This is an optimization exercise on Yosys and OpenROAD, whose aim is small area and a short achievable clock period, not a production implementation. Where RTL was checked, it was by simulation tests only, not by an equivalence proof against the original. Some runs may be left out. An edit can pass the tests and still lose a function that they never use. For runs 1 to 6, 9 to 13, 17 to 19, 26 and 27, only the layout was checked, not whether the RTL still works. Power and IR drop assume default switching activity.

--- design/flow/design.v ---
module movavg(
    input logic clk,
    input logic reset,
    input logic [63:0] din,
    output logic [63:0] dout
);
   logic [63:0] t1, t2, t3;
   logic [63:0] s1, c1, x1, y1, s2, c2;
   logic ao_w1;
   logic ao_w2;
   logic ao_w3;
   logic ao_w4;
   logic ao_w5;
   logic ao_w6;
   logic ao_w7;
   logic ao_w8;
   logic ao_w9;
   logic ao_w10;
   logic ao_w11;
   logic ao_w12;
   logic ao_w13;
   logic ao_w14;
   logic ao_w15;
   logic ao_w16;
   logic ao_w17;
   logic ao_w18;
   logic ao_w19;
   logic ao_w20;
   logic ao_w21;
   logic ao_w22;
   logic ao_w23;
   logic ao_w24;
   logic ao_w25;
   logic ao_w26;
   logic ao_w27;
   logic ao_w28;
   logic ao_w29;
   logic ao_w30;
   logic ao_w31;
   logic ao_w32;
   logic ao_w33;
   logic ao_w34;
   logic ao_w35;
   logic ao_w36;
   logic ao_w37;
   logic ao_w38;
   logic ao_w39;
   logic ao_w40;
   logic ao_w41;
   logic ao_w42;
   logic ao_w43;
   logic ao_w44;
   logic ao_w45;
   logic ao_w46;
   logic ao_w47;
   logic ao_w48;
   logic ao_w49;
   logic ao_w50;
   logic ao_w51;
   logic ao_w52;
   logic ao_w53;
   logic ao_w54;
   logic ao_w55;
   logic ao_w56;
   logic ao_w57;
   logic ao_w58;
   logic ao_w59;
   logic ao_w60;
   logic ao_w61;
   logic ao_w62;
   logic ao_w63;
   logic ao_w64;
   logic ao_w65;
   logic ao_w66;
   logic ao_w67;
   logic ao_w68;
   logic ao_w69;
   logic ao_w70;
   logic ao_w71;
   logic ao_w72;
   logic ao_w73;
   logic ao_w74;
   logic ao_w75;
   logic ao_w76;
   logic ao_w77;
   logic ao_w78;
   logic ao_w79;
   logic ao_w80;
   logic ao_w81;
   logic ao_w82;
   logic ao_w83;
   logic ao_w84;
   logic ao_w85;
   logic ao_w86;
   logic ao_w87;
   logic ao_w88;
   logic ao_w89;
   logic ao_w90;
   logic ao_w91;
   logic ao_w92;
   logic ao_w93;
   logic ao_w94;
   logic ao_w95;
   logic ao_w96;
   logic ao_w97;
   logic ao_w98;
   logic ao_w99;
   logic ao_w100;
   logic ao_w101;
   logic ao_w102;
   logic ao_w103;
   logic ao_w104;
   logic ao_w105;
   logic ao_w106;
   logic ao_w107;
   logic ao_w108;
   logic ao_w109;
   logic ao_w110;
   logic ao_w111;
   logic ao_w112;
   logic ao_w113;
   logic ao_w114;
   logic ao_w115;
   logic ao_w116;
   logic ao_w117;
   logic ao_w118;
   logic ao_w119;
   logic ao_w120;
   logic ao_w121;
   logic ao_w122;
   logic ao_w123;
   logic ao_w124;
   logic ao_w125;
   logic ao_w126;
   logic ao_w127;
   logic ao_w128;
   logic ao_w129;
   logic ao_w130;
   logic ao_w131;
   logic ao_w132;
   logic ao_w133;
   logic ao_w134;
   logic ao_w135;
   logic ao_w136;
   logic ao_w137;
   logic ao_w138;
   logic ao_w139;
   logic ao_w140;
   logic ao_w141;
   logic ao_w142;
   logic ao_w143;
   logic ao_w144;
   logic ao_w145;
   logic ao_w146;
   logic ao_w147;
   logic ao_w148;
   logic ao_w149;
   logic ao_w150;
   logic ao_w151;
   logic ao_w152;
   logic ao_w153;
   logic ao_w154;
   logic ao_w155;
   logic ao_w156;
   logic ao_w157;
   logic ao_w158;
   logic ao_w159;
   logic ao_w160;
   logic ao_w161;
   logic ao_w162;
   logic ao_w163;
   logic ao_w164;
   logic ao_w165;
   logic ao_w166;
   logic ao_w167;
   logic ao_w168;
   logic ao_w169;
   logic ao_w170;
   logic ao_w171;
   logic ao_w172;
   logic ao_w173;
   logic ao_w174;
   logic ao_w175;
   logic ao_w176;
   logic ao_w177;
   logic ao_w178;
   logic ao_w179;
   logic ao_w180;
   logic ao_w181;
   logic ao_w182;
   logic ao_w183;
   logic ao_w184;
   logic ao_w185;
   logic ao_w186;
   logic ao_w187;
   logic ao_w188;
   logic ao_w189;
   logic ao_w190;
   logic ao_w191;
   logic ao_w192;
   logic ao_w193;
   logic ao_w194;
   logic ao_w195;
   logic ao_w196;
   logic ao_w197;
   logic ao_w198;
   logic ao_w199;
   logic ao_w200;
   logic ao_w201;
   logic ao_w202;
   logic ao_w203;
   logic ao_w204;
   logic ao_w205;
   logic ao_w206;
   logic ao_w207;
   logic ao_w208;
   logic ao_w209;
   logic ao_w210;
   logic ao_w211;
   logic ao_w212;
   logic ao_w213;
   logic ao_w214;
   logic ao_w215;
   logic ao_w216;
   logic ao_w217;
   logic ao_w218;
   logic ao_w219;
   logic ao_w220;
   logic ao_w221;
   logic ao_w222;
   logic ao_w223;
   logic ao_w224;
   logic ao_w225;
   logic ao_w226;
   logic ao_w227;
   logic ao_w228;
   logic ao_w229;
   logic ao_w230;
   logic ao_w231;
   logic ao_w232;
   logic ao_w233;
   logic ao_w234;
   logic ao_w235;
   logic ao_w236;
   logic ao_w237;
   logic ao_w238;
   logic ao_w239;
   logic ao_w240;
   logic ao_w241;
   logic ao_w242;
   logic ao_w243;
   logic ao_w244;
   logic ao_w245;
   logic ao_w246;
   logic ao_w247;
   logic ao_w248;
   logic ao_w249;
   logic ao_w250;
   logic ao_w251;
   logic ao_w252;
   logic ao_w253;
   logic ao_w254;
   logic ao_w255;
   logic ao_w256;
   logic ao_w257;
   logic ao_w258;
   logic ao_w259;
   logic ao_w260;
   logic ao_w261;
   logic ao_w262;
   logic ao_w263;
   logic ao_w264;
   logic ao_w265;
   logic ao_w266;
   logic ao_w267;
   logic ao_w268;
   logic ao_w269;
   logic ao_w270;
   logic ao_w271;
   logic ao_w272;
   logic ao_w273;
   logic ao_w274;
   logic ao_w275;
   logic ao_w276;
   logic ao_w277;
   logic ao_w278;
   logic ao_w279;
   logic ao_w280;
   logic ao_w281;
   logic ao_w282;
   logic ao_w283;
   logic ao_w284;
   logic ao_w285;
   logic ao_w286;
   logic ao_w287;
   logic ao_w288;
   logic ao_w289;
   logic ao_w290;
   logic ao_w291;
   logic ao_w292;
   logic ao_w293;
   logic ao_w294;
   logic ao_w295;
   logic ao_w296;
   logic ao_w297;
   logic ao_w298;
   logic ao_w299;
   logic ao_w300;
   logic ao_w301;
   logic ao_w302;
   logic ao_w303;
   logic ao_w304;
   logic ao_w305;
   logic ao_w306;
   logic ao_w307;
   logic ao_w308;
   logic ao_w309;
   logic ao_w310;
   logic ao_w311;
   logic ao_w312;
   logic ao_w313;
   logic ao_w314;
   logic ao_w315;
   logic ao_w316;
   logic ao_w317;
   logic ao_w318;
   logic ao_w319;
   logic ao_w320;
   logic ao_w321;
   logic ao_w322;
   logic ao_w323;
   logic ao_w324;
   logic ao_w325;
   logic ao_w326;
   logic ao_w327;
   logic ao_w328;
   logic ao_w329;
   logic ao_w330;
   logic ao_w331;
   logic ao_w332;
   logic ao_w333;
   logic ao_w334;
   logic ao_w335;
   logic ao_w336;
   logic ao_w337;
   logic ao_w338;
   logic ao_w339;
   logic ao_w340;
   logic ao_w341;
   logic ao_w342;
   logic ao_w343;
   logic ao_w344;
   logic ao_w345;
   logic ao_w346;
   logic ao_w347;
   logic ao_w348;
   logic ao_w349;
   logic ao_w350;
   logic ao_w351;
   logic ao_w352;
   logic ao_w353;
   logic ao_w354;
   logic ao_w355;
   logic ao_w356;
   logic ao_w357;
   logic ao_w358;
   logic ao_w359;
   logic ao_w360;
   logic ao_w361;
   logic ao_w362;
   logic ao_w363;
   logic ao_w364;
   logic ao_w365;
   logic ao_w366;
   logic ao_w367;
   logic ao_w368;
   logic ao_w369;
   logic ao_w370;
   logic ao_w371;
   logic ao_w372;
   logic ao_w373;
   logic ao_w374;
   logic ao_w375;
   logic ao_w376;
   logic ao_w377;
   logic ao_w378;
   logic ao_w379;
   logic ao_w380;
   logic ao_w381;
   logic ao_w382;
   logic ao_w383;
   logic ao_w384;
   logic ao_w385;
   logic ao_w386;
   logic ao_w387;
   logic ao_w388;
   logic ao_w389;
   logic ao_w390;
   logic ao_w391;
   logic ao_w392;
   logic ao_w393;
   logic ao_w394;
   logic ao_w395;
   logic ao_w396;
   logic ao_w397;
   logic ao_w398;
   logic ao_w399;
   logic ao_w400;
   logic ao_w401;
   logic ao_w402;
   logic ao_w403;
   logic ao_w404;
   logic ao_w405;
   logic ao_w406;
   logic ao_w407;
   logic ao_w408;
   logic ao_w409;
   logic ao_w410;
   logic ao_w411;
   logic ao_w412;
   logic ao_w413;
   logic ao_w414;
   logic ao_w415;
   logic ao_w416;
   logic ao_w417;
   logic ao_w418;
   logic ao_w419;
   logic ao_w420;
   logic ao_w421;
   logic ao_w422;
   logic ao_w423;
   logic ao_w424;
   logic ao_w425;
   logic ao_w426;
   logic ao_w427;
   logic ao_w428;
   logic ao_w429;
   logic ao_w430;
   logic ao_w431;
   logic ao_w432;
   logic ao_w433;
   logic ao_w434;
   logic ao_w435;
   logic ao_w436;
   logic ao_w437;
   logic ao_w438;
   logic ao_w439;
   logic ao_w440;
   logic ao_w441;
   logic ao_w442;
   logic ao_w443;
   logic ao_w444;
   logic ao_w445;
   logic ao_w446;
   logic ao_w447;
   logic ao_w448;
   logic ao_w449;
   logic ao_w450;
   logic ao_w451;
   logic ao_w452;
   logic ao_w453;
   logic ao_w454;
   logic ao_w455;
   logic ao_w456;
   logic ao_w457;
   logic ao_w458;
   logic ao_w459;
   logic ao_w460;
   logic ao_w461;
   logic ao_w462;
   logic ao_w463;
   assign s1 = t1 ^ t2 ^ t3;
   assign c1 = {(t1[62:0] & t2[62:0]) | (t3[62:0] & (t1[62:0] | t2[62:0])), 1'b0};
   assign x1 = s1 ^ c1;
   assign s2 = din ^ x1;
   assign c2 = {x1[62:0] & din[62:0] | ~x1[62:0] & s1[62:0], 1'b0};
   assign ao_w1 = s2[0] & c2[0];
   assign ao_w2 = s2[1] & c2[1];
   assign ao_w3 = s2[2] & c2[2];
   assign ao_w4 = s2[3] & c2[3];
   assign ao_w5 = s2[4] & c2[4];
   assign ao_w6 = s2[5] & c2[5];
   assign ao_w7 = s2[6] & c2[6];
   assign ao_w8 = s2[7] & c2[7];
   assign ao_w9 = s2[8] & c2[8];
   assign ao_w10 = s2[9] & c2[9];
   assign ao_w11 = s2[10] & c2[10];
   assign ao_w12 = s2[11] & c2[11];
   assign ao_w13 = s2[12] & c2[12];
   assign ao_w14 = s2[13] & c2[13];
   assign ao_w15 = s2[14] & c2[14];
   assign ao_w16 = s2[15] & c2[15];
   assign ao_w17 = s2[16] & c2[16];
   assign ao_w18 = s2[17] & c2[17];
   assign ao_w19 = s2[18] & c2[18];
   assign ao_w20 = s2[19] & c2[19];
   assign ao_w21 = s2[20] & c2[20];
   assign ao_w22 = s2[21] & c2[21];
   assign ao_w23 = s2[22] & c2[22];
   assign ao_w24 = s2[23] & c2[23];
   assign ao_w25 = s2[24] & c2[24];
   assign ao_w26 = s2[25] & c2[25];
   assign ao_w27 = s2[26] & c2[26];
   assign ao_w28 = s2[27] & c2[27];
   assign ao_w29 = s2[28] & c2[28];
   assign ao_w30 = s2[29] & c2[29];
   assign ao_w31 = s2[30] & c2[30];
   assign ao_w32 = s2[31] & c2[31];
   assign ao_w33 = s2[32] & c2[32];
   assign ao_w34 = s2[33] & c2[33];
   assign ao_w35 = s2[34] & c2[34];
   assign ao_w36 = s2[35] & c2[35];
   assign ao_w37 = s2[36] & c2[36];
   assign ao_w38 = s2[37] & c2[37];
   assign ao_w39 = s2[38] & c2[38];
   assign ao_w40 = s2[39] & c2[39];
   assign ao_w41 = s2[40] & c2[40];
   assign ao_w42 = s2[41] & c2[41];
   assign ao_w43 = s2[42] & c2[42];
   assign ao_w44 = s2[43] & c2[43];
   assign ao_w45 = s2[44] & c2[44];
   assign ao_w46 = s2[45] & c2[45];
   assign ao_w47 = s2[46] & c2[46];
   assign ao_w48 = s2[47] & c2[47];
   assign ao_w49 = s2[48] & c2[48];
   assign ao_w50 = s2[49] & c2[49];
   assign ao_w51 = s2[50] & c2[50];
   assign ao_w52 = s2[51] & c2[51];
   assign ao_w53 = s2[52] & c2[52];
   assign ao_w54 = s2[53] & c2[53];
   assign ao_w55 = s2[54] & c2[54];
   assign ao_w56 = s2[55] & c2[55];
   assign ao_w57 = s2[56] & c2[56];
   assign ao_w58 = s2[57] & c2[57];
   assign ao_w59 = s2[58] & c2[58];
   assign ao_w60 = s2[59] & c2[59];
   assign ao_w61 = s2[60] & c2[60];
   assign ao_w62 = s2[61] & c2[61];
   assign ao_w63 = s2[62] & c2[62];
   assign ao_w64 = s2[63] & c2[63];
   assign ao_w65 = s2[0] ^ c2[0];
   assign ao_w66 = s2[1] ^ c2[1];
   assign ao_w67 = s2[2] ^ c2[2];
   assign ao_w68 = s2[3] ^ c2[3];
   assign ao_w69 = s2[4] ^ c2[4];
   assign ao_w70 = s2[5] ^ c2[5];
   assign ao_w71 = s2[6] ^ c2[6];
   assign ao_w72 = s2[7] ^ c2[7];
   assign ao_w73 = s2[8] ^ c2[8];
   assign ao_w74 = s2[9] ^ c2[9];
   assign ao_w75 = s2[10] ^ c2[10];
   assign ao_w76 = s2[11] ^ c2[11];
   assign ao_w77 = s2[12] ^ c2[12];
   assign ao_w78 = s2[13] ^ c2[13];
   assign ao_w79 = s2[14] ^ c2[14];
   assign ao_w80 = s2[15] ^ c2[15];
   assign ao_w81 = s2[16] ^ c2[16];
   assign ao_w82 = s2[17] ^ c2[17];
   assign ao_w83 = s2[18] ^ c2[18];
   assign ao_w84 = s2[19] ^ c2[19];
   assign ao_w85 = s2[20] ^ c2[20];
   assign ao_w86 = s2[21] ^ c2[21];
   assign ao_w87 = s2[22] ^ c2[22];
   assign ao_w88 = s2[23] ^ c2[23];
   assign ao_w89 = s2[24] ^ c2[24];
   assign ao_w90 = s2[25] ^ c2[25];
   assign ao_w91 = s2[26] ^ c2[26];
   assign ao_w92 = s2[27] ^ c2[27];
   assign ao_w93 = s2[28] ^ c2[28];
   assign ao_w94 = s2[29] ^ c2[29];
   assign ao_w95 = s2[30] ^ c2[30];
   assign ao_w96 = s2[31] ^ c2[31];
   assign ao_w97 = s2[32] ^ c2[32];
   assign ao_w98 = s2[33] ^ c2[33];
   assign ao_w99 = s2[34] ^ c2[34];
   assign ao_w100 = s2[35] ^ c2[35];
   assign ao_w101 = s2[36] ^ c2[36];
   assign ao_w102 = s2[37] ^ c2[37];
   assign ao_w103 = s2[38] ^ c2[38];
   assign ao_w104 = s2[39] ^ c2[39];
   assign ao_w105 = s2[40] ^ c2[40];
   assign ao_w106 = s2[41] ^ c2[41];
   assign ao_w107 = s2[42] ^ c2[42];
   assign ao_w108 = s2[43] ^ c2[43];
   assign ao_w109 = s2[44] ^ c2[44];
   assign ao_w110 = s2[45] ^ c2[45];
   assign ao_w111 = s2[46] ^ c2[46];
   assign ao_w112 = s2[47] ^ c2[47];
   assign ao_w113 = s2[48] ^ c2[48];
   assign ao_w114 = s2[49] ^ c2[49];
   assign ao_w115 = s2[50] ^ c2[50];
   assign ao_w116 = s2[51] ^ c2[51];
   assign ao_w117 = s2[52] ^ c2[52];
   assign ao_w118 = s2[53] ^ c2[53];
   assign ao_w119 = s2[54] ^ c2[54];
   assign ao_w120 = s2[55] ^ c2[55];
   assign ao_w121 = s2[56] ^ c2[56];
   assign ao_w122 = s2[57] ^ c2[57];
   assign ao_w123 = s2[58] ^ c2[58];
   assign ao_w124 = s2[59] ^ c2[59];
   assign ao_w125 = s2[60] ^ c2[60];
   assign ao_w126 = s2[61] ^ c2[61];
   assign ao_w127 = s2[62] ^ c2[62];
   assign ao_w128 = s2[63] ^ c2[63];
   assign ao_w129 = ao_w2 | (ao_w66 & ao_w1);
   assign ao_w130 = ao_w66 & ao_w65;
   assign ao_w131 = ao_w4 | (ao_w68 & ao_w3);
   assign ao_w132 = ao_w68 & ao_w67;
   assign ao_w133 = ao_w6 | (ao_w70 & ao_w5);
   assign ao_w134 = ao_w70 & ao_w69;
   assign ao_w135 = ao_w8 | (ao_w72 & ao_w7);
   assign ao_w136 = ao_w72 & ao_w71;
   assign ao_w137 = ao_w3 | (ao_w67 & ao_w129);
   assign ao_w138 = ao_w67 & ao_w130;
   assign ao_w139 = ao_w131 | (ao_w132 & ao_w129);
   assign ao_w140 = ao_w132 & ao_w130;
   assign ao_w141 = ao_w7 | (ao_w71 & ao_w133);
   assign ao_w142 = ao_w71 & ao_w134;
   assign ao_w143 = ao_w135 | (ao_w136 & ao_w133);
   assign ao_w144 = ao_w136 & ao_w134;
   assign ao_w145 = ao_w5 | (ao_w69 & ao_w139);
   assign ao_w146 = ao_w69 & ao_w140;
   assign ao_w147 = ao_w133 | (ao_w134 & ao_w139);
   assign ao_w148 = ao_w134 & ao_w140;
   assign ao_w149 = ao_w141 | (ao_w142 & ao_w139);
   assign ao_w150 = ao_w142 & ao_w140;
   assign ao_w151 = ao_w143 | (ao_w144 & ao_w139);
   assign ao_w152 = ao_w144 & ao_w140;
   assign ao_w153 = ao_w10 | (ao_w74 & ao_w9);
   assign ao_w154 = ao_w74 & ao_w73;
   assign ao_w155 = ao_w12 | (ao_w76 & ao_w11);
   assign ao_w156 = ao_w76 & ao_w75;
   assign ao_w157 = ao_w14 | (ao_w78 & ao_w13);
   assign ao_w158 = ao_w78 & ao_w77;
   assign ao_w159 = ao_w16 | (ao_w80 & ao_w15);
   assign ao_w160 = ao_w80 & ao_w79;
   assign ao_w161 = ao_w11 | (ao_w75 & ao_w153);
   assign ao_w162 = ao_w75 & ao_w154;
   assign ao_w163 = ao_w155 | (ao_w156 & ao_w153);
   assign ao_w164 = ao_w156 & ao_w154;
   assign ao_w165 = ao_w15 | (ao_w79 & ao_w157);
   assign ao_w166 = ao_w79 & ao_w158;
   assign ao_w167 = ao_w159 | (ao_w160 & ao_w157);
   assign ao_w168 = ao_w160 & ao_w158;
   assign ao_w169 = ao_w13 | (ao_w77 & ao_w163);
   assign ao_w170 = ao_w77 & ao_w164;
   assign ao_w171 = ao_w157 | (ao_w158 & ao_w163);
   assign ao_w172 = ao_w158 & ao_w164;
   assign ao_w173 = ao_w165 | (ao_w166 & ao_w163);
   assign ao_w174 = ao_w166 & ao_w164;
   assign ao_w175 = ao_w167 | (ao_w168 & ao_w163);
   assign ao_w176 = ao_w168 & ao_w164;
   assign ao_w177 = ao_w18 | (ao_w82 & ao_w17);
   assign ao_w178 = ao_w82 & ao_w81;
   assign ao_w179 = ao_w20 | (ao_w84 & ao_w19);
   assign ao_w180 = ao_w84 & ao_w83;
   assign ao_w181 = ao_w22 | (ao_w86 & ao_w21);
   assign ao_w182 = ao_w86 & ao_w85;
   assign ao_w183 = ao_w24 | (ao_w88 & ao_w23);
   assign ao_w184 = ao_w88 & ao_w87;
   assign ao_w185 = ao_w19 | (ao_w83 & ao_w177);
   assign ao_w186 = ao_w83 & ao_w178;
   assign ao_w187 = ao_w179 | (ao_w180 & ao_w177);
   assign ao_w188 = ao_w180 & ao_w178;
   assign ao_w189 = ao_w23 | (ao_w87 & ao_w181);
   assign ao_w190 = ao_w87 & ao_w182;
   assign ao_w191 = ao_w183 | (ao_w184 & ao_w181);
   assign ao_w192 = ao_w184 & ao_w182;
   assign ao_w193 = ao_w21 | (ao_w85 & ao_w187);
   assign ao_w194 = ao_w85 & ao_w188;
   assign ao_w195 = ao_w181 | (ao_w182 & ao_w187);
   assign ao_w196 = ao_w182 & ao_w188;
   assign ao_w197 = ao_w189 | (ao_w190 & ao_w187);
   assign ao_w198 = ao_w190 & ao_w188;
   assign ao_w199 = ao_w191 | (ao_w192 & ao_w187);
   assign ao_w200 = ao_w192 & ao_w188;
   assign ao_w201 = ao_w26 | (ao_w90 & ao_w25);
   assign ao_w202 = ao_w90 & ao_w89;
   assign ao_w203 = ao_w28 | (ao_w92 & ao_w27);
   assign ao_w204 = ao_w92 & ao_w91;
   assign ao_w205 = ao_w30 | (ao_w94 & ao_w29);
   assign ao_w206 = ao_w94 & ao_w93;
   assign ao_w207 = ao_w32 | (ao_w96 & ao_w31);
   assign ao_w208 = ao_w96 & ao_w95;
   assign ao_w209 = ao_w27 | (ao_w91 & ao_w201);
   assign ao_w210 = ao_w91 & ao_w202;
   assign ao_w211 = ao_w203 | (ao_w204 & ao_w201);
   assign ao_w212 = ao_w204 & ao_w202;
   assign ao_w213 = ao_w31 | (ao_w95 & ao_w205);
   assign ao_w214 = ao_w95 & ao_w206;
   assign ao_w215 = ao_w207 | (ao_w208 & ao_w205);
   assign ao_w216 = ao_w208 & ao_w206;
   assign ao_w217 = ao_w29 | (ao_w93 & ao_w211);
   assign ao_w218 = ao_w93 & ao_w212;
   assign ao_w219 = ao_w205 | (ao_w206 & ao_w211);
   assign ao_w220 = ao_w206 & ao_w212;
   assign ao_w221 = ao_w213 | (ao_w214 & ao_w211);
   assign ao_w222 = ao_w214 & ao_w212;
   assign ao_w223 = ao_w215 | (ao_w216 & ao_w211);
   assign ao_w224 = ao_w216 & ao_w212;
   assign ao_w225 = ao_w34 | (ao_w98 & ao_w33);
   assign ao_w226 = ao_w98 & ao_w97;
   assign ao_w227 = ao_w36 | (ao_w100 & ao_w35);
   assign ao_w228 = ao_w100 & ao_w99;
   assign ao_w229 = ao_w38 | (ao_w102 & ao_w37);
   assign ao_w230 = ao_w102 & ao_w101;
   assign ao_w231 = ao_w40 | (ao_w104 & ao_w39);
   assign ao_w232 = ao_w104 & ao_w103;
   assign ao_w233 = ao_w35 | (ao_w99 & ao_w225);
   assign ao_w234 = ao_w99 & ao_w226;
   assign ao_w235 = ao_w227 | (ao_w228 & ao_w225);
   assign ao_w236 = ao_w228 & ao_w226;
   assign ao_w237 = ao_w39 | (ao_w103 & ao_w229);
   assign ao_w238 = ao_w103 & ao_w230;
   assign ao_w239 = ao_w231 | (ao_w232 & ao_w229);
   assign ao_w240 = ao_w232 & ao_w230;
   assign ao_w241 = ao_w37 | (ao_w101 & ao_w235);
   assign ao_w242 = ao_w101 & ao_w236;
   assign ao_w243 = ao_w229 | (ao_w230 & ao_w235);
   assign ao_w244 = ao_w230 & ao_w236;
   assign ao_w245 = ao_w237 | (ao_w238 & ao_w235);
   assign ao_w246 = ao_w238 & ao_w236;
   assign ao_w247 = ao_w239 | (ao_w240 & ao_w235);
   assign ao_w248 = ao_w240 & ao_w236;
   assign ao_w249 = ao_w42 | (ao_w106 & ao_w41);
   assign ao_w250 = ao_w106 & ao_w105;
   assign ao_w251 = ao_w44 | (ao_w108 & ao_w43);
   assign ao_w252 = ao_w108 & ao_w107;
   assign ao_w253 = ao_w46 | (ao_w110 & ao_w45);
   assign ao_w254 = ao_w110 & ao_w109;
   assign ao_w255 = ao_w48 | (ao_w112 & ao_w47);
   assign ao_w256 = ao_w112 & ao_w111;
   assign ao_w257 = ao_w43 | (ao_w107 & ao_w249);
   assign ao_w258 = ao_w107 & ao_w250;
   assign ao_w259 = ao_w251 | (ao_w252 & ao_w249);
   assign ao_w260 = ao_w252 & ao_w250;
   assign ao_w261 = ao_w47 | (ao_w111 & ao_w253);
   assign ao_w262 = ao_w111 & ao_w254;
   assign ao_w263 = ao_w255 | (ao_w256 & ao_w253);
   assign ao_w264 = ao_w256 & ao_w254;
   assign ao_w265 = ao_w45 | (ao_w109 & ao_w259);
   assign ao_w266 = ao_w109 & ao_w260;
   assign ao_w267 = ao_w253 | (ao_w254 & ao_w259);
   assign ao_w268 = ao_w254 & ao_w260;
   assign ao_w269 = ao_w261 | (ao_w262 & ao_w259);
   assign ao_w270 = ao_w262 & ao_w260;
   assign ao_w271 = ao_w263 | (ao_w264 & ao_w259);
   assign ao_w272 = ao_w264 & ao_w260;
   assign ao_w273 = ao_w50 | (ao_w114 & ao_w49);
   assign ao_w274 = ao_w114 & ao_w113;
   assign ao_w275 = ao_w52 | (ao_w116 & ao_w51);
   assign ao_w276 = ao_w116 & ao_w115;
   assign ao_w277 = ao_w54 | (ao_w118 & ao_w53);
   assign ao_w278 = ao_w118 & ao_w117;
   assign ao_w279 = ao_w56 | (ao_w120 & ao_w55);
   assign ao_w280 = ao_w120 & ao_w119;
   assign ao_w281 = ao_w51 | (ao_w115 & ao_w273);
   assign ao_w282 = ao_w115 & ao_w274;
   assign ao_w283 = ao_w275 | (ao_w276 & ao_w273);
   assign ao_w284 = ao_w276 & ao_w274;
   assign ao_w285 = ao_w55 | (ao_w119 & ao_w277);
   assign ao_w286 = ao_w119 & ao_w278;
   assign ao_w287 = ao_w279 | (ao_w280 & ao_w277);
   assign ao_w288 = ao_w280 & ao_w278;
   assign ao_w289 = ao_w53 | (ao_w117 & ao_w283);
   assign ao_w290 = ao_w117 & ao_w284;
   assign ao_w291 = ao_w277 | (ao_w278 & ao_w283);
   assign ao_w292 = ao_w278 & ao_w284;
   assign ao_w293 = ao_w285 | (ao_w286 & ao_w283);
   assign ao_w294 = ao_w286 & ao_w284;
   assign ao_w295 = ao_w287 | (ao_w288 & ao_w283);
   assign ao_w296 = ao_w288 & ao_w284;
   assign ao_w297 = ao_w58 | (ao_w122 & ao_w57);
   assign ao_w298 = ao_w122 & ao_w121;
   assign ao_w299 = ao_w60 | (ao_w124 & ao_w59);
   assign ao_w300 = ao_w124 & ao_w123;
   assign ao_w301 = ao_w62 | (ao_w126 & ao_w61);
   assign ao_w302 = ao_w126 & ao_w125;
   assign ao_w303 = ao_w64 | (ao_w128 & ao_w63);
   assign ao_w304 = ao_w128 & ao_w127;
   assign ao_w305 = ao_w59 | (ao_w123 & ao_w297);
   assign ao_w306 = ao_w123 & ao_w298;
   assign ao_w307 = ao_w299 | (ao_w300 & ao_w297);
   assign ao_w308 = ao_w300 & ao_w298;
   assign ao_w309 = ao_w63 | (ao_w127 & ao_w301);
   assign ao_w310 = ao_w127 & ao_w302;
   assign ao_w311 = ao_w303 | (ao_w304 & ao_w301);
   assign ao_w312 = ao_w304 & ao_w302;
   assign ao_w313 = ao_w61 | (ao_w125 & ao_w307);
   assign ao_w314 = ao_w125 & ao_w308;
   assign ao_w315 = ao_w301 | (ao_w302 & ao_w307);
   assign ao_w316 = ao_w302 & ao_w308;
   assign ao_w317 = ao_w309 | (ao_w310 & ao_w307);
   assign ao_w318 = ao_w310 & ao_w308;
   assign ao_w319 = ao_w311 | (ao_w312 & ao_w307);
   assign ao_w320 = ao_w312 & ao_w308;
   assign ao_w321 = ao_w175 | (ao_w176 & ao_w151);
   assign ao_w322 = ao_w176 & ao_w152;
   assign ao_w323 = ao_w223 | (ao_w224 & ao_w199);
   assign ao_w324 = ao_w224 & ao_w200;
   assign ao_w325 = ao_w271 | (ao_w272 & ao_w247);
   assign ao_w326 = ao_w272 & ao_w248;
   assign ao_w327 = ao_w319 | (ao_w320 & ao_w295);
   assign ao_w328 = ao_w320 & ao_w296;
   assign ao_w329 = ao_w199 | (ao_w200 & ao_w321);
   assign ao_w330 = ao_w200 & ao_w322;
   assign ao_w331 = ao_w323 | (ao_w324 & ao_w321);
   assign ao_w332 = ao_w324 & ao_w322;
   assign ao_w333 = ao_w295 | (ao_w296 & ao_w325);
   assign ao_w334 = ao_w296 & ao_w326;
   assign ao_w335 = ao_w327 | (ao_w328 & ao_w325);
   assign ao_w336 = ao_w328 & ao_w326;
   assign ao_w337 = ao_w247 | (ao_w248 & ao_w331);
   assign ao_w338 = ao_w248 & ao_w332;
   assign ao_w339 = ao_w325 | (ao_w326 & ao_w331);
   assign ao_w340 = ao_w326 & ao_w332;
   assign ao_w341 = ao_w333 | (ao_w334 & ao_w331);
   assign ao_w342 = ao_w334 & ao_w332;
   assign ao_w343 = ao_w335 | (ao_w336 & ao_w331);
   assign ao_w344 = ao_w336 & ao_w332;
   assign ao_w345 = ao_w9 | (ao_w73 & ao_w151);
   assign ao_w346 = ao_w153 | (ao_w154 & ao_w151);
   assign ao_w347 = ao_w161 | (ao_w162 & ao_w151);
   assign ao_w348 = ao_w163 | (ao_w164 & ao_w151);
   assign ao_w349 = ao_w169 | (ao_w170 & ao_w151);
   assign ao_w350 = ao_w171 | (ao_w172 & ao_w151);
   assign ao_w351 = ao_w173 | (ao_w174 & ao_w151);
   assign ao_w352 = ao_w175 | (ao_w176 & ao_w151);
   assign ao_w353 = ao_w17 | (ao_w81 & ao_w321);
   assign ao_w354 = ao_w177 | (ao_w178 & ao_w321);
   assign ao_w355 = ao_w185 | (ao_w186 & ao_w321);
   assign ao_w356 = ao_w187 | (ao_w188 & ao_w321);
   assign ao_w357 = ao_w193 | (ao_w194 & ao_w321);
   assign ao_w358 = ao_w195 | (ao_w196 & ao_w321);
   assign ao_w359 = ao_w197 | (ao_w198 & ao_w321);
   assign ao_w360 = ao_w199 | (ao_w200 & ao_w321);
   assign ao_w361 = ao_w25 | (ao_w89 & ao_w329);
   assign ao_w362 = ao_w201 | (ao_w202 & ao_w329);
   assign ao_w363 = ao_w209 | (ao_w210 & ao_w329);
   assign ao_w364 = ao_w211 | (ao_w212 & ao_w329);
   assign ao_w365 = ao_w217 | (ao_w218 & ao_w329);
   assign ao_w366 = ao_w219 | (ao_w220 & ao_w329);
   assign ao_w367 = ao_w221 | (ao_w222 & ao_w329);
   assign ao_w368 = ao_w223 | (ao_w224 & ao_w329);
   assign ao_w369 = ao_w33 | (ao_w97 & ao_w331);
   assign ao_w370 = ao_w225 | (ao_w226 & ao_w331);
   assign ao_w371 = ao_w233 | (ao_w234 & ao_w331);
   assign ao_w372 = ao_w235 | (ao_w236 & ao_w331);
   assign ao_w373 = ao_w241 | (ao_w242 & ao_w331);
   assign ao_w374 = ao_w243 | (ao_w244 & ao_w331);
   assign ao_w375 = ao_w245 | (ao_w246 & ao_w331);
   assign ao_w376 = ao_w247 | (ao_w248 & ao_w331);
   assign ao_w377 = ao_w41 | (ao_w105 & ao_w337);
   assign ao_w378 = ao_w249 | (ao_w250 & ao_w337);
   assign ao_w379 = ao_w257 | (ao_w258 & ao_w337);
   assign ao_w380 = ao_w259 | (ao_w260 & ao_w337);
   assign ao_w381 = ao_w265 | (ao_w266 & ao_w337);
   assign ao_w382 = ao_w267 | (ao_w268 & ao_w337);
   assign ao_w383 = ao_w269 | (ao_w270 & ao_w337);
   assign ao_w384 = ao_w271 | (ao_w272 & ao_w337);
   assign ao_w385 = ao_w49 | (ao_w113 & ao_w339);
   assign ao_w386 = ao_w273 | (ao_w274 & ao_w339);
   assign ao_w387 = ao_w281 | (ao_w282 & ao_w339);
   assign ao_w388 = ao_w283 | (ao_w284 & ao_w339);
   assign ao_w389 = ao_w289 | (ao_w290 & ao_w339);
   assign ao_w390 = ao_w291 | (ao_w292 & ao_w339);
   assign ao_w391 = ao_w293 | (ao_w294 & ao_w339);
   assign ao_w392 = ao_w295 | (ao_w296 & ao_w339);
   assign ao_w393 = ao_w57 | (ao_w121 & ao_w341);
   assign ao_w394 = ao_w297 | (ao_w298 & ao_w341);
   assign ao_w395 = ao_w305 | (ao_w306 & ao_w341);
   assign ao_w396 = ao_w307 | (ao_w308 & ao_w341);
   assign ao_w397 = ao_w313 | (ao_w314 & ao_w341);
   assign ao_w398 = ao_w315 | (ao_w316 & ao_w341);
   assign ao_w399 = ao_w317 | (ao_w318 & ao_w341);
   assign ao_w400 = ao_w319 | (ao_w320 & ao_w341);
   assign ao_w401 = ao_w66 ^ ao_w1;
   assign ao_w402 = ao_w67 ^ ao_w129;
   assign ao_w403 = ao_w68 ^ ao_w137;
   assign ao_w404 = ao_w69 ^ ao_w139;
   assign ao_w405 = ao_w70 ^ ao_w145;
   assign ao_w406 = ao_w71 ^ ao_w147;
   assign ao_w407 = ao_w72 ^ ao_w149;
   assign ao_w408 = ao_w73 ^ ao_w151;
   assign ao_w409 = ao_w74 ^ ao_w345;
   assign ao_w410 = ao_w75 ^ ao_w346;
   assign ao_w411 = ao_w76 ^ ao_w347;
   assign ao_w412 = ao_w77 ^ ao_w348;
   assign ao_w413 = ao_w78 ^ ao_w349;
   assign ao_w414 = ao_w79 ^ ao_w350;
   assign ao_w415 = ao_w80 ^ ao_w351;
   assign ao_w416 = ao_w81 ^ ao_w352;
   assign ao_w417 = ao_w82 ^ ao_w353;
   assign ao_w418 = ao_w83 ^ ao_w354;
   assign ao_w419 = ao_w84 ^ ao_w355;
   assign ao_w420 = ao_w85 ^ ao_w356;
   assign ao_w421 = ao_w86 ^ ao_w357;
   assign ao_w422 = ao_w87 ^ ao_w358;
   assign ao_w423 = ao_w88 ^ ao_w359;
   assign ao_w424 = ao_w89 ^ ao_w360;
   assign ao_w425 = ao_w90 ^ ao_w361;
   assign ao_w426 = ao_w91 ^ ao_w362;
   assign ao_w427 = ao_w92 ^ ao_w363;
   assign ao_w428 = ao_w93 ^ ao_w364;
   assign ao_w429 = ao_w94 ^ ao_w365;
   assign ao_w430 = ao_w95 ^ ao_w366;
   assign ao_w431 = ao_w96 ^ ao_w367;
   assign ao_w432 = ao_w97 ^ ao_w368;
   assign ao_w433 = ao_w98 ^ ao_w369;
   assign ao_w434 = ao_w99 ^ ao_w370;
   assign ao_w435 = ao_w100 ^ ao_w371;
   assign ao_w436 = ao_w101 ^ ao_w372;
   assign ao_w437 = ao_w102 ^ ao_w373;
   assign ao_w438 = ao_w103 ^ ao_w374;
   assign ao_w439 = ao_w104 ^ ao_w375;
   assign ao_w440 = ao_w105 ^ ao_w376;
   assign ao_w441 = ao_w106 ^ ao_w377;
   assign ao_w442 = ao_w107 ^ ao_w378;
   assign ao_w443 = ao_w108 ^ ao_w379;
   assign ao_w444 = ao_w109 ^ ao_w380;
   assign ao_w445 = ao_w110 ^ ao_w381;
   assign ao_w446 = ao_w111 ^ ao_w382;
   assign ao_w447 = ao_w112 ^ ao_w383;
   assign ao_w448 = ao_w113 ^ ao_w384;
   assign ao_w449 = ao_w114 ^ ao_w385;
   assign ao_w450 = ao_w115 ^ ao_w386;
   assign ao_w451 = ao_w116 ^ ao_w387;
   assign ao_w452 = ao_w117 ^ ao_w388;
   assign ao_w453 = ao_w118 ^ ao_w389;
   assign ao_w454 = ao_w119 ^ ao_w390;
   assign ao_w455 = ao_w120 ^ ao_w391;
   assign ao_w456 = ao_w121 ^ ao_w392;
   assign ao_w457 = ao_w122 ^ ao_w393;
   assign ao_w458 = ao_w123 ^ ao_w394;
   assign ao_w459 = ao_w124 ^ ao_w395;
   assign ao_w460 = ao_w125 ^ ao_w396;
   assign ao_w461 = ao_w126 ^ ao_w397;
   assign ao_w462 = ao_w127 ^ ao_w398;
   assign ao_w463 = ao_w128 ^ ao_w399;
   assign dout = {ao_w463, ao_w462, ao_w461, ao_w460, ao_w459, ao_w458, ao_w457, ao_w456, ao_w455, ao_w454, ao_w453, ao_w452, ao_w451, ao_w450, ao_w449, ao_w448, ao_w447, ao_w446, ao_w445, ao_w444, ao_w443, ao_w442, ao_w441, ao_w440, ao_w439, ao_w438, ao_w437, ao_w436, ao_w435, ao_w434, ao_w433, ao_w432, ao_w431, ao_w430, ao_w429, ao_w428, ao_w427, ao_w426, ao_w425, ao_w424, ao_w423, ao_w422, ao_w421, ao_w420, ao_w419, ao_w418, ao_w417, ao_w416, ao_w415, ao_w414, ao_w413, ao_w412, ao_w411, ao_w410, ao_w409, ao_w408, ao_w407, ao_w406, ao_w405, ao_w404, ao_w403, ao_w402, ao_w401, ao_w65};
   always_ff @(posedge clk) begin
      if (reset) begin
         t1 <= 64'h0;
         t2 <= 64'h0;
         t3 <= 64'h0;
      end else begin
         t1 <= din;
         t2 <= t1;
         t3 <= t2;
      end
   end
endmodule
--- design/flow/flow/run.sh ---
#!/bin/bash
set -euo pipefail
export BUFFER_PORTS_ARGS="-buffer_cell sky130_fd_sc_hd__buf_2"
python3 flow/mknet.py sp8 > netlist.v 2> mknet.log
bash standard.sh VERILOG_FILES="$PWD/netlist.v" ADDER_MAP_FILE= finish > standard_make.log 2>&1
--- design/flow/flow/mknet.py ---
#!/usr/bin/env python3
"""Writes the movavg design as a netlist: the registers, their clears and the carry-save
rows as sky130 cells, the carry-propagate adder as plain logic for synthesis to map.

    dout = din + t1 + t2 + t3, with t1, t2, t3 the last three samples.
    (s1, c1) = full adders on t1, t2, t3          (register outputs only)
    x1 = s1 ^ c1, y1 = s1 & c1                     (half adders, still off the din path)
    s2 = din ^ x1, c2 = y1 | (din & x1)            (adds din to the carry-save pair)
    g = s2 & c2, p = s2 ^ c2, then a prefix adder.
usage: mknet.py PREFIX_KIND > netlist.v     (PREFIX_KIND: sk, sp4, sp8, ks, bk)"""
import sys

N = 64
P = "sky130_fd_sc_hd__"
kind = sys.argv[1] if len(sys.argv) > 1 else "sp8"
out = []
wires = []
assigns = []
ncell = [0]


def cell(typ, **pins):
    ncell[0] += 1
    conn = ", ".join(f".{k}({v})" for k, v in pins.items())
    out.append(f"  {P}{typ} hm_{ncell[0]} ({conn});")


def wire(name):
    wires.append(name)
    return name


# registers and their synchronous clears
for i in range(N):
    for r, src in (("t1", f"din[{i}]"), ("t2", f"t1[{i}]"), ("t3", f"t2[{i}]")):
        d = wire(f"d_{r}_{i}")
        cell("nor2b_1", A="reset", B_N=src, Y=d)
        out.append(f"  {P}dfxtp_1 \\{r}[{i}]$_SDFF_PP0_  (.CLK(clk), .D({d}), .Q({r}[{i}]));")

# carry-save rows and generate/propagate
g = ["1'b0"] * N
p = [None] * N
for i in range(N):
    s1 = wire(f"s1_{i}")
    if i < N - 1:
        k1 = wire(f"k1_{i}")
        cell("fa_1", A=f"t1[{i}]", B=f"t2[{i}]", CIN=f"t3[{i}]", SUM=s1, COUT=k1)
    else:
        k1 = wire(f"k1_{i}")
        cell("fa_1", A=f"t1[{i}]", B=f"t2[{i}]", CIN=f"t3[{i}]", SUM=s1, COUT=k1)
    if i == 0:
        x1, y1 = s1, None
    else:
        x1, y1 = wire(f"x1_{i}"), wire(f"y1_{i}")
        cell("ha_1", A=s1, B=f"k1_{i-1}", SUM=x1, COUT=y1)
    s2n = wire(f"s2n_{i}")
    cell("xnor2_1", A=f"din[{i}]", B=x1, Y=s2n)
    if i < N - 1:
        c2n = wire(f"c2n_{i+1}")
        if y1 is None:
            cell("nand2_1", A=f"din[{i}]", B=x1, Y=c2n)
        else:
            cell("a21oi_1", A1=f"din[{i}]", A2=x1, B1=y1, Y=c2n)
    if i == 0:
        p[0] = wire("p_0")
        cell("inv_1", A=s2n, Y=p[0])
    else:
        g[i], p[i] = wire(f"g_{i}"), wire(f"p_{i}")
        cell("nor2_1", A=s2n, B=f"c2n_{i}", Y=g[i])
        cell("xor2_1", A=s2n, B=f"c2n_{i}", X=p[i])

# hand-mapped Sklansky prefix (kind "hsk"): alternating AOI/OAI levels, inverters only where
# a node's polarity does not match its partner's.
inv_cache = {}


def inv(net):
    if net not in inv_cache:
        n = wire(f"iv_{len(inv_cache)}")
        cell("inv_1", A=net, Y=n)
        inv_cache[net] = n
    return inv_cache[net]


def as_pol(sig, pol):
    net, sp = sig
    return net if sp == pol else inv(net)


if kind == "hsk":
    # node i holds (G, P, lo) for the group (i : lo); signals as (net, polarity True=true)
    node = [None] * N
    for i in range(N):
        node[i] = [(g[i], True) if i else None, (p[i], True), i]
    d = 1
    lvl = 0
    while d < N:
        new = list(node)
        for i in range(N):
            if (i // d) % 2 == 1:
                j = (i // d) * d - 1
                Gh, Ph, loh = node[i]
                Gl, Pl, lol = node[j]
                lo = lol
                if Gl is None:      # group (j : 0) has no generate (bit 0 never generates)
                    new[i] = [Gh, None, lo]
                    continue
                needp = lo > 1
                ins = [Gh, Ph, Gl] + ([Pl] if needp else [])
                ntrue = sum(1 for s in ins if s[1])
                pol_in = ntrue * 2 >= len(ins)
                gh, ph, gl = as_pol(Gh, pol_in), as_pol(Ph, pol_in), as_pol(Gl, pol_in)
                go = wire(f"G{lvl}_{i}")
                if pol_in:
                    cell("a21oi_1", A1=ph, A2=gl, B1=gh, Y=go)
                else:
                    cell("o21ai_0", A1=ph, A2=gl, B1=gh, Y=go)
                po = None
                if needp:
                    pl = as_pol(Pl, pol_in)
                    pn = wire(f"P{lvl}_{i}")
                    cell("nand2_1" if pol_in else "nor2_1", A=ph, B=pl, Y=pn)
                    po = (pn, not pol_in)
                new[i] = [(go, not pol_in), po, lo]
        node = new
        d *= 2
        lvl += 1
    for i in range(N):
        if i <= 1:
            assigns.append(f"  assign dout[{i}] = {p[i]};")
            continue
        C = node[i - 1][0]
        if C[1]:
            cell("xor2_1", A=p[i], B=C[0], X=f"dout[{i}]")
        else:
            cell("xnor2_1", A=p[i], B=C[0], Y=f"dout[{i}]")
    kind = "done"

# prefix network (plain logic)
nw = [0]


def w(expr):
    nw[0] += 1
    nm = wire(f"pf_{nw[0]}")
    assigns.append(f"  assign {nm} = {expr};")
    return nm


def comb(Gh, Ph, Gl, Pl, needp=True):
    G = w(f"{Gh} | ({Ph} & {Gl})")
    Pn = w(f"{Ph} & {Pl}") if needp else None
    return G, Pn


G, Pp = list(g), list(p)
if kind == "done":
    pass
elif kind in ("sk", "ks", "bk"):
    if kind == "ks":
        d = 1
        while d < N:
            nG, nP = list(G), list(Pp)
            for i in range(d, N):
                nG[i], nP[i] = comb(G[i], Pp[i], G[i - d], Pp[i - d])
            G, Pp = nG, nP
            d *= 2
    elif kind == "sk":
        d = 1
        while d < N:
            nG, nP = list(G), list(Pp)
            for i in range(N):
                if (i // d) % 2 == 1:
                    j = (i // d) * d - 1
                    nG[i], nP[i] = comb(G[i], Pp[i], G[j], Pp[j])
            G, Pp = nG, nP
            d *= 2
    else:
        d = 1
        while d < N:
            for i in range(2 * d - 1, N, 2 * d):
                G[i], Pp[i] = comb(G[i], Pp[i], G[i - d], Pp[i - d])
            d *= 2
        d = N // 4
        while d >= 1:
            for i in range(3 * d - 1, N, 2 * d):
                G[i], _ = comb(G[i], Pp[i], G[i - d], Pp[i - d], False)
            d //= 2
else:
    k = int(kind[2:])
    ng = N // k
    LG, LP = list(g), list(p)
    for gi in range(ng):
        base = gi * k
        d = 1
        while d < k:
            nLG, nLP = list(LG), list(LP)
            for i in range(base, base + k):
                if ((i - base) // d) % 2 == 1:
                    j = base + ((i - base) // d) * d - 1
                    nLG[i], nLP[i] = comb(LG[i], LP[i], LG[j], LP[j])
            LG, LP = nLG, nLP
            d *= 2
    GG = [LG[gi * k + k - 1] for gi in range(ng)]
    GP = [LP[gi * k + k - 1] for gi in range(ng)]
    d = 1
    while d < ng:
        nG, nP = list(GG), list(GP)
        for i in range(ng):
            if (i // d) % 2 == 1:
                j = (i // d) * d - 1
                nG[i], nP[i] = comb(GG[i], GP[i], GG[j], GP[j])
        GG, GP = nG, nP
        d *= 2
    for i in range(N):
        gi = i // k
        G[i] = LG[i] if gi == 0 else w(f"{LG[i]} | ({LP[i]} & {GG[gi - 1]})")

for i in range(N if kind != "done" else 0):
    if i == 0:
        assigns.append(f"  assign dout[0] = {p[0]};")
    else:
        assigns.append(f"  assign dout[{i}] = {p[i]} ^ {G[i - 1]};")

print("// Generated by mknet.py " + kind)
print("module movavg(clk, reset, din, dout);")
print("  input clk;\n  input reset;\n  input [63:0] din;\n  output [63:0] dout;")
print("  wire [63:0] t1, t2, t3;")
for x in wires:
    print(f"  wire {x};")
print("\n".join(out))
print("\n".join(assigns))
print("endmodule")
--- design/flow/standard.sh ---
#!/bin/bash
# synth_recipe.tcl (not shown) runs the flow's synth.tcl, then flattens the netlist and writes it again
# the make line also repeats each setting of config.mk as NAME=value (left out here)
make -C /OpenROAD-flow-scripts/flow DESIGN_CONFIG=/design/flow/config.mk WORK_HOME=/design/flow/orfs CLKGATE_MAP_FILE= SYNTH_SCRIPT=/design/flow/synth_recipe.tcl "${@:-finish}"
--- design/flow/config.mk ---
export PLATFORM = sky130hd
export DESIGN_NAME = movavg
export DESIGN_NICKNAME = movavg
export VERILOG_FILES = /design/flow/design.v
export SDC_FILE = /design/flow/constraint.sdc
export NUM_CORES = 4
export LEC_CHECK = 0
export CAP_MARGIN = 20
export CORE_MARGIN = 2
export CORE_UTILIZATION = 65
export CTS_BUF_LIST = sky130_fd_sc_hd__clkbuf_4 sky130_fd_sc_hd__clkbuf_8
export PLACE_DENSITY = 0.75
export SETUP_SLACK_MARGIN = 1.5
export SLEW_MARGIN = 20
--- design/flow/constraint.sdc ---
create_clock -name core_clock -period 7.5 [get_ports {clk}]
set_input_delay 1.5000 -clock core_clock [delete_from_list [all_inputs] [get_ports {clk}]]
set_output_delay 1.5000 -clock core_clock [all_outputs]
set_load 0.01 [all_outputs]
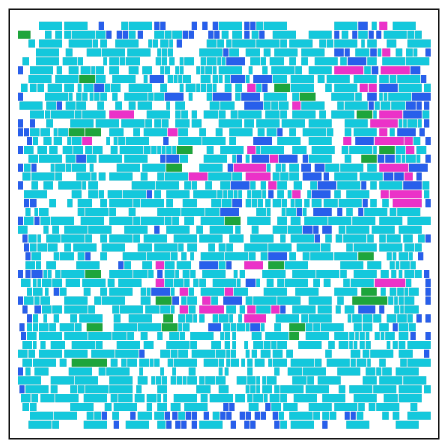
Figure 1: run 1, sizing map.
- _2 cells: blue (cells 186)
- _0 and _1 cells: cyan (cells 970)
- _3 and _4 cells: magenta (cells 42)
- _6 and larger: green (cells 24)

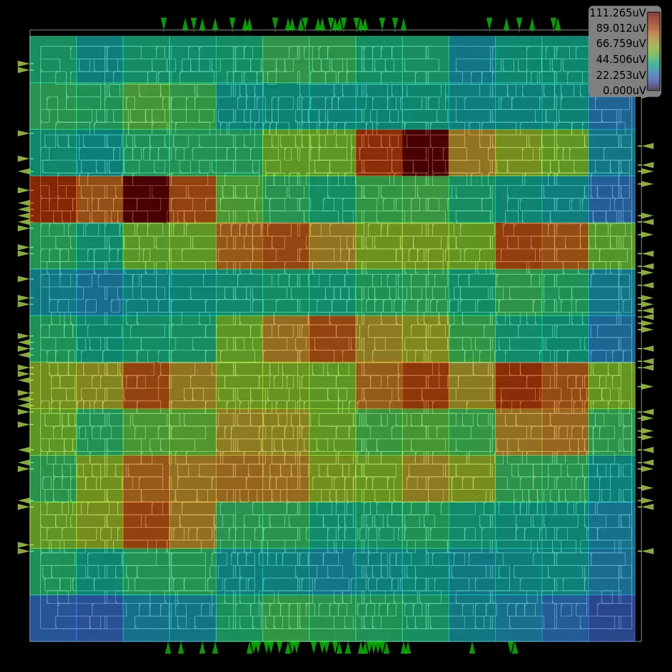
Figure 2: run 1, IR drop over the die.
Total Power: 2.94 mW
Int Pwr: 1.88 mW
P_sw: 1.06 mW
Power Density: 237 nW/um^2

==> metrics.yaml, run 1 <==
status: "timing/DRC/antenna clean"
critPathSlowestCell: "fa_1"
busiest_layer: "met2"
synth_seq_cells: 192
cts_made_buffers: 17
antenna_found_initial: 3
drt_first_pass_iters: 4
synth.area.top_cells: "dfxtp_1, fa_1, nor2b_1"
cap_viol_max_count: 0
final_common_cell: "nor2b_1"
cts.sinks: 192
fillers: 1110
cp-end-kind: "output port"
holdPathStages: 1
wl_um: 19800
setup_violations: 0
post-cts-setup-buffers: 3
route.vias.total: 7458
max-slew-margin-rel: 0.341
n_antenna_cell: 2
grt_overflow: 0
ys_types: 48
path_max_fanout: 5
fin_crit_sh: 0.790
cp_num_buf_inv: 2
endpoint: "dout[43]"
sequential_cell_total: 192
drc: 0
area_growth_syn_to_layout_pct: 18.0
layout_setup_ws_ns: 1.57
synthXorXnorAreaFrac: 0.149
syn_area_per_cell_um2: 10.1
worstPathArrival_ns: 4.43
syn_nets: 1239
multiInputGateArea_um2: 7070
seq_area_frac: 0.309
min_to: "t3[31]$_SDFF_PP0_"
grt_util_met2: 0.371
cts_tree: "yes"
dr_wl_met2_um: 9730
final-max-slew-violation-count: 0
cpPeakStageDelay_ns: 0.48
finClkSkew_ns: 0.0111
dp_hpwl_um: 14100
seq-power_mw: 1.09
io_buffers: 129
postRouteAntennaNets: 0
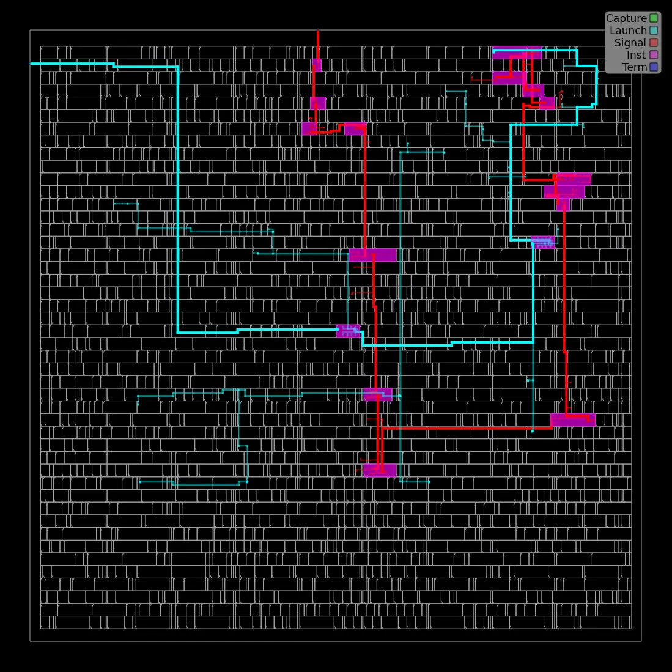
Figure 3: run 1, the worst timing path.
Setup TNS Final: 0 ns
Tmin final: 5.93 ns
Finished Layout Cells: 1440
Final Util: 0.783

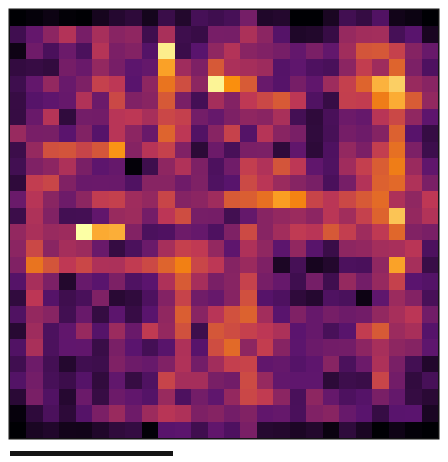
Figure 4: run 1, wiring heat map.
The bar under the picture is 50 um long. The die is cut into 26 by 26 equal tiles; black is low, pale yellow is high, scaled to the fullest tile. Values are wire area over tile area, all layers added.
- fullest tile: 0.53
- mean over tiles: 0.18
- nearly empty tiles: 2.1%
- tiles over half the peak: 17%
- emptiest ninth of the die: bottom left

--- run 2 (diff from run 1) ---
==> design/flow/flow/run.sh (replaced) <==
#!/bin/bash
set -euo pipefail
export BUFFER_PORTS_ARGS="-buffer_cell sky130_fd_sc_hd__buf_2"
python3 flow/mknet.py hhc > netlist.v 2> mknet.log
bash standard.sh VERILOG_FILES="$PWD/netlist.v" ADDER_MAP_FILE= finish > standard_make.log 2>&1
--- a/design/flow/flow/mknet.py
+++ b/design/flow/flow/mknet.py
@@ -87,49 +87,77 @@
     return net if sp == pol else inv(net)
 
 
-if kind == "hsk":
-    # node i holds (G, P, lo) for the group (i : lo); signals as (net, polarity True=true)
-    node = [None] * N
-    for i in range(N):
-        node[i] = [(g[i], True) if i else None, (p[i], True), i]
-    d = 1
-    lvl = 0
-    while d < N:
+def combine(nh, nl, tag):
+    """(G, P, lo) of group hi combined with the adjacent lower group."""
+    Gh, Ph, loh = nh
+    Gl, Pl, lol = nl
+    lo = lol
+    if Gl is None:          # the lower group holds bit 0 only, which never generates
+        return [Gh, None, lo]
+    needp = lo > 1          # groups that reach bit 1 are complete (bit 0 never generates)
+    ins = [Gh, Ph, Gl] + ([Pl] if needp else [])
+    ntrue = sum(1 for s in ins if s[1])
+    pol_in = ntrue * 2 >= len(ins)
+    gh, ph, gl = as_pol(Gh, pol_in), as_pol(Ph, pol_in), as_pol(Gl, pol_in)
+    go = wire(f"G{tag}")
+    if pol_in:
+        cell("a21oi_1", A1=ph, A2=gl, B1=gh, Y=go)
+    else:
+        cell("o21ai_0", A1=ph, A2=gl, B1=gh, Y=go)
+    po = None
+    if needp:
+        pl = as_pol(Pl, pol_in)
+        pn = wire(f"P{tag}")
+        cell("nand2_1" if pol_in else "nor2_1", A=ph, B=pl, Y=pn)
+        po = (pn, not pol_in)
+    return [(go, not pol_in), po, lo]
+
+
+if kind in ("hsk", "hhc", "hks"):
+    node = [[(g[i], True) if i else None, (p[i], True), i] for i in range(N)]
+    if kind == "hsk":
+        d = 1
+        while d < N:
+            new = list(node)
+            for i in range(N):
+                if (i // d) % 2 == 1:
+                    j = (i // d) * d - 1
+                    new[i] = combine(node[i], node[j], f"{d}_{i}")
+            node = new
+            d *= 2
+    elif kind == "hks":
+        d = 1
+        while d < N:
+            new = list(node)
+            for i in range(d, N):
+                if node[i][2] > 1:
+                    new[i] = combine(node[i], node[i - d], f"{d}_{i}")
+            node = new
+            d *= 2
+    else:
+        # Han-Carlson: odd nodes pair up, Kogge-Stone among odd nodes, then even nodes
         new = list(node)
-        for i in range(N):
-            if (i // d) % 2 == 1:
-                j = (i // d) * d - 1
-                Gh, Ph, loh = node[i]
-                Gl, Pl, lol = node[j]
-                lo = lol
-                if Gl is None:      # group (j : 0) has no generate (bit 0 never generates)
-                    new[i] = [Gh, None, lo]
-                    continue
-                needp = lo > 1
-                ins = [Gh, Ph, Gl] + ([Pl] if needp else [])
-                ntrue = sum(1 for s in ins if s[1])
-                pol_in = ntrue * 2 >= len(ins)
-                gh, ph, gl = as_pol(Gh, pol_in), as_pol(Ph, pol_in), as_pol(Gl, pol_in)
-                go = wire(f"G{lvl}_{i}")
-                if pol_in:
-                    cell("a21oi_1", A1=ph, A2=gl, B1=gh, Y=go)
-                else:
-                    cell("o21ai_0", A1=ph, A2=gl, B1=gh, Y=go)
-                po = None
-                if needp:
-                    pl = as_pol(Pl, pol_in)
-                    pn = wire(f"P{lvl}_{i}")
-                    cell("nand2_1" if pol_in else "nor2_1", A=ph, B=pl, Y=pn)
-                    po = (pn, not pol_in)
-                new[i] = [(go, not pol_in), po, lo]
+        for i in range(1, N, 2):
+            new[i] = combine(node[i], node[i - 1], f"a_{i}")
         node = new
-        d *= 2
-        lvl += 1
+        d = 2
+        while d < N:
+            new = list(node)
+            for i in range(1, N, 2):
+                if i - d >= 0 and node[i][2] > 1:
+                    new[i] = combine(node[i], node[i - d], f"{d}_{i}")
+            node = new
+            d *= 2
+        new = list(node)
+        for i in range(2, N, 2):
+            new[i] = combine(node[i], node[i - 1], f"e_{i}")
+        node = new
     for i in range(N):
         if i <= 1:
             assigns.append(f"  assign dout[{i}] = {p[i]};")
             continue
         C = node[i - 1][0]
+        assert node[i - 1][2] <= 1, (i, node[i - 1][2])
         if C[1]:
             cell("xor2_1", A=p[i], B=C[0], X=f"dout[{i}]")
         else:
--- a/design/flow/config.mk
+++ b/design/flow/config.mk
@@ -10,5 +10,5 @@
 export CORE_UTILIZATION = 65
 export CTS_BUF_LIST = sky130_fd_sc_hd__clkbuf_4 sky130_fd_sc_hd__clkbuf_8
 export PLACE_DENSITY = 0.75
-export SETUP_SLACK_MARGIN = 1.5
+export SETUP_SLACK_MARGIN = 0
 export SLEW_MARGIN = 20
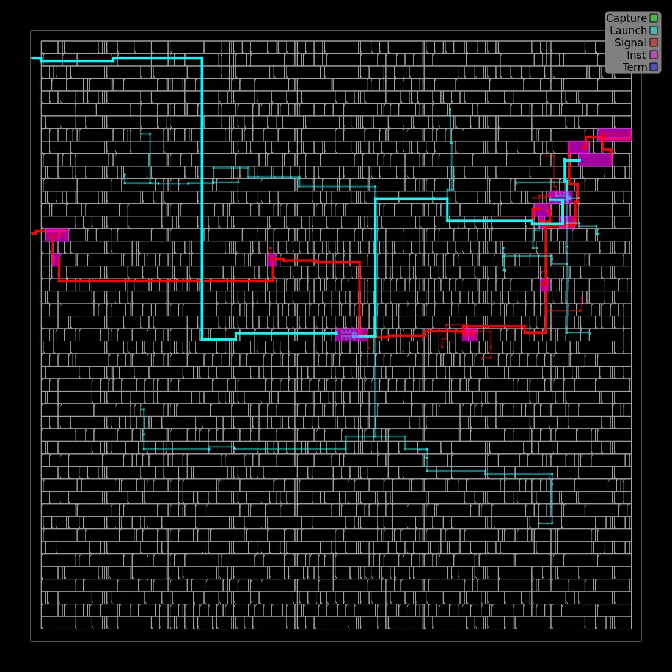
Figure 5: run 2, the worst timing path.
worst setup margin: 1.24 ns
Tmin final: 6.26 ns
Final Util: 0.739
Finished Layout Cells: 1535

==> metrics.yaml, run 2 <==
grt_util_met2: 0.457  # +0.0858
final-max-slew-violation-count: 0  # unchanged
seq-power_mw: 1.09  # about the same
p_int_mw: 1.81  # -4.0%
busiest_layer: "met2"
cp_num_buf_inv: 2  # unchanged
dr_wl_met2_um: 10700  # +10%
drt_first_pass_iters: 5  # +1
synthXorXnorAreaFrac: 0.153  # +0.00474
finClkSkew_ns: 0.0154  # +0.00430 ns
tns_ns: 0  # unchanged
setup_violations: 0  # unchanged
postRouteAntennaNets: 0  # unchanged
power_density_nw_per_um2: 243  # +2.8%
wl_um: 22300  # +13%
status: "timing/DRC/antenna clean"
critPathSlowestCell: "o21ai_0"
cp-end-kind: "output port"
cts_made_buffers: 17  # unchanged
fillers: 1277  # +15%
worstPathArrival_ns: 4.76  # +0.33 ns
io_buffers: 129  # unchanged
antenna_found_initial: 0  # -3
cap_viol_max_count: 0  # unchanged
cts_tree: "yes"
seq_area_frac: 0.317  # +0.00793
power.net_switching_mw: 1.14  # +7.8%
synth-main-ff-cell: "dfxtp_1"
power_mw: 2.95  # +0.24%
path_max_fanout: 5  # unchanged
syn_area_per_cell_um2: 9.36  # -7.2%
cts.sinks: 192  # unchanged
cpPeakStageDelay_ns: 0.56  # +0.08 ns
syn_nets: 1346  # +8.6%
ys_types: 12  # -75%
min_to: "t3[53]$_SDFF_PP0_"
multiInputGateArea_um2: 6860  # -2.9%
dp_hpwl_um: 17700  # +25%
holdPathStages: 1  # unchanged
drc: 0  # unchanged
max-slew-margin-rel: 0.465  # +0.124
n_antenna_cell: 0  # -2
endpoint: "dout[61]"
route.vias.total: 8084  # +8.4%
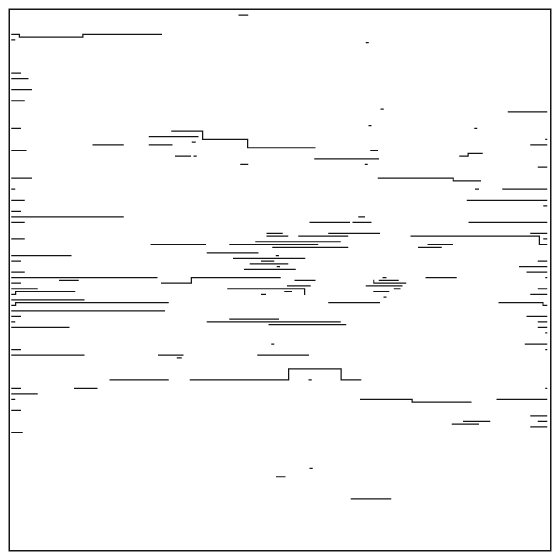
Figure 6: run 2, met3 routing.
- main direction: horizontal
- longest straight run: 37.5 um
- share of all routed wire: 5.1%
- wire length on this layer: 1130 um
- nets with wire on the layer: 115

--- run 3 (diff from run 2) ---
--- a/design/flow/flow/mknet.py
+++ b/design/flow/flow/mknet.py
@@ -103,7 +103,7 @@
     if pol_in:
         cell("a21oi_1", A1=ph, A2=gl, B1=gh, Y=go)
     else:
-        cell("o21ai_0", A1=ph, A2=gl, B1=gh, Y=go)
+        cell("o21ai_1", A1=ph, A2=gl, B1=gh, Y=go)
     po = None
     if needp:
         pl = as_pol(Pl, pol_in)
--- a/design/flow/config.mk
+++ b/design/flow/config.mk
@@ -10,5 +10,5 @@
 export CORE_UTILIZATION = 65
 export CTS_BUF_LIST = sky130_fd_sc_hd__clkbuf_4 sky130_fd_sc_hd__clkbuf_8
 export PLACE_DENSITY = 0.75
-export SETUP_SLACK_MARGIN = 0
+export SETUP_SLACK_MARGIN = 1.5
 export SLEW_MARGIN = 20
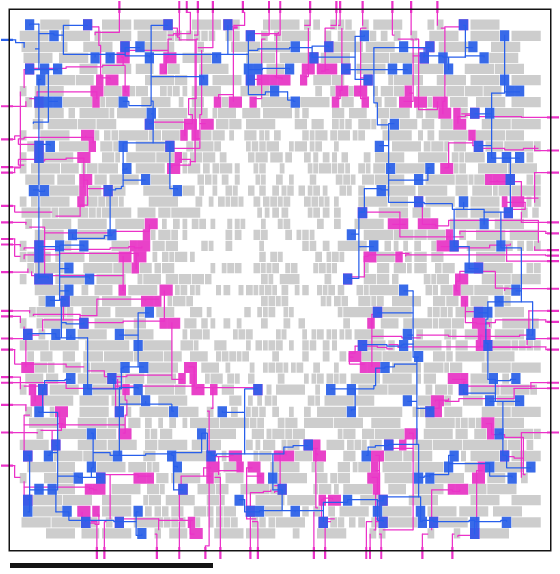
Figure 7: run 3, nets reached from selected ports.
The bar under the picture is 50 um long.
- din: magenta (direction input; edge 18 left, 16 right, 15 top, 15 bottom; end cells 191; wire 2260 um)
- reset: blue (direction input; edge left; end cells 192; wire 1480 um)

==> metrics.yaml, run 3 <==
status: "timing/DRC/antenna clean"
postRouteAntennaNets: 0  # unchanged
instances_no_fill: 1531  # -0.26%
power_mw: 2.97  # +0.73%
power_density_nw_per_um2: 245  # +0.88%
final-max-slew-violation-count: 0  # unchanged
drt_first_pass_iters: 5  # unchanged
n_antenna_cell: 0  # unchanged
cts.sinks: 192  # unchanged
utilization: 0.738  # -0.00107
antenna_found_initial: 0  # unchanged
finClkSkew_ns: 0.0166  # +0.00118 ns
power.net_switching_mw: 1.11  # -2.4%
tns_ns: 0  # unchanged
path_max_fanout: 5  # unchanged
worstPathArrival_ns: 4.13  # -0.63 ns
route.vias.total: 8066  # -0.22%
cap_viol_max_count: 0  # unchanged
layout_setup_ws_ns: 1.87  # +0.627 ns
dp_hpwl_um: 18100  # +2.3%
holdPathStages: 1  # unchanged
ys_types: 12  # unchanged
io_buffers: 129  # unchanged
p_int_mw: 1.86  # +2.7%
syn_area_per_cell_um2: 9.36  # unchanged
drc: 0  # unchanged
syn_nets: 1346  # unchanged
cp_num_buf_inv: 2  # unchanged
max-slew-margin-rel: 0.355  # -0.110
seq_area_frac: 0.317  # +0.000458
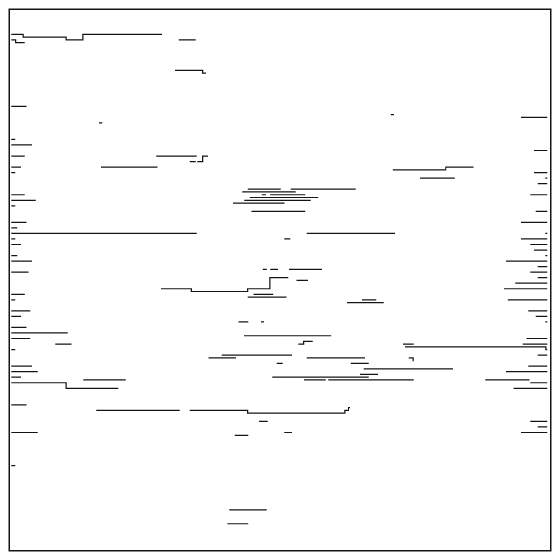
Figure 8: run 3, met3 routing.
- share of all routed wire: 4.0%
- longest straight run: 45.3 um
- nets with wire on the layer: 104
- wire length on this layer: 915 um

--- run 4 (diff from run 3) ---
--- a/design/flow/config.mk
+++ b/design/flow/config.mk
@@ -10,5 +10,5 @@
 export CORE_UTILIZATION = 65
 export CTS_BUF_LIST = sky130_fd_sc_hd__clkbuf_4 sky130_fd_sc_hd__clkbuf_8
 export PLACE_DENSITY = 0.75
-export SETUP_SLACK_MARGIN = 1.5
+export SETUP_SLACK_MARGIN = 2.5
 export SLEW_MARGIN = 20
==> metrics.yaml, run 4 <==
synth_cells: 1153
yosysTopAreaCellShare: 0.356
synthArstFlopShare: 0
muxShareOfSynthArea: 0
cts_made_buffers: 17
netlist.top_cell.by_area: "dfxtp_1"
status: "aborted with a tool error"
cts_resized: 354
rows: 47
error_message: "[ERROR DPL-0038] Utilization greater than 100%, impossible to legalize"
die_h_um: 133
ys_types: 12  # unchanged
post-cts-setup-buffers: 83
dpl_worst_slack_ns: 1.83
synthAdderAreaFrac: 0.192
synthXorXnorAreaFrac: 0.153
synth_seq_cells: 192
yosys_warnings: 0
failed_stage: "global routing (5_1_grt)"
synthesis.area_um2: 10800
synth.area.top_cells: "dfxtp_1, fa_1, nor2b_1"
start_util: 0.657
cts_buffer_depth: 2
ys_seq_area_frac: 0.356
synth_top_family_by_area: "adder cells"
worst_endpoint: "dout[61]"
place_area_um2: 11700
gp_congestion: 0.969
place_inst: 1501
synth-simple-area-share: 0.176
syn_nets: 1346  # unchanged
dp_hpwl_um: 18100  # unchanged
ios: 130
netlist_top_cells_count: "dfxtp_1, nor2b_1, a21oi_1"
synth-main-ff-cell: "dfxtp_1"
grt_max_degree: 99
hold_buffers: 0
root_buffer: "clkbuf_8"
synth_compound_area_frac: 0.115
io_buffers: 129  # unchanged
synth_edf_count: 0
htree_levels: 4
syn_area_per_cell_um2: 9.36  # unchanged
cts.sinks: 192  # unchanged
die_x_um: 133
worst-ep-kind: "output port"
--- run 5 (diff from run 4) ---
==> design/flow/flow/run.sh (replaced) <==
#!/bin/bash
set -euo pipefail
export BUFFER_PORTS_ARGS="-buffer_cell sky130_fd_sc_hd__buf_2"
python3 flow/mknet.py hks > netlist.v 2> mknet.log
bash standard.sh VERILOG_FILES="$PWD/netlist.v" ADDER_MAP_FILE= finish > standard_make.log 2>&1
--- a/design/flow/config.mk
+++ b/design/flow/config.mk
@@ -10,5 +10,5 @@
 export CORE_UTILIZATION = 65
 export CTS_BUF_LIST = sky130_fd_sc_hd__clkbuf_4 sky130_fd_sc_hd__clkbuf_8
 export PLACE_DENSITY = 0.75
-export SETUP_SLACK_MARGIN = 2.5
+export SETUP_SLACK_MARGIN = 1.5
 export SLEW_MARGIN = 20
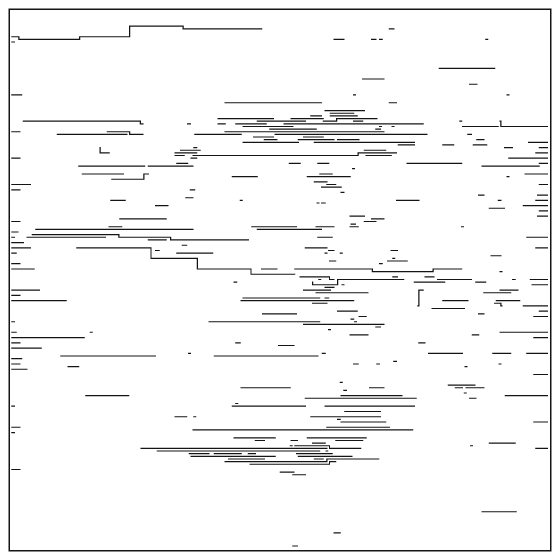
Figure 9: run 5, met3 routing.
- longest straight run: 56.6 um
- wire length on this layer: 2180 um
- share of all routed wire: 6.3%
via count: 10400
global routing usage on met3: 0.0611

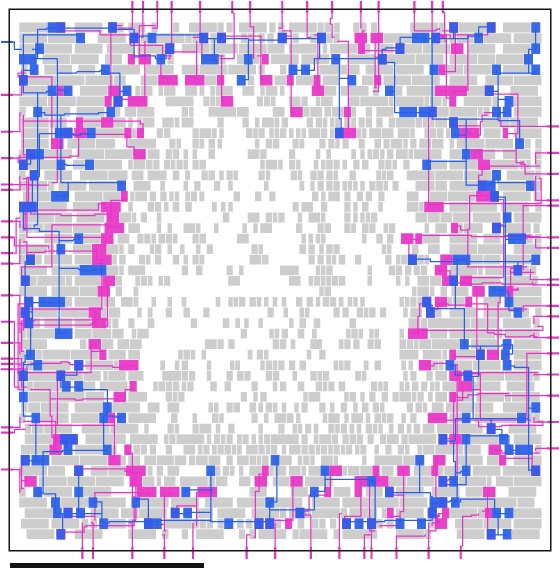
Figure 10: run 5, nets reached from selected ports.
The bar under the picture is 50 um long.
- din: magenta (direction input; edge 18 left, 17 right, 15 top, 14 bottom; end cells 191; wire 2540 um)
- reset: blue (direction input; edge left; end cells 192; wire 1460 um)

==> metrics.yaml, run 5 <==
cp_top_family: "compound AO/OA/AOI/OAI gates"
n_antenna_cell: 0
cts_buffer_depth: 2  # unchanged
yosysTopAreaCellShare: 0.324  # -0.0326
ys_seq_area_frac: 0.324  # -0.0326
power_frac_seq: 0.331
netlist_top_cells_count: "a21oi_1, dfxtp_1, nor2b_1"
synthArstFlopShare: 0  # unchanged
place_area_um2: 12800  # +9.4%
cts_tree: "yes"
die_x_um: 139  # +4.8%
dominant_cells: "multi-input combinational cells"
cts_resized: 0  # -100%
drc: 0
wl_um: 34500
syn_area_per_cell_um2: 8.47  # -9.4%
dpl_worst_slack_ns: 1.85  # +0.0225 ns
synth_edf_count: 0  # unchanged
ios: 130  # unchanged
rows: 49  # +4.3%
synth_compound_area_frac: 0.156  # +0.0418
dp_hpwl_um: 27400  # +51%
yosys_warnings: 0  # unchanged
synth_cells: 1401  # +22%
place_inst: 1758  # +17%
synth-simple-area-share: 0.199  # +0.0231
netlist.top_cell.by_area: "dfxtp_1"
synth.area.top_cells: "dfxtp_1, fa_1, nor2b_1"
ys_types: 12  # unchanged
cts.sinks: 192  # unchanged
hold_buffers: 0  # unchanged
synthXorXnorAreaFrac: 0.139  # -0.0140
die_h_um: 139  # +4.8%
critPathSlowestCell: "a21oi_1"
synth-main-ff-cell: "dfxtp_1"
reg_top3: "t1 (64), t2 (64), t3 (64)"
nNonClkInverters: 17
whs_ns: 0.489
status: "timing/DRC/antenna clean"
finClkSkew_ns: 0.0147
p_sw_frac: 0.430
synth_top_family_by_area: "simple AND/OR/NAND/NOR gates"
antenna_found_initial: 0
grt_max_degree: 99
drt_first_pass_iters: 6
syn_nets: 1594  # +18%
root_buffer: "clkbuf_8"
drive_gt1_frac: 0.103
gp_congestion: 1.00  # +3.4%
start_util: 0.661  # +0.00349
synthAdderAreaFrac: 0.174  # -0.0176
post-cts-setup-buffers: 0  # -100%
drt_iter0_drc: 711
htree_levels: 4  # unchanged
busiest_layer: "met2"
cts_made_buffers: 17  # unchanged
synthesis.area_um2: 11900  # +10%
synth_seq_cells: 192  # unchanged
io_buffers: 129  # unchanged
muxShareOfSynthArea: 0  # unchanged
--- run 6 (diff from run 5) ---
==> design/flow/flow/run.sh (replaced) <==
#!/bin/bash
set -euo pipefail
export BUFFER_PORTS_ARGS="-buffer_cell sky130_fd_sc_hd__buf_2"
python3 flow/mknet.py hhc > netlist.v 2> mknet.log
bash standard.sh VERILOG_FILES="$PWD/netlist.v" ADDER_MAP_FILE= finish > standard_make.log 2>&1
--- a/design/flow/flow/mknet.py
+++ b/design/flow/flow/mknet.py
@@ -13,13 +13,18 @@
 N = 64
 P = "sky130_fd_sc_hd__"
 kind = sys.argv[1] if len(sys.argv) > 1 else "sp8"
+rtl = "--rtl" in sys.argv
 out = []
 wires = []
 assigns = []
 ncell = [0]
 
 
+cells = []
+
+
 def cell(typ, **pins):
+    cells.append((typ, pins))
     ncell[0] += 1
     conn = ", ".join(f".{k}({v})" for k, v in pins.items())
     out.append(f"  {P}{typ} hm_{ncell[0]} ({conn});")
@@ -250,12 +255,76 @@
     else:
         assigns.append(f"  assign dout[{i}] = {p[i]} ^ {G[i - 1]};")
 
-print("// Generated by mknet.py " + kind)
-print("module movavg(clk, reset, din, dout);")
-print("  input clk;\n  input reset;\n  input [63:0] din;\n  output [63:0] dout;")
-print("  wire [63:0] t1, t2, t3;")
-for x in wires:
-    print(f"  wire {x};")
-print("\n".join(out))
-print("\n".join(assigns))
-print("endmodule")
+FUNCS = {
+    "nor2b_1": ("Y", "~{A} & {B_N}"),
+    "xnor2_1": ("Y", "~({A} ^ {B})"),
+    "xor2_1": ("X", "{A} ^ {B}"),
+    "a21oi_1": ("Y", "~(({A1} & {A2}) | {B1})"),
+    "o21ai_1": ("Y", "~(({A1} | {A2}) & {B1})"),
+    "nand2_1": ("Y", "~({A} & {B})"),
+    "nor2_1": ("Y", "~({A} | {B})"),
+    "inv_1": ("Y", "~{A}"),
+}
+if not rtl:
+    print("// Generated by mknet.py " + kind)
+    print("module movavg(clk, reset, din, dout);")
+    print("  input clk;\n  input reset;\n  input [63:0] din;\n  output [63:0] dout;")
+    print("  wire [63:0] t1, t2, t3;")
+    for x in wires:
+        print(f"  wire {x};")
+    print("\n".join(out))
+    print("\n".join(assigns))
+    print("endmodule")
+else:
+    body = []
+    for typ, pins in cells:
+        if typ == "dfxtp_1":
+            continue
+        if typ == "nor2b_1" and pins["Y"].startswith("d_t"):
+            continue
+        if typ == "fa_1":
+            a, b, c = pins["A"], pins["B"], pins["CIN"]
+            body.append(f"   assign {pins['SUM']} = {a} ^ {b} ^ {c};")
+            body.append(f"   assign {pins['COUT']} = ({a} & {b}) | ({a} & {c}) | ({b} & {c});")
+        elif typ == "ha_1":
+            body.append(f"   assign {pins['SUM']} = {pins['A']} ^ {pins['B']};")
+            body.append(f"   assign {pins['COUT']} = {pins['A']} & {pins['B']};")
+        else:
+            o, f = FUNCS[typ]
+            body.append(f"   assign {pins[o]} = " + f.format(**pins) + ";")
+    body += ["  " + a for a in assigns]
+    print(f"""// Generated by gen/mknet.py {kind} --rtl: the same circuit as the layout flow's netlist,
+// written as plain logic.
+//
+// dout = din + t1 + t2 + t3, where t1, t2, t3 are the last three samples:
+//   (s1, c1)  full adders on t1, t2, t3 (register outputs only, off the din path)
+//   x1, y1    = s1 ^ c1, s1 & c1 (half adders)
+//   s2n, c2n  = ~(din ^ x1), ~((din & x1) | y1): din added to the carry-save pair
+//   g, p      generate / propagate for a prefix adder, whose carries give dout.
+module movavg(
+    input logic clk,
+    input logic reset,
+    input logic [63:0] din,
+    output logic [63:0] dout
+);
+
+   logic [63:0] t1, t2, t3;""")
+    for x in wires:
+        if not x.startswith("d_t"):
+            print(f"   logic {x};")
+    print()
+    print("\n".join(body))
+    print("""
+   always_ff @(posedge clk) begin
+      if (reset) begin
+         t1 <= 64'h0;
+         t2 <= 64'h0;
+         t3 <= 64'h0;
+      end else begin
+         t1 <= din;
+         t2 <= t1;
+         t3 <= t2;
+      end
+   end
+
+endmodule""")
--- a/design/flow/config.mk
+++ b/design/flow/config.mk
@@ -7,8 +7,8 @@
 export LEC_CHECK = 0
 export CAP_MARGIN = 20
 export CORE_MARGIN = 2
-export CORE_UTILIZATION = 65
+export CORE_UTILIZATION = 60
 export CTS_BUF_LIST = sky130_fd_sc_hd__clkbuf_4 sky130_fd_sc_hd__clkbuf_8
-export PLACE_DENSITY = 0.75
-export SETUP_SLACK_MARGIN = 1.5
+export PLACE_DENSITY = 0.72
+export SETUP_SLACK_MARGIN = 2.0
 export SLEW_MARGIN = 20
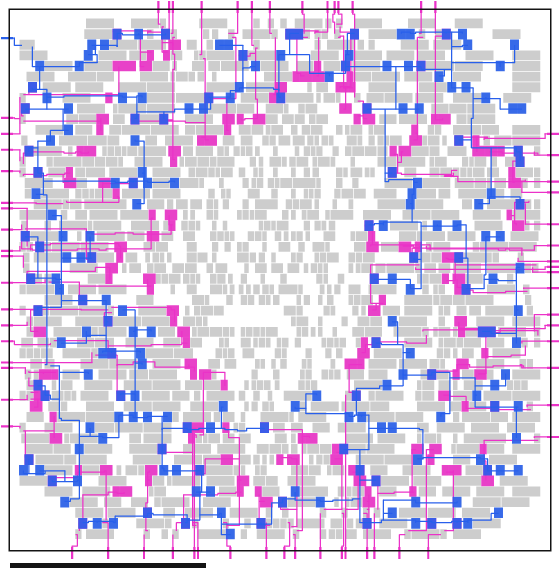
Figure 11: run 6, nets reached from selected ports.
The bar under the picture is 50 um long.
- din: magenta (direction input; edge 17 left, 17 bottom, 16 right, 14 top; end cells 191; wire 2270 um)
- reset: blue (direction input; edge left; end cells 192; wire 1510 um)
io pins: 130
number of buffers added on ports: 129

==> metrics.yaml, run 6 <==
synth_seq_cells: 192  # unchanged
netlist.top_cell.by_area: "dfxtp_1"
synth_cells: 1153  # -18%
synthXorXnorAreaFrac: 0.153  # +0.0140
synth-main-ff-cell: "dfxtp_1"
critPathSlowestCell: "fa_1"
rows: 49  # unchanged
muxShareOfSynthArea: 0  # unchanged
cts_resized: 9  # +9
hold_viol: 0
power_frac_seq: 0.362  # +0.031
cts.sinks: 192  # unchanged
finClkSkew_ns: 0.0145  # -0.000193 ns
drive_gt1_frac: 0.162  # +0.0590
synthAdderAreaFrac: 0.192  # +0.0176
seq_area_frac: 0.310
n_antenna_cell: 0  # unchanged
path_clk_slew_ns: 0.10
whs_ns: 0.475  # -0.0144 ns
gp_congestion: 0.943  # -5.9%
ys_seq_area_frac: 0.356  # +0.0326
dp_hpwl_um: 17500  # -36%
synth-simple-area-share: 0.176  # -0.0231
root_buffer: "clkbuf_8"
cts_made_buffers: 17  # unchanged
dominant_cells: "multi-input combinational cells"
synth_top_family_by_area: "adder cells"
track_usage: 0.238
synthArstFlopShare: 0  # unchanged
busiest_layer: "met2"
post-cts-setup-buffers: 0  # unchanged
cp_num_buf_inv: 2
synth_compound_area_frac: 0.115  # -0.0418
syn_area_per_cell_um2: 9.36  # +10%
ys_types: 12  # unchanged
place_area_um2: 11700  # -8.5%
r2r_start: "t2[32]$_SDFF_PP0_"
syn_nets: 1346  # -16%
dpl_worst_slack_ns: 1.82  # -0.0243 ns
place_inst: 1510  # -14%
synth_edf_count: 0  # unchanged
die_h_um: 138  # -0.77%
yosys_warnings: 0  # unchanged
cts_tree: "yes"
status: "timing/DRC/antenna clean"
netlist_top_cells_count: "dfxtp_1, nor2b_1, a21oi_1"
cts_buffer_depth: 2  # unchanged
die_x_um: 138  # -0.77%
htree_levels: 4  # unchanged
cp_top_family: "compound AO/OA/AOI/OAI gates"
hold_buffers: 0  # unchanged
drt_iter0_drc: 319  # -55%
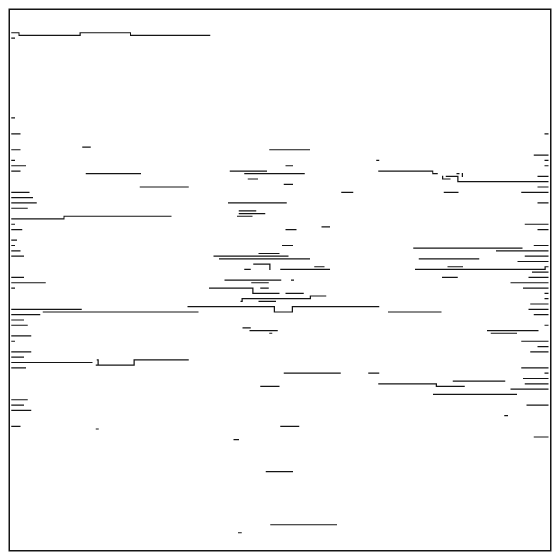
Figure 12: run 6, met3 routing.
- share of all routed wire: 4.6%
- wire length on this layer: 1030 um
- longest straight run: 39.6 um
- main direction: horizontal
Routed WL: 22600 um
via count: 8182
global routing usage on met3: 0.0419

==> run 7: a larger rewrite; changed files in full <==
==> design/flow/design.v <==
module movavg(
    input logic clk,
    input logic reset,
    input logic [63:0] din,
    output logic [63:0] dout
);
   logic [63:0] t1, t2, t3;
   logic [63:0] s1, c1, x1, y1, s2, c2;
   logic ao_w1;
   logic ao_w2;
   logic ao_w3;
   logic ao_w4;
   logic ao_w5;
   logic ao_w6;
   logic ao_w7;
   logic ao_w8;
   logic ao_w9;
   logic ao_w10;
   logic ao_w11;
   logic ao_w12;
   logic ao_w13;
   logic ao_w14;
   logic ao_w15;
   logic ao_w16;
   logic ao_w17;
   logic ao_w18;
   logic ao_w19;
   logic ao_w20;
   logic ao_w21;
   logic ao_w22;
   logic ao_w23;
   logic ao_w24;
   logic ao_w25;
   logic ao_w26;
   logic ao_w27;
   logic ao_w28;
   logic ao_w29;
   logic ao_w30;
   logic ao_w31;
   logic ao_w32;
   logic ao_w33;
   logic ao_w34;
   logic ao_w35;
   logic ao_w36;
   logic ao_w37;
   logic ao_w38;
   logic ao_w39;
   logic ao_w40;
   logic ao_w41;
   logic ao_w42;
   logic ao_w43;
   logic ao_w44;
   logic ao_w45;
   logic ao_w46;
   logic ao_w47;
   logic ao_w48;
   logic ao_w49;
   logic ao_w50;
   logic ao_w51;
   logic ao_w52;
   logic ao_w53;
   logic ao_w54;
   logic ao_w55;
   logic ao_w56;
   logic ao_w57;
   logic ao_w58;
   logic ao_w59;
   logic ao_w60;
   logic ao_w61;
   logic ao_w62;
   logic ao_w63;
   logic ao_w64;
   logic ao_w65;
   logic ao_w66;
   logic ao_w67;
   logic ao_w68;
   logic ao_w69;
   logic ao_w70;
   logic ao_w71;
   logic ao_w72;
   logic ao_w73;
   logic ao_w74;
   logic ao_w75;
   logic ao_w76;
   logic ao_w77;
   logic ao_w78;
   logic ao_w79;
   logic ao_w80;
   logic ao_w81;
   logic ao_w82;
   logic ao_w83;
   logic ao_w84;
   logic ao_w85;
   logic ao_w86;
   logic ao_w87;
   logic ao_w88;
   logic ao_w89;
   logic ao_w90;
   logic ao_w91;
   logic ao_w92;
   logic ao_w93;
   logic ao_w94;
   logic ao_w95;
   logic ao_w96;
   logic ao_w97;
   logic ao_w98;
   logic ao_w99;
   logic ao_w100;
   logic ao_w101;
   logic ao_w102;
   logic ao_w103;
   logic ao_w104;
   logic ao_w105;
   logic ao_w106;
   logic ao_w107;
   logic ao_w108;
   logic ao_w109;
   logic ao_w110;
   logic ao_w111;
   logic ao_w112;
   logic ao_w113;
   logic ao_w114;
   logic ao_w115;
   logic ao_w116;
   logic ao_w117;
   logic ao_w118;
   logic ao_w119;
   logic ao_w120;
   logic ao_w121;
   logic ao_w122;
   logic ao_w123;
   logic ao_w124;
   logic ao_w125;
   logic ao_w126;
   logic ao_w127;
   logic ao_w128;
   logic ao_w129;
   logic ao_w130;
   logic ao_w131;
   logic ao_w132;
   logic ao_w133;
   logic ao_w134;
   logic ao_w135;
   logic ao_w136;
   logic ao_w137;
   logic ao_w138;
   logic ao_w139;
   logic ao_w140;
   logic ao_w141;
   logic ao_w142;
   logic ao_w143;
   logic ao_w144;
   logic ao_w145;
   logic ao_w146;
   logic ao_w147;
   logic ao_w148;
   logic ao_w149;
   logic ao_w150;
   logic ao_w151;
   logic ao_w152;
   logic ao_w153;
   logic ao_w154;
   logic ao_w155;
   logic ao_w156;
   logic ao_w157;
   logic ao_w158;
   logic ao_w159;
   logic ao_w160;
   logic ao_w161;
   logic ao_w162;
   logic ao_w163;
   logic ao_w164;
   logic ao_w165;
   logic ao_w166;
   logic ao_w167;
   logic ao_w168;
   logic ao_w169;
   logic ao_w170;
   logic ao_w171;
   logic ao_w172;
   logic ao_w173;
   logic ao_w174;
   logic ao_w175;
   logic ao_w176;
   logic ao_w177;
   logic ao_w178;
   logic ao_w179;
   logic ao_w180;
   logic ao_w181;
   logic ao_w182;
   logic ao_w183;
   logic ao_w184;
   logic ao_w185;
   logic ao_w186;
   logic ao_w187;
   logic ao_w188;
   logic ao_w189;
   logic ao_w190;
   logic ao_w191;
   logic ao_w192;
   logic ao_w193;
   logic ao_w194;
   logic ao_w195;
   logic ao_w196;
   logic ao_w197;
   logic ao_w198;
   logic ao_w199;
   logic ao_w200;
   logic ao_w201;
   logic ao_w202;
   logic ao_w203;
   logic ao_w204;
   logic ao_w205;
   logic ao_w206;
   logic ao_w207;
   logic ao_w208;
   logic ao_w209;
   logic ao_w210;
   logic ao_w211;
   logic ao_w212;
   logic ao_w213;
   logic ao_w214;
   logic ao_w215;
   logic ao_w216;
   logic ao_w217;
   logic ao_w218;
   logic ao_w219;
   logic ao_w220;
   logic ao_w221;
   logic ao_w222;
   logic ao_w223;
   logic ao_w224;
   logic ao_w225;
   logic ao_w226;
   logic ao_w227;
   logic ao_w228;
   logic ao_w229;
   logic ao_w230;
   logic ao_w231;
   logic ao_w232;
   logic ao_w233;
   logic ao_w234;
   logic ao_w235;
   logic ao_w236;
   logic ao_w237;
   logic ao_w238;
   logic ao_w239;
   logic ao_w240;
   logic ao_w241;
   logic ao_w242;
   logic ao_w243;
   logic ao_w244;
   logic ao_w245;
   logic ao_w246;
   logic ao_w247;
   logic ao_w248;
   logic ao_w249;
   logic ao_w250;
   logic ao_w251;
   logic ao_w252;
   logic ao_w253;
   logic ao_w254;
   logic ao_w255;
   logic ao_w256;
   logic ao_w257;
   logic ao_w258;
   logic ao_w259;
   logic ao_w260;
   logic ao_w261;
   logic ao_w262;
   logic ao_w263;
   logic ao_w264;
   logic ao_w265;
   logic ao_w266;
   logic ao_w267;
   logic ao_w268;
   logic ao_w269;
   logic ao_w270;
   logic ao_w271;
   logic ao_w272;
   logic ao_w273;
   logic ao_w274;
   logic ao_w275;
   logic ao_w276;
   logic ao_w277;
   logic ao_w278;
   logic ao_w279;
   logic ao_w280;
   logic ao_w281;
   logic ao_w282;
   logic ao_w283;
   logic ao_w284;
   logic ao_w285;
   logic ao_w286;
   logic ao_w287;
   logic ao_w288;
   logic ao_w289;
   logic ao_w290;
   logic ao_w291;
   logic ao_w292;
   logic ao_w293;
   logic ao_w294;
   logic ao_w295;
   logic ao_w296;
   logic ao_w297;
   logic ao_w298;
   logic ao_w299;
   logic ao_w300;
   logic ao_w301;
   logic ao_w302;
   logic ao_w303;
   logic ao_w304;
   logic ao_w305;
   logic ao_w306;
   logic ao_w307;
   logic ao_w308;
   logic ao_w309;
   logic ao_w310;
   logic ao_w311;
   logic ao_w312;
   logic ao_w313;
   logic ao_w314;
   logic ao_w315;
   logic ao_w316;
   logic ao_w317;
   logic ao_w318;
   logic ao_w319;
   logic ao_w320;
   logic ao_w321;
   logic ao_w322;
   logic ao_w323;
   logic ao_w324;
   logic ao_w325;
   logic ao_w326;
   logic ao_w327;
   logic ao_w328;
   logic ao_w329;
   logic ao_w330;
   logic ao_w331;
   logic ao_w332;
   logic ao_w333;
   logic ao_w334;
   logic ao_w335;
   logic ao_w336;
   logic ao_w337;
   logic ao_w338;
   logic ao_w339;
   logic ao_w340;
   logic ao_w341;
   logic ao_w342;
   logic ao_w343;
   logic ao_w344;
   logic ao_w345;
   logic ao_w346;
   logic ao_w347;
   logic ao_w348;
   logic ao_w349;
   logic ao_w350;
   logic ao_w351;
   logic ao_w352;
   logic ao_w353;
   logic ao_w354;
   logic ao_w355;
   logic ao_w356;
   logic ao_w357;
   logic ao_w358;
   logic ao_w359;
   logic ao_w360;
   logic ao_w361;
   logic ao_w362;
   logic ao_w363;
   logic ao_w364;
   logic ao_w365;
   logic ao_w366;
   logic ao_w367;
   logic ao_w368;
   logic ao_w369;
   logic ao_w370;
   logic ao_w371;
   logic ao_w372;
   logic ao_w373;
   logic ao_w374;
   logic ao_w375;
   logic ao_w376;
   logic ao_w377;
   logic ao_w378;
   logic ao_w379;
   logic ao_w380;
   logic ao_w381;
   logic ao_w382;
   logic ao_w383;
   logic ao_w384;
   logic ao_w385;
   logic ao_w386;
   logic ao_w387;
   logic ao_w388;
   logic ao_w389;
   logic ao_w390;
   logic ao_w391;
   logic ao_w392;
   logic ao_w393;
   logic ao_w394;
   logic ao_w395;
   logic ao_w396;
   logic ao_w397;
   logic ao_w398;
   logic ao_w399;
   logic ao_w400;
   logic ao_w401;
   logic ao_w402;
   logic ao_w403;
   logic ao_w404;
   logic ao_w405;
   logic ao_w406;
   logic ao_w407;
   logic ao_w408;
   logic ao_w409;
   logic ao_w410;
   logic ao_w411;
   logic ao_w412;
   logic ao_w413;
   logic ao_w414;
   logic ao_w415;
   logic ao_w416;
   logic ao_w417;
   logic ao_w418;
   logic ao_w419;
   logic ao_w420;
   logic ao_w421;
   logic ao_w422;
   logic ao_w423;
   logic ao_w424;
   logic ao_w425;
   logic ao_w426;
   logic ao_w427;
   logic ao_w428;
   logic ao_w429;
   logic ao_w430;
   logic ao_w431;
   logic ao_w432;
   logic ao_w433;
   logic ao_w434;
   logic ao_w435;
   logic ao_w436;
   logic ao_w437;
   logic ao_w438;
   logic ao_w439;
   logic ao_w440;
   logic ao_w441;
   logic ao_w442;
   logic ao_w443;
   logic ao_w444;
   logic ao_w445;
   logic ao_w446;
   logic ao_w447;
   logic ao_w448;
   logic ao_w449;
   logic ao_w450;
   logic ao_w451;
   logic ao_w452;
   logic ao_w453;
   logic ao_w454;
   logic ao_w455;
   logic ao_w456;
   logic ao_w457;
   logic ao_w458;
   logic ao_w459;
   logic ao_w460;
   logic ao_w461;
   logic ao_w462;
   logic ao_w463;
   logic ao_w464;
   logic ao_w465;
   logic ao_w466;
   logic ao_w467;
   logic ao_w468;
   logic ao_w469;
   logic ao_w470;
   logic ao_w471;
   logic ao_w472;
   logic ao_w473;
   logic ao_w474;
   logic ao_w475;
   logic ao_w476;
   logic ao_w477;
   logic ao_w478;
   logic ao_w479;
   logic ao_w480;
   logic ao_w481;
   logic ao_w482;
   logic ao_w483;
   logic ao_w484;
   logic ao_w485;
   logic ao_w486;
   logic ao_w487;
   logic ao_w488;
   logic ao_w489;
   logic ao_w490;
   logic ao_w491;
   logic ao_w492;
   logic ao_w493;
   logic ao_w494;
   logic ao_w495;
   logic ao_w496;
   logic ao_w497;
   logic ao_w498;
   logic ao_w499;
   logic ao_w500;
   logic ao_w501;
   logic ao_w502;
   logic ao_w503;
   logic ao_w504;
   logic ao_w505;
   logic ao_w506;
   logic ao_w507;
   logic ao_w508;
   logic ao_w509;
   logic ao_w510;
   logic ao_w511;
   logic ao_w512;
   logic ao_w513;
   logic ao_w514;
   logic ao_w515;
   logic ao_w516;
   logic ao_w517;
   logic ao_w518;
   logic ao_w519;
   logic ao_w520;
   logic ao_w521;
   logic ao_w522;
   logic ao_w523;
   logic ao_w524;
   logic ao_w525;
   logic ao_w526;
   logic ao_w527;
   logic ao_w528;
   logic ao_w529;
   logic ao_w530;
   logic ao_w531;
   logic ao_w532;
   logic ao_w533;
   logic ao_w534;
   logic ao_w535;
   logic ao_w536;
   logic ao_w537;
   logic ao_w538;
   logic ao_w539;
   logic ao_w540;
   logic ao_w541;
   logic ao_w542;
   logic ao_w543;
   logic ao_w544;
   logic ao_w545;
   logic ao_w546;
   logic ao_w547;
   logic ao_w548;
   logic ao_w549;
   logic ao_w550;
   logic ao_w551;
   logic ao_w552;
   logic ao_w553;
   logic ao_w554;
   logic ao_w555;
   logic ao_w556;
   logic ao_w557;
   logic ao_w558;
   logic ao_w559;
   logic ao_w560;
   logic ao_w561;
   logic ao_w562;
   logic ao_w563;
   logic ao_w564;
   logic ao_w565;
   logic ao_w566;
   logic ao_w567;
   logic ao_w568;
   logic ao_w569;
   logic ao_w570;
   logic ao_w571;
   logic ao_w572;
   logic ao_w573;
   logic ao_w574;
   logic ao_w575;
   assign s1 = t1 ^ t2 ^ t3;
   assign c1 = {(t1[62:0] & t2[62:0]) | (t3[62:0] & (t1[62:0] | t2[62:0])), 1'b0};
   assign x1 = s1 ^ c1;
   assign s2 = din ^ x1;
   assign c2 = {x1[62:0] & din[62:0] | ~x1[62:0] & s1[62:0], 1'b0};
   assign ao_w1 = s2[0] & c2[0];
   assign ao_w2 = s2[1] & c2[1];
   assign ao_w3 = s2[2] & c2[2];
   assign ao_w4 = s2[3] & c2[3];
   assign ao_w5 = s2[4] & c2[4];
   assign ao_w6 = s2[5] & c2[5];
   assign ao_w7 = s2[6] & c2[6];
   assign ao_w8 = s2[7] & c2[7];
   assign ao_w9 = s2[8] & c2[8];
   assign ao_w10 = s2[9] & c2[9];
   assign ao_w11 = s2[10] & c2[10];
   assign ao_w12 = s2[11] & c2[11];
   assign ao_w13 = s2[12] & c2[12];
   assign ao_w14 = s2[13] & c2[13];
   assign ao_w15 = s2[14] & c2[14];
   assign ao_w16 = s2[15] & c2[15];
   assign ao_w17 = s2[16] & c2[16];
   assign ao_w18 = s2[17] & c2[17];
   assign ao_w19 = s2[18] & c2[18];
   assign ao_w20 = s2[19] & c2[19];
   assign ao_w21 = s2[20] & c2[20];
   assign ao_w22 = s2[21] & c2[21];
   assign ao_w23 = s2[22] & c2[22];
   assign ao_w24 = s2[23] & c2[23];
   assign ao_w25 = s2[24] & c2[24];
   assign ao_w26 = s2[25] & c2[25];
   assign ao_w27 = s2[26] & c2[26];
   assign ao_w28 = s2[27] & c2[27];
   assign ao_w29 = s2[28] & c2[28];
   assign ao_w30 = s2[29] & c2[29];
   assign ao_w31 = s2[30] & c2[30];
   assign ao_w32 = s2[31] & c2[31];
   assign ao_w33 = s2[32] & c2[32];
   assign ao_w34 = s2[33] & c2[33];
   assign ao_w35 = s2[34] & c2[34];
   assign ao_w36 = s2[35] & c2[35];
   assign ao_w37 = s2[36] & c2[36];
   assign ao_w38 = s2[37] & c2[37];
   assign ao_w39 = s2[38] & c2[38];
   assign ao_w40 = s2[39] & c2[39];
   assign ao_w41 = s2[40] & c2[40];
   assign ao_w42 = s2[41] & c2[41];
   assign ao_w43 = s2[42] & c2[42];
   assign ao_w44 = s2[43] & c2[43];
   assign ao_w45 = s2[44] & c2[44];
   assign ao_w46 = s2[45] & c2[45];
   assign ao_w47 = s2[46] & c2[46];
   assign ao_w48 = s2[47] & c2[47];
   assign ao_w49 = s2[48] & c2[48];
   assign ao_w50 = s2[49] & c2[49];
   assign ao_w51 = s2[50] & c2[50];
   assign ao_w52 = s2[51] & c2[51];
   assign ao_w53 = s2[52] & c2[52];
   assign ao_w54 = s2[53] & c2[53];
   assign ao_w55 = s2[54] & c2[54];
   assign ao_w56 = s2[55] & c2[55];
   assign ao_w57 = s2[56] & c2[56];
   assign ao_w58 = s2[57] & c2[57];
   assign ao_w59 = s2[58] & c2[58];
   assign ao_w60 = s2[59] & c2[59];
   assign ao_w61 = s2[60] & c2[60];
   assign ao_w62 = s2[61] & c2[61];
   assign ao_w63 = s2[62] & c2[62];
   assign ao_w64 = s2[63] & c2[63];
   assign ao_w65 = s2[0] ^ c2[0];
   assign ao_w66 = s2[1] ^ c2[1];
   assign ao_w67 = s2[2] ^ c2[2];
   assign ao_w68 = s2[3] ^ c2[3];
   assign ao_w69 = s2[4] ^ c2[4];
   assign ao_w70 = s2[5] ^ c2[5];
   assign ao_w71 = s2[6] ^ c2[6];
   assign ao_w72 = s2[7] ^ c2[7];
   assign ao_w73 = s2[8] ^ c2[8];
   assign ao_w74 = s2[9] ^ c2[9];
   assign ao_w75 = s2[10] ^ c2[10];
   assign ao_w76 = s2[11] ^ c2[11];
   assign ao_w77 = s2[12] ^ c2[12];
   assign ao_w78 = s2[13] ^ c2[13];
   assign ao_w79 = s2[14] ^ c2[14];
   assign ao_w80 = s2[15] ^ c2[15];
   assign ao_w81 = s2[16] ^ c2[16];
   assign ao_w82 = s2[17] ^ c2[17];
   assign ao_w83 = s2[18] ^ c2[18];
   assign ao_w84 = s2[19] ^ c2[19];
   assign ao_w85 = s2[20] ^ c2[20];
   assign ao_w86 = s2[21] ^ c2[21];
   assign ao_w87 = s2[22] ^ c2[22];
   assign ao_w88 = s2[23] ^ c2[23];
   assign ao_w89 = s2[24] ^ c2[24];
   assign ao_w90 = s2[25] ^ c2[25];
   assign ao_w91 = s2[26] ^ c2[26];
   assign ao_w92 = s2[27] ^ c2[27];
   assign ao_w93 = s2[28] ^ c2[28];
   assign ao_w94 = s2[29] ^ c2[29];
   assign ao_w95 = s2[30] ^ c2[30];
   assign ao_w96 = s2[31] ^ c2[31];
   assign ao_w97 = s2[32] ^ c2[32];
   assign ao_w98 = s2[33] ^ c2[33];
   assign ao_w99 = s2[34] ^ c2[34];
   assign ao_w100 = s2[35] ^ c2[35];
   assign ao_w101 = s2[36] ^ c2[36];
   assign ao_w102 = s2[37] ^ c2[37];
   assign ao_w103 = s2[38] ^ c2[38];
   assign ao_w104 = s2[39] ^ c2[39];
   assign ao_w105 = s2[40] ^ c2[40];
   assign ao_w106 = s2[41] ^ c2[41];
   assign ao_w107 = s2[42] ^ c2[42];
   assign ao_w108 = s2[43] ^ c2[43];
   assign ao_w109 = s2[44] ^ c2[44];
   assign ao_w110 = s2[45] ^ c2[45];
   assign ao_w111 = s2[46] ^ c2[46];
   assign ao_w112 = s2[47] ^ c2[47];
   assign ao_w113 = s2[48] ^ c2[48];
   assign ao_w114 = s2[49] ^ c2[49];
   assign ao_w115 = s2[50] ^ c2[50];
   assign ao_w116 = s2[51] ^ c2[51];
   assign ao_w117 = s2[52] ^ c2[52];
   assign ao_w118 = s2[53] ^ c2[53];
   assign ao_w119 = s2[54] ^ c2[54];
   assign ao_w120 = s2[55] ^ c2[55];
   assign ao_w121 = s2[56] ^ c2[56];
   assign ao_w122 = s2[57] ^ c2[57];
   assign ao_w123 = s2[58] ^ c2[58];
   assign ao_w124 = s2[59] ^ c2[59];
   assign ao_w125 = s2[60] ^ c2[60];
   assign ao_w126 = s2[61] ^ c2[61];
   assign ao_w127 = s2[62] ^ c2[62];
   assign ao_w128 = s2[63] ^ c2[63];
   assign ao_w129 = ao_w2 | (ao_w66 & ao_w1);
   assign ao_w130 = ao_w66 & ao_w65;
   assign ao_w131 = ao_w4 | (ao_w68 & ao_w3);
   assign ao_w132 = ao_w68 & ao_w67;
   assign ao_w133 = ao_w6 | (ao_w70 & ao_w5);
   assign ao_w134 = ao_w70 & ao_w69;
   assign ao_w135 = ao_w8 | (ao_w72 & ao_w7);
   assign ao_w136 = ao_w72 & ao_w71;
   assign ao_w137 = ao_w10 | (ao_w74 & ao_w9);
   assign ao_w138 = ao_w74 & ao_w73;
   assign ao_w139 = ao_w12 | (ao_w76 & ao_w11);
   assign ao_w140 = ao_w76 & ao_w75;
   assign ao_w141 = ao_w14 | (ao_w78 & ao_w13);
   assign ao_w142 = ao_w78 & ao_w77;
   assign ao_w143 = ao_w16 | (ao_w80 & ao_w15);
   assign ao_w144 = ao_w80 & ao_w79;
   assign ao_w145 = ao_w18 | (ao_w82 & ao_w17);
   assign ao_w146 = ao_w82 & ao_w81;
   assign ao_w147 = ao_w20 | (ao_w84 & ao_w19);
   assign ao_w148 = ao_w84 & ao_w83;
   assign ao_w149 = ao_w22 | (ao_w86 & ao_w21);
   assign ao_w150 = ao_w86 & ao_w85;
   assign ao_w151 = ao_w24 | (ao_w88 & ao_w23);
   assign ao_w152 = ao_w88 & ao_w87;
   assign ao_w153 = ao_w26 | (ao_w90 & ao_w25);
   assign ao_w154 = ao_w90 & ao_w89;
   assign ao_w155 = ao_w28 | (ao_w92 & ao_w27);
   assign ao_w156 = ao_w92 & ao_w91;
   assign ao_w157 = ao_w30 | (ao_w94 & ao_w29);
   assign ao_w158 = ao_w94 & ao_w93;
   assign ao_w159 = ao_w32 | (ao_w96 & ao_w31);
   assign ao_w160 = ao_w96 & ao_w95;
   assign ao_w161 = ao_w34 | (ao_w98 & ao_w33);
   assign ao_w162 = ao_w98 & ao_w97;
   assign ao_w163 = ao_w36 | (ao_w100 & ao_w35);
   assign ao_w164 = ao_w100 & ao_w99;
   assign ao_w165 = ao_w38 | (ao_w102 & ao_w37);
   assign ao_w166 = ao_w102 & ao_w101;
   assign ao_w167 = ao_w40 | (ao_w104 & ao_w39);
   assign ao_w168 = ao_w104 & ao_w103;
   assign ao_w169 = ao_w42 | (ao_w106 & ao_w41);
   assign ao_w170 = ao_w106 & ao_w105;
   assign ao_w171 = ao_w44 | (ao_w108 & ao_w43);
   assign ao_w172 = ao_w108 & ao_w107;
   assign ao_w173 = ao_w46 | (ao_w110 & ao_w45);
   assign ao_w174 = ao_w110 & ao_w109;
   assign ao_w175 = ao_w48 | (ao_w112 & ao_w47);
   assign ao_w176 = ao_w112 & ao_w111;
   assign ao_w177 = ao_w50 | (ao_w114 & ao_w49);
   assign ao_w178 = ao_w114 & ao_w113;
   assign ao_w179 = ao_w52 | (ao_w116 & ao_w51);
   assign ao_w180 = ao_w116 & ao_w115;
   assign ao_w181 = ao_w54 | (ao_w118 & ao_w53);
   assign ao_w182 = ao_w118 & ao_w117;
   assign ao_w183 = ao_w56 | (ao_w120 & ao_w55);
   assign ao_w184 = ao_w120 & ao_w119;
   assign ao_w185 = ao_w58 | (ao_w122 & ao_w57);
   assign ao_w186 = ao_w122 & ao_w121;
   assign ao_w187 = ao_w60 | (ao_w124 & ao_w59);
   assign ao_w188 = ao_w124 & ao_w123;
   assign ao_w189 = ao_w62 | (ao_w126 & ao_w61);
   assign ao_w190 = ao_w126 & ao_w125;
   assign ao_w191 = ao_w64 | (ao_w128 & ao_w63);
   assign ao_w192 = ao_w128 & ao_w127;
   assign ao_w193 = ao_w3 | (ao_w67 & ao_w129);
   assign ao_w194 = ao_w67 & ao_w130;
   assign ao_w195 = ao_w131 | (ao_w132 & ao_w129);
   assign ao_w196 = ao_w132 & ao_w130;
   assign ao_w197 = ao_w7 | (ao_w71 & ao_w133);
   assign ao_w198 = ao_w71 & ao_w134;
   assign ao_w199 = ao_w135 | (ao_w136 & ao_w133);
   assign ao_w200 = ao_w136 & ao_w134;
   assign ao_w201 = ao_w11 | (ao_w75 & ao_w137);
   assign ao_w202 = ao_w75 & ao_w138;
   assign ao_w203 = ao_w139 | (ao_w140 & ao_w137);
   assign ao_w204 = ao_w140 & ao_w138;
   assign ao_w205 = ao_w15 | (ao_w79 & ao_w141);
   assign ao_w206 = ao_w79 & ao_w142;
   assign ao_w207 = ao_w143 | (ao_w144 & ao_w141);
   assign ao_w208 = ao_w144 & ao_w142;
   assign ao_w209 = ao_w19 | (ao_w83 & ao_w145);
   assign ao_w210 = ao_w83 & ao_w146;
   assign ao_w211 = ao_w147 | (ao_w148 & ao_w145);
   assign ao_w212 = ao_w148 & ao_w146;
   assign ao_w213 = ao_w23 | (ao_w87 & ao_w149);
   assign ao_w214 = ao_w87 & ao_w150;
   assign ao_w215 = ao_w151 | (ao_w152 & ao_w149);
   assign ao_w216 = ao_w152 & ao_w150;
   assign ao_w217 = ao_w27 | (ao_w91 & ao_w153);
   assign ao_w218 = ao_w91 & ao_w154;
   assign ao_w219 = ao_w155 | (ao_w156 & ao_w153);
   assign ao_w220 = ao_w156 & ao_w154;
   assign ao_w221 = ao_w31 | (ao_w95 & ao_w157);
   assign ao_w222 = ao_w95 & ao_w158;
   assign ao_w223 = ao_w159 | (ao_w160 & ao_w157);
   assign ao_w224 = ao_w160 & ao_w158;
   assign ao_w225 = ao_w35 | (ao_w99 & ao_w161);
   assign ao_w226 = ao_w99 & ao_w162;
   assign ao_w227 = ao_w163 | (ao_w164 & ao_w161);
   assign ao_w228 = ao_w164 & ao_w162;
   assign ao_w229 = ao_w39 | (ao_w103 & ao_w165);
   assign ao_w230 = ao_w103 & ao_w166;
   assign ao_w231 = ao_w167 | (ao_w168 & ao_w165);
   assign ao_w232 = ao_w168 & ao_w166;
   assign ao_w233 = ao_w43 | (ao_w107 & ao_w169);
   assign ao_w234 = ao_w107 & ao_w170;
   assign ao_w235 = ao_w171 | (ao_w172 & ao_w169);
   assign ao_w236 = ao_w172 & ao_w170;
   assign ao_w237 = ao_w47 | (ao_w111 & ao_w173);
   assign ao_w238 = ao_w111 & ao_w174;
   assign ao_w239 = ao_w175 | (ao_w176 & ao_w173);
   assign ao_w240 = ao_w176 & ao_w174;
   assign ao_w241 = ao_w51 | (ao_w115 & ao_w177);
   assign ao_w242 = ao_w115 & ao_w178;
   assign ao_w243 = ao_w179 | (ao_w180 & ao_w177);
   assign ao_w244 = ao_w180 & ao_w178;
   assign ao_w245 = ao_w55 | (ao_w119 & ao_w181);
   assign ao_w246 = ao_w119 & ao_w182;
   assign ao_w247 = ao_w183 | (ao_w184 & ao_w181);
   assign ao_w248 = ao_w184 & ao_w182;
   assign ao_w249 = ao_w59 | (ao_w123 & ao_w185);
   assign ao_w250 = ao_w123 & ao_w186;
   assign ao_w251 = ao_w187 | (ao_w188 & ao_w185);
   assign ao_w252 = ao_w188 & ao_w186;
   assign ao_w253 = ao_w63 | (ao_w127 & ao_w189);
   assign ao_w254 = ao_w127 & ao_w190;
   assign ao_w255 = ao_w191 | (ao_w192 & ao_w189);
   assign ao_w256 = ao_w192 & ao_w190;
   assign ao_w257 = ao_w5 | (ao_w69 & ao_w195);
   assign ao_w258 = ao_w69 & ao_w196;
   assign ao_w259 = ao_w133 | (ao_w134 & ao_w195);
   assign ao_w260 = ao_w134 & ao_w196;
   assign ao_w261 = ao_w197 | (ao_w198 & ao_w195);
   assign ao_w262 = ao_w198 & ao_w196;
   assign ao_w263 = ao_w199 | (ao_w200 & ao_w195);
   assign ao_w264 = ao_w200 & ao_w196;
   assign ao_w265 = ao_w13 | (ao_w77 & ao_w203);
   assign ao_w266 = ao_w77 & ao_w204;
   assign ao_w267 = ao_w141 | (ao_w142 & ao_w203);
   assign ao_w268 = ao_w142 & ao_w204;
   assign ao_w269 = ao_w205 | (ao_w206 & ao_w203);
   assign ao_w270 = ao_w206 & ao_w204;
   assign ao_w271 = ao_w207 | (ao_w208 & ao_w203);
   assign ao_w272 = ao_w208 & ao_w204;
   assign ao_w273 = ao_w21 | (ao_w85 & ao_w211);
   assign ao_w274 = ao_w85 & ao_w212;
   assign ao_w275 = ao_w149 | (ao_w150 & ao_w211);
   assign ao_w276 = ao_w150 & ao_w212;
   assign ao_w277 = ao_w213 | (ao_w214 & ao_w211);
   assign ao_w278 = ao_w214 & ao_w212;
   assign ao_w279 = ao_w215 | (ao_w216 & ao_w211);
   assign ao_w280 = ao_w216 & ao_w212;
   assign ao_w281 = ao_w29 | (ao_w93 & ao_w219);
   assign ao_w282 = ao_w93 & ao_w220;
   assign ao_w283 = ao_w157 | (ao_w158 & ao_w219);
   assign ao_w284 = ao_w158 & ao_w220;
   assign ao_w285 = ao_w221 | (ao_w222 & ao_w219);
   assign ao_w286 = ao_w222 & ao_w220;
   assign ao_w287 = ao_w223 | (ao_w224 & ao_w219);
   assign ao_w288 = ao_w224 & ao_w220;
   assign ao_w289 = ao_w37 | (ao_w101 & ao_w227);
   assign ao_w290 = ao_w101 & ao_w228;
   assign ao_w291 = ao_w165 | (ao_w166 & ao_w227);
   assign ao_w292 = ao_w166 & ao_w228;
   assign ao_w293 = ao_w229 | (ao_w230 & ao_w227);
   assign ao_w294 = ao_w230 & ao_w228;
   assign ao_w295 = ao_w231 | (ao_w232 & ao_w227);
   assign ao_w296 = ao_w232 & ao_w228;
   assign ao_w297 = ao_w45 | (ao_w109 & ao_w235);
   assign ao_w298 = ao_w109 & ao_w236;
   assign ao_w299 = ao_w173 | (ao_w174 & ao_w235);
   assign ao_w300 = ao_w174 & ao_w236;
   assign ao_w301 = ao_w237 | (ao_w238 & ao_w235);
   assign ao_w302 = ao_w238 & ao_w236;
   assign ao_w303 = ao_w239 | (ao_w240 & ao_w235);
   assign ao_w304 = ao_w240 & ao_w236;
   assign ao_w305 = ao_w53 | (ao_w117 & ao_w243);
   assign ao_w306 = ao_w117 & ao_w244;
   assign ao_w307 = ao_w181 | (ao_w182 & ao_w243);
   assign ao_w308 = ao_w182 & ao_w244;
   assign ao_w309 = ao_w245 | (ao_w246 & ao_w243);
   assign ao_w310 = ao_w246 & ao_w244;
   assign ao_w311 = ao_w247 | (ao_w248 & ao_w243);
   assign ao_w312 = ao_w248 & ao_w244;
   assign ao_w313 = ao_w61 | (ao_w125 & ao_w251);
   assign ao_w314 = ao_w125 & ao_w252;
   assign ao_w315 = ao_w189 | (ao_w190 & ao_w251);
   assign ao_w316 = ao_w190 & ao_w252;
   assign ao_w317 = ao_w253 | (ao_w254 & ao_w251);
   assign ao_w318 = ao_w254 & ao_w252;
   assign ao_w319 = ao_w255 | (ao_w256 & ao_w251);
   assign ao_w320 = ao_w256 & ao_w252;
   assign ao_w321 = ao_w9 | (ao_w73 & ao_w263);
   assign ao_w322 = ao_w73 & ao_w264;
   assign ao_w323 = ao_w137 | (ao_w138 & ao_w263);
   assign ao_w324 = ao_w138 & ao_w264;
   assign ao_w325 = ao_w201 | (ao_w202 & ao_w263);
   assign ao_w326 = ao_w202 & ao_w264;
   assign ao_w327 = ao_w203 | (ao_w204 & ao_w263);
   assign ao_w328 = ao_w204 & ao_w264;
   assign ao_w329 = ao_w265 | (ao_w266 & ao_w263);
   assign ao_w330 = ao_w266 & ao_w264;
   assign ao_w331 = ao_w267 | (ao_w268 & ao_w263);
   assign ao_w332 = ao_w268 & ao_w264;
   assign ao_w333 = ao_w269 | (ao_w270 & ao_w263);
   assign ao_w334 = ao_w270 & ao_w264;
   assign ao_w335 = ao_w271 | (ao_w272 & ao_w263);
   assign ao_w336 = ao_w272 & ao_w264;
   assign ao_w337 = ao_w25 | (ao_w89 & ao_w279);
   assign ao_w338 = ao_w89 & ao_w280;
   assign ao_w339 = ao_w153 | (ao_w154 & ao_w279);
   assign ao_w340 = ao_w154 & ao_w280;
   assign ao_w341 = ao_w217 | (ao_w218 & ao_w279);
   assign ao_w342 = ao_w218 & ao_w280;
   assign ao_w343 = ao_w219 | (ao_w220 & ao_w279);
   assign ao_w344 = ao_w220 & ao_w280;
   assign ao_w345 = ao_w281 | (ao_w282 & ao_w279);
   assign ao_w346 = ao_w282 & ao_w280;
   assign ao_w347 = ao_w283 | (ao_w284 & ao_w279);
   assign ao_w348 = ao_w284 & ao_w280;
   assign ao_w349 = ao_w285 | (ao_w286 & ao_w279);
   assign ao_w350 = ao_w286 & ao_w280;
   assign ao_w351 = ao_w287 | (ao_w288 & ao_w279);
   assign ao_w352 = ao_w288 & ao_w280;
   assign ao_w353 = ao_w41 | (ao_w105 & ao_w295);
   assign ao_w354 = ao_w105 & ao_w296;
   assign ao_w355 = ao_w169 | (ao_w170 & ao_w295);
   assign ao_w356 = ao_w170 & ao_w296;
   assign ao_w357 = ao_w233 | (ao_w234 & ao_w295);
   assign ao_w358 = ao_w234 & ao_w296;
   assign ao_w359 = ao_w235 | (ao_w236 & ao_w295);
   assign ao_w360 = ao_w236 & ao_w296;
   assign ao_w361 = ao_w297 | (ao_w298 & ao_w295);
   assign ao_w362 = ao_w298 & ao_w296;
   assign ao_w363 = ao_w299 | (ao_w300 & ao_w295);
   assign ao_w364 = ao_w300 & ao_w296;
   assign ao_w365 = ao_w301 | (ao_w302 & ao_w295);
   assign ao_w366 = ao_w302 & ao_w296;
   assign ao_w367 = ao_w303 | (ao_w304 & ao_w295);
   assign ao_w368 = ao_w304 & ao_w296;
   assign ao_w369 = ao_w57 | (ao_w121 & ao_w311);
   assign ao_w370 = ao_w121 & ao_w312;
   assign ao_w371 = ao_w185 | (ao_w186 & ao_w311);
   assign ao_w372 = ao_w186 & ao_w312;
   assign ao_w373 = ao_w249 | (ao_w250 & ao_w311);
   assign ao_w374 = ao_w250 & ao_w312;
   assign ao_w375 = ao_w251 | (ao_w252 & ao_w311);
   assign ao_w376 = ao_w252 & ao_w312;
   assign ao_w377 = ao_w313 | (ao_w314 & ao_w311);
   assign ao_w378 = ao_w314 & ao_w312;
   assign ao_w379 = ao_w315 | (ao_w316 & ao_w311);
   assign ao_w380 = ao_w316 & ao_w312;
   assign ao_w381 = ao_w317 | (ao_w318 & ao_w311);
   assign ao_w382 = ao_w318 & ao_w312;
   assign ao_w383 = ao_w319 | (ao_w320 & ao_w311);
   assign ao_w384 = ao_w320 & ao_w312;
   assign ao_w385 = ao_w17 | (ao_w81 & ao_w335);
   assign ao_w386 = ao_w81 & ao_w336;
   assign ao_w387 = ao_w145 | (ao_w146 & ao_w335);
   assign ao_w388 = ao_w146 & ao_w336;
   assign ao_w389 = ao_w209 | (ao_w210 & ao_w335);
   assign ao_w390 = ao_w210 & ao_w336;
   assign ao_w391 = ao_w211 | (ao_w212 & ao_w335);
   assign ao_w392 = ao_w212 & ao_w336;
   assign ao_w393 = ao_w273 | (ao_w274 & ao_w335);
   assign ao_w394 = ao_w274 & ao_w336;
   assign ao_w395 = ao_w275 | (ao_w276 & ao_w335);
   assign ao_w396 = ao_w276 & ao_w336;
   assign ao_w397 = ao_w277 | (ao_w278 & ao_w335);
   assign ao_w398 = ao_w278 & ao_w336;
   assign ao_w399 = ao_w279 | (ao_w280 & ao_w335);
   assign ao_w400 = ao_w280 & ao_w336;
   assign ao_w401 = ao_w337 | (ao_w338 & ao_w335);
   assign ao_w402 = ao_w338 & ao_w336;
   assign ao_w403 = ao_w339 | (ao_w340 & ao_w335);
   assign ao_w404 = ao_w340 & ao_w336;
   assign ao_w405 = ao_w341 | (ao_w342 & ao_w335);
   assign ao_w406 = ao_w342 & ao_w336;
   assign ao_w407 = ao_w343 | (ao_w344 & ao_w335);
   assign ao_w408 = ao_w344 & ao_w336;
   assign ao_w409 = ao_w345 | (ao_w346 & ao_w335);
   assign ao_w410 = ao_w346 & ao_w336;
   assign ao_w411 = ao_w347 | (ao_w348 & ao_w335);
   assign ao_w412 = ao_w348 & ao_w336;
   assign ao_w413 = ao_w349 | (ao_w350 & ao_w335);
   assign ao_w414 = ao_w350 & ao_w336;
   assign ao_w415 = ao_w351 | (ao_w352 & ao_w335);
   assign ao_w416 = ao_w352 & ao_w336;
   assign ao_w417 = ao_w49 | (ao_w113 & ao_w367);
   assign ao_w418 = ao_w113 & ao_w368;
   assign ao_w419 = ao_w177 | (ao_w178 & ao_w367);
   assign ao_w420 = ao_w178 & ao_w368;
   assign ao_w421 = ao_w241 | (ao_w242 & ao_w367);
   assign ao_w422 = ao_w242 & ao_w368;
   assign ao_w423 = ao_w243 | (ao_w244 & ao_w367);
   assign ao_w424 = ao_w244 & ao_w368;
   assign ao_w425 = ao_w305 | (ao_w306 & ao_w367);
   assign ao_w426 = ao_w306 & ao_w368;
   assign ao_w427 = ao_w307 | (ao_w308 & ao_w367);
   assign ao_w428 = ao_w308 & ao_w368;
   assign ao_w429 = ao_w309 | (ao_w310 & ao_w367);
   assign ao_w430 = ao_w310 & ao_w368;
   assign ao_w431 = ao_w311 | (ao_w312 & ao_w367);
   assign ao_w432 = ao_w312 & ao_w368;
   assign ao_w433 = ao_w369 | (ao_w370 & ao_w367);
   assign ao_w434 = ao_w370 & ao_w368;
   assign ao_w435 = ao_w371 | (ao_w372 & ao_w367);
   assign ao_w436 = ao_w372 & ao_w368;
   assign ao_w437 = ao_w373 | (ao_w374 & ao_w367);
   assign ao_w438 = ao_w374 & ao_w368;
   assign ao_w439 = ao_w375 | (ao_w376 & ao_w367);
   assign ao_w440 = ao_w376 & ao_w368;
   assign ao_w441 = ao_w377 | (ao_w378 & ao_w367);
   assign ao_w442 = ao_w378 & ao_w368;
   assign ao_w443 = ao_w379 | (ao_w380 & ao_w367);
   assign ao_w444 = ao_w380 & ao_w368;
   assign ao_w445 = ao_w381 | (ao_w382 & ao_w367);
   assign ao_w446 = ao_w382 & ao_w368;
   assign ao_w447 = ao_w383 | (ao_w384 & ao_w367);
   assign ao_w448 = ao_w384 & ao_w368;
   assign ao_w449 = ao_w33 | (ao_w97 & ao_w415);
   assign ao_w450 = ao_w97 & ao_w416;
   assign ao_w451 = ao_w161 | (ao_w162 & ao_w415);
   assign ao_w452 = ao_w162 & ao_w416;
   assign ao_w453 = ao_w225 | (ao_w226 & ao_w415);
   assign ao_w454 = ao_w226 & ao_w416;
   assign ao_w455 = ao_w227 | (ao_w228 & ao_w415);
   assign ao_w456 = ao_w228 & ao_w416;
   assign ao_w457 = ao_w289 | (ao_w290 & ao_w415);
   assign ao_w458 = ao_w290 & ao_w416;
   assign ao_w459 = ao_w291 | (ao_w292 & ao_w415);
   assign ao_w460 = ao_w292 & ao_w416;
   assign ao_w461 = ao_w293 | (ao_w294 & ao_w415);
   assign ao_w462 = ao_w294 & ao_w416;
   assign ao_w463 = ao_w295 | (ao_w296 & ao_w415);
   assign ao_w464 = ao_w296 & ao_w416;
   assign ao_w465 = ao_w353 | (ao_w354 & ao_w415);
   assign ao_w466 = ao_w354 & ao_w416;
   assign ao_w467 = ao_w355 | (ao_w356 & ao_w415);
   assign ao_w468 = ao_w356 & ao_w416;
   assign ao_w469 = ao_w357 | (ao_w358 & ao_w415);
   assign ao_w470 = ao_w358 & ao_w416;
   assign ao_w471 = ao_w359 | (ao_w360 & ao_w415);
   assign ao_w472 = ao_w360 & ao_w416;
   assign ao_w473 = ao_w361 | (ao_w362 & ao_w415);
   assign ao_w474 = ao_w362 & ao_w416;
   assign ao_w475 = ao_w363 | (ao_w364 & ao_w415);
   assign ao_w476 = ao_w364 & ao_w416;
   assign ao_w477 = ao_w365 | (ao_w366 & ao_w415);
   assign ao_w478 = ao_w366 & ao_w416;
   assign ao_w479 = ao_w367 | (ao_w368 & ao_w415);
   assign ao_w480 = ao_w368 & ao_w416;
   assign ao_w481 = ao_w417 | (ao_w418 & ao_w415);
   assign ao_w482 = ao_w418 & ao_w416;
   assign ao_w483 = ao_w419 | (ao_w420 & ao_w415);
   assign ao_w484 = ao_w420 & ao_w416;
   assign ao_w485 = ao_w421 | (ao_w422 & ao_w415);
   assign ao_w486 = ao_w422 & ao_w416;
   assign ao_w487 = ao_w423 | (ao_w424 & ao_w415);
   assign ao_w488 = ao_w424 & ao_w416;
   assign ao_w489 = ao_w425 | (ao_w426 & ao_w415);
   assign ao_w490 = ao_w426 & ao_w416;
   assign ao_w491 = ao_w427 | (ao_w428 & ao_w415);
   assign ao_w492 = ao_w428 & ao_w416;
   assign ao_w493 = ao_w429 | (ao_w430 & ao_w415);
   assign ao_w494 = ao_w430 & ao_w416;
   assign ao_w495 = ao_w431 | (ao_w432 & ao_w415);
   assign ao_w496 = ao_w432 & ao_w416;
   assign ao_w497 = ao_w433 | (ao_w434 & ao_w415);
   assign ao_w498 = ao_w434 & ao_w416;
   assign ao_w499 = ao_w435 | (ao_w436 & ao_w415);
   assign ao_w500 = ao_w436 & ao_w416;
   assign ao_w501 = ao_w437 | (ao_w438 & ao_w415);
   assign ao_w502 = ao_w438 & ao_w416;
   assign ao_w503 = ao_w439 | (ao_w440 & ao_w415);
   assign ao_w504 = ao_w440 & ao_w416;
   assign ao_w505 = ao_w441 | (ao_w442 & ao_w415);
   assign ao_w506 = ao_w442 & ao_w416;
   assign ao_w507 = ao_w443 | (ao_w444 & ao_w415);
   assign ao_w508 = ao_w444 & ao_w416;
   assign ao_w509 = ao_w445 | (ao_w446 & ao_w415);
   assign ao_w510 = ao_w446 & ao_w416;
   assign ao_w511 = ao_w447 | (ao_w448 & ao_w415);
   assign ao_w512 = ao_w448 & ao_w416;
   assign ao_w513 = ao_w66 ^ ao_w1;
   assign ao_w514 = ao_w67 ^ ao_w129;
   assign ao_w515 = ao_w68 ^ ao_w193;
   assign ao_w516 = ao_w69 ^ ao_w195;
   assign ao_w517 = ao_w70 ^ ao_w257;
   assign ao_w518 = ao_w71 ^ ao_w259;
   assign ao_w519 = ao_w72 ^ ao_w261;
   assign ao_w520 = ao_w73 ^ ao_w263;
   assign ao_w521 = ao_w74 ^ ao_w321;
   assign ao_w522 = ao_w75 ^ ao_w323;
   assign ao_w523 = ao_w76 ^ ao_w325;
   assign ao_w524 = ao_w77 ^ ao_w327;
   assign ao_w525 = ao_w78 ^ ao_w329;
   assign ao_w526 = ao_w79 ^ ao_w331;
   assign ao_w527 = ao_w80 ^ ao_w333;
   assign ao_w528 = ao_w81 ^ ao_w335;
   assign ao_w529 = ao_w82 ^ ao_w385;
   assign ao_w530 = ao_w83 ^ ao_w387;
   assign ao_w531 = ao_w84 ^ ao_w389;
   assign ao_w532 = ao_w85 ^ ao_w391;
   assign ao_w533 = ao_w86 ^ ao_w393;
   assign ao_w534 = ao_w87 ^ ao_w395;
   assign ao_w535 = ao_w88 ^ ao_w397;
   assign ao_w536 = ao_w89 ^ ao_w399;
   assign ao_w537 = ao_w90 ^ ao_w401;
   assign ao_w538 = ao_w91 ^ ao_w403;
   assign ao_w539 = ao_w92 ^ ao_w405;
   assign ao_w540 = ao_w93 ^ ao_w407;
   assign ao_w541 = ao_w94 ^ ao_w409;
   assign ao_w542 = ao_w95 ^ ao_w411;
   assign ao_w543 = ao_w96 ^ ao_w413;
   assign ao_w544 = ao_w97 ^ ao_w415;
   assign ao_w545 = ao_w98 ^ ao_w449;
   assign ao_w546 = ao_w99 ^ ao_w451;
   assign ao_w547 = ao_w100 ^ ao_w453;
   assign ao_w548 = ao_w101 ^ ao_w455;
   assign ao_w549 = ao_w102 ^ ao_w457;
   assign ao_w550 = ao_w103 ^ ao_w459;
   assign ao_w551 = ao_w104 ^ ao_w461;
   assign ao_w552 = ao_w105 ^ ao_w463;
   assign ao_w553 = ao_w106 ^ ao_w465;
   assign ao_w554 = ao_w107 ^ ao_w467;
   assign ao_w555 = ao_w108 ^ ao_w469;
   assign ao_w556 = ao_w109 ^ ao_w471;
   assign ao_w557 = ao_w110 ^ ao_w473;
   assign ao_w558 = ao_w111 ^ ao_w475;
   assign ao_w559 = ao_w112 ^ ao_w477;
   assign ao_w560 = ao_w113 ^ ao_w479;
   assign ao_w561 = ao_w114 ^ ao_w481;
   assign ao_w562 = ao_w115 ^ ao_w483;
   assign ao_w563 = ao_w116 ^ ao_w485;
   assign ao_w564 = ao_w117 ^ ao_w487;
   assign ao_w565 = ao_w118 ^ ao_w489;
   assign ao_w566 = ao_w119 ^ ao_w491;
   assign ao_w567 = ao_w120 ^ ao_w493;
   assign ao_w568 = ao_w121 ^ ao_w495;
   assign ao_w569 = ao_w122 ^ ao_w497;
   assign ao_w570 = ao_w123 ^ ao_w499;
   assign ao_w571 = ao_w124 ^ ao_w501;
   assign ao_w572 = ao_w125 ^ ao_w503;
   assign ao_w573 = ao_w126 ^ ao_w505;
   assign ao_w574 = ao_w127 ^ ao_w507;
   assign ao_w575 = ao_w128 ^ ao_w509;
   assign dout = {ao_w575, ao_w574, ao_w573, ao_w572, ao_w571, ao_w570, ao_w569, ao_w568, ao_w567, ao_w566, ao_w565, ao_w564, ao_w563, ao_w562, ao_w561, ao_w560, ao_w559, ao_w558, ao_w557, ao_w556, ao_w555, ao_w554, ao_w553, ao_w552, ao_w551, ao_w550, ao_w549, ao_w548, ao_w547, ao_w546, ao_w545, ao_w544, ao_w543, ao_w542, ao_w541, ao_w540, ao_w539, ao_w538, ao_w537, ao_w536, ao_w535, ao_w534, ao_w533, ao_w532, ao_w531, ao_w530, ao_w529, ao_w528, ao_w527, ao_w526, ao_w525, ao_w524, ao_w523, ao_w522, ao_w521, ao_w520, ao_w519, ao_w518, ao_w517, ao_w516, ao_w515, ao_w514, ao_w513, ao_w65};
   always_ff @(posedge clk) begin
      if (reset) begin
         t1 <= 64'h0;
         t2 <= 64'h0;
         t3 <= 64'h0;
      end else begin
         t1 <= din;
         t2 <= t1;
         t3 <= t2;
      end
   end
endmodule
==> design/flow/flow/run.sh <==
#!/bin/bash
set -euo pipefail
export BUFFER_PORTS_ARGS="-buffer_cell sky130_fd_sc_hd__buf_2"
python3 flow/mknet.py sk > netlist.v 2> mknet.log
bash standard.sh VERILOG_FILES="$PWD/netlist.v" ADDER_MAP_FILE= finish > standard_make.log 2>&1
==> design/flow/flow/mknet.py <==
#!/usr/bin/env python3
"""Writes the movavg design as a netlist: the registers, their clears and the carry-save
rows as sky130 cells, the carry-propagate adder as plain logic for synthesis to map.

    dout = din + t1 + t2 + t3, with t1, t2, t3 the last three samples.
    (s1, c1) = full adders on t1, t2, t3          (register outputs only)
    x1 = s1 ^ c1, y1 = s1 & c1                     (half adders, still off the din path)
    s2 = din ^ x1, c2 = y1 | (din & x1)            (adds din to the carry-save pair)
    g = s2 & c2, p = s2 ^ c2, then a prefix adder.
usage: mknet.py PREFIX_KIND > netlist.v     (PREFIX_KIND: sk, sp4, sp8, ks, bk)"""
import sys

N = 64
P = "sky130_fd_sc_hd__"
kind = sys.argv[1] if len(sys.argv) > 1 else "sp8"
out = []
wires = []
assigns = []
ncell = [0]


def cell(typ, **pins):
    ncell[0] += 1
    conn = ", ".join(f".{k}({v})" for k, v in pins.items())
    out.append(f"  {P}{typ} hm_{ncell[0]} ({conn});")


def wire(name):
    wires.append(name)
    return name


# registers and their synchronous clears
for i in range(N):
    for r, src in (("t1", f"din[{i}]"), ("t2", f"t1[{i}]"), ("t3", f"t2[{i}]")):
        d = wire(f"d_{r}_{i}")
        cell("nor2b_1", A="reset", B_N=src, Y=d)
        out.append(f"  {P}dfxtp_1 \\{r}[{i}]$_SDFF_PP0_  (.CLK(clk), .D({d}), .Q({r}[{i}]));")

# carry-save rows and generate/propagate
g = ["1'b0"] * N
p = [None] * N
for i in range(N):
    s1 = wire(f"s1_{i}")
    if i < N - 1:
        k1 = wire(f"k1_{i}")
        cell("fa_1", A=f"t1[{i}]", B=f"t2[{i}]", CIN=f"t3[{i}]", SUM=s1, COUT=k1)
    else:
        k1 = wire(f"k1_{i}")
        cell("fa_1", A=f"t1[{i}]", B=f"t2[{i}]", CIN=f"t3[{i}]", SUM=s1, COUT=k1)
    if i == 0:
        x1, y1 = s1, None
    else:
        x1, y1 = wire(f"x1_{i}"), wire(f"y1_{i}")
        cell("ha_1", A=s1, B=f"k1_{i-1}", SUM=x1, COUT=y1)
    s2n = wire(f"s2n_{i}")
    cell("xnor2_1", A=f"din[{i}]", B=x1, Y=s2n)
    if i < N - 1:
        c2n = wire(f"c2n_{i+1}")
        if y1 is None:
            cell("nand2_1", A=f"din[{i}]", B=x1, Y=c2n)
        else:
            cell("a21oi_1", A1=f"din[{i}]", A2=x1, B1=y1, Y=c2n)
    if i == 0:
        p[0] = wire("p_0")
        cell("inv_1", A=s2n, Y=p[0])
    else:
        g[i], p[i] = wire(f"g_{i}"), wire(f"p_{i}")
        cell("nor2_1", A=s2n, B=f"c2n_{i}", Y=g[i])
        cell("xor2_1", A=s2n, B=f"c2n_{i}", X=p[i])

# hand-mapped Sklansky prefix (kind "hsk"): alternating AOI/OAI levels, inverters only where
# a node's polarity does not match its partner's.
inv_cache = {}


def inv(net):
    if net not in inv_cache:
        n = wire(f"iv_{len(inv_cache)}")
        cell("inv_1", A=net, Y=n)
        inv_cache[net] = n
    return inv_cache[net]


def as_pol(sig, pol):
    net, sp = sig
    return net if sp == pol else inv(net)


def combine(nh, nl, tag):
    """(G, P, lo) of group hi combined with the adjacent lower group."""
    Gh, Ph, loh = nh
    Gl, Pl, lol = nl
    lo = lol
    if Gl is None:          # the lower group holds bit 0 only, which never generates
        return [Gh, None, lo]
    needp = lo > 1          # groups that reach bit 1 are complete (bit 0 never generates)
    ins = [Gh, Ph, Gl] + ([Pl] if needp else [])
    ntrue = sum(1 for s in ins if s[1])
    pol_in = ntrue * 2 >= len(ins)
    gh, ph, gl = as_pol(Gh, pol_in), as_pol(Ph, pol_in), as_pol(Gl, pol_in)
    go = wire(f"G{tag}")
    if pol_in:
        cell("a21oi_1", A1=ph, A2=gl, B1=gh, Y=go)
    else:
        cell("o21ai_1", A1=ph, A2=gl, B1=gh, Y=go)
    po = None
    if needp:
        pl = as_pol(Pl, pol_in)
        pn = wire(f"P{tag}")
        cell("nand2_1" if pol_in else "nor2_1", A=ph, B=pl, Y=pn)
        po = (pn, not pol_in)
    return [(go, not pol_in), po, lo]


if kind in ("hsk", "hhc", "hks"):
    node = [[(g[i], True) if i else None, (p[i], True), i] for i in range(N)]
    if kind == "hsk":
        d = 1
        while d < N:
            new = list(node)
            for i in range(N):
                if (i // d) % 2 == 1:
                    j = (i // d) * d - 1
                    new[i] = combine(node[i], node[j], f"{d}_{i}")
            node = new
            d *= 2
    elif kind == "hks":
        d = 1
        while d < N:
            new = list(node)
            for i in range(d, N):
                if node[i][2] > 1:
                    new[i] = combine(node[i], node[i - d], f"{d}_{i}")
            node = new
            d *= 2
    else:
        # Han-Carlson: odd nodes pair up, Kogge-Stone among odd nodes, then even nodes
        new = list(node)
        for i in range(1, N, 2):
            new[i] = combine(node[i], node[i - 1], f"a_{i}")
        node = new
        d = 2
        while d < N:
            new = list(node)
            for i in range(1, N, 2):
                if i - d >= 0 and node[i][2] > 1:
                    new[i] = combine(node[i], node[i - d], f"{d}_{i}")
            node = new
            d *= 2
        new = list(node)
        for i in range(2, N, 2):
            new[i] = combine(node[i], node[i - 1], f"e_{i}")
        node = new
    for i in range(N):
        if i <= 1:
            assigns.append(f"  assign dout[{i}] = {p[i]};")
            continue
        C = node[i - 1][0]
        assert node[i - 1][2] <= 1, (i, node[i - 1][2])
        if C[1]:
            cell("xor2_1", A=p[i], B=C[0], X=f"dout[{i}]")
        else:
            cell("xnor2_1", A=p[i], B=C[0], Y=f"dout[{i}]")
    kind = "done"

# prefix network (plain logic)
nw = [0]


def w(expr):
    nw[0] += 1
    nm = wire(f"pf_{nw[0]}")
    assigns.append(f"  assign {nm} = {expr};")
    return nm


def comb(Gh, Ph, Gl, Pl, needp=True):
    G = w(f"{Gh} | ({Ph} & {Gl})")
    Pn = w(f"{Ph} & {Pl}") if needp else None
    return G, Pn


G, Pp = list(g), list(p)
if kind == "done":
    pass
elif kind in ("sk", "ks", "bk"):
    if kind == "ks":
        d = 1
        while d < N:
            nG, nP = list(G), list(Pp)
            for i in range(d, N):
                nG[i], nP[i] = comb(G[i], Pp[i], G[i - d], Pp[i - d])
            G, Pp = nG, nP
            d *= 2
    elif kind == "sk":
        d = 1
        while d < N:
            nG, nP = list(G), list(Pp)
            for i in range(N):
                if (i // d) % 2 == 1:
                    j = (i // d) * d - 1
                    nG[i], nP[i] = comb(G[i], Pp[i], G[j], Pp[j])
            G, Pp = nG, nP
            d *= 2
    else:
        d = 1
        while d < N:
            for i in range(2 * d - 1, N, 2 * d):
                G[i], Pp[i] = comb(G[i], Pp[i], G[i - d], Pp[i - d])
            d *= 2
        d = N // 4
        while d >= 1:
            for i in range(3 * d - 1, N, 2 * d):
                G[i], _ = comb(G[i], Pp[i], G[i - d], Pp[i - d], False)
            d //= 2
else:
    k = int(kind[2:])
    ng = N // k
    LG, LP = list(g), list(p)
    for gi in range(ng):
        base = gi * k
        d = 1
        while d < k:
            nLG, nLP = list(LG), list(LP)
            for i in range(base, base + k):
                if ((i - base) // d) % 2 == 1:
                    j = base + ((i - base) // d) * d - 1
                    nLG[i], nLP[i] = comb(LG[i], LP[i], LG[j], LP[j])
            LG, LP = nLG, nLP
            d *= 2
    GG = [LG[gi * k + k - 1] for gi in range(ng)]
    GP = [LP[gi * k + k - 1] for gi in range(ng)]
    d = 1
    while d < ng:
        nG, nP = list(GG), list(GP)
        for i in range(ng):
            if (i // d) % 2 == 1:
                j = (i // d) * d - 1
                nG[i], nP[i] = comb(GG[i], GP[i], GG[j], GP[j])
        GG, GP = nG, nP
        d *= 2
    for i in range(N):
        gi = i // k
        G[i] = LG[i] if gi == 0 else w(f"{LG[i]} | ({LP[i]} & {GG[gi - 1]})")

for i in range(N if kind != "done" else 0):
    if i == 0:
        assigns.append(f"  assign dout[0] = {p[0]};")
    else:
        assigns.append(f"  assign dout[{i}] = {p[i]} ^ {G[i - 1]};")

print("// Generated by mknet.py " + kind)
print("module movavg(clk, reset, din, dout);")
print("  input clk;\n  input reset;\n  input [63:0] din;\n  output [63:0] dout;")
print("  wire [63:0] t1, t2, t3;")
for x in wires:
    print(f"  wire {x};")
print("\n".join(out))
print("\n".join(assigns))
print("endmodule")
==> design/flow/config.mk <==
export PLATFORM = sky130hd
export DESIGN_NAME = movavg
export DESIGN_NICKNAME = movavg
export VERILOG_FILES = /design/flow/design.v
export SDC_FILE = /design/flow/constraint.sdc
export NUM_CORES = 4
export LEC_CHECK = 0
export CAP_MARGIN = 20
export CORE_MARGIN = 2
export CORE_UTILIZATION = 65
export CTS_BUF_LIST = sky130_fd_sc_hd__clkbuf_4 sky130_fd_sc_hd__clkbuf_8
export PLACE_DENSITY = 0.75
export SETUP_SLACK_MARGIN = 1.5
export SLEW_MARGIN = 20
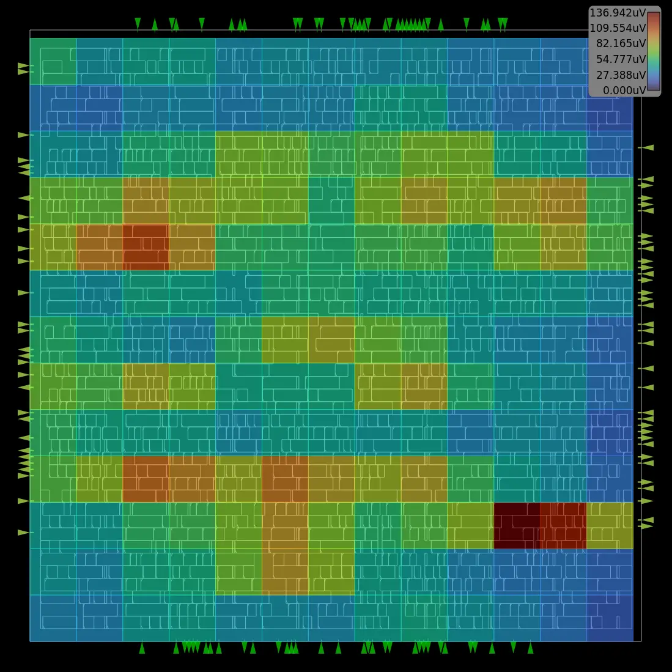
Figure 13: run 7, IR drop over the die.
Int Pwr: 1.90 mW
P_sw: 1.05 mW

==> metrics.yaml, run 7 <==
busiest_layer: "met2"
r2r_start: "t1[17]$_SDFF_PP0_"
wl_um: 19200  # -15%
netlist_top_cells_count: "nor2b_1, dfxtp_1, a21oi_1"
post-cts-setup-buffers: 0  # unchanged
root_buffer: "clkbuf_8"
syn_area_per_cell_um2: 10.1  # +7.8%
dp_hpwl_um: 14300  # -19%
status: "timing/DRC/antenna clean"
synth-simple-area-share: 0.187  # +0.0104
muxShareOfSynthArea: 0.000943  # +0.000943
whs_ns: 0.484  # +0.00866 ns
cts_buffer_depth: 2  # unchanged
cp_top_family: "compound AO/OA/AOI/OAI gates"
die_x_um: 132  # -4.6%
synthAdderAreaFrac: 0.195  # +0.00314
synth_edf_count: 0  # unchanged
synth_cells: 1052  # -8.8%
synth_seq_cells: 192  # unchanged
finClkSkew_ns: 0.0103  # -0.00418 ns
grtUsageMet3: 0.0546  # +0.0127
io_buffers: 129  # unchanged
cts_made_buffers: 17  # unchanged
n_antenna_cell: 0  # unchanged
yosys_warnings: 0  # unchanged
gp_congestion: 0.817  # -13%
critPathSlowestCell: "fa_1"
synth-main-ff-cell: "dfxtp_1"
place_area_um2: 11500  # -1.6%
dpl_worst_slack_ns: 1.49  # -0.335 ns
cts_resized: 1  # -8
synthXorXnorAreaFrac: 0.149  # -0.00409
hold_viol: 0  # unchanged
place_inst: 1396  # -7.5%
ys_types: 52  # +40
htree_levels: 4  # unchanged
netlist.top_cell.by_area: "dfxtp_1"
cp_num_buf_inv: 2  # unchanged
path_clk_slew_ns: 0.10  # about the same
cts.sinks: 192  # unchanged
ys_seq_area_frac: 0.362  # +0.00584
route.vias.total: 7464  # -8.8%
rows: 46  # -6.1%
dominant_cells: "multi-input combinational cells"
synthArstFlopShare: 0  # unchanged
hold_buffers: 0  # unchanged
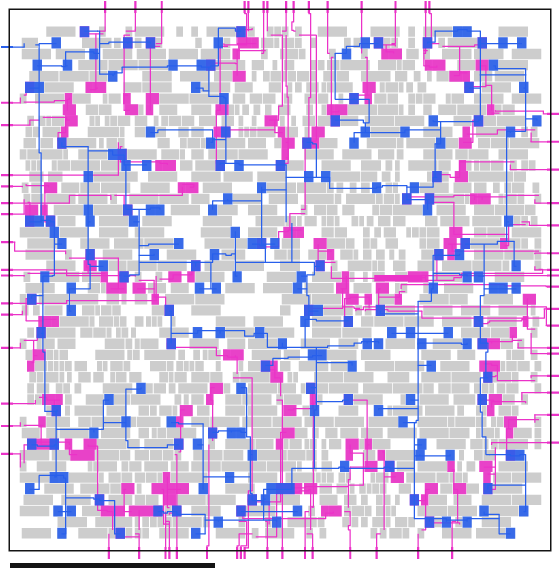
Figure 14: run 7, nets reached from selected ports.
The bar under the picture is 50 um long.
- reset: blue (direction input; edge left; end cells 192; wire 1640 um)
- din: magenta (direction input; edge 17 right, 17 bottom, 15 left, 15 top; end cells 191; wire 2250 um)

Figure 15. Sizing map (run 7).
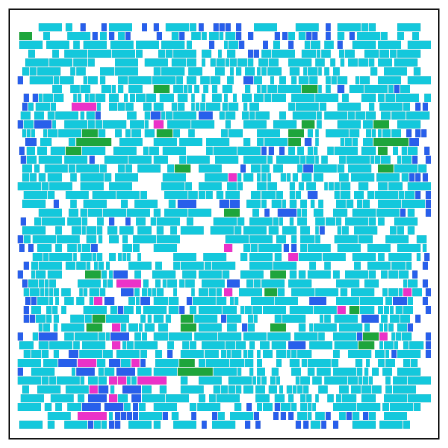

--- run 8 (diff from run 7) ---
--- a/design/flow/flow/mknet.py
+++ b/design/flow/flow/mknet.py
@@ -69,101 +69,6 @@
         cell("nor2_1", A=s2n, B=f"c2n_{i}", Y=g[i])
         cell("xor2_1", A=s2n, B=f"c2n_{i}", X=p[i])
 
-# hand-mapped Sklansky prefix (kind "hsk"): alternating AOI/OAI levels, inverters only where
-# a node's polarity does not match its partner's.
-inv_cache = {}
-
-
-def inv(net):
-    if net not in inv_cache:
-        n = wire(f"iv_{len(inv_cache)}")
-        cell("inv_1", A=net, Y=n)
-        inv_cache[net] = n
-    return inv_cache[net]
-
-
-def as_pol(sig, pol):
-    net, sp = sig
-    return net if sp == pol else inv(net)
-
-
-def combine(nh, nl, tag):
-    """(G, P, lo) of group hi combined with the adjacent lower group."""
-    Gh, Ph, loh = nh
-    Gl, Pl, lol = nl
-    lo = lol
-    if Gl is None:          # the lower group holds bit 0 only, which never generates
-        return [Gh, None, lo]
-    needp = lo > 1          # groups that reach bit 1 are complete (bit 0 never generates)
-    ins = [Gh, Ph, Gl] + ([Pl] if needp else [])
-    ntrue = sum(1 for s in ins if s[1])
-    pol_in = ntrue * 2 >= len(ins)
-    gh, ph, gl = as_pol(Gh, pol_in), as_pol(Ph, pol_in), as_pol(Gl, pol_in)
-    go = wire(f"G{tag}")
-    if pol_in:
-        cell("a21oi_1", A1=ph, A2=gl, B1=gh, Y=go)
-    else:
-        cell("o21ai_1", A1=ph, A2=gl, B1=gh, Y=go)
-    po = None
-    if needp:
-        pl = as_pol(Pl, pol_in)
-        pn = wire(f"P{tag}")
-        cell("nand2_1" if pol_in else "nor2_1", A=ph, B=pl, Y=pn)
-        po = (pn, not pol_in)
-    return [(go, not pol_in), po, lo]
-
-
-if kind in ("hsk", "hhc", "hks"):
-    node = [[(g[i], True) if i else None, (p[i], True), i] for i in range(N)]
-    if kind == "hsk":
-        d = 1
-        while d < N:
-            new = list(node)
-            for i in range(N):
-                if (i // d) % 2 == 1:
-                    j = (i // d) * d - 1
-                    new[i] = combine(node[i], node[j], f"{d}_{i}")
-            node = new
-            d *= 2
-    elif kind == "hks":
-        d = 1
-        while d < N:
-            new = list(node)
-            for i in range(d, N):
-                if node[i][2] > 1:
-                    new[i] = combine(node[i], node[i - d], f"{d}_{i}")
-            node = new
-            d *= 2
-    else:
-        # Han-Carlson: odd nodes pair up, Kogge-Stone among odd nodes, then even nodes
-        new = list(node)
-        for i in range(1, N, 2):
-            new[i] = combine(node[i], node[i - 1], f"a_{i}")
-        node = new
-        d = 2
-        while d < N:
-            new = list(node)
-            for i in range(1, N, 2):
-                if i - d >= 0 and node[i][2] > 1:
-                    new[i] = combine(node[i], node[i - d], f"{d}_{i}")
-            node = new
-            d *= 2
-        new = list(node)
-        for i in range(2, N, 2):
-            new[i] = combine(node[i], node[i - 1], f"e_{i}")
-        node = new
-    for i in range(N):
-        if i <= 1:
-            assigns.append(f"  assign dout[{i}] = {p[i]};")
-            continue
-        C = node[i - 1][0]
-        assert node[i - 1][2] <= 1, (i, node[i - 1][2])
-        if C[1]:
-            cell("xor2_1", A=p[i], B=C[0], X=f"dout[{i}]")
-        else:
-            cell("xnor2_1", A=p[i], B=C[0], Y=f"dout[{i}]")
-    kind = "done"
-
 # prefix network (plain logic)
 nw = [0]
 
@@ -182,9 +87,7 @@
 
 
 G, Pp = list(g), list(p)
-if kind == "done":
-    pass
-elif kind in ("sk", "ks", "bk"):
+if kind in ("sk", "ks", "bk"):
     if kind == "ks":
         d = 1
         while d < N:
@@ -244,7 +147,7 @@
         gi = i // k
         G[i] = LG[i] if gi == 0 else w(f"{LG[i]} | ({LP[i]} & {GG[gi - 1]})")
 
-for i in range(N if kind != "done" else 0):
+for i in range(N):
     if i == 0:
         assigns.append(f"  assign dout[0] = {p[0]};")
     else:
--- a/design/flow/config.mk
+++ b/design/flow/config.mk
@@ -10,5 +10,4 @@
 export CORE_UTILIZATION = 65
 export CTS_BUF_LIST = sky130_fd_sc_hd__clkbuf_4 sky130_fd_sc_hd__clkbuf_8
 export PLACE_DENSITY = 0.75
-export SETUP_SLACK_MARGIN = 1.5
 export SLEW_MARGIN = 20
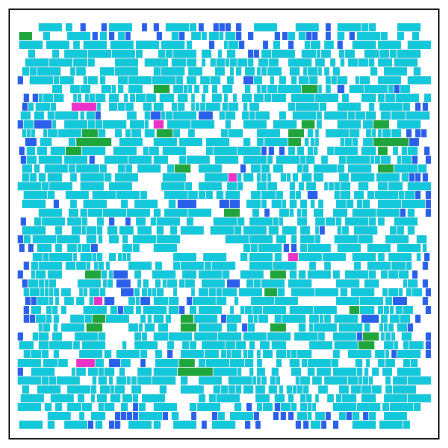
Figure 16: run 8, sizing map.
- _0 and _1 cells: cyan (cells 1027)
- _2 cells: blue (cells 150)
- _6 and larger: green (cells 29)
- _3 and _4 cells: magenta (cells 6)

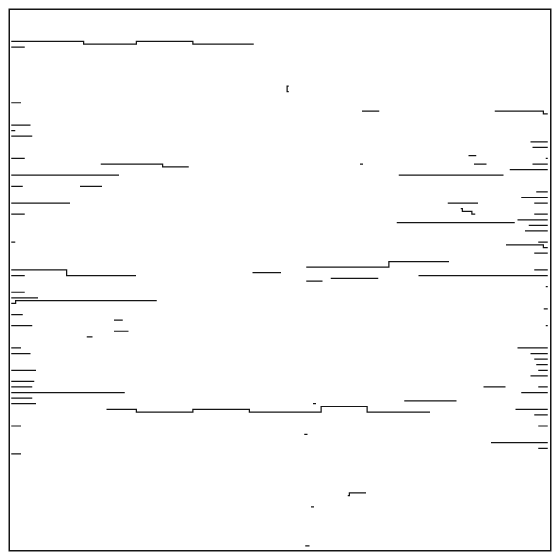
Figure 17: run 8, met3 routing.
- longest straight run: 34.3 um
- share of all routed wire: 3.9%
- nets with wire on the layer: 76
- main direction: horizontal
- wire length on this layer: 725 um

==> metrics.yaml, run 8 <==
busiest_layer: "met2"
dominant_cells: "multi-input combinational cells"
synth_seq_cells: 192  # unchanged
whs_ns: 0.483  # -0.00115 ns
path_clk_slew_ns: 0.10  # about the same
synthAdderAreaFrac: 0.195  # unchanged
rows: 46  # unchanged
syn_area_per_cell_um2: 10.1  # unchanged
wl_um: 18500  # -3.4%
synth-simple-area-share: 0.187  # unchanged
hold_buffers: 0  # unchanged
netlist_top_cells_count: "nor2b_1, dfxtp_1, a21oi_1"
route.vias.total: 7366  # -1.3%
ys_seq_area_frac: 0.362  # unchanged
dpl_worst_slack_ns: 1.49  # unchanged
finClkSkew_ns: 0.0133  # +0.00300 ns
r2r_start: "t1[17]$_SDFF_PP0_"
post-cts-setup-buffers: 0  # unchanged
cts_resized: 0  # -1
gp_congestion: 0.817  # unchanged
htree_levels: 4  # unchanged
root_buffer: "clkbuf_8"
cts_buffer_depth: 2  # unchanged
n_antenna_cell: 0  # unchanged
synth_edf_count: 0  # unchanged
hold_viol: 0  # unchanged
yosys_warnings: 0  # unchanged
cts.sinks: 192  # unchanged
power.net_switching_mw: 1.03  # -2.0%
place_inst: 1396  # unchanged
status: "timing/DRC/antenna clean"
synth-main-ff-cell: "dfxtp_1"
--- run 9 (diff from run 8) ---
--- a/design/flow/design.v
+++ b/design/flow/design.v
@@ -5,7 +5,7 @@
     output logic [63:0] dout
 );
    logic [63:0] t1, t2, t3;
-   logic [63:0] s1, c1, x1, y1, s2, c2;
+   logic [63:0] s1, c1, x1, s2, c2;
    logic ao_w1;
    logic ao_w2;
    logic ao_w3;
==> design/flow/flow/run.sh (replaced) <==
#!/bin/bash
set -euo pipefail
export BUFFER_PORTS_ARGS="-buffer_cell sky130_fd_sc_hd__buf_2"
bash standard.sh > standard_make.log 2>&1
--- a/design/flow/config.mk
+++ b/design/flow/config.mk
@@ -10,4 +10,5 @@
 export CORE_UTILIZATION = 65
 export CTS_BUF_LIST = sky130_fd_sc_hd__clkbuf_4 sky130_fd_sc_hd__clkbuf_8
 export PLACE_DENSITY = 0.75
+export SETUP_SLACK_MARGIN = 1.5
 export SLEW_MARGIN = 20
removed: design/flow/flow/mknet.py
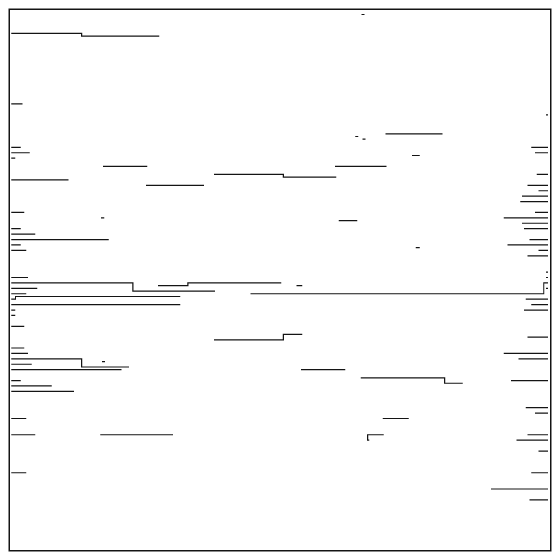
Figure 18: run 9, met3 routing.
- nets with wire on the layer: 71
- main direction: horizontal

==> metrics.yaml, run 9 <==
busiest_layer: "met2"
synthAdderAreaFrac: 0.242  # +0.0473
cp_cell_sequence: "buf_8 -> xnor2_4 -> xnor2_2 -> ha_4 -> and2_4 -> a311o_1 -> a221oi_4 -> a31oi_4 -> o31ai_4 -> buf_6 -> a211o_1 -> nand3_2 -> a21o_1 -> a21oi_2 -> xnor2_1 -> buf_2"
yosysMostFrequentCell: "nor2b_1"
whs_ns: 0.466  # -0.0161 ns
syn_area_per_cell_um2: 10.5  # +3.6%
synth_edf_count: 0  # unchanged
post-cts-setup-buffers: 5  # +5
dp_hpwl_um: 14200
finClkSkew_ns: 0.00992  # -0.00339 ns
place_inst: 1344  # -3.7%
wl_um: 19300  # +4.1%
cts_resized: 18  # +18
r2r_start: "t1[46]$_SDFF_PP0_"
worstPathArrival_ns: 4.56
synth-main-ff-cell: "dfxtp_1"
hold_buffers: 0  # unchanged
cts_buffer_depth: 2  # unchanged
status: "timing/DRC/antenna clean"
dpl_worst_slack_ns: 1.18  # -0.309 ns
power.net_switching_uw: 992  # -3.6%
path_clk_slew_ns: 0.09  # about the same
htree_levels: 4  # unchanged
netlist_top_cells_count: "nor2b_1, dfxtp_1, xnor2_1"
root_buffer: "clkbuf_8"
dominant_cells: "multi-input combinational cells"
n_antenna_cell: 0  # unchanged
yosys_warnings: 1  # +1
ys_seq_area_frac: 0.342  # -0.0198
synth-simple-area-share: 0.150  # -0.0369
reg2reg_to: "t2[46]$_SDFF_PP0_"
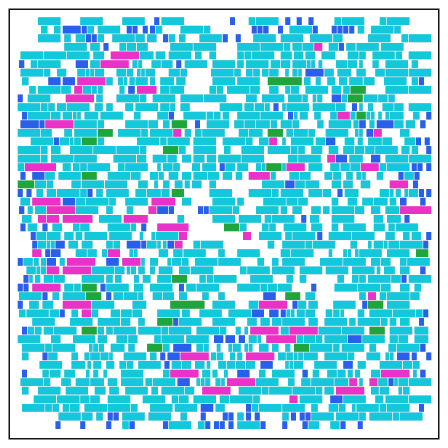
Figure 19: run 9, sizing map.
- _3 and _4 cells: magenta (cells 55)
- _2 cells: blue (cells 171)
- _6 and larger: green (cells 26)
- _0 and _1 cells: cyan (cells 909)
fin area: 12600 um^2
Non-CTS buffers: 141
Layout area overhead: 12.6%
worst setup margin: 1.44 ns

Figure 20. Wiring heat map (run 9).
The bar under the picture is 50 um long. The die is cut into 27 by 27 equal tiles; black is low, pale yellow is high, scaled to the fullest tile. Values are wire area over tile area, all layers added.
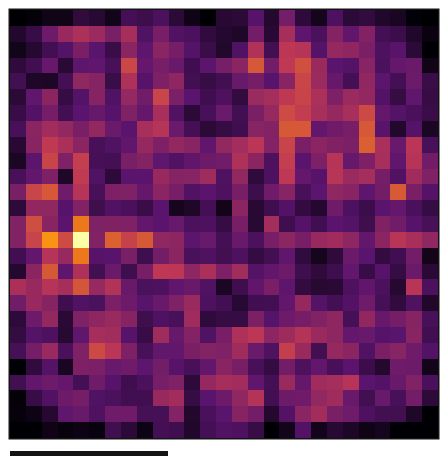

## Run 10: large edit since run 9, in outline
design/flow/design.v: 1176 -> 1923 lines; modules unchanged: 0
  movavg: edited, 1176 -> 1923 lines
--- a/design/flow/config.mk
+++ b/design/flow/config.mk
@@ -8,7 +8,5 @@
 export CAP_MARGIN = 20
 export CORE_MARGIN = 2
-export CORE_UTILIZATION = 65
-export CTS_BUF_LIST = sky130_fd_sc_hd__clkbuf_4 sky130_fd_sc_hd__clkbuf_8
-export PLACE_DENSITY = 0.75
+export CORE_UTILIZATION = 40
 export SETUP_SLACK_MARGIN = 1.5
 export SLEW_MARGIN = 20
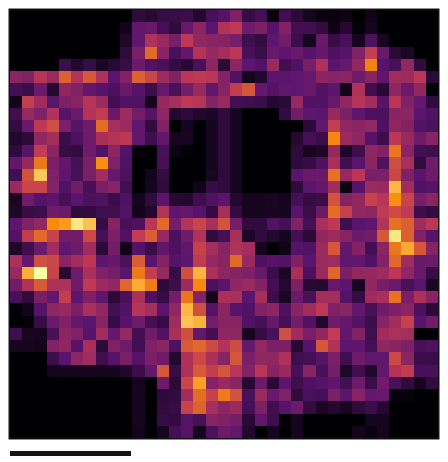
Figure 21: run 10, wiring heat map.
The bar under the picture is 50 um long. The die is cut into 35 by 35 equal tiles; black is low, pale yellow is high, scaled to the fullest tile. Values are wire area over tile area, all layers added.
- mean over tiles: 0.11
- fullest tile: 0.45
- nearly empty tiles: 17%
- emptiest ninth of the die: bottom left
- tiles over half the peak: 9.6%

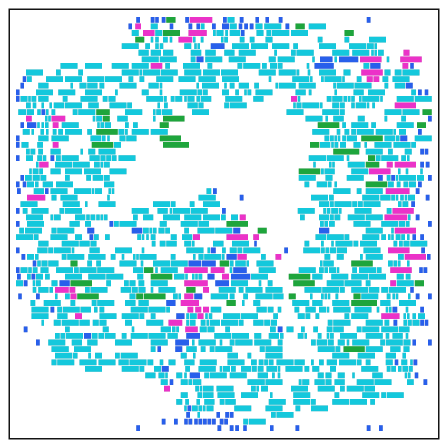
Figure 22: run 10, sizing map.
- _2 cells: blue (cells 155)
- _6 and larger: green (cells 43)
- _3 and _4 cells: magenta (cells 57)
- _0 and _1 cells: cyan (cells 1004)

==> metrics.yaml, run 10 <==
status: "timing/DRC/antenna clean"
root_buffer: "clkbuf_16"
antenna_found_initial: 1
wl_um: 22800  # +18%
nNonClkInverters: 52
yosys_warnings: 1  # unchanged
synthAdderAreaFrac: 0.297  # +0.0542
cts_resized: 45  # +27
n_antenna_cell: 0  # unchanged
place_inst: 1594  # +19%
final_area_um2: 13800  # +9.5%
dp_hpwl_um: 17200  # +21%
use_met1: 0.202
cts_buffer_depth: 2  # unchanged
whs_ns: 0.505  # +0.0388 ns
reg2reg_to: "q[54]$_SDFF_PP0_"
layout_setup_ws_ns: 1.30  # -0.138 ns
power.net_switching_mw: 1.06  # +6.7%
endpoint: "dout[55]"
ys_seq_area_frac: 0.322  # -0.0205
buffers_excl_clock: 153  # +8.5%
cp_cell_sequence: "buf_2 -> fa_1 -> ha_4 -> o21ai_2 -> a2111oi_4 -> a221oi_4 -> o211ai_4 -> nand4_4 -> a21oi_4 -> buf_4 -> o21ai_1 -> a21boi_2 -> nor4_1 -> a311o_1 -> buf_2"
worstPathArrival_ns: 4.70  # +0.14 ns
ys_types: 55
netlist_top_cells_count: "dfxtp_1, nor2b_1, ha_1"
cp_top_family: "compound AO/OA/AOI/OAI gates"
path_clk_slew_ns: 0.08  # about the same
post-cts-setup-buffers: 13  # +8
synth_edf_count: 0  # unchanged
finClkSkew_ns: 0.0176  # +0.00769 ns
htree_levels: 4  # unchanged
synth-simple-area-share: 0.153  # +0.00297
dieArea_um2: 31300
yosysMostFrequentCell: "dfxtp_1"
pg_comb_mw: 1.07
synth-main-ff-cell: "dfxtp_1"
r2r_start: "t1[0]$_SDFF_PP0_"
hold_buffers: 0  # unchanged
dpl_worst_slack_ns: 0.891  # -0.290 ns
--- run 11 (diff from run 10) ---
--- a/design/flow/config.mk
+++ b/design/flow/config.mk
@@ -8,5 +8,5 @@
 export CAP_MARGIN = 20
 export CORE_MARGIN = 2
 export CORE_UTILIZATION = 40
-export SETUP_SLACK_MARGIN = 1.5
+export SETUP_SLACK_MARGIN = 3.0
 export SLEW_MARGIN = 20
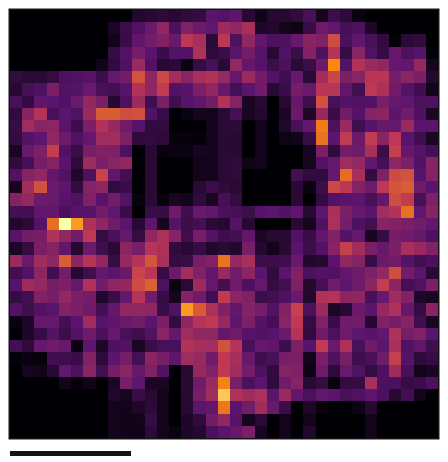
Figure 23: run 11, wiring heat map.
The bar under the picture is 50 um long. The die is cut into 35 by 35 equal tiles; black is low, pale yellow is high, scaled to the fullest tile. Values are wire area over tile area, all layers added.
- mean over tiles: 0.11
- nearly empty tiles: 15%
- emptiest ninth of the die: bottom left
- tiles over half the peak: 4.6%

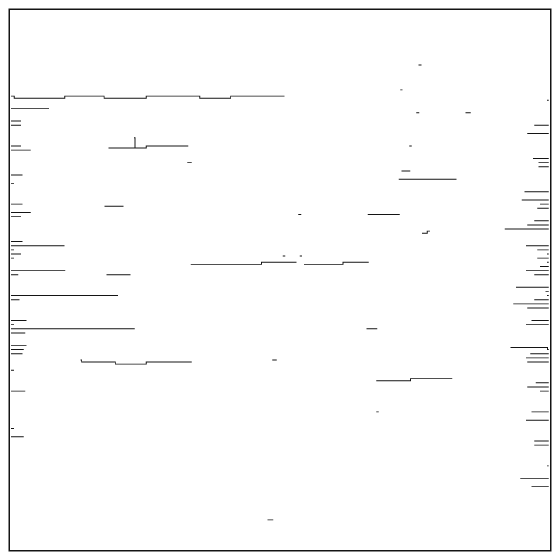
Figure 24: run 11, met3 routing.
- main direction: horizontal
- nets with wire on the layer: 82
via count: 7839
Routed WL: 22800 um
global routing usage on met3: 0.0309

==> metrics.yaml, run 11 <==
status: "timing/DRC/antenna clean"
synthAdderAreaFrac: 0.297  # unchanged
dp_hpwl_um: 17300  # +0.59%
whs_ns: 0.507  # +0.00199 ns
power.net_switching_mw: 1.09  # +3.0%
path_clk_slew_ns: 0.07  # about the same
final_area_um2: 14100  # +1.9%
endpoint: "dout[27]"
sequential_cell_total: 192
finClkSkew_ns: 0.0136  # -0.00397 ns
synthArstFlopShare: 0
cp_top_family: "compound AO/OA/AOI/OAI gates"
setup_violations: 0
cp_cell_sequence: "buf_6 -> fa_2 -> ha_4 -> buf_6 -> a21oi_4 -> o211ai_1 -> a221oi_2 -> buf_4 -> o211ai_4 -> buf_4 -> buf_6 -> and2_2 -> o21a_1 -> o21a_1 -> nor2_1 -> xnor2_1 -> buf_2"
root_buffer: "clkbuf_16"
htree_levels: 4  # unchanged
pwr-share-clk: 0.288
r2r_start: "t1[0]$_SDFF_PP0_"
worstPathArrival_ns: 4.69  # about the same
use_met1: 0.199  # -0.00313
dpl_worst_slack_ns: 1.00  # +0.111 ns
layout_setup_ws_ns: 1.31  # +0.0141 ns
ys_types: 55  # unchanged
reg2reg_to: "q[52]$_SDFF_PP0_"
buffers_excl_clock: 163  # +6.5%
yosysMostFrequentCell: "dfxtp_1"
min_from: "t1[59]$_SDFF_PP0_"
synth_edf_count: 0  # unchanged
pg_comb_mw: 1.13  # +6%
nNonClkInverters: 52  # unchanged
p_clk_uw: 909
synth-main-ff-cell: "dfxtp_1"
cts_resized: 66  # +47%
cts_buffer_depth: 2  # unchanged
ys_seq_area_frac: 0.322  # unchanged
n_antenna_cell: 1  # +1
antenna_found_initial: 4  # +3
dieArea_um2: 31300  # unchanged
--- run 12: outline of the changes from run 11 ---
design/flow/design.v: 1923 -> 3473 lines; modules unchanged: 0
  movavg: edited, 1923 -> 3473 lines
--- a/design/flow/config.mk
+++ b/design/flow/config.mk
@@ -9,4 +9,4 @@
 export CORE_MARGIN = 2
 export CORE_UTILIZATION = 40
-export SETUP_SLACK_MARGIN = 3.0
+export SETUP_SLACK_MARGIN = 1.5
 export SLEW_MARGIN = 20
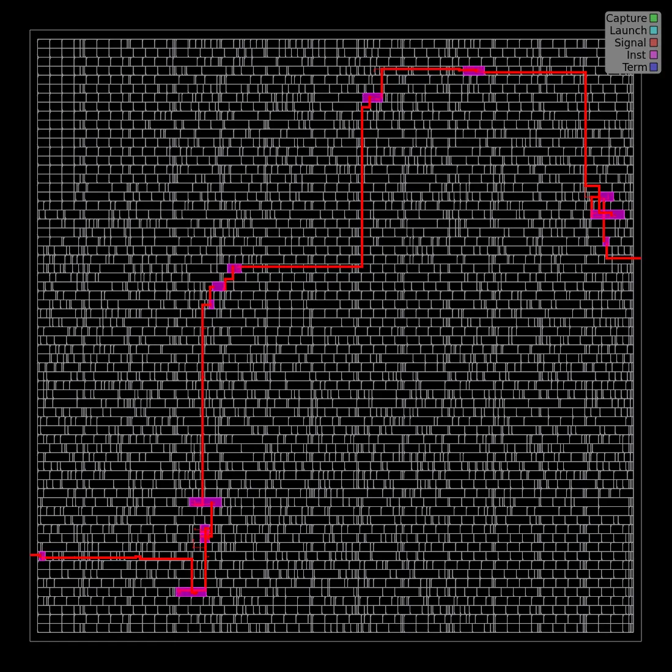
Figure 25: run 12, the worst timing path.
worst setup margin: 1.52 ns
Tmin final: 5.98 ns
Finished Layout Cells: 2007
Final Util: 0.461

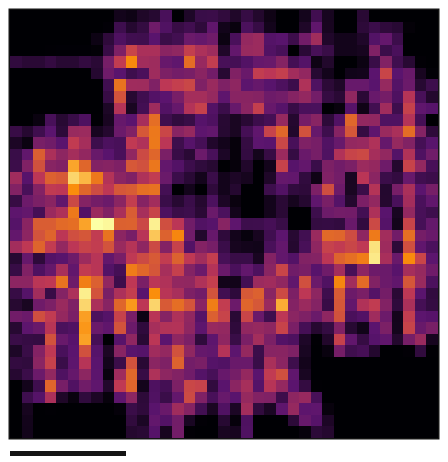
Figure 26: run 12, wiring heat map.
The bar under the picture is 50 um long. The die is cut into 37 by 37 equal tiles; black is low, pale yellow is high, scaled to the fullest tile. Values are wire area over tile area, all layers added.
- nearly empty tiles: 18%
- mean over tiles: 0.13
- tiles over half the peak: 14%
- emptiest ninth of the die: bottom right
- densest ninth of the die: left middle
- fullest tile: 0.52

==> metrics.yaml, run 12 <==
pwr-share-clk: 0.242  # -0.046
synth-main-ff-cell: "dfxtp_1"
cp_top_family: "compound AO/OA/AOI/OAI gates"
n_antenna_cell: 1  # unchanged
dp_hpwl_um: 22700  # +31%
buffers_excl_clock: 154  # -5.5%
seq-power_mw: 1.20
cts_resized: 18  # -73%
finClkSkew_ns: 0.0124  # -0.00121 ns
endpoint: "dout[63]"
r2r_start: "s1[0]$_SDFF_PP0_"
synth_edf_count: 0  # unchanged
worstPathArrival_ns: 4.48  # -0.21 ns
grtUsageMet3: 0.0291  # -0.00183
antenna_found_initial: 2  # -2
setup_violations: 0  # unchanged
pg_comb_mw: 1.56  # +38%
status: "timing/DRC/antenna clean"
sequential_cell_total: 192  # unchanged
p_clk_uw: 880  # -3.2%
yosysMostFrequentCell: "dfxtp_1"
dieArea_um2: 34200  # +9.6%
power.net_switching_mw: 1.33  # +22%
cts_buffer_depth: 2  # unchanged
synthAdderAreaFrac: 0.205  # -0.0915
path_clk_slew_ns: 0.07  # about the same
ys_types: 75  # +36%
track_usage: 0.174
dpl_worst_slack_ns: 0.902  # -0.0995 ns
cp-end-kind: "output port"
p_comb_frac: 0.429
reg2reg_to: "s2[63]$_SDFF_PP0_"
htree_levels: 4  # unchanged
use_met1: 0.222  # +0.0239
netlist.top_cell.by_area: "dfxtp_1"
min_from: "s2[0]$_SDFF_PP0_"
nNonClkInverters: 64  # +23%
cp_cell_sequence: "buf_2 -> ha_4 -> a21o_1 -> a21o_1 -> a221oi_4 -> nor2_1 -> a221o_1 -> or4_4 -> o21ai_4 -> nand3_4 -> a2111oi_4 -> nor3b_2 -> buf_2"
route.vias.total: 10200  # +31%
synthArstFlopShare: 0  # unchanged
wl_um: 29400  # +29%
grt_pass1_wl_um: 47000
power_density_nw_per_um2: 243
root_buffer: "clkbuf_16"
--- run 13 (diff from run 12) ---
--- a/design/flow/config.mk
+++ b/design/flow/config.mk
@@ -8,5 +8,5 @@
 export CAP_MARGIN = 20
 export CORE_MARGIN = 2
 export CORE_UTILIZATION = 40
-export SETUP_SLACK_MARGIN = 1.5
+export SETUP_SLACK_MARGIN = 3.0
 export SLEW_MARGIN = 20
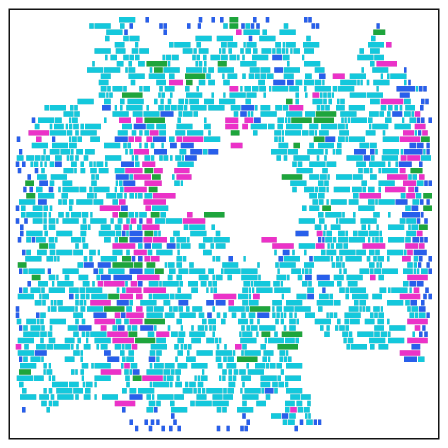
Figure 27: run 13, sizing map.
- _0 and _1 cells: cyan (cells 1213)
- _6 and larger: green (cells 54)
- _2 cells: blue (cells 206)
- _3 and _4 cells: magenta (cells 113)

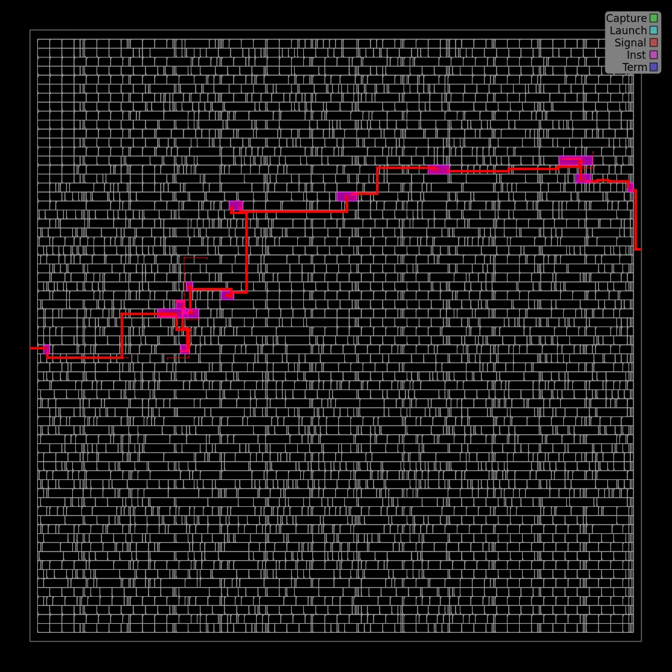
Figure 28: run 13, the worst timing path.
Finished Layout Cells: 2028
Final Util: 0.491
Tmin final: 5.86 ns

==> metrics.yaml, run 13 <==
synth-main-ff-cell: "dfxtp_1"
min_from: "s2[0]$_SDFF_PP0_"
sequential_cell_total: 192  # unchanged
n_antenna_cell: 0  # -1
status: "timing/DRC/antenna clean"
cts_buffer_depth: 2  # unchanged
setup_violations: 0  # unchanged
pg_comb_mw: 1.81  # +16%
wl_um: 30700  # +4.6%
synthArstFlopShare: 0  # unchanged
dp_hpwl_um: 23200  # +2.0%
buffers_excl_clock: 176  # +14%
nNonClkInverters: 64  # unchanged
layout_setup_ws_ns: 1.64  # +0.120 ns
grtUsageMet3: 0.0305  # +0.00138
worstPathArrival_ns: 4.36  # -0.12 ns
finClkSkew_ns: 0.0197  # +0.00730 ns
p_clk_uw: 904  # +2.7%
synth_edf_count: 0  # unchanged
cts_resized: 95  # +77
netlist.top_cell.by_area: "dfxtp_1"
seq-power_mw: 1.20  # about the same
synthAdderAreaFrac: 0.205  # unchanged
grt_pass1_wl_um: 48500  # +3.2%
cp_top_family: "compound AO/OA/AOI/OAI gates"
use_met1: 0.231  # +0.00821
## Run 14: large edit since run 13, in outline
design/flow/design.v: 3473 -> 1775 lines; modules unchanged: 0
  movavg: edited, 3473 -> 1775 lines
==> design/flow/flow/run.sh (replaced) <==
#!/bin/bash
set -euo pipefail
export BUFFER_PORTS_ARGS="-buffer_cell sky130_fd_sc_hd__buf_2"
python3 flow/mknet.py hhc > netlist.v 2> mknet.log
bash standard.sh VERILOG_FILES="$PWD/netlist.v" ADDER_MAP_FILE= finish > standard_make.log 2>&1
==> design/flow/flow/mknet.py (new file) <==
#!/usr/bin/env python3
"""Writes the movavg design as a netlist: the registers, their clears and the carry-save
rows as sky130 cells, the carry-propagate adder as plain logic for synthesis to map.

    dout = din + t1 + t2 + t3, with t1, t2, t3 the last three samples.
    (s1, c1) = full adders on t1, t2, t3          (register outputs only)
    x1 = s1 ^ c1, y1 = s1 & c1                     (half adders, still off the din path)
    s2 = din ^ x1, c2 = y1 | (din & x1)            (adds din to the carry-save pair)
    g = s2 & c2, p = s2 ^ c2, then a prefix adder.
usage: mknet.py PREFIX_KIND > netlist.v     (PREFIX_KIND: sk, sp4, sp8, ks, bk)"""
import sys

N = 64
P = "sky130_fd_sc_hd__"
kind = sys.argv[1] if len(sys.argv) > 1 else "sp8"
rtl = "--rtl" in sys.argv
out = []
wires = []
assigns = []
ncell = [0]


cells = []


def cell(typ, **pins):
    cells.append((typ, pins))
    ncell[0] += 1
    conn = ", ".join(f".{k}({v})" for k, v in pins.items())
    out.append(f"  {P}{typ} hm_{ncell[0]} ({conn});")


def wire(name):
    wires.append(name)
    return name


# registers and their synchronous clears
for i in range(N):
    for r, src in (("t1", f"din[{i}]"), ("t2", f"t1[{i}]"), ("t3", f"t2[{i}]")):
        d = wire(f"d_{r}_{i}")
        cell("nor2b_1", A="reset", B_N=src, Y=d)
        out.append(f"  {P}dfxtp_1 \\{r}[{i}]$_SDFF_PP0_  (.CLK(clk), .D({d}), .Q({r}[{i}]));")

# carry-save rows and generate/propagate
g = ["1'b0"] * N
p = [None] * N
for i in range(N):
    s1 = wire(f"s1_{i}")
    if i < N - 1:
        k1 = wire(f"k1_{i}")
        cell("fa_1", A=f"t1[{i}]", B=f"t2[{i}]", CIN=f"t3[{i}]", SUM=s1, COUT=k1)
    else:
        k1 = wire(f"k1_{i}")
        cell("fa_1", A=f"t1[{i}]", B=f"t2[{i}]", CIN=f"t3[{i}]", SUM=s1, COUT=k1)
    if i == 0:
        x1, y1 = s1, None
    else:
        x1, y1 = wire(f"x1_{i}"), wire(f"y1_{i}")
        cell("ha_1", A=s1, B=f"k1_{i-1}", SUM=x1, COUT=y1)
    s2n = wire(f"s2n_{i}")
    cell("xnor2_1", A=f"din[{i}]", B=x1, Y=s2n)
    if i < N - 1:
        c2n = wire(f"c2n_{i+1}")
        if y1 is None:
            cell("nand2_1", A=f"din[{i}]", B=x1, Y=c2n)
        else:
            cell("a21oi_1", A1=f"din[{i}]", A2=x1, B1=y1, Y=c2n)
    if i == 0:
        p[0] = wire("p_0")
        cell("inv_1", A=s2n, Y=p[0])
    else:
        g[i], p[i] = wire(f"g_{i}"), wire(f"p_{i}")
        cell("nor2_1", A=s2n, B=f"c2n_{i}", Y=g[i])
        cell("xor2_1", A=s2n, B=f"c2n_{i}", X=p[i])

# hand-mapped Sklansky prefix (kind "hsk"): alternating AOI/OAI levels, inverters only where
# a node's polarity does not match its partner's.
inv_cache = {}


depth = {}


def inv(net):
    if net not in inv_cache:
        n = wire(f"iv_{len(inv_cache)}")
        cell("inv_1", A=net, Y=n)
        inv_cache[net] = n
        depth[n] = depth.get(net, 0) + 1
    return inv_cache[net]


def as_pol(sig, pol):
    net, sp = sig
    return net if sp == pol else inv(net)


def combine(nh, nl, tag):
    """(G, P, lo) of group hi combined with the adjacent lower group."""
    Gh, Ph, loh = nh
    Gl, Pl, lol = nl
    lo = lol
    if Gl is None:          # the lower group holds bit 0 only, which never generates
        return [Gh, None, lo]
    needp = lo > 1          # groups that reach bit 1 are complete (bit 0 never generates)
    rest = [Ph, Gl] + ([Pl] if needp else [])

    def cost(pol):
        d = max(depth.get(s[0], 0) + (0 if s[1] == pol else 1) for s in rest)
        d = max(d, depth.get(Gh[0], 0))
        n = sum(1 for s in rest if s[1] != pol and s[0] not in inv_cache)
        return (d, n)

    pol_in = cost(True) <= cost(False)
    ph, gl = as_pol(Ph, pol_in), as_pol(Gl, pol_in)
    go = wire(f"G{tag}")
    if Gh[1] == pol_in:
        if pol_in:
            cell("a21oi_1", A1=ph, A2=gl, B1=Gh[0], Y=go)
        else:
            cell("o21ai_1", A1=ph, A2=gl, B1=Gh[0], Y=go)
    else:
        # the group's own generate comes in the other polarity: use the cell with that
        # input inverted instead of an inverter
        if pol_in:
            cell("a21boi_0", A1=ph, A2=gl, B1_N=Gh[0], Y=go)
        else:
            cell("o21bai_1", A1=ph, A2=gl, B1_N=Gh[0], Y=go)
    depth[go] = max(depth.get(x, 0) for x in (ph, gl, Gh[0])) + 1
    po = None
    if needp:
        pl = as_pol(Pl, pol_in)
        pn = wire(f"P{tag}")
        cell("nand2_1" if pol_in else "nor2_1", A=ph, B=pl, Y=pn)
        depth[pn] = max(depth.get(ph, 0), depth.get(pl, 0)) + 1
        po = (pn, not pol_in)
    return [(go, not pol_in), po, lo]


if kind in ("hsk", "hhc", "hks"):
    node = [[(g[i], True) if i else None, (p[i], True), i] for i in range(N)]
    if kind == "hsk":
        d = 1
        while d < N:
            new = list(node)
            for i in range(N):
                if (i // d) % 2 == 1:
                    j = (i // d) * d - 1
                    new[i] = combine(node[i], node[j], f"{d}_{i}")
            node = new
            d *= 2
    elif kind == "hks":
        d = 1
        while d < N:
            new = list(node)
            for i in range(d, N):
                if node[i][2] > 1:
                    new[i] = combine(node[i], node[i - d], f"{d}_{i}")
            node = new
            d *= 2
    else:
        # Han-Carlson: odd nodes pair up, Kogge-Stone among odd nodes, then even nodes
        new = list(node)
        for i in range(1, N, 2):
            new[i] = combine(node[i], node[i - 1], f"a_{i}")
        node = new
        d = 2
        while d < N:
            new = list(node)
            for i in range(1, N, 2):
                if i - d >= 0 and node[i][2] > 1:
                    new[i] = combine(node[i], node[i - d], f"{d}_{i}")
            node = new
            d *= 2
        new = list(node)
        for i in range(2, N, 2):
            new[i] = combine(node[i], node[i - 1], f"e_{i}")
        node = new
    for i in range(N):
        if i <= 1:
            assigns.append(f"  assign dout[{i}] = {p[i]};")
            continue
        C = node[i - 1][0]
        assert node[i - 1][2] <= 1, (i, node[i - 1][2])
        if C[1]:
            cell("xor2_1", A=p[i], B=C[0], X=f"dout[{i}]")
        else:
            cell("xnor2_1", A=p[i], B=C[0], Y=f"dout[{i}]")
    kind = "done"

# prefix network (plain logic)
nw = [0]


def w(expr):
    nw[0] += 1
    nm = wire(f"pf_{nw[0]}")
    assigns.append(f"  assign {nm} = {expr};")
    return nm


def comb(Gh, Ph, Gl, Pl, needp=True):
    G = w(f"{Gh} | ({Ph} & {Gl})")
    Pn = w(f"{Ph} & {Pl}") if needp else None
    return G, Pn


G, Pp = list(g), list(p)
if kind == "done":
    pass
elif kind in ("sk", "ks", "bk"):
    if kind == "ks":
        d = 1
        while d < N:
            nG, nP = list(G), list(Pp)
            for i in range(d, N):
                nG[i], nP[i] = comb(G[i], Pp[i], G[i - d], Pp[i - d])
            G, Pp = nG, nP
            d *= 2
    elif kind == "sk":
        d = 1
        while d < N:
            nG, nP = list(G), list(Pp)
            for i in range(N):
                if (i // d) % 2 == 1:
                    j = (i // d) * d - 1
                    nG[i], nP[i] = comb(G[i], Pp[i], G[j], Pp[j])
            G, Pp = nG, nP
            d *= 2
    else:
        d = 1
        while d < N:
            for i in range(2 * d - 1, N, 2 * d):
                G[i], Pp[i] = comb(G[i], Pp[i], G[i - d], Pp[i - d])
            d *= 2
        d = N // 4
        while d >= 1:
            for i in range(3 * d - 1, N, 2 * d):
                G[i], _ = comb(G[i], Pp[i], G[i - d], Pp[i - d], False)
            d //= 2
else:
    k = int(kind[2:])
    ng = N // k
    LG, LP = list(g), list(p)
    for gi in range(ng):
        base = gi * k
        d = 1
        while d < k:
            nLG, nLP = list(LG), list(LP)
            for i in range(base, base + k):
                if ((i - base) // d) % 2 == 1:
                    j = base + ((i - base) // d) * d - 1
                    nLG[i], nLP[i] = comb(LG[i], LP[i], LG[j], LP[j])
            LG, LP = nLG, nLP
            d *= 2
    GG = [LG[gi * k + k - 1] for gi in range(ng)]
    GP = [LP[gi * k + k - 1] for gi in range(ng)]
    d = 1
    while d < ng:
        nG, nP = list(GG), list(GP)
        for i in range(ng):
            if (i // d) % 2 == 1:
                j = (i // d) * d - 1
                nG[i], nP[i] = comb(GG[i], GP[i], GG[j], GP[j])
        GG, GP = nG, nP
        d *= 2
    for i in range(N):
        gi = i // k
        G[i] = LG[i] if gi == 0 else w(f"{LG[i]} | ({LP[i]} & {GG[gi - 1]})")

for i in range(N if kind != "done" else 0):
    if i == 0:
        assigns.append(f"  assign dout[0] = {p[0]};")
    else:
        assigns.append(f"  assign dout[{i}] = {p[i]} ^ {G[i - 1]};")

FUNCS = {
    "nor2b_1": ("Y", "~{A} & {B_N}"),
    "xnor2_1": ("Y", "~({A} ^ {B})"),
    "xor2_1": ("X", "{A} ^ {B}"),
    "a21oi_1": ("Y", "~(({A1} & {A2}) | {B1})"),
    "o21ai_1": ("Y", "~(({A1} | {A2}) & {B1})"),
    "nand2_1": ("Y", "~({A} & {B})"),
    "nor2_1": ("Y", "~({A} | {B})"),
    "inv_1": ("Y", "~{A}"),
    "a21boi_0": ("Y", "~(({A1} & {A2}) | ~{B1_N})"),
    "o21bai_1": ("Y", "~(({A1} | {A2}) & ~{B1_N})"),
}
if not rtl:
    print("// Generated by mknet.py " + kind)
    print("module movavg(clk, reset, din, dout);")
    print("  input clk;\n  input reset;\n  input [63:0] din;\n  output [63:0] dout;")
    print("  wire [63:0] t1, t2, t3;")
    for x in wires:
        print(f"  wire {x};")
    print("\n".join(out))
    print("\n".join(assigns))
    print("endmodule")
else:
    body = []
    for typ, pins in cells:
        if typ == "dfxtp_1":
            continue
        if typ == "nor2b_1" and pins["Y"].startswith("d_t"):
            continue
        if typ == "fa_1":
            a, b, c = pins["A"], pins["B"], pins["CIN"]
            body.append(f"   assign {pins['SUM']} = {a} ^ {b} ^ {c};")
            body.append(f"   assign {pins['COUT']} = ({a} & {b}) | ({a} & {c}) | ({b} & {c});")
        elif typ == "ha_1":
            body.append(f"   assign {pins['SUM']} = {pins['A']} ^ {pins['B']};")
            body.append(f"   assign {pins['COUT']} = {pins['A']} & {pins['B']};")
        else:
            o, f = FUNCS[typ]
            body.append(f"   assign {pins[o]} = " + f.format(**pins) + ";")
    body += ["  " + a for a in assigns]
    print(f"""// Generated by gen/mknet.py {kind} --rtl: the same circuit as the layout flow's netlist,
// written as plain logic.
//
// dout = din + t1 + t2 + t3, where t1, t2, t3 are the last three samples:
//   (s1, c1)  full adders on t1, t2, t3 (register outputs only, off the din path)
//   x1, y1    = s1 ^ c1, s1 & c1 (half adders)
//   s2n, c2n  = ~(din ^ x1), ~((din & x1) | y1): din added to the carry-save pair
//   g, p      generate / propagate for a prefix adder, whose carries give dout.
module movavg(
    input logic clk,
    input logic reset,
    input logic [63:0] din,
    output logic [63:0] dout
);

   logic [63:0] t1, t2, t3;""")
    for x in wires:
        if not x.startswith("d_t"):
            print(f"   logic {x};")
    print()
    print("\n".join(body))
    print("""
   always_ff @(posedge clk) begin
      if (reset) begin
         t1 <= 64'h0;
         t2 <= 64'h0;
         t3 <= 64'h0;
      end else begin
         t1 <= din;
         t2 <= t1;
         t3 <= t2;
      end
   end

endmodule""")
--- a/design/flow/config.mk
+++ b/design/flow/config.mk
@@ -8,5 +8,7 @@
 export CAP_MARGIN = 20
 export CORE_MARGIN = 2
-export CORE_UTILIZATION = 40
-export SETUP_SLACK_MARGIN = 3.0
+export CORE_UTILIZATION = 65
+export CTS_BUF_LIST = sky130_fd_sc_hd__clkbuf_4 sky130_fd_sc_hd__clkbuf_8
+export PLACE_DENSITY = 0.75
+export SETUP_SLACK_MARGIN = 1.5
 export SLEW_MARGIN = 20
==> metrics.yaml, run 14 <==
status: "timing/DRC/antenna clean"
min_path_type: "register to register"
use_met1: 0.349  # +0.118
fillers: 1256
cp-end-kind: "output port"
min_period_ns: 5.75  # -0.106 ns
clkLatencyLatePin_ns: 0.46
p_clk_uw: 825  # -8.7%
buffers_excl_clock: 130  # -26%
min_to: "t3[31]$_SDFF_PP0_"
ys_seq_area_frac: 0.355
cts_resized: 0  # -100%
cts.sinks: 192
yosys_warnings: 0
synthArstFlopShare: 0  # unchanged
netlist.top_cell.by_area: "dfxtp_1"
synthAdderAreaFrac: 0.191  # -0.0137
cp_top_family: "compound AO/OA/AOI/OAI gates"
io_buffers: 129
worstPathArrival_ns: 4.25  # -0.11 ns
min_from: "t2[31]$_SDFF_PP0_"
synth_seq_cells: 192
hold_buffers: 0
die_x_um: 133
place_inst: 1503
synth-main-ff-cell: "dfxtp_1"
n_antenna_cell: 0  # unchanged
dp_hpwl_um: 18000  # -22%
power_frac_seq: 0.353
grt_pass1_wl_um: 37300  # -23%
multi_input_area_share: 0.564
holdPathStages: 1
rows: 47
syn_area_per_cell_um2: 9.37
place_area_um2: 11700
cts_buffer_depth: 2  # unchanged
netlist_top_cells_count: "dfxtp_1, nor2b_1, a21oi_1"
sequential_cell_total: 192  # unchanged
grt_max_degree: 98
nNonClkInverters: 19  # -70%
pg_comb_mw: 1.17  # -35%
p_comb_frac: 0.380
synth_edf_count: 0  # unchanged
utilization: 0.746  # +0.255
route.vias.total: 8085
setup_violations: 0  # unchanged
grtUsageMet3: 0.0471  # +0.0167
nonClkBufAreaFrac: 0.0539
wl_um: 22800  # -26%
cts_made_buffers: 17
finClkSkew_ns: 0.0138  # -0.00594 ns
seq-power_mw: 1.09  # -9%
max-slew-margin-rel: 0.340
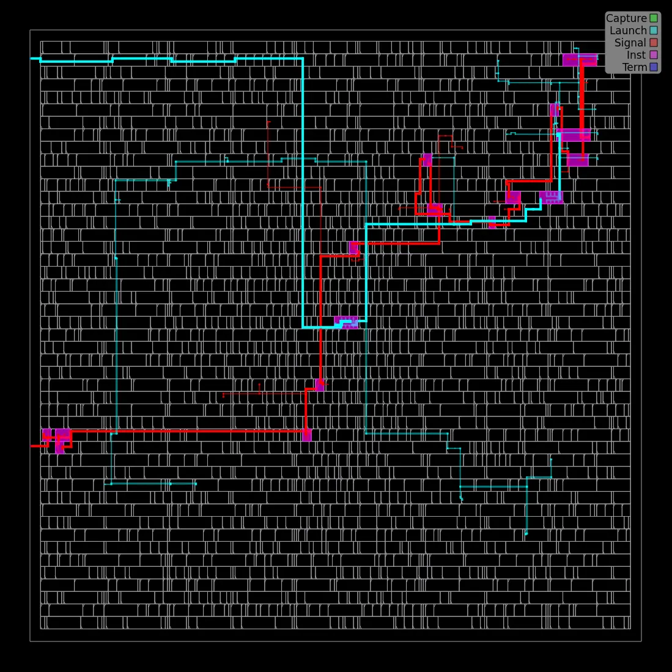
Figure 29: run 14, the worst timing path.
worst setup margin: 1.75 ns
Finished Layout Cells: 1532

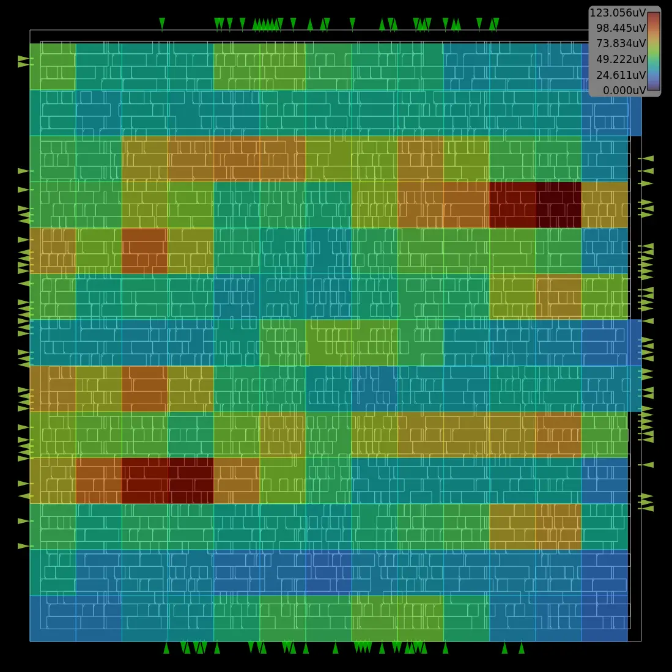
Figure 30: run 14, IR drop over the die.
P_sw: 1.11 mW
Int Pwr: 1.98 mW
Power Density: 252 nW/um^2
Total Power: 3.09 mW

Figure 31. Sizing map (run 14).
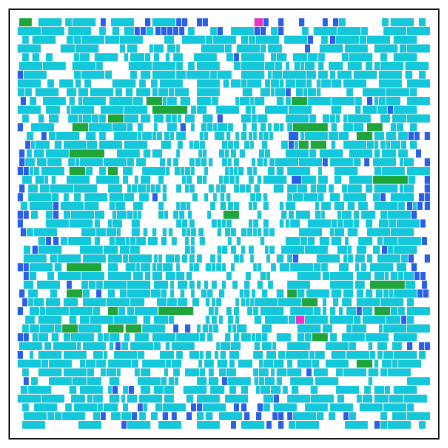

--- run 15 (diff from run 14) ---
--- a/design/flow/config.mk
+++ b/design/flow/config.mk
@@ -7,8 +7,8 @@
 export LEC_CHECK = 0
 export CAP_MARGIN = 20
 export CORE_MARGIN = 2
-export CORE_UTILIZATION = 65
+export CORE_UTILIZATION = 60
 export CTS_BUF_LIST = sky130_fd_sc_hd__clkbuf_4 sky130_fd_sc_hd__clkbuf_8
-export PLACE_DENSITY = 0.75
-export SETUP_SLACK_MARGIN = 1.5
+export PLACE_DENSITY = 0.72
+export SETUP_SLACK_MARGIN = 2.0
 export SLEW_MARGIN = 20
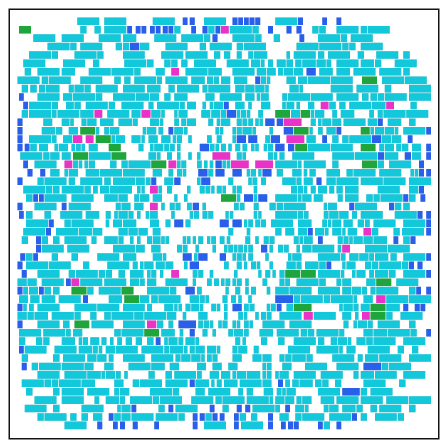
Figure 32: run 15, sizing map.
- _3 and _4 cells: magenta (cells 25)
- _2 cells: blue (cells 167)
- _0 and _1 cells: cyan (cells 1109)
- _6 and larger: green (cells 27)
fin area: 12500 um^2
Layout area overhead: 15.1%
Non-CTS buffers: 143
worst setup margin: 2.16 ns

==> metrics.yaml, run 15 <==
status: "timing/DRC/antenna clean"
min_period_ns: 5.34  # -0.412 ns
n_antenna_cell: 1  # +1
grt_pass1_wl_um: 36800  # -1.4%
rows: 49  # +4.3%
netlist.top_cell.by_area: "dfxtp_1"
finClkSkew_ns: 0.0133  # -0.000533 ns
place_area_um2: 11800  # about the same
sequential_cell_total: 192  # unchanged
grt_max_degree: 99  # +1.0%
multi_input_area_share: 0.570  # +0.00612
hold_buffers: 0  # unchanged
ys_seq_area_frac: 0.355  # unchanged
power_density_nw_per_um2: 241  # -4.7%
holdPathStages: 1  # unchanged
utilization: 0.698  # -0.0477
clkLatencyLatePin_ns: 0.47  # about the same
worstPathArrival_ns: 3.84  # -0.41 ns
cp-end-kind: "output port"
power_mw: 3.00  # -3.0%
cp_top_family: "compound AO/OA/AOI/OAI gates"
nNonClkInverters: 19  # unchanged
fillers: 1461  # +16%
route.vias.total: 8104  # +0.24%
min_to: "t3[33]$_SDFF_PP0_"
syn_area_per_cell_um2: 9.37  # unchanged
cts_buffer_depth: 2  # unchanged
synthArstFlopShare: 0  # unchanged
io_buffers: 129  # unchanged
synth_seq_cells: 192  # unchanged
min_from: "t2[33]$_SDFF_PP0_"
die_x_um: 138  # +4.0%
power_frac_seq: 0.364  # +0.011
pg_comb_mw: 1.25  # +7%
instances_no_fill: 1558  # +1.7%
p_comb_frac: 0.416  # +0.036
grtUsageMet3: 0.0436  # -0.00348
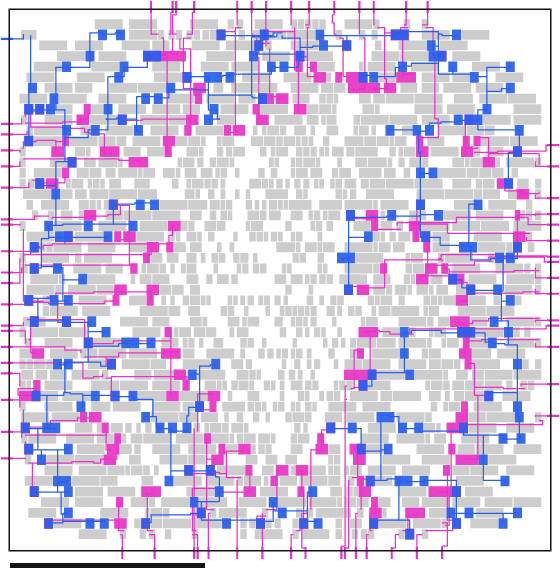
Figure 33: run 15, nets reached from selected ports.
The bar under the picture is 50 um long.
- din: magenta (direction input; edge 19 left, 16 bottom, 15 right, 14 top; end cells 191; wire 2260 um)
- reset: blue (direction input; edge left; end cells 192; wire 1420 um)

--- run 16 (diff from run 15) ---
--- a/design/flow/flow/mknet.py
+++ b/design/flow/flow/mknet.py
@@ -45,6 +45,12 @@
 # carry-save rows and generate/propagate
 g = ["1'b0"] * N
 p = [None] * N
+# with a "t" suffix on the prefix kind, the prefix network takes transmit (s2 | c2, one NAND)
+# in place of propagate (s2 ^ c2, an XOR); propagate is still made, for the sums only.
+transmit = kind.endswith("t") and kind.startswith("h")
+if transmit:
+    kind = kind[:-1]
+tr = [None] * N
 for i in range(N):
     s1 = wire(f"s1_{i}")
     if i < N - 1:
@@ -73,6 +79,9 @@
         g[i], p[i] = wire(f"g_{i}"), wire(f"p_{i}")
         cell("nor2_1", A=s2n, B=f"c2n_{i}", Y=g[i])
         cell("xor2_1", A=s2n, B=f"c2n_{i}", X=p[i])
+        if transmit:
+            tr[i] = wire(f"tr_{i}")
+            cell("nand2_1", A=s2n, B=f"c2n_{i}", Y=tr[i])
 
 # hand-mapped Sklansky prefix (kind "hsk"): alternating AOI/OAI levels, inverters only where
 # a node's polarity does not match its partner's.
@@ -139,7 +148,8 @@
 
 
 if kind in ("hsk", "hhc", "hks"):
-    node = [[(g[i], True) if i else None, (p[i], True), i] for i in range(N)]
+    node = [[(g[i], True) if i else None, ((tr[i] if transmit and i else p[i]), True), i]
+            for i in range(N)]
     if kind == "hsk":
         d = 1
         while d < N:
--- a/design/flow/config.mk
+++ b/design/flow/config.mk
@@ -7,8 +7,8 @@
 export LEC_CHECK = 0
 export CAP_MARGIN = 20
 export CORE_MARGIN = 2
-export CORE_UTILIZATION = 60
+export CORE_UTILIZATION = 55
 export CTS_BUF_LIST = sky130_fd_sc_hd__clkbuf_4 sky130_fd_sc_hd__clkbuf_8
-export PLACE_DENSITY = 0.72
-export SETUP_SLACK_MARGIN = 2.0
+export PLACE_DENSITY = 0.68
+export SETUP_SLACK_MARGIN = 2.3
 export SLEW_MARGIN = 20
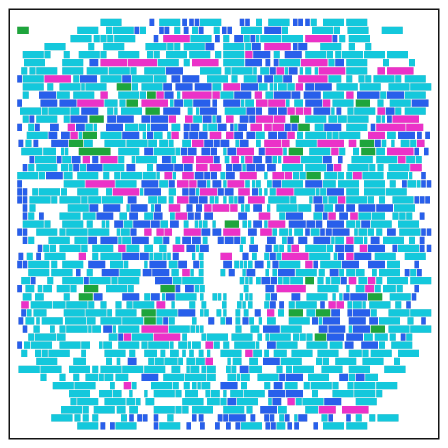
Figure 34: run 16, sizing map.
- _0 and _1 cells: cyan (cells 815)
- _2 cells: blue (cells 399)
- _3 and _4 cells: magenta (cells 133)
- _6 and larger: green (cells 28)

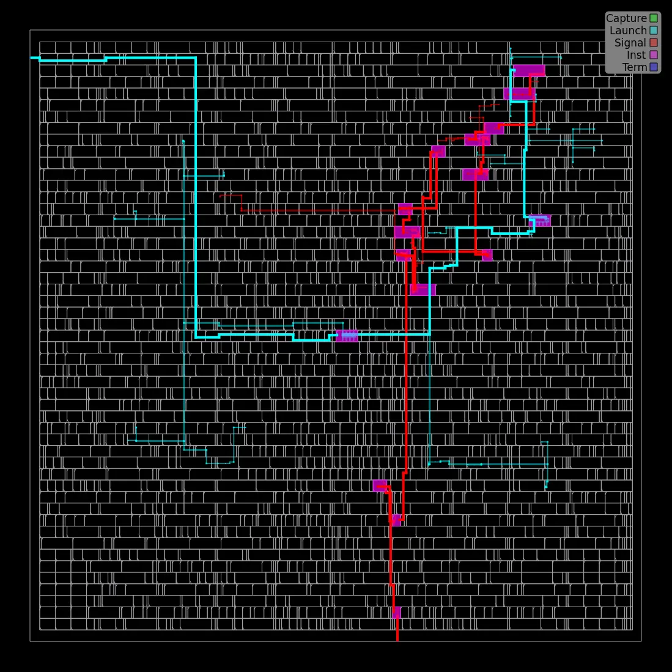
Figure 35: run 16, the worst timing path.
worst setup margin: 2.24 ns
Finished Layout Cells: 1640
Final Util: 0.755

==> metrics.yaml, run 16 <==
holdPathStages: 1  # unchanged
yosys_warnings: 0
power_frac_seq: 0.316  # -0.048
top_layer_used: "met4"
nNonClkInverters: 19  # unchanged
grt_max_degree: 99  # unchanged
cts.sinks: 192
tns_ns: 0
hold_buffers: 0  # unchanged
syn_nets: 1348
final-max-slew-violation-count: 0
worstPathArrival_ns: 3.76  # -0.08 ns
clkbuf_count: 19
cp-end-kind: "output port"
power_density_nw_per_um2: 235  # -2.2%
grtUsageMet3: 0.0404  # -0.00325
synth_seq_cells: 192  # unchanged
final_area_um2: 14700  # +18%
min_from: "t2[39]$_SDFF_PP0_"
pg_comb_mw: 1.67  # +34%
seq-power_mw: 1.09
die_x_um: 144  # +4.3%
dpl_worst_slack_ns: 1.81
synth_compound_area_frac: 0.117
sequential_cell_total: 192  # unchanged
area_growth_syn_to_layout_pct: 35.5
synthArstFlopShare: 0  # unchanged
buffers_excl_clock: 190  # +33%
n_antenna_cell: 0  # -1
min_period_ns: 5.26  # -0.0747 ns
cts_buffer_depth: 2  # unchanged
use_met1: 0.309
regArea_um2: 3840
multi_input_area_share: 0.607  # +0.0370
status: "timing/DRC/antenna clean"
ys_seq_area_frac: 0.355  # unchanged
fillers: 1345  # -7.9%
syn_area_per_cell_um2: 9.37  # unchanged
crit_type: "register to output port"
io_buffers: 129  # unchanged
finClkSkew_ns: 0.0108  # -0.00245 ns
cp_top_family: "compound AO/OA/AOI/OAI gates"
p_comb_frac: 0.483  # +0.067
clkCellAreaFrac: 0.0276
route.vias.total: 8669  # +7.0%
min_to: "t3[39]$_SDFF_PP0_"
tap_cells: 265
clkLatencyLatePin_ns: 0.47  # about the same
nonClkBufAreaFrac: 0.0757
place_area_um2: 11800  # +0.38%
synth_cells: 1155
grt_pass1_wl_um: 37500  # +1.8%
power_mw: 3.45  # +15%
rows: 51  # +4.1%
reg2reg_depth: 1
path_max_fanout: 3
netlist.top_cell.by_area: "dfxtp_1"
reg2reg_to: "t2[33]$_SDFF_PP0_"
synth.area.top_cells: "dfxtp_1, fa_1, nor2b_1"
Figure 36. Wiring heat map (run 16).
The bar under the picture is 50 um long. The die is cut into 29 by 29 equal tiles; black is low, pale yellow is high, scaled to the fullest tile. Values are wire area over tile area, all layers added.
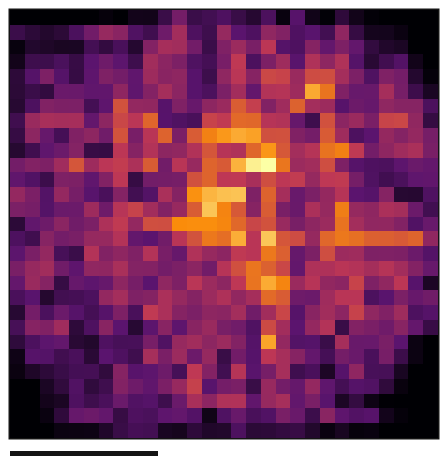

## Run 17: large edit since run 16, in outline
design/flow/design.v: 1775 -> 1901 lines; modules unchanged: 0
  movavg: edited, 1775 -> 1901 lines
==> design/flow/flow/run.sh (replaced) <==
#!/bin/bash
set -euo pipefail
export BUFFER_PORTS_ARGS="-buffer_cell sky130_fd_sc_hd__buf_2"
python3 flow/mknet.py hhct > netlist.v 2> mknet.log
bash standard.sh VERILOG_FILES="$PWD/netlist.v" ADDER_MAP_FILE= finish > standard_make.log 2>&1
--- a/design/flow/config.mk
+++ b/design/flow/config.mk
@@ -8,7 +8,7 @@
 export CAP_MARGIN = 20
 export CORE_MARGIN = 2
-export CORE_UTILIZATION = 55
+export CORE_UTILIZATION = 60
 export CTS_BUF_LIST = sky130_fd_sc_hd__clkbuf_4 sky130_fd_sc_hd__clkbuf_8
-export PLACE_DENSITY = 0.68
-export SETUP_SLACK_MARGIN = 2.3
+export PLACE_DENSITY = 0.72
+export SETUP_SLACK_MARGIN = 2.0
 export SLEW_MARGIN = 20
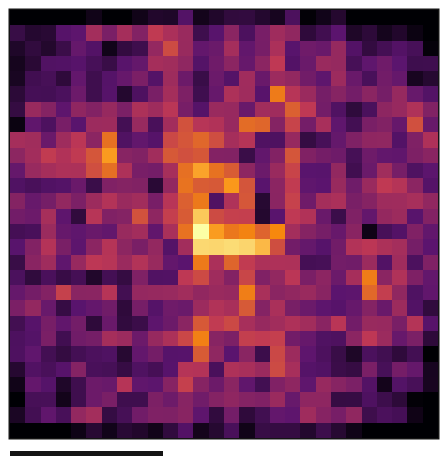
Figure 37: run 17, wiring heat map.
The bar under the picture is 50 um long. The die is cut into 28 by 28 equal tiles; black is low, pale yellow is high, scaled to the fullest tile. Values are wire area over tile area, all layers added.
- densest ninth of the die: middle
- nearly empty tiles: 3.8%
- mean over tiles: 0.18
- tiles over half the peak: 11%
- fullest tile: 0.58

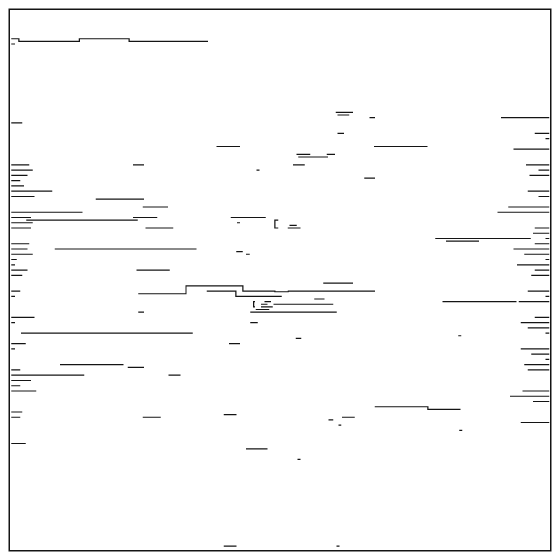
Figure 38: run 17, met3 routing.
- longest straight run: 44.2 um
- nets with wire on the layer: 111
- main direction: horizontal
- wire length on this layer: 879 um
- share of all routed wire: 3.9%
Routed WL: 22700 um
global routing usage on met3: 0.0365
via count: 8342

==> metrics.yaml, run 17 <==
layout_setup_ws_ns: 2.18  # -0.0569 ns
io_buffers: 129  # unchanged
cts_buffer_depth: 2  # unchanged
syn_nets: 1409  # +4.5%
use_met1: 0.334  # +0.0248
cp-end-kind: "output port"
multi_input_area_share: 0.578  # -0.0289
buffers_excl_clock: 133  # -30%
worstPathArrival_ns: 3.82  # +0.06 ns
rows: 49  # -3.9%
synth.area.top_cells: "dfxtp_1, fa_1, nor2b_1"
path_max_fanout: 3  # unchanged
hold_buffers: 0  # unchanged
utilization: 0.694  # -0.0610
grt_max_degree: 98  # -1.0%
area_growth_syn_to_layout_pct: 13.3
power_frac_seq: 0.361  # +0.045
top_layer_used: "met4"
sequential_cell_total: 192  # unchanged
synth_seq_cells: 192  # unchanged
cts.sinks: 192  # unchanged
n_antenna_cell: 0  # unchanged
regArea_um2: 3840  # about the same
status: "timing/DRC/antenna clean"
min_from: "t2[50]$_SDFF_PP0_"
min_period_ns: 5.32  # +0.0569 ns
syn_area_per_cell_um2: 9.09  # -3.0%
clkbuf_count: 19  # unchanged
p_comb_frac: 0.414  # -0.069
synth_cells: 1216  # +5.3%
reg2reg_to: "t3[8]$_SDFF_PP0_"
final-max-slew-violation-count: 0  # unchanged
tns_ns: 0  # unchanged
tap_cells: 229  # -14%
pg_comb_mw: 1.25  # -25%
Figure 39. Sizing map (run 17).
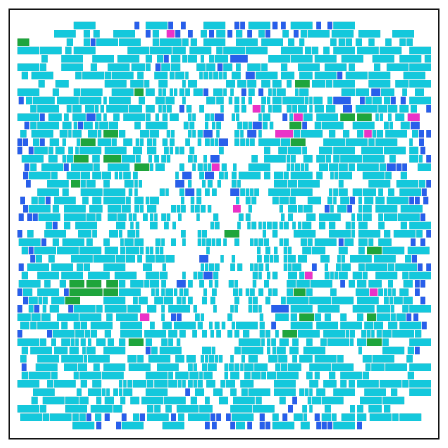

--- run 18: outline of the changes from run 17 ---
design/flow/design.v: 1901 -> 1853 lines; modules unchanged: 0
  movavg: edited, 1901 -> 1853 lines
==> design/flow/flow/run.sh (replaced) <==
#!/bin/bash
set -euo pipefail
export BUFFER_PORTS_ARGS="-buffer_cell sky130_fd_sc_hd__buf_2"
python3 flow/mknet.py hsk > netlist.v 2> mknet.log
bash standard.sh VERILOG_FILES="$PWD/netlist.v" ADDER_MAP_FILE= finish > standard_make.log 2>&1
--- a/design/flow/flow/mknet.py
+++ b/design/flow/flow/mknet.py
@@ -148,5 +148,57 @@
 
 
-if kind in ("hsk", "hhc", "hks"):
+if kind[:2] in ("hs", "hk") and kind[2:].isdigit():
+    gks = kind.startswith("hk")
+    # sparse: Sklansky inside groups of k bits, Sklansky over the groups, then one more
+    # node per bit from its group's carry-in
+    k = int(kind[2:])
+    node = [[(g[i], True) if i else None, ((tr[i] if transmit and i else p[i]), True), i]
+            for i in range(N)]
+    ng = N // k
+    loc = list(node)
+    d = 1
+    while d < k:
+        new = list(loc)
+        for i in range(N):
+            r = i % k
+            if (r // d) % 2 == 1:
+                j = i - r + (r // d) * d - 1
+                new[i] = combine(loc[i], loc[j], f"l{d}_{i}")
+        loc = new
+        d *= 2
+    grp = [loc[gi * k + k - 1] for gi in range(ng)]
+    d = 1
+    while d < ng:
+        new = list(grp)
+        for gi in range(ng):
+            if gks:
+                if gi - d >= 0 and grp[gi][2] > 1:
+                    new[gi] = combine(grp[gi], grp[gi - d], f"g{d}_{gi}")
+            elif (gi // d) % 2 == 1:
+                gj = (gi // d) * d - 1
+                new[gi] = combine(grp[gi], grp[gj], f"g{d}_{gi}")
+        grp = new
+        d *= 2
+    node = list(loc)
+    for i in range(N):
+        gi = i // k
+        if gi == 0:
+            continue
+        if i % k == k - 1:
+            node[i] = grp[gi]
+        else:
+            node[i] = combine(loc[i], grp[gi - 1], f"f_{i}")
+    for i in range(N):
+        if i <= 1:
+            assigns.append(f"  assign dout[{i}] = {p[i]};")
+            continue
+        C = node[i - 1][0]
+        assert node[i - 1][2] <= 1, (i, node[i - 1][2])
+        if C[1]:
+            cell("xor2_1", A=p[i], B=C[0], X=f"dout[{i}]")
+        else:
+            cell("xnor2_1", A=p[i], B=C[0], Y=f"dout[{i}]")
+    kind = "done"
+elif kind in ("hsk", "hhc", "hks"):
     node = [[(g[i], True) if i else None, ((tr[i] if transmit and i else p[i]), True), i]
             for i in range(N)]
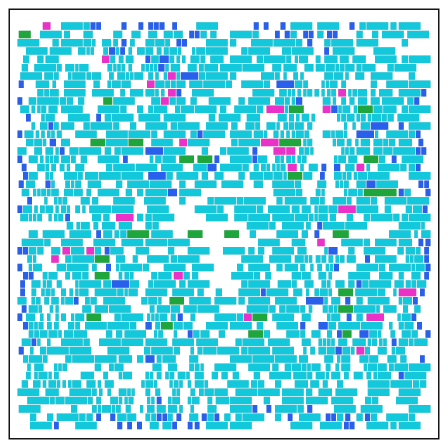
Figure 40: run 18, sizing map.
- _2 cells: blue (cells 155)
- _3 and _4 cells: magenta (cells 26)
- _6 and larger: green (cells 26)
- _0 and _1 cells: cyan (cells 1162)
fin area: 12700 um^2
Layout area overhead: 14.8%
Non-CTS buffers: 145
worst setup margin: 2.15 ns

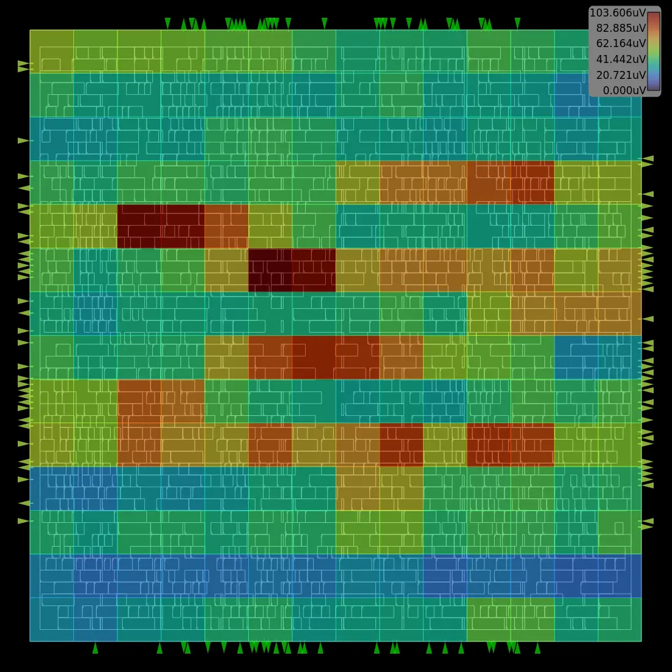
Figure 41: run 18, IR drop over the die.
Power Density: 232 nW/um^2
Total Power: 2.96 mW
P_sw: 1.10 mW
Int Pwr: 1.86 mW

==> metrics.yaml, run 18 <==
status: "timing/DRC/antenna clean"
path_max_fanout: 16  # +13
cp-end-kind: "output port"
layout_common_cells: "nor2b_1, dfxtp_1, a21oi_1, buf_2, nor2_1"
syn_nets: 1387  # -1.6%
rows: 49  # unchanged
top_layer_used: "met4"
yosysTopAreaCellShare: 0.347
nNonClkInverters: 58
crit_type: "register to output port"
use_met1: 0.295  # -0.0395
place_area_um2: 12100
cts.sinks: 192  # unchanged
synth_seq_cells: 192  # unchanged
sequential_cell_total: 192  # unchanged
clkbuf_count: 20  # +1
regArea_um2: 3840  # unchanged
final-max-slew-violation-count: 0  # unchanged
grtUsageMet3: 0.0479  # +0.0114
synthesis.area_um2: 11100
route.vias.total: 7988  # -4.2%
n_antenna_cell: 0  # unchanged
dp_hpwl_um: 14900
synth_cells: 1194  # -1.8%
r2r_start: "t1[25]$_SDFF_PP0_"
min_period_ns: 5.35  # +0.0321 ns
pg_comb_mw: 1.22  # about the same
reg2reg_to: "t2[25]$_SDFF_PP0_"
multi_input_area_share: 0.566  # -0.0122
p_comb_frac: 0.414  # about the same
io_buffers: 129  # unchanged
cts_buffer_depth: 2  # unchanged
track_usage: 0.215
synthXorXnorAreaFrac: 0.149
tap_cells: 229  # unchanged
synth.area.top_cells: "dfxtp_1, fa_1, nor2b_1"
utilization: 0.706  # +0.0111
tns_ns: 0  # unchanged
power_frac_seq: 0.368  # +0.007
min_from: "t2[37]$_SDFF_PP0_"
Figure 42. Met3 routing (run 18).
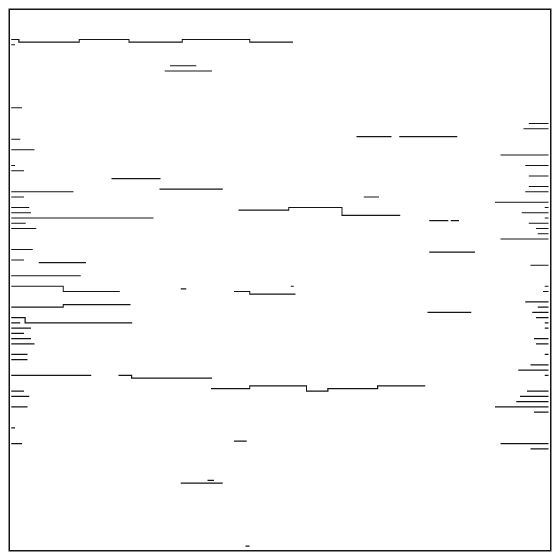

==> run 19: too many edits to list; what changed since run 18 <==
design/flow/design.v: 1853 -> 1683 lines; modules unchanged: 0
  movavg: edited, 1853 -> 1683 lines
==> design/flow/flow/run.sh (replaced) <==
#!/bin/bash
set -euo pipefail
export BUFFER_PORTS_ARGS="-buffer_cell sky130_fd_sc_hd__buf_2"
python3 flow/mknet.py hk4 > netlist.v 2> mknet.log
bash standard.sh VERILOG_FILES="$PWD/netlist.v" ADDER_MAP_FILE= finish > standard_make.log 2>&1
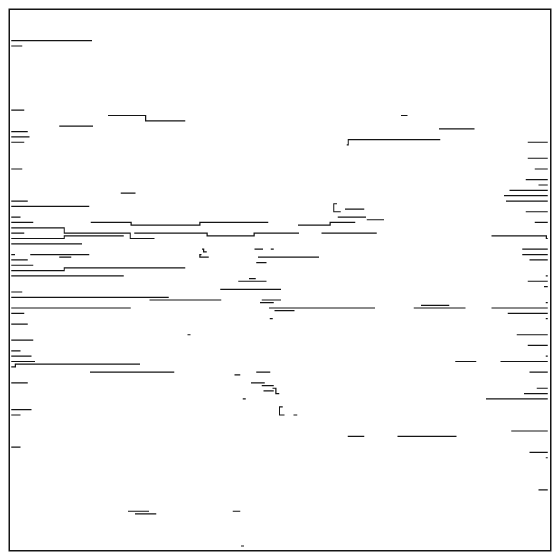
Figure 43: run 19, met3 routing.
- longest straight run: 39.8 um
- nets with wire on the layer: 104
- main direction: horizontal
- share of all routed wire: 4.9%

==> metrics.yaml, run 19 <==
cp_num_buf_inv: 2
crit_type: "register to output port"
top_layer_used: "met4"
synth_seq_cells: 192  # unchanged
multi_input_area_share: 0.558  # -0.00751
reg_top3: "t1 (64), t2 (64), t3 (64)"
status: "timing/DRC/antenna clean"
nNonClkInverters: 41  # -29%
yosysTopAreaCellShare: 0.360  # +0.0135
layout_setup_ws_ns: 2.17  # +0.0259 ns
r2r_start: "t1[4]$_SDFF_PP0_"
track_usage: 0.222  # +0.00706
layout_common_cells: "nor2b_1, dfxtp_1, buf_2, a21oi_1, xnor2_1"
regArea_um2: 3840  # unchanged
syn_nets: 1302  # -6.1%
use_met1: 0.290  # -0.00492
p_comb_frac: 0.411  # -0.003
place_area_um2: 11600  # -3.9%
area_growth_syn_to_layout_pct: 15.5
tns_ns: 0  # unchanged
clkbuf_count: 19  # -5.0%
cts.sinks: 192  # unchanged
synthXorXnorAreaFrac: 0.155  # +0.00580
grt_pass1_wl_um: 33000
tap_cells: 225  # -1.7%
synthesis.area_um2: 10700  # -3.7%
n_antenna_cell: 1  # +1
pg_comb_mw: 1.20  # about the same
final-max-slew-violation-count: 0  # unchanged
reg2reg_to: "t2[4]$_SDFF_PP0_"
power_frac_seq: 0.372  # +0.004
cts_buffer_depth: 2  # unchanged
synthArstFlopShare: 0
synth.area.top_cells: "dfxtp_1, fa_1, nor2b_1"
power_density_nw_per_um2: 238  # +2.2%
utilization: 0.710  # +0.00409
sequential_cell_total: 192  # unchanged
cp-end-kind: "output port"
dp_hpwl_um: 15500  # +3.7%
io_buffers: 129  # unchanged
final_area_um2: 12300  # -3.1%
setup_violations: 0
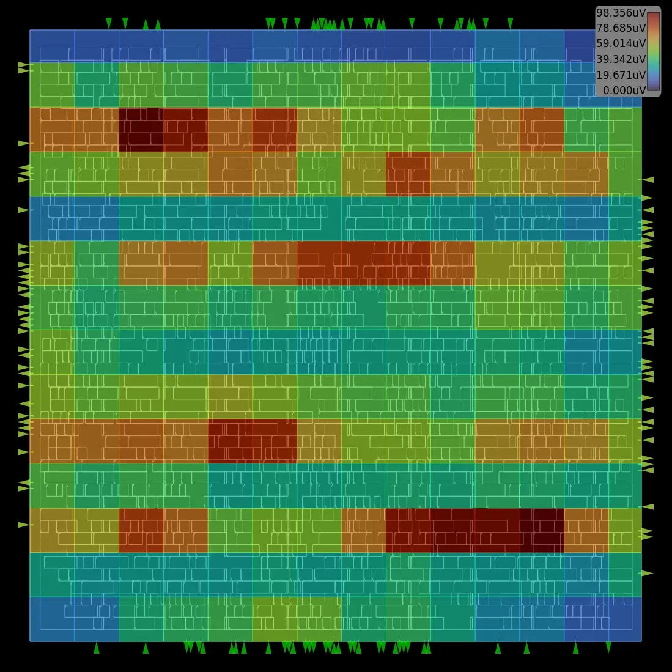
Figure 44: run 19, IR drop over the die.
Total Power: 2.93 mW
Int Pwr: 1.82 mW

Figure 45. Wiring heat map (run 19).
The bar under the picture is 50 um long. The die is cut into 27 by 27 equal tiles; black is low, pale yellow is high, scaled to the fullest tile. Values are wire area over tile area, all layers added.
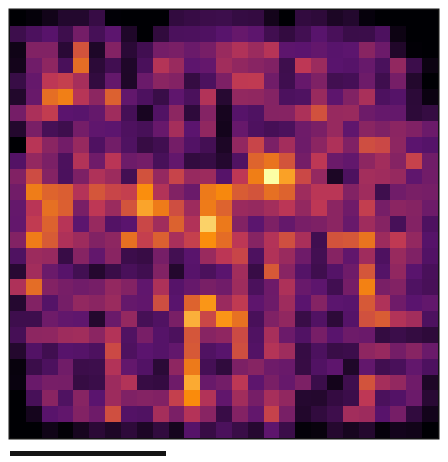

--- run 20: outline of the changes from run 19 ---
design/flow/design.v: 1683 -> 1625 lines; modules unchanged: 0
  movavg: edited, 1683 -> 1625 lines
==> design/flow/flow/run.sh (replaced) <==
#!/bin/bash
set -euo pipefail
export BUFFER_PORTS_ARGS="-buffer_cell sky130_fd_sc_hd__buf_2"
python3 flow/mknet.py hs4 > netlist.v 2> mknet.log
bash standard.sh VERILOG_FILES="$PWD/netlist.v" ADDER_MAP_FILE= finish > standard_make.log 2>&1
--- a/design/flow/config.mk
+++ b/design/flow/config.mk
@@ -8,7 +8,7 @@
 export CAP_MARGIN = 20
 export CORE_MARGIN = 2
-export CORE_UTILIZATION = 60
+export CORE_UTILIZATION = 55
 export CTS_BUF_LIST = sky130_fd_sc_hd__clkbuf_4 sky130_fd_sc_hd__clkbuf_8
-export PLACE_DENSITY = 0.72
-export SETUP_SLACK_MARGIN = 2.0
+export PLACE_DENSITY = 0.68
+export SETUP_SLACK_MARGIN = 2.2
 export SLEW_MARGIN = 20
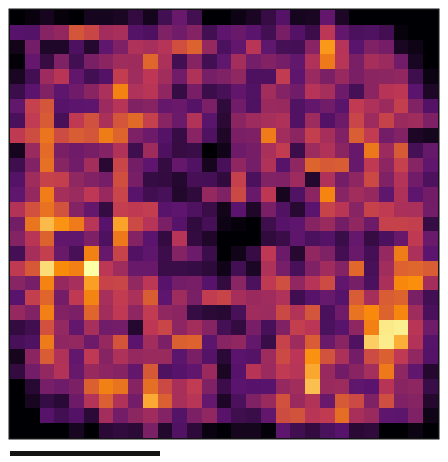
Figure 46: run 20, wiring heat map.
The bar under the picture is 50 um long. The die is cut into 29 by 29 equal tiles; black is low, pale yellow is high, scaled to the fullest tile. Values are wire area over tile area, all layers added.
- tiles over half the peak: 20%
- nearly empty tiles: 4.4%
- mean over tiles: 0.16
- fullest tile: 0.45
via count: 7487
GRT Total Usage: 0.193
average wire per standard cell: 13.4 um

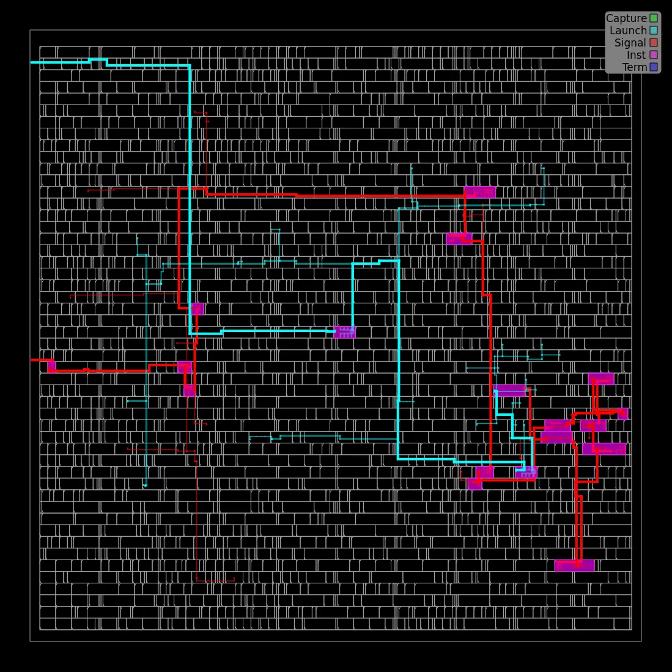
Figure 47: run 20, the worst timing path.
Final Util: 0.705
Finished Layout Cells: 1522
worst setup margin: 2.26 ns
Tmin final: 5.24 ns

==> metrics.yaml, run 20 <==
cts_tree: "yes"
synth_seq_cells: 192  # unchanged
nonClkBufAreaFrac: 0.0783
grt_overflow: 0
final_area_um2: 13200  # +7.5%
reg2reg_depth: 1
wl_um: 20400
buffers_excl_clock: 178
power_mw: 3.12  # +6.5%
r2r_start: "t1[8]$_SDFF_PP0_"
tap_cells: 234  # +4.0%
p_comb_frac: 0.429  # +0.018
crit_type: "register to output port"
area_growth_syn_to_layout_pct: 25.4
dr_wl_met2_um: 10100
power.net_switching_mw: 1.11
clkCellAreaFrac: 0.0310
synthArstFlopShare: 0  # unchanged
sequential_cell_total: 192  # unchanged
nNonClkInverters: 46  # +12%
reg2reg_to: "t2[8]$_SDFF_PP0_"
ir_drop_v: 0.000134
regArea_um2: 3840  # about the same
pg_comb_mw: 1.34  # +12%
dpl_worst_slack_ns: 1.37
use_met1: 0.256  # -0.0335
cp_num_buf_inv: 4  # +2
cts.sinks: 192  # unchanged
power_density_nw_per_um2: 236  # -0.91%
final-max-slew-violation-count: 0  # unchanged
path_depth: 15
synthesis.area_um2: 10600  # -1.0%
dp_hpwl_um: 13900  # -9.9%
io_buffers: 129  # unchanged
clkbuf_count: 21  # +2
cp-end-kind: "output port"
netlist.top_cell.by_area: "dfxtp_1"
n_antenna_cell: 0  # -1
endpoint: "dout[33]"
setup_violations: 0  # unchanged
synth.area.top_cells: "dfxtp_1, fa_1, nor2b_1"
multi_input_area_share: 0.565  # +0.00688
netlist_top_cells_count: "dfxtp_1, nor2b_1, a21oi_1"
pwr-share-clk: 0.222
synthXorXnorAreaFrac: 0.157  # +0.00158
reg_top3: "t1 (64), t2 (64), t3 (64)"
tns_ns: 0  # unchanged
status: "timing/DRC/antenna clean"
yosysTopAreaCellShare: 0.364  # +0.00367
p_int_mw: 2.00  # +10%
layout_common_cells: "nor2b_1, dfxtp_1, buf_2, nor2_1, a21oi_1"
grt_pass1_wl_um: 31800  # -3.8%
syn_nets: 1273  # -2.2%
top_layer_used: "met4"
place_area_um2: 11500  # -0.73%
grt_max_degree: 104
cts_buffer_depth: 2  # unchanged
power_frac_seq: 0.349  # -0.023
--- run 21 (diff from run 20) ---
--- a/design/flow/config.mk
+++ b/design/flow/config.mk
@@ -10,5 +10,5 @@
 export CORE_UTILIZATION = 55
 export CTS_BUF_LIST = sky130_fd_sc_hd__clkbuf_4 sky130_fd_sc_hd__clkbuf_8
 export PLACE_DENSITY = 0.68
-export SETUP_SLACK_MARGIN = 2.2
+export SETUP_SLACK_MARGIN = 2.0
 export SLEW_MARGIN = 20
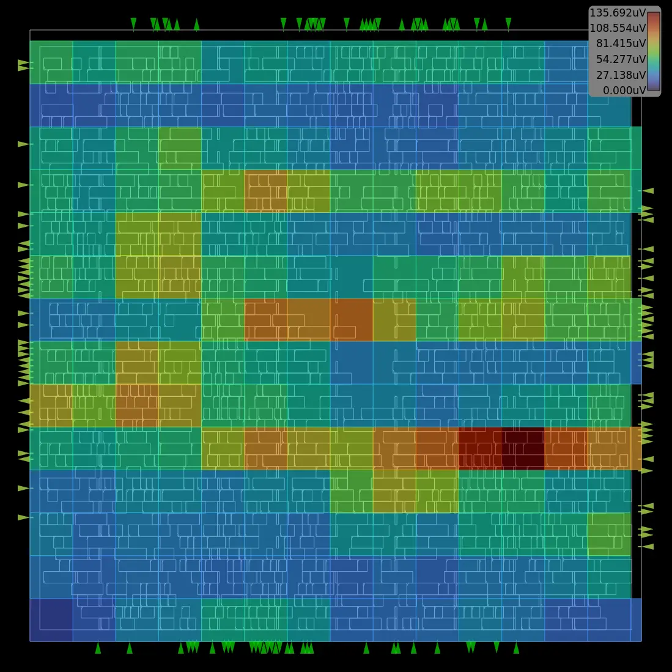
Figure 48: run 21, IR drop over the die.
Power Density: 239 nW/um^2
P_sw: 1.06 mW
Total Power: 2.94 mW
Int Pwr: 1.88 mW

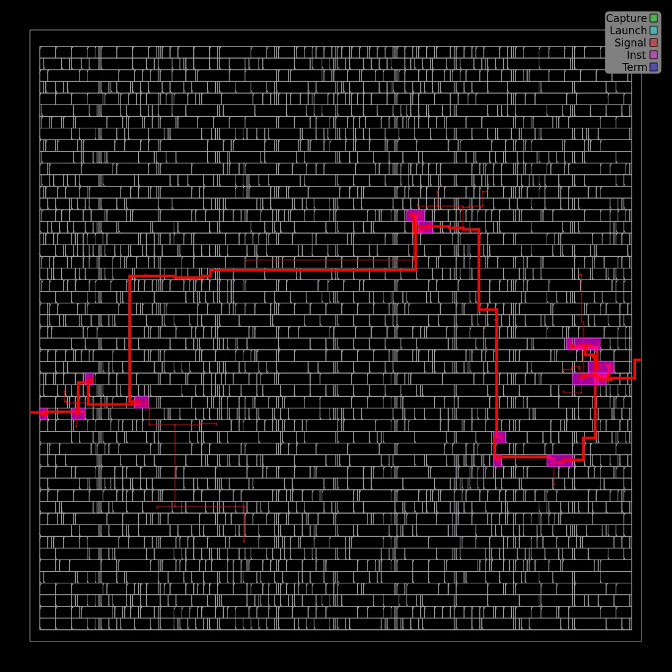
Figure 49: run 21, the worst timing path.
Finished Layout Cells: 1491
Final Util: 0.655
worst setup margin: 2.24 ns
Tmin final: 5.26 ns

==> metrics.yaml, run 21 <==
n_antenna_cell: 1  # +1
status: "timing/DRC/antenna clean"
grt_pass1_wl_um: 30500  # -4.0%
dpl_worst_slack_ns: 1.70  # +0.331 ns
netlist_top_cells_count: "dfxtp_1, nor2b_1, a21oi_1"
power_frac_seq: 0.370  # +0.021
netlist.top_cell.by_area: "dfxtp_1"
yosysTopAreaCellShare: 0.364  # unchanged
track_usage: 0.185  # -0.00802
routedWlPerCell_um: 12.3  # -8.0%
nonClkBufAreaFrac: 0.0637  # -0.0145
pg_comb_mw: 1.16  # -13%
regArea_um2: 3840  # about the same
endpoint: "dout[53]"
synth.area.top_cells: "dfxtp_1, fa_1, nor2b_1"
cts_buffer_depth: 2  # unchanged
synthArstFlopShare: 0  # unchanged
dr_wl_met2_um: 8470  # -16%
cts.sinks: 192  # unchanged
path_depth: 14  # -1
multi_input_area_share: 0.552  # -0.0133
layout_common_cells: "nor2b_1, dfxtp_1, buf_2, a21oi_1, nor2_1"
buffers_excl_clock: 146  # -18%
tns_ns: 0  # unchanged
synthesis.area_um2: 10600  # unchanged
place_area_um2: 11500  # about the same
crit_type: "primary input to output port"
final_area_um2: 12300  # -7.2%
--- run 22 (diff from run 21) ---
--- a/design/flow/config.mk
+++ b/design/flow/config.mk
@@ -7,8 +7,8 @@
 export LEC_CHECK = 0
 export CAP_MARGIN = 20
 export CORE_MARGIN = 2
-export CORE_UTILIZATION = 55
+export CORE_UTILIZATION = 65
 export CTS_BUF_LIST = sky130_fd_sc_hd__clkbuf_4 sky130_fd_sc_hd__clkbuf_8
-export PLACE_DENSITY = 0.68
+export PLACE_DENSITY = 0.76
 export SETUP_SLACK_MARGIN = 2.0
 export SLEW_MARGIN = 20
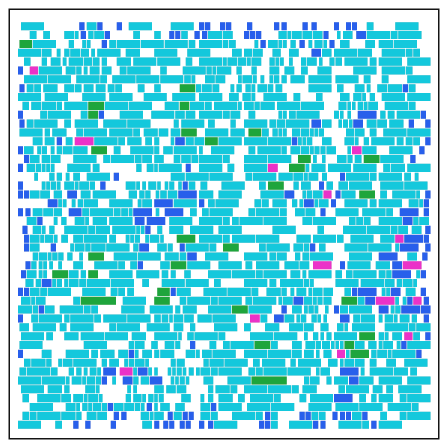
Figure 50: run 22, sizing map.
- _6 and larger: green (cells 30)
- _3 and _4 cells: magenta (cells 14)
- _0 and _1 cells: cyan (cells 1030)
- _2 cells: blue (cells 173)
Non-CTS buffers: 137
fin area: 12200 um^2

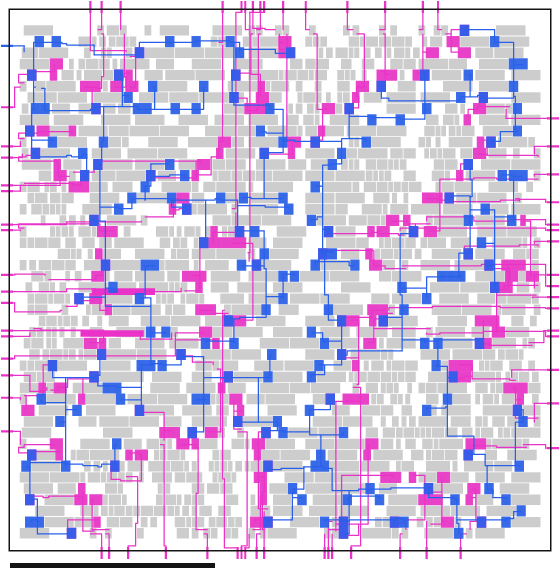
Figure 51: run 22, nets reached from selected ports.
The bar under the picture is 50 um long.
- din: magenta (direction input; edge 17 bottom, 16 right, 16 left, 15 top; end cells 191; wire 2390 um)
- reset: blue (direction input; edge left; end cells 192; wire 1510 um)

==> metrics.yaml, run 22 <==
min_period_ns: 5.32  # +0.0674 ns
synthArstFlopShare: 0  # unchanged
endpoint: "dout[46]"
power_mw: 2.94  # about the same
nonClkBufAreaFrac: 0.0583  # -0.00542
post-cts-setup-buffers: 1
path_max_fanout: 6
cts_buffer_depth: 2  # unchanged
path_depth: 14  # unchanged
synthesis.area_um2: 10600  # unchanged
track_usage: 0.226  # +0.0416
cts.sinks: 192  # unchanged
p_clk_uw: 709
synth_compound_area_frac: 0.103
status: "timing/DRC/antenna clean"
pg_comb_mw: 1.14  # about the same
power.net_switching_mw: 1.08  # +2.0%
crit_type: "register to output port"
layout_common_cells: "nor2b_1, dfxtp_1, buf_2, a21oi_1, nor2_1"
multi_input_area_share: 0.556  # +0.00404
grt_pass1_wl_um: 32100  # +5.4%
routedWlPerCell_um: 13.3  # +8.1%
power_frac_seq: 0.370  # about the same
power_density_nw_per_um2: 241  # +0.51%
p_int_mw: 1.86  # -1.1%
netlist.top_cell.by_area: "dfxtp_1"
place_area_um2: 11500  # -0.26%
tns_ns: 0  # unchanged
n_antenna_cell: 2  # +1
instances_no_fill: 1465  # -1.7%
cp-end-kind: "output port"
synth.area.top_cells: "dfxtp_1, fa_1, nor2b_1"
yosysTopAreaCellShare: 0.364  # unchanged
dpl_worst_slack_ns: 1.38  # -0.319 ns
crit_path_start_kind: "register"
route.vias.total: 7432
--- run 23 (diff from run 22) ---
--- a/design/flow/config.mk
+++ b/design/flow/config.mk
@@ -7,8 +7,8 @@
 export LEC_CHECK = 0
 export CAP_MARGIN = 20
 export CORE_MARGIN = 2
-export CORE_UTILIZATION = 65
+export CORE_UTILIZATION = 60
 export CTS_BUF_LIST = sky130_fd_sc_hd__clkbuf_4 sky130_fd_sc_hd__clkbuf_8
-export PLACE_DENSITY = 0.76
+export PLACE_DENSITY = 0.72
 export SETUP_SLACK_MARGIN = 2.0
 export SLEW_MARGIN = 20
==> metrics.yaml, run 23 <==
status: "timing/DRC/antenna clean"
power.net_switching_mw: 1.03  # -4.8%
nonClkBufAreaFrac: 0.0595  # +0.00120
tns_ns: 0  # unchanged
track_usage: 0.206  # -0.0199
cts.sinks: 192  # unchanged
power_frac_seq: 0.373  # +0.003
path_depth: 14  # unchanged
routedWlPerCell_um: 12.8  # -3.7%
power_density_nw_per_um2: 240  # -0.24%
postRouteAntennaNets: 0
crit_path_start_kind: "register"
syn_nets: 1273
synthesis.area_um2: 10600  # unchanged
p_clk_uw: 700  # -1%
power_mw: 2.92  # -0.88%
synth_compound_area_frac: 0.103  # unchanged
muxShareOfSynthArea: 0
reg2reg_to: "t2[9]$_SDFF_PP0_"
multi_input_gates: 840
layout_common_cells: "nor2b_1, dfxtp_1, buf_2, a21oi_1, xnor2_1"
crit_type: "register to output port"
n_antenna_cell: 3  # +1
hold_buffers: 0
grt_pass1_wl_um: 31100  # -3.2%
grt_util_met2: 0.344
crit_path_start: "t1[6]$_SDFF_PP0_"
grt_overflow: 0
cts_buffer_depth: 2  # unchanged
p_sw_frac: 0.353
syn_area_per_cell_um2: 9.78
cp-end-kind: "output port"
whs_ns: 0.482
p_int_mw: 1.89  # +1.4%
route.vias.total: 7337  # -1.3%
final_area_um2: 12200  # -0.64%
buffers_excl_clock: 138  # +0.73%
dpl_worst_slack_ns: 1.39  # +0.00636 ns
synth.area.top_cells: "dfxtp_1, fa_1, nor2b_1"
place_area_um2: 11500  # about the same
place_inst: 1434
path_max_fanout: 11  # +5
dieArea_um2: 18700
multi_input_area_share: 0.552  # -0.00371
yosysTopAreaCellShare: 0.364  # unchanged
endpoint: "dout[50]"
synth_seq_cells: 192
pg_comb_mw: 1.13  # about the same
netlist.top_cell.by_area: "dfxtp_1"
required_ns: 6.00
synthArstFlopShare: 0  # unchanged
post-cts-setup-buffers: 1  # unchanged
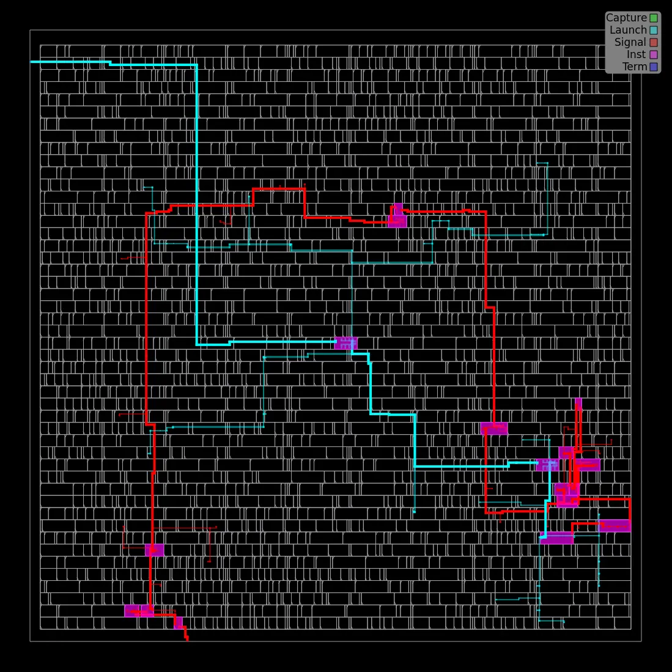
Figure 52: run 23, the worst timing path.
Final Util: 0.705
Finished Layout Cells: 1475
Tmin final: 5.29 ns
worst setup margin: 2.21 ns

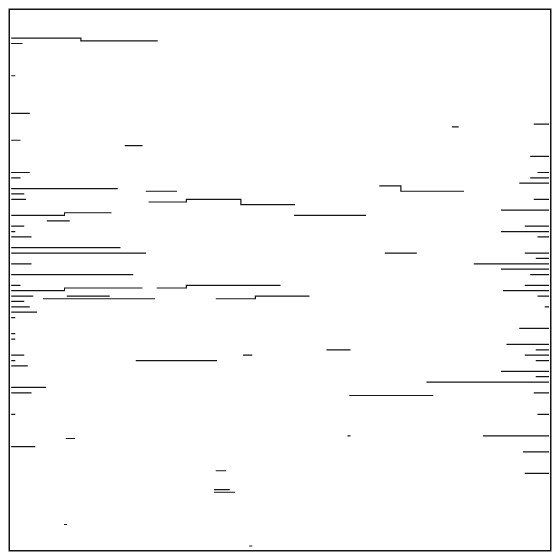
Figure 53: run 23, met3 routing.
- wire length on this layer: 797 um
- main direction: horizontal
- nets with wire on the layer: 78
- longest straight run: 33.8 um
- share of all routed wire: 4.2%

--- run 24 (diff from run 23) ---
--- a/design/flow/config.mk
+++ b/design/flow/config.mk
@@ -10,5 +10,5 @@
 export CORE_UTILIZATION = 60
 export CTS_BUF_LIST = sky130_fd_sc_hd__clkbuf_4 sky130_fd_sc_hd__clkbuf_8
 export PLACE_DENSITY = 0.72
-export SETUP_SLACK_MARGIN = 2.0
+export SETUP_SLACK_MARGIN = 1.8
 export SLEW_MARGIN = 20
==> metrics.yaml, run 24 <==
post-cts-setup-buffers: 0  # -1
syn_area_per_cell_um2: 9.78  # unchanged
pg_comb_mw: 1.09  # -4%
min_period_ns: 5.41  # +0.125 ns
multi_input_gates: 840  # unchanged
grt_overflow: 0  # unchanged
grt_util_met2: 0.343  # -0.000833
power.net_switching_mw: 1.01  # -1.6%
cts_made_buffers: 17
cts.sinks: 192  # unchanged
finClkSkew_ns: 0.0132
path_depth: 13  # -1
synthesis.area_um2: 10600  # unchanged
power_density_nw_per_um2: 240  # about the same
final_area_um2: 12000  # -1.2%
clkCellAreaFrac: 0.0344
synth_seq_cells: 192  # unchanged
layout_common_cells: "nor2b_1, dfxtp_1, buf_2, a21oi_1, xnor2_1"
p_clk_uw: 701  # about the same
dpl_worst_slack_ns: 1.39  # unchanged
yosysTopAreaCellShare: 0.364  # unchanged
utilization: 0.696  # -0.00864
multi_input_area_share: 0.550  # -0.00212
dieArea_um2: 18700  # unchanged
route.vias.total: 7281  # -0.76%
syn_nets: 1273  # unchanged
power_frac_seq: 0.378  # +0.005
routedWlPerCell_um: 12.5  # -2.2%
synth.area.top_cells: "dfxtp_1, fa_1, nor2b_1"
n_antenna_cell: 3  # unchanged
min_to: "t3[25]$_SDFF_PP0_"
whs_ns: 0.483  # +0.00142 ns
ys_seq_area_frac: 0.364
grt_pass1_wl_um: 31000  # -0.27%
tns_ns: 0  # unchanged
netlist.top_cell.by_area: "dfxtp_1"
place_area_um2: 11500  # unchanged
synth_compound_area_frac: 0.103  # unchanged
status: "timing/DRC/antenna clean"
postRouteAntennaNets: 0  # unchanged
gp_congestion: 0.824
ir_drop_v: 0.000164
layout_setup_ws_ns: 2.09  # -0.125 ns
cp-end-kind: "output port"
instances_no_fill: 1470  # -0.34%
place_inst: 1434  # unchanged
crit_path_start_kind: "primary input"
hold_viol: 0
rrSetupSlack_ns: 6.86
reg2reg_to: "t2[9]$_SDFF_PP0_"
endpoint: "dout[50]"
dominant_cells: "multi-input combinational cells"
clkbuf_count: 19
synthArstFlopShare: 0  # unchanged
p_sw_frac: 0.351  # -0.00160
buffers_excl_clock: 133  # -3.6%
crit_type: "primary input to output port"
die_x_um: 137
cts_buffer_depth: 2  # unchanged
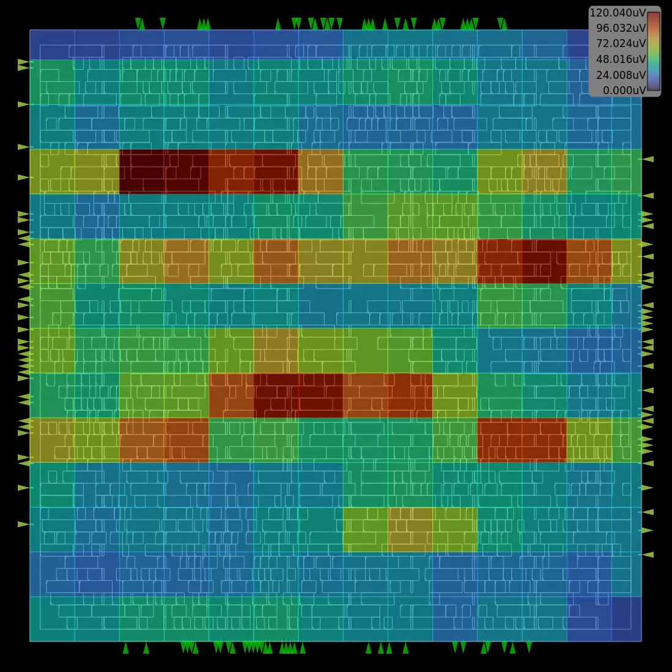
Figure 54: run 24, IR drop over the die.
Int Pwr: 1.87 mW
Total Power: 2.88 mW

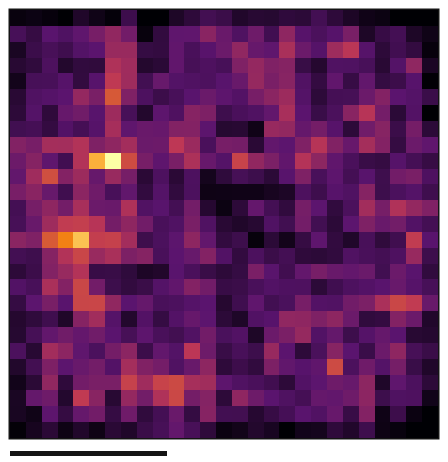
Figure 55: run 24, wiring heat map.
The bar under the picture is 50 um long. The die is cut into 27 by 27 equal tiles; black is low, pale yellow is high, scaled to the fullest tile. Values are wire area over tile area, all layers added.
- tiles over half the peak: 3.8%
- nearly empty tiles: 2.3%
- densest ninth of the die: left middle
- fullest tile: 0.63

--- run 25 (diff from run 24) ---
--- a/design/flow/flow/mknet.py
+++ b/design/flow/flow/mknet.py
@@ -13,6 +13,7 @@
 N = 64
 P = "sky130_fd_sc_hd__"
 kind = sys.argv[1] if len(sys.argv) > 1 else "sp8"
+kind_arg = kind
 rtl = "--rtl" in sys.argv
 out = []
 wires = []
@@ -350,7 +351,7 @@
     "o21bai_1": ("Y", "~(({A1} | {A2}) & ~{B1_N})"),
 }
 if not rtl:
-    print("// Generated by mknet.py " + kind)
+    print("// Generated by mknet.py " + kind_arg)
     print("module movavg(clk, reset, din, dout);")
     print("  input clk;\n  input reset;\n  input [63:0] din;\n  output [63:0] dout;")
     print("  wire [63:0] t1, t2, t3;")
@@ -377,7 +378,7 @@
             o, f = FUNCS[typ]
             body.append(f"   assign {pins[o]} = " + f.format(**pins) + ";")
     body += ["  " + a for a in assigns]
-    print(f"""// Generated by gen/mknet.py {kind} --rtl: the same circuit as the layout flow's netlist,
+    print(f"""// Generated by gen/mknet.py {kind_arg} --rtl: the same circuit as the layout flow's netlist,
 // written as plain logic.
 //
 // dout = din + t1 + t2 + t3, where t1, t2, t3 are the last three samples:
--- a/design/flow/config.mk
+++ b/design/flow/config.mk
@@ -8,7 +8,9 @@
 export CAP_MARGIN = 20
 export CORE_MARGIN = 2
 export CORE_UTILIZATION = 60
-export CTS_BUF_LIST = sky130_fd_sc_hd__clkbuf_4 sky130_fd_sc_hd__clkbuf_8
+export CTS_BUF_LIST = sky130_fd_sc_hd__clkbuf_8
+export CTS_CLUSTER_DIAMETER = 100
+export CTS_CLUSTER_SIZE = 30
 export PLACE_DENSITY = 0.72
-export SETUP_SLACK_MARGIN = 1.8
+export SETUP_SLACK_MARGIN = 2.0
 export SLEW_MARGIN = 20
==> metrics.yaml, run 25 <==
dominant_cells: "multi-input combinational cells"
syn_nets: 1273  # unchanged
dieArea_um2: 18700  # unchanged
grt_util_met2: 0.344  # +0.000833
synthArstFlopShare: 0  # unchanged
grt_pass1_wl_um: 31100  # +0.27%
path_depth: 14  # +1
rrSetupSlack_ns: 6.86  # about the same
wl_met1_um: 8820
min_to: "t3[25]$_SDFF_PP0_"
crit_path_start_kind: "register"
whs_ns: 0.482  # -0.00142 ns
ys_seq_area_frac: 0.364  # unchanged
min_period_ns: 5.29  # -0.125 ns
dpl_worst_slack_ns: 1.39  # unchanged
pg_comb_mw: 1.13  # +4%
status: "timing/DRC/antenna clean"
reg2reg_to: "t2[9]$_SDFF_PP0_"
place_area_um2: 11500  # unchanged
synth_compound_area_frac: 0.103  # unchanged
multi_input_area_share: 0.552  # +0.00229
p_comb_frac: 0.387
synthesis.area_um2: 10600  # unchanged
route.vias.total: 7337  # +0.77%
utilization: 0.705  # +0.00842
yosysTopAreaCellShare: 0.364  # unchanged
ir_drop_v: 0.000164  # about the same
power_density_nw_per_um2: 240  # -0.19%
grt_overflow: 0  # unchanged
multi_input_gates: 840  # unchanged
layout_setup_ws_ns: 2.21  # +0.125 ns
syn_area_per_cell_um2: 9.78  # unchanged
n_antenna_cell: 3  # unchanged
hold_viol: 0  # unchanged
clkCellAreaFrac: 0.0337  # -0.000720
cp-end-kind: "output port"
routedWlPerCell_um: 12.8  # +2.3%
layout_common_cells: "nor2b_1, dfxtp_1, buf_2, a21oi_1, xnor2_1"
buffers_excl_clock: 138  # +3.8%
power_mw: 2.91  # +1.0%
p_clk_uw: 695  # -0.9%
final_area_um2: 12100  # +1.2%
tns_ns: 0  # unchanged
power_frac_seq: 0.374  # -0.004
instances_no_fill: 1475  # +0.34%
clkbuf_count: 18  # -1
place_inst: 1434  # unchanged
p_sw_frac: 0.353  # +0.00221
crit_type: "register to output port"
die_x_um: 137  # unchanged
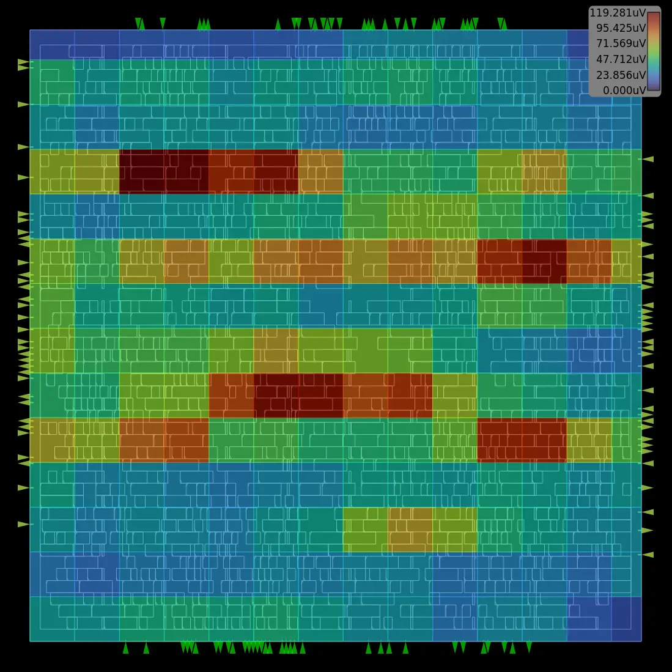
Figure 56: run 25, IR drop over the die.
P_sw: 1.03 mW
Int Pwr: 1.88 mW

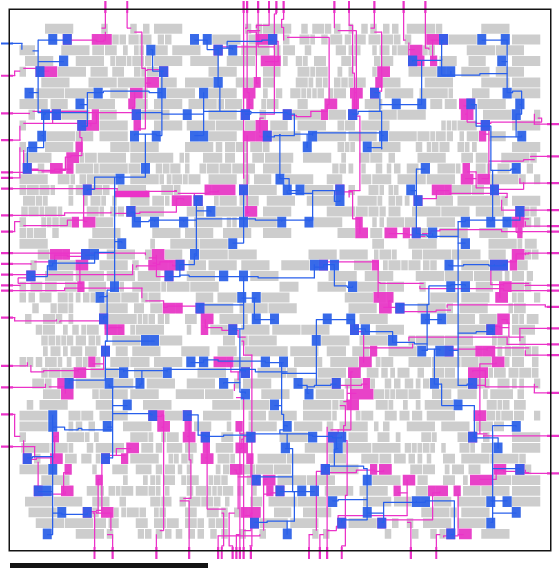
Figure 57: run 25, nets reached from selected ports.
The bar under the picture is 50 um long.
- reset: blue (direction input; edge left; end cells 192; wire 1590 um)
- din: magenta (direction input; edge 18 left, 17 bottom, 16 right, 13 top; end cells 191; wire 2280 um)

## Run 26: large edit since run 25, in outline
design/flow/design.v: 1625 -> 1751 lines; modules unchanged: 0
  movavg: edited, 1625 -> 1751 lines
==> design/flow/flow/run.sh (replaced) <==
#!/bin/bash
set -euo pipefail
export BUFFER_PORTS_ARGS="-buffer_cell sky130_fd_sc_hd__buf_2"
python3 flow/mknet.py hs4t > netlist.v 2> mknet.log
bash standard.sh VERILOG_FILES="$PWD/netlist.v" ADDER_MAP_FILE= finish > standard_make.log 2>&1
--- a/design/flow/flow/mknet.py
+++ b/design/flow/flow/mknet.py
@@ -14,5 +14,4 @@
 P = "sky130_fd_sc_hd__"
 kind = sys.argv[1] if len(sys.argv) > 1 else "sp8"
-kind_arg = kind
 rtl = "--rtl" in sys.argv
 out = []
@@ -352,5 +351,5 @@
 }
 if not rtl:
-    print("// Generated by mknet.py " + kind_arg)
+    print("// Generated by mknet.py " + kind)
     print("module movavg(clk, reset, din, dout);")
     print("  input clk;\n  input reset;\n  input [63:0] din;\n  output [63:0] dout;")
@@ -379,5 +378,5 @@
             body.append(f"   assign {pins[o]} = " + f.format(**pins) + ";")
     body += ["  " + a for a in assigns]
-    print(f"""// Generated by gen/mknet.py {kind_arg} --rtl: the same circuit as the layout flow's netlist,
+    print(f"""// Generated by gen/mknet.py {kind} --rtl: the same circuit as the layout flow's netlist,
 // written as plain logic.
 //
--- a/design/flow/config.mk
+++ b/design/flow/config.mk
@@ -9,7 +9,5 @@
 export CORE_MARGIN = 2
 export CORE_UTILIZATION = 60
-export CTS_BUF_LIST = sky130_fd_sc_hd__clkbuf_8
-export CTS_CLUSTER_DIAMETER = 100
-export CTS_CLUSTER_SIZE = 30
+export CTS_BUF_LIST = sky130_fd_sc_hd__clkbuf_4 sky130_fd_sc_hd__clkbuf_8
 export PLACE_DENSITY = 0.72
 export SETUP_SLACK_MARGIN = 2.0
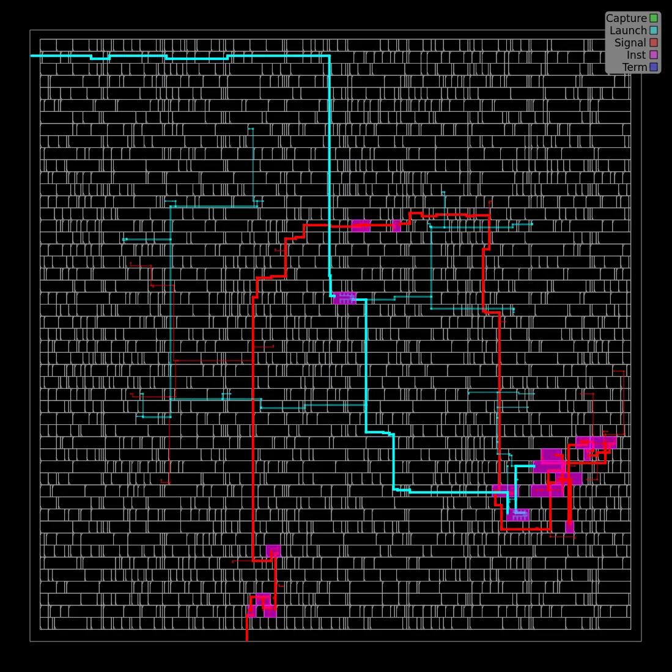
Figure 58: run 26, the worst timing path.
Finished Layout Cells: 1534
Final Util: 0.698
worst setup margin: 2.24 ns

==> metrics.yaml, run 26 <==
whs_ns: 0.477  # -0.00428 ns
path_depth: 14  # unchanged
n_antenna_cell: 1  # -2
place_area_um2: 11700  # +2.0%
min_period_ns: 5.26  # -0.0297 ns
hold_viol: 0  # unchanged
wl_met1_um: 8810  # -0.16%
routedWlPerCell_um: 12.7  # -0.72%
reg2reg_to: "t3[43]$_SDFF_PP0_"
p_sw_frac: 0.361  # +0.00776
place_inst: 1499  # +4.5%
layout_common_cells: "nor2b_1, dfxtp_1, buf_2, a21oi_1, nand2_1"
dpl_worst_slack_ns: 1.50  # +0.112 ns
cp-end-kind: "output port"
p_int_mw: 1.89  # +0.31%
ir_drop_v: 0.000181  # +10%
crit_path_start_kind: "register"
dominant_cells: "multi-input combinational cells"
power_density_nw_per_um2: 238  # -0.58%
power_mw: 2.96  # +1.5%
multi_input_area_share: 0.564  # +0.0116
die_x_um: 138  # +1.1%
min_to: "t3[20]$_SDFF_PP0_"
power_frac_seq: 0.368  # -0.006
clkCellAreaFrac: 0.0331  # -0.000599
p_comb_frac: 0.395  # +0.008
ys_seq_area_frac: 0.356  # -0.00773
die_h_um: 138
dieArea_um2: 19100  # +2.1%
p_clk_uw: 699  # +0.6%
power.net_switching_mw: 1.07  # +3.8%
grt_overflow: 0  # unchanged
clkbuf_count: 19  # +1
syn_area_per_cell_um2: 9.45  # -3.3%
grt_pass1_wl_um: 32900  # +5.8%
synthArstFlopShare: 0  # unchanged
buffers_excl_clock: 134  # -2.9%
status: "timing/DRC/antenna clean"
tns_ns: 0  # unchanged
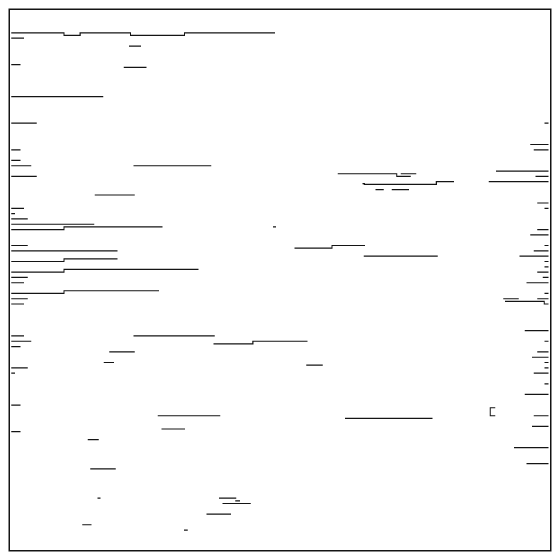
Figure 59: run 26, met3 routing.
- wire length on this layer: 762 um
- longest straight run: 34.3 um
- main direction: horizontal

--- run 27: outline of the changes from run 26 ---
design/flow/design.v: 1751 -> 1721 lines; modules unchanged: 0
  movavg: edited, 1751 -> 1721 lines
==> design/flow/flow/run.sh (replaced) <==
#!/bin/bash
set -euo pipefail
export BUFFER_PORTS_ARGS="-buffer_cell sky130_fd_sc_hd__buf_2"
python3 flow/mknet.py hk8 > netlist.v 2> mknet.log
bash standard.sh VERILOG_FILES="$PWD/netlist.v" ADDER_MAP_FILE= finish > standard_make.log 2>&1
==> metrics.yaml, run 27 <==
min_to: "t3[35]$_SDFF_PP0_"
p_int_mw: 1.88  # -0.34%
dpl_worst_slack_ns: 1.56  # +0.0598 ns
clkCellAreaFrac: 0.0309  # -0.00221
p_sw_frac: 0.372  # +0.0115
cp-end-kind: "output port"
syn_area_per_cell_um2: 9.55  # +1.0%
tns_ns: 0  # unchanged
power_density_nw_per_um2: 236  # -0.76%
power.net_switching_mw: 1.12  # +4.7%
ir_drop_v: 0.000162  # -11%
grt_overflow: 0  # unchanged
layout_common_cells: "nor2b_1, dfxtp_1, buf_2, a21oi_1, xnor2_1"
die_h_um: 138  # about the same
buffers_excl_clock: 153  # +14%
status: "timing/DRC/antenna clean"
place_area_um2: 11700  # about the same
power_mw: 3.00  # +1.5%
p_comb_frac: 0.414  # +0.019
p_clk_uw: 668  # -4.4%
path_depth: 12  # -2
synthArstFlopShare: 0  # unchanged
grt_pass1_wl_um: 32400  # -1.5%
hold_viol: 0  # unchanged
n_antenna_cell: 0  # -1
die_x_um: 138  # about the same
dominant_cells: "multi-input combinational cells"
routedWlPerCell_um: 12.7  # about the same
power_frac_seq: 0.363  # -0.005
multi_input_area_share: 0.562  # -0.00240
dieArea_um2: 19000  # -0.12%
whs_ns: 0.483  # +0.00603 ns
crit_path_start_kind: "primary input"
wl_met1_um: 9250  # +5.0%
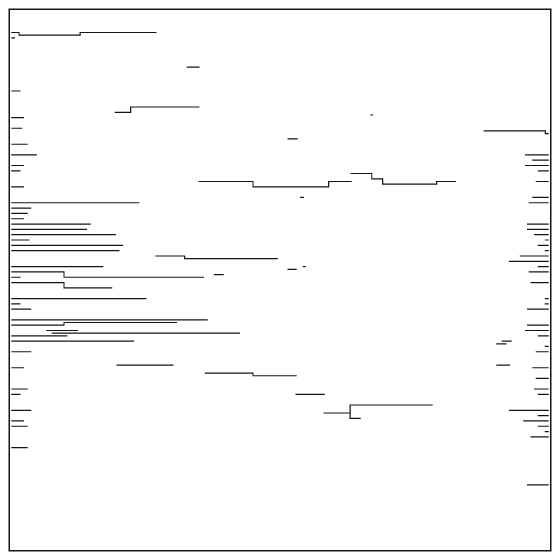
Figure 60: run 27, met3 routing.
- main direction: horizontal
- nets with wire on the layer: 85
- wire length on this layer: 986 um
- share of all routed wire: 5.0%
- longest straight run: 49.9 um

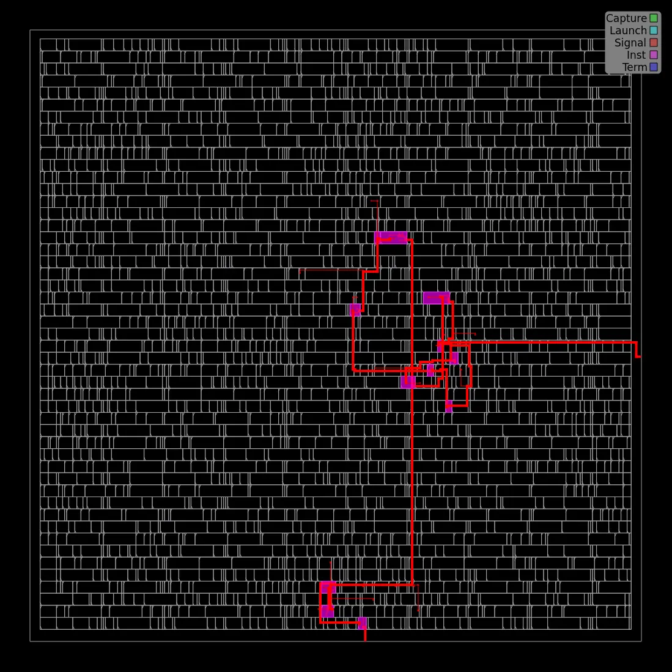
Figure 61: run 27, the worst timing path.
worst setup margin: 2.19 ns
Final Util: 0.713
Finished Layout Cells: 1539
Tmin final: 5.31 ns


==> screenshots <==
Nets reached from selected ports.
The bar under the picture is 50 um long.
(a)
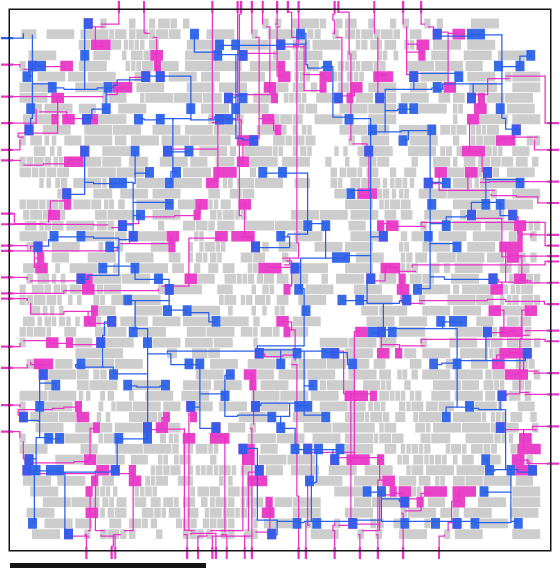
(b)
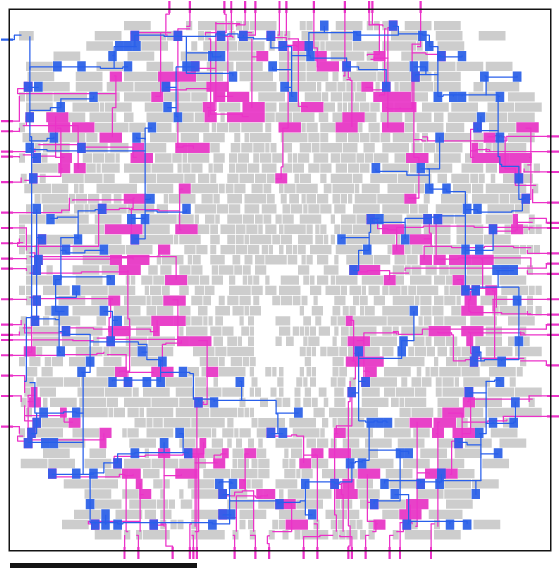
(c)
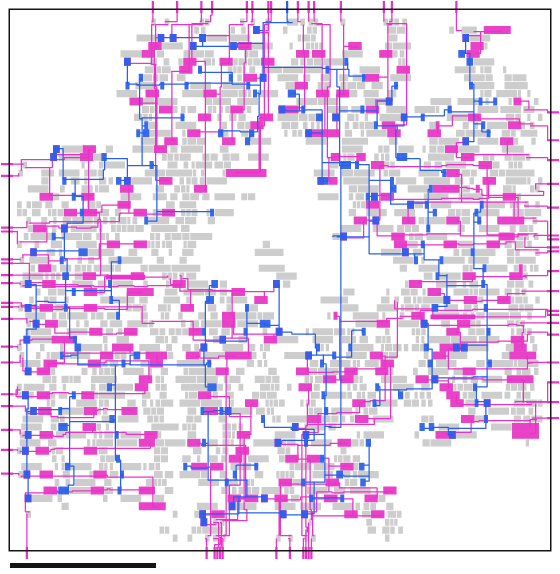
(d)
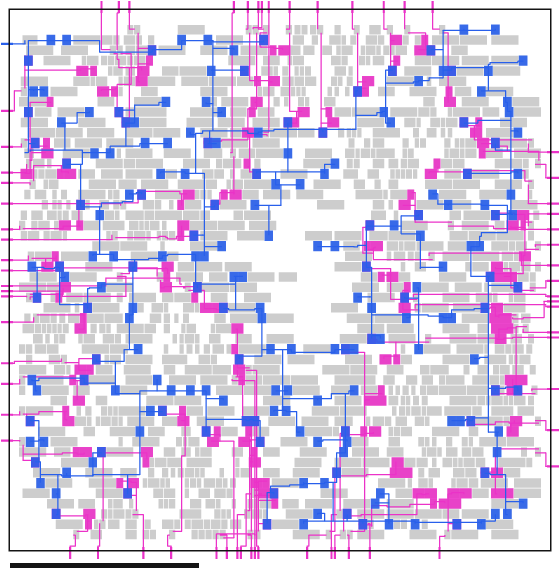
(e)
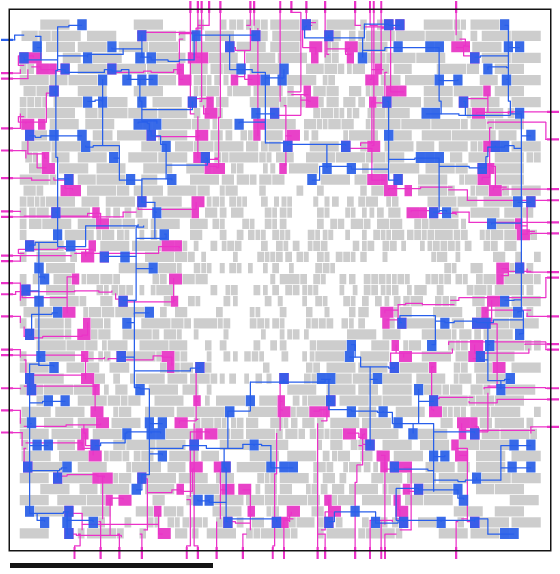
(f)
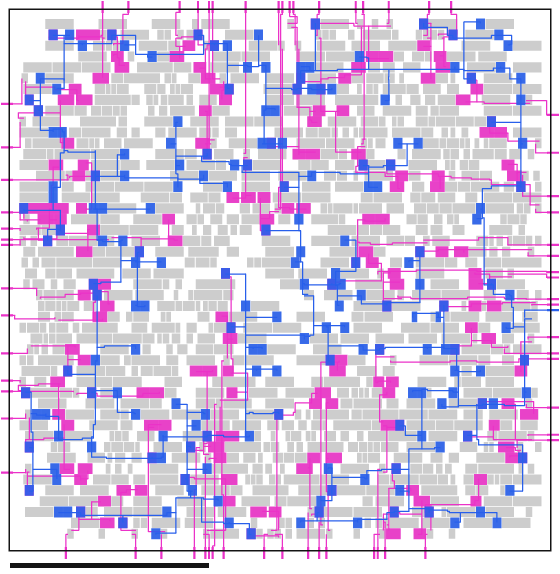
Of these, largest die: (c)
Of these, most cells: (c)
- (c) = run 12
- (e) = run 2
- (f) = run 9
- (d) = run 21
- (a) = run 26
- (b) = run 16


## Gallery

Sizing map.
image #1
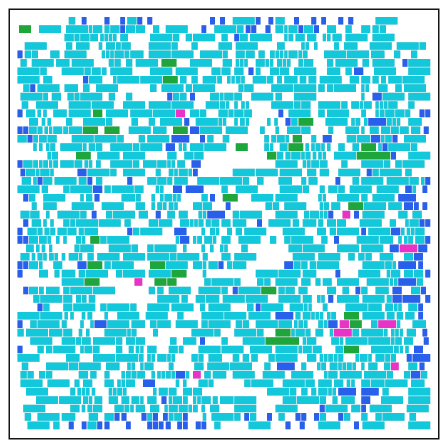
image #2
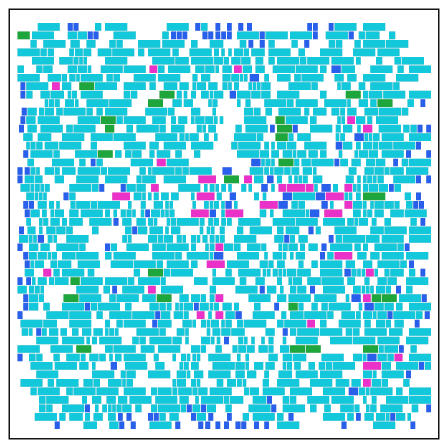
image #3
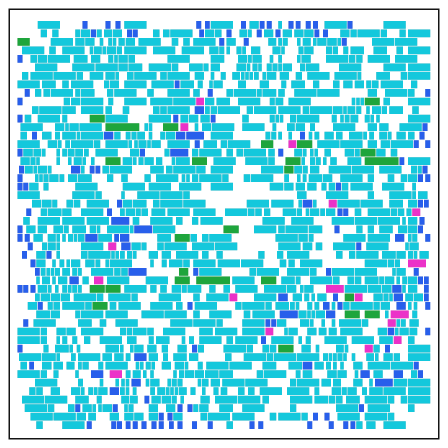
image #4
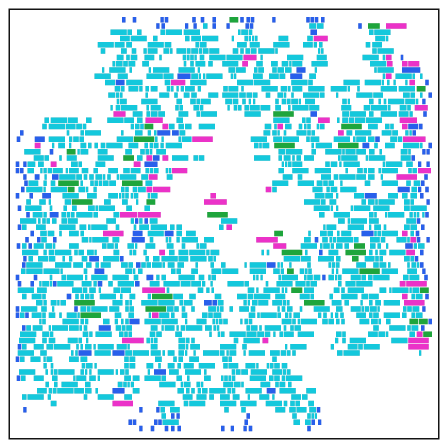
image #5
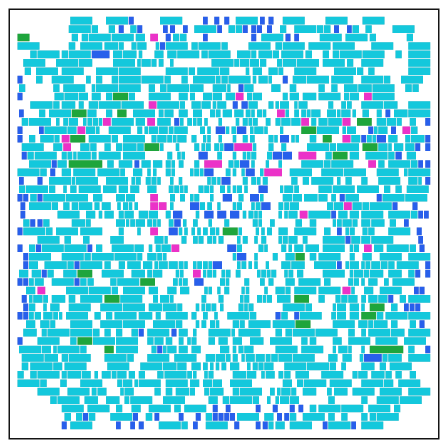
image #6
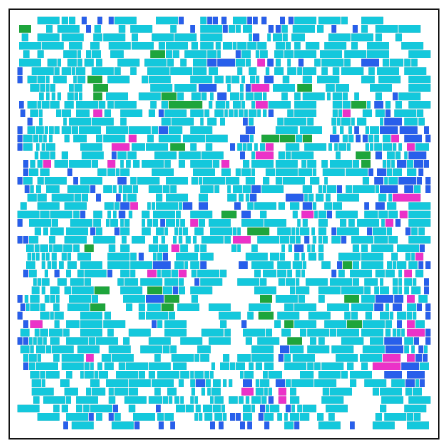
image #1 -> run 26
image #2 -> run 19
image #6 -> run 27
image #3 -> run 23
image #4 -> run 12
image #5 -> run 6
- most cells: image #4

what the ideal ports hide:
The results above use ideal ports. As a check the final layouts listed here were re-extracted and re-timed, cells and wires unchanged.
Step 1 sets driving cells, clkbuf_16 on the clock port and buf_2 on the other inputs (assumed; they add their load-dependent delay and slew).
Step 2, shift: input delay + t, output delay - t, t = (earliest + latest rising clock arrival at the registers) / 2. This alone moves slack from input paths to output paths.
Slacks: ideal / step 1 / step 2; pairs: ideal / step 1.
run	t, ns	setup slack, ns	pins driven straight from the clock port
run 1	0.499	1.574 / 1.534 / 1.562	1
run 2	0.507	1.241 / 1.201 / 1.233	1
run 3	0.512	1.868 / 1.824 / 1.863	1
run 5	0.518	1.627 / 1.582 / 1.641	1
run 6	0.500	2.140 / 2.097 / 2.128	1
run 7	0.498	1.677 / 1.638 / 1.674	1
run 8	0.508	1.515 / 1.476 / 1.503	1
run 9	0.500	1.436 / 1.398 / 1.398	1
run 10	0.487	1.298 / 1.262 / 1.262	1
run 11	0.478	1.312 / 1.279 / 1.279	1
run 12	0.485	1.524 / 1.487 / 1.487	1
run 13	0.488	1.643 / 1.615 / 1.615	1
run 14	0.500	1.749 / 1.706 / 1.767	1
run 15	0.499	2.162 / 2.123 / 2.159	1
run 16	0.509	2.236 / 2.194 / 2.219	1
run 17	0.510	2.179 / 2.135 / 2.179	1
run 18	0.494	2.147 / 2.105 / 2.168	1
run 19	0.506	2.173 / 2.135 / 2.153	1
run 20	0.495	2.264 / 2.224 / 2.247	1
run 21	0.496	2.243 / 2.204 / 2.219	1
run 22	0.500	2.176 / 2.135 / 2.164	1
run 23	0.482	2.211 / 2.171 / 2.188	1
run 24	0.482	2.086 / 2.064 / 2.064	1
run 25	0.482	2.211 / 2.171 / 2.188	1
run 26	0.491	2.241 / 2.204 / 2.243	1
run 27	0.497	2.185 / 2.131 / 2.131	1
After both steps every run listed still meets setup and hold. The setup slack of run 27, which loses most, moves by -0.054 ns with the drivers and by -0.054 ns with both steps.
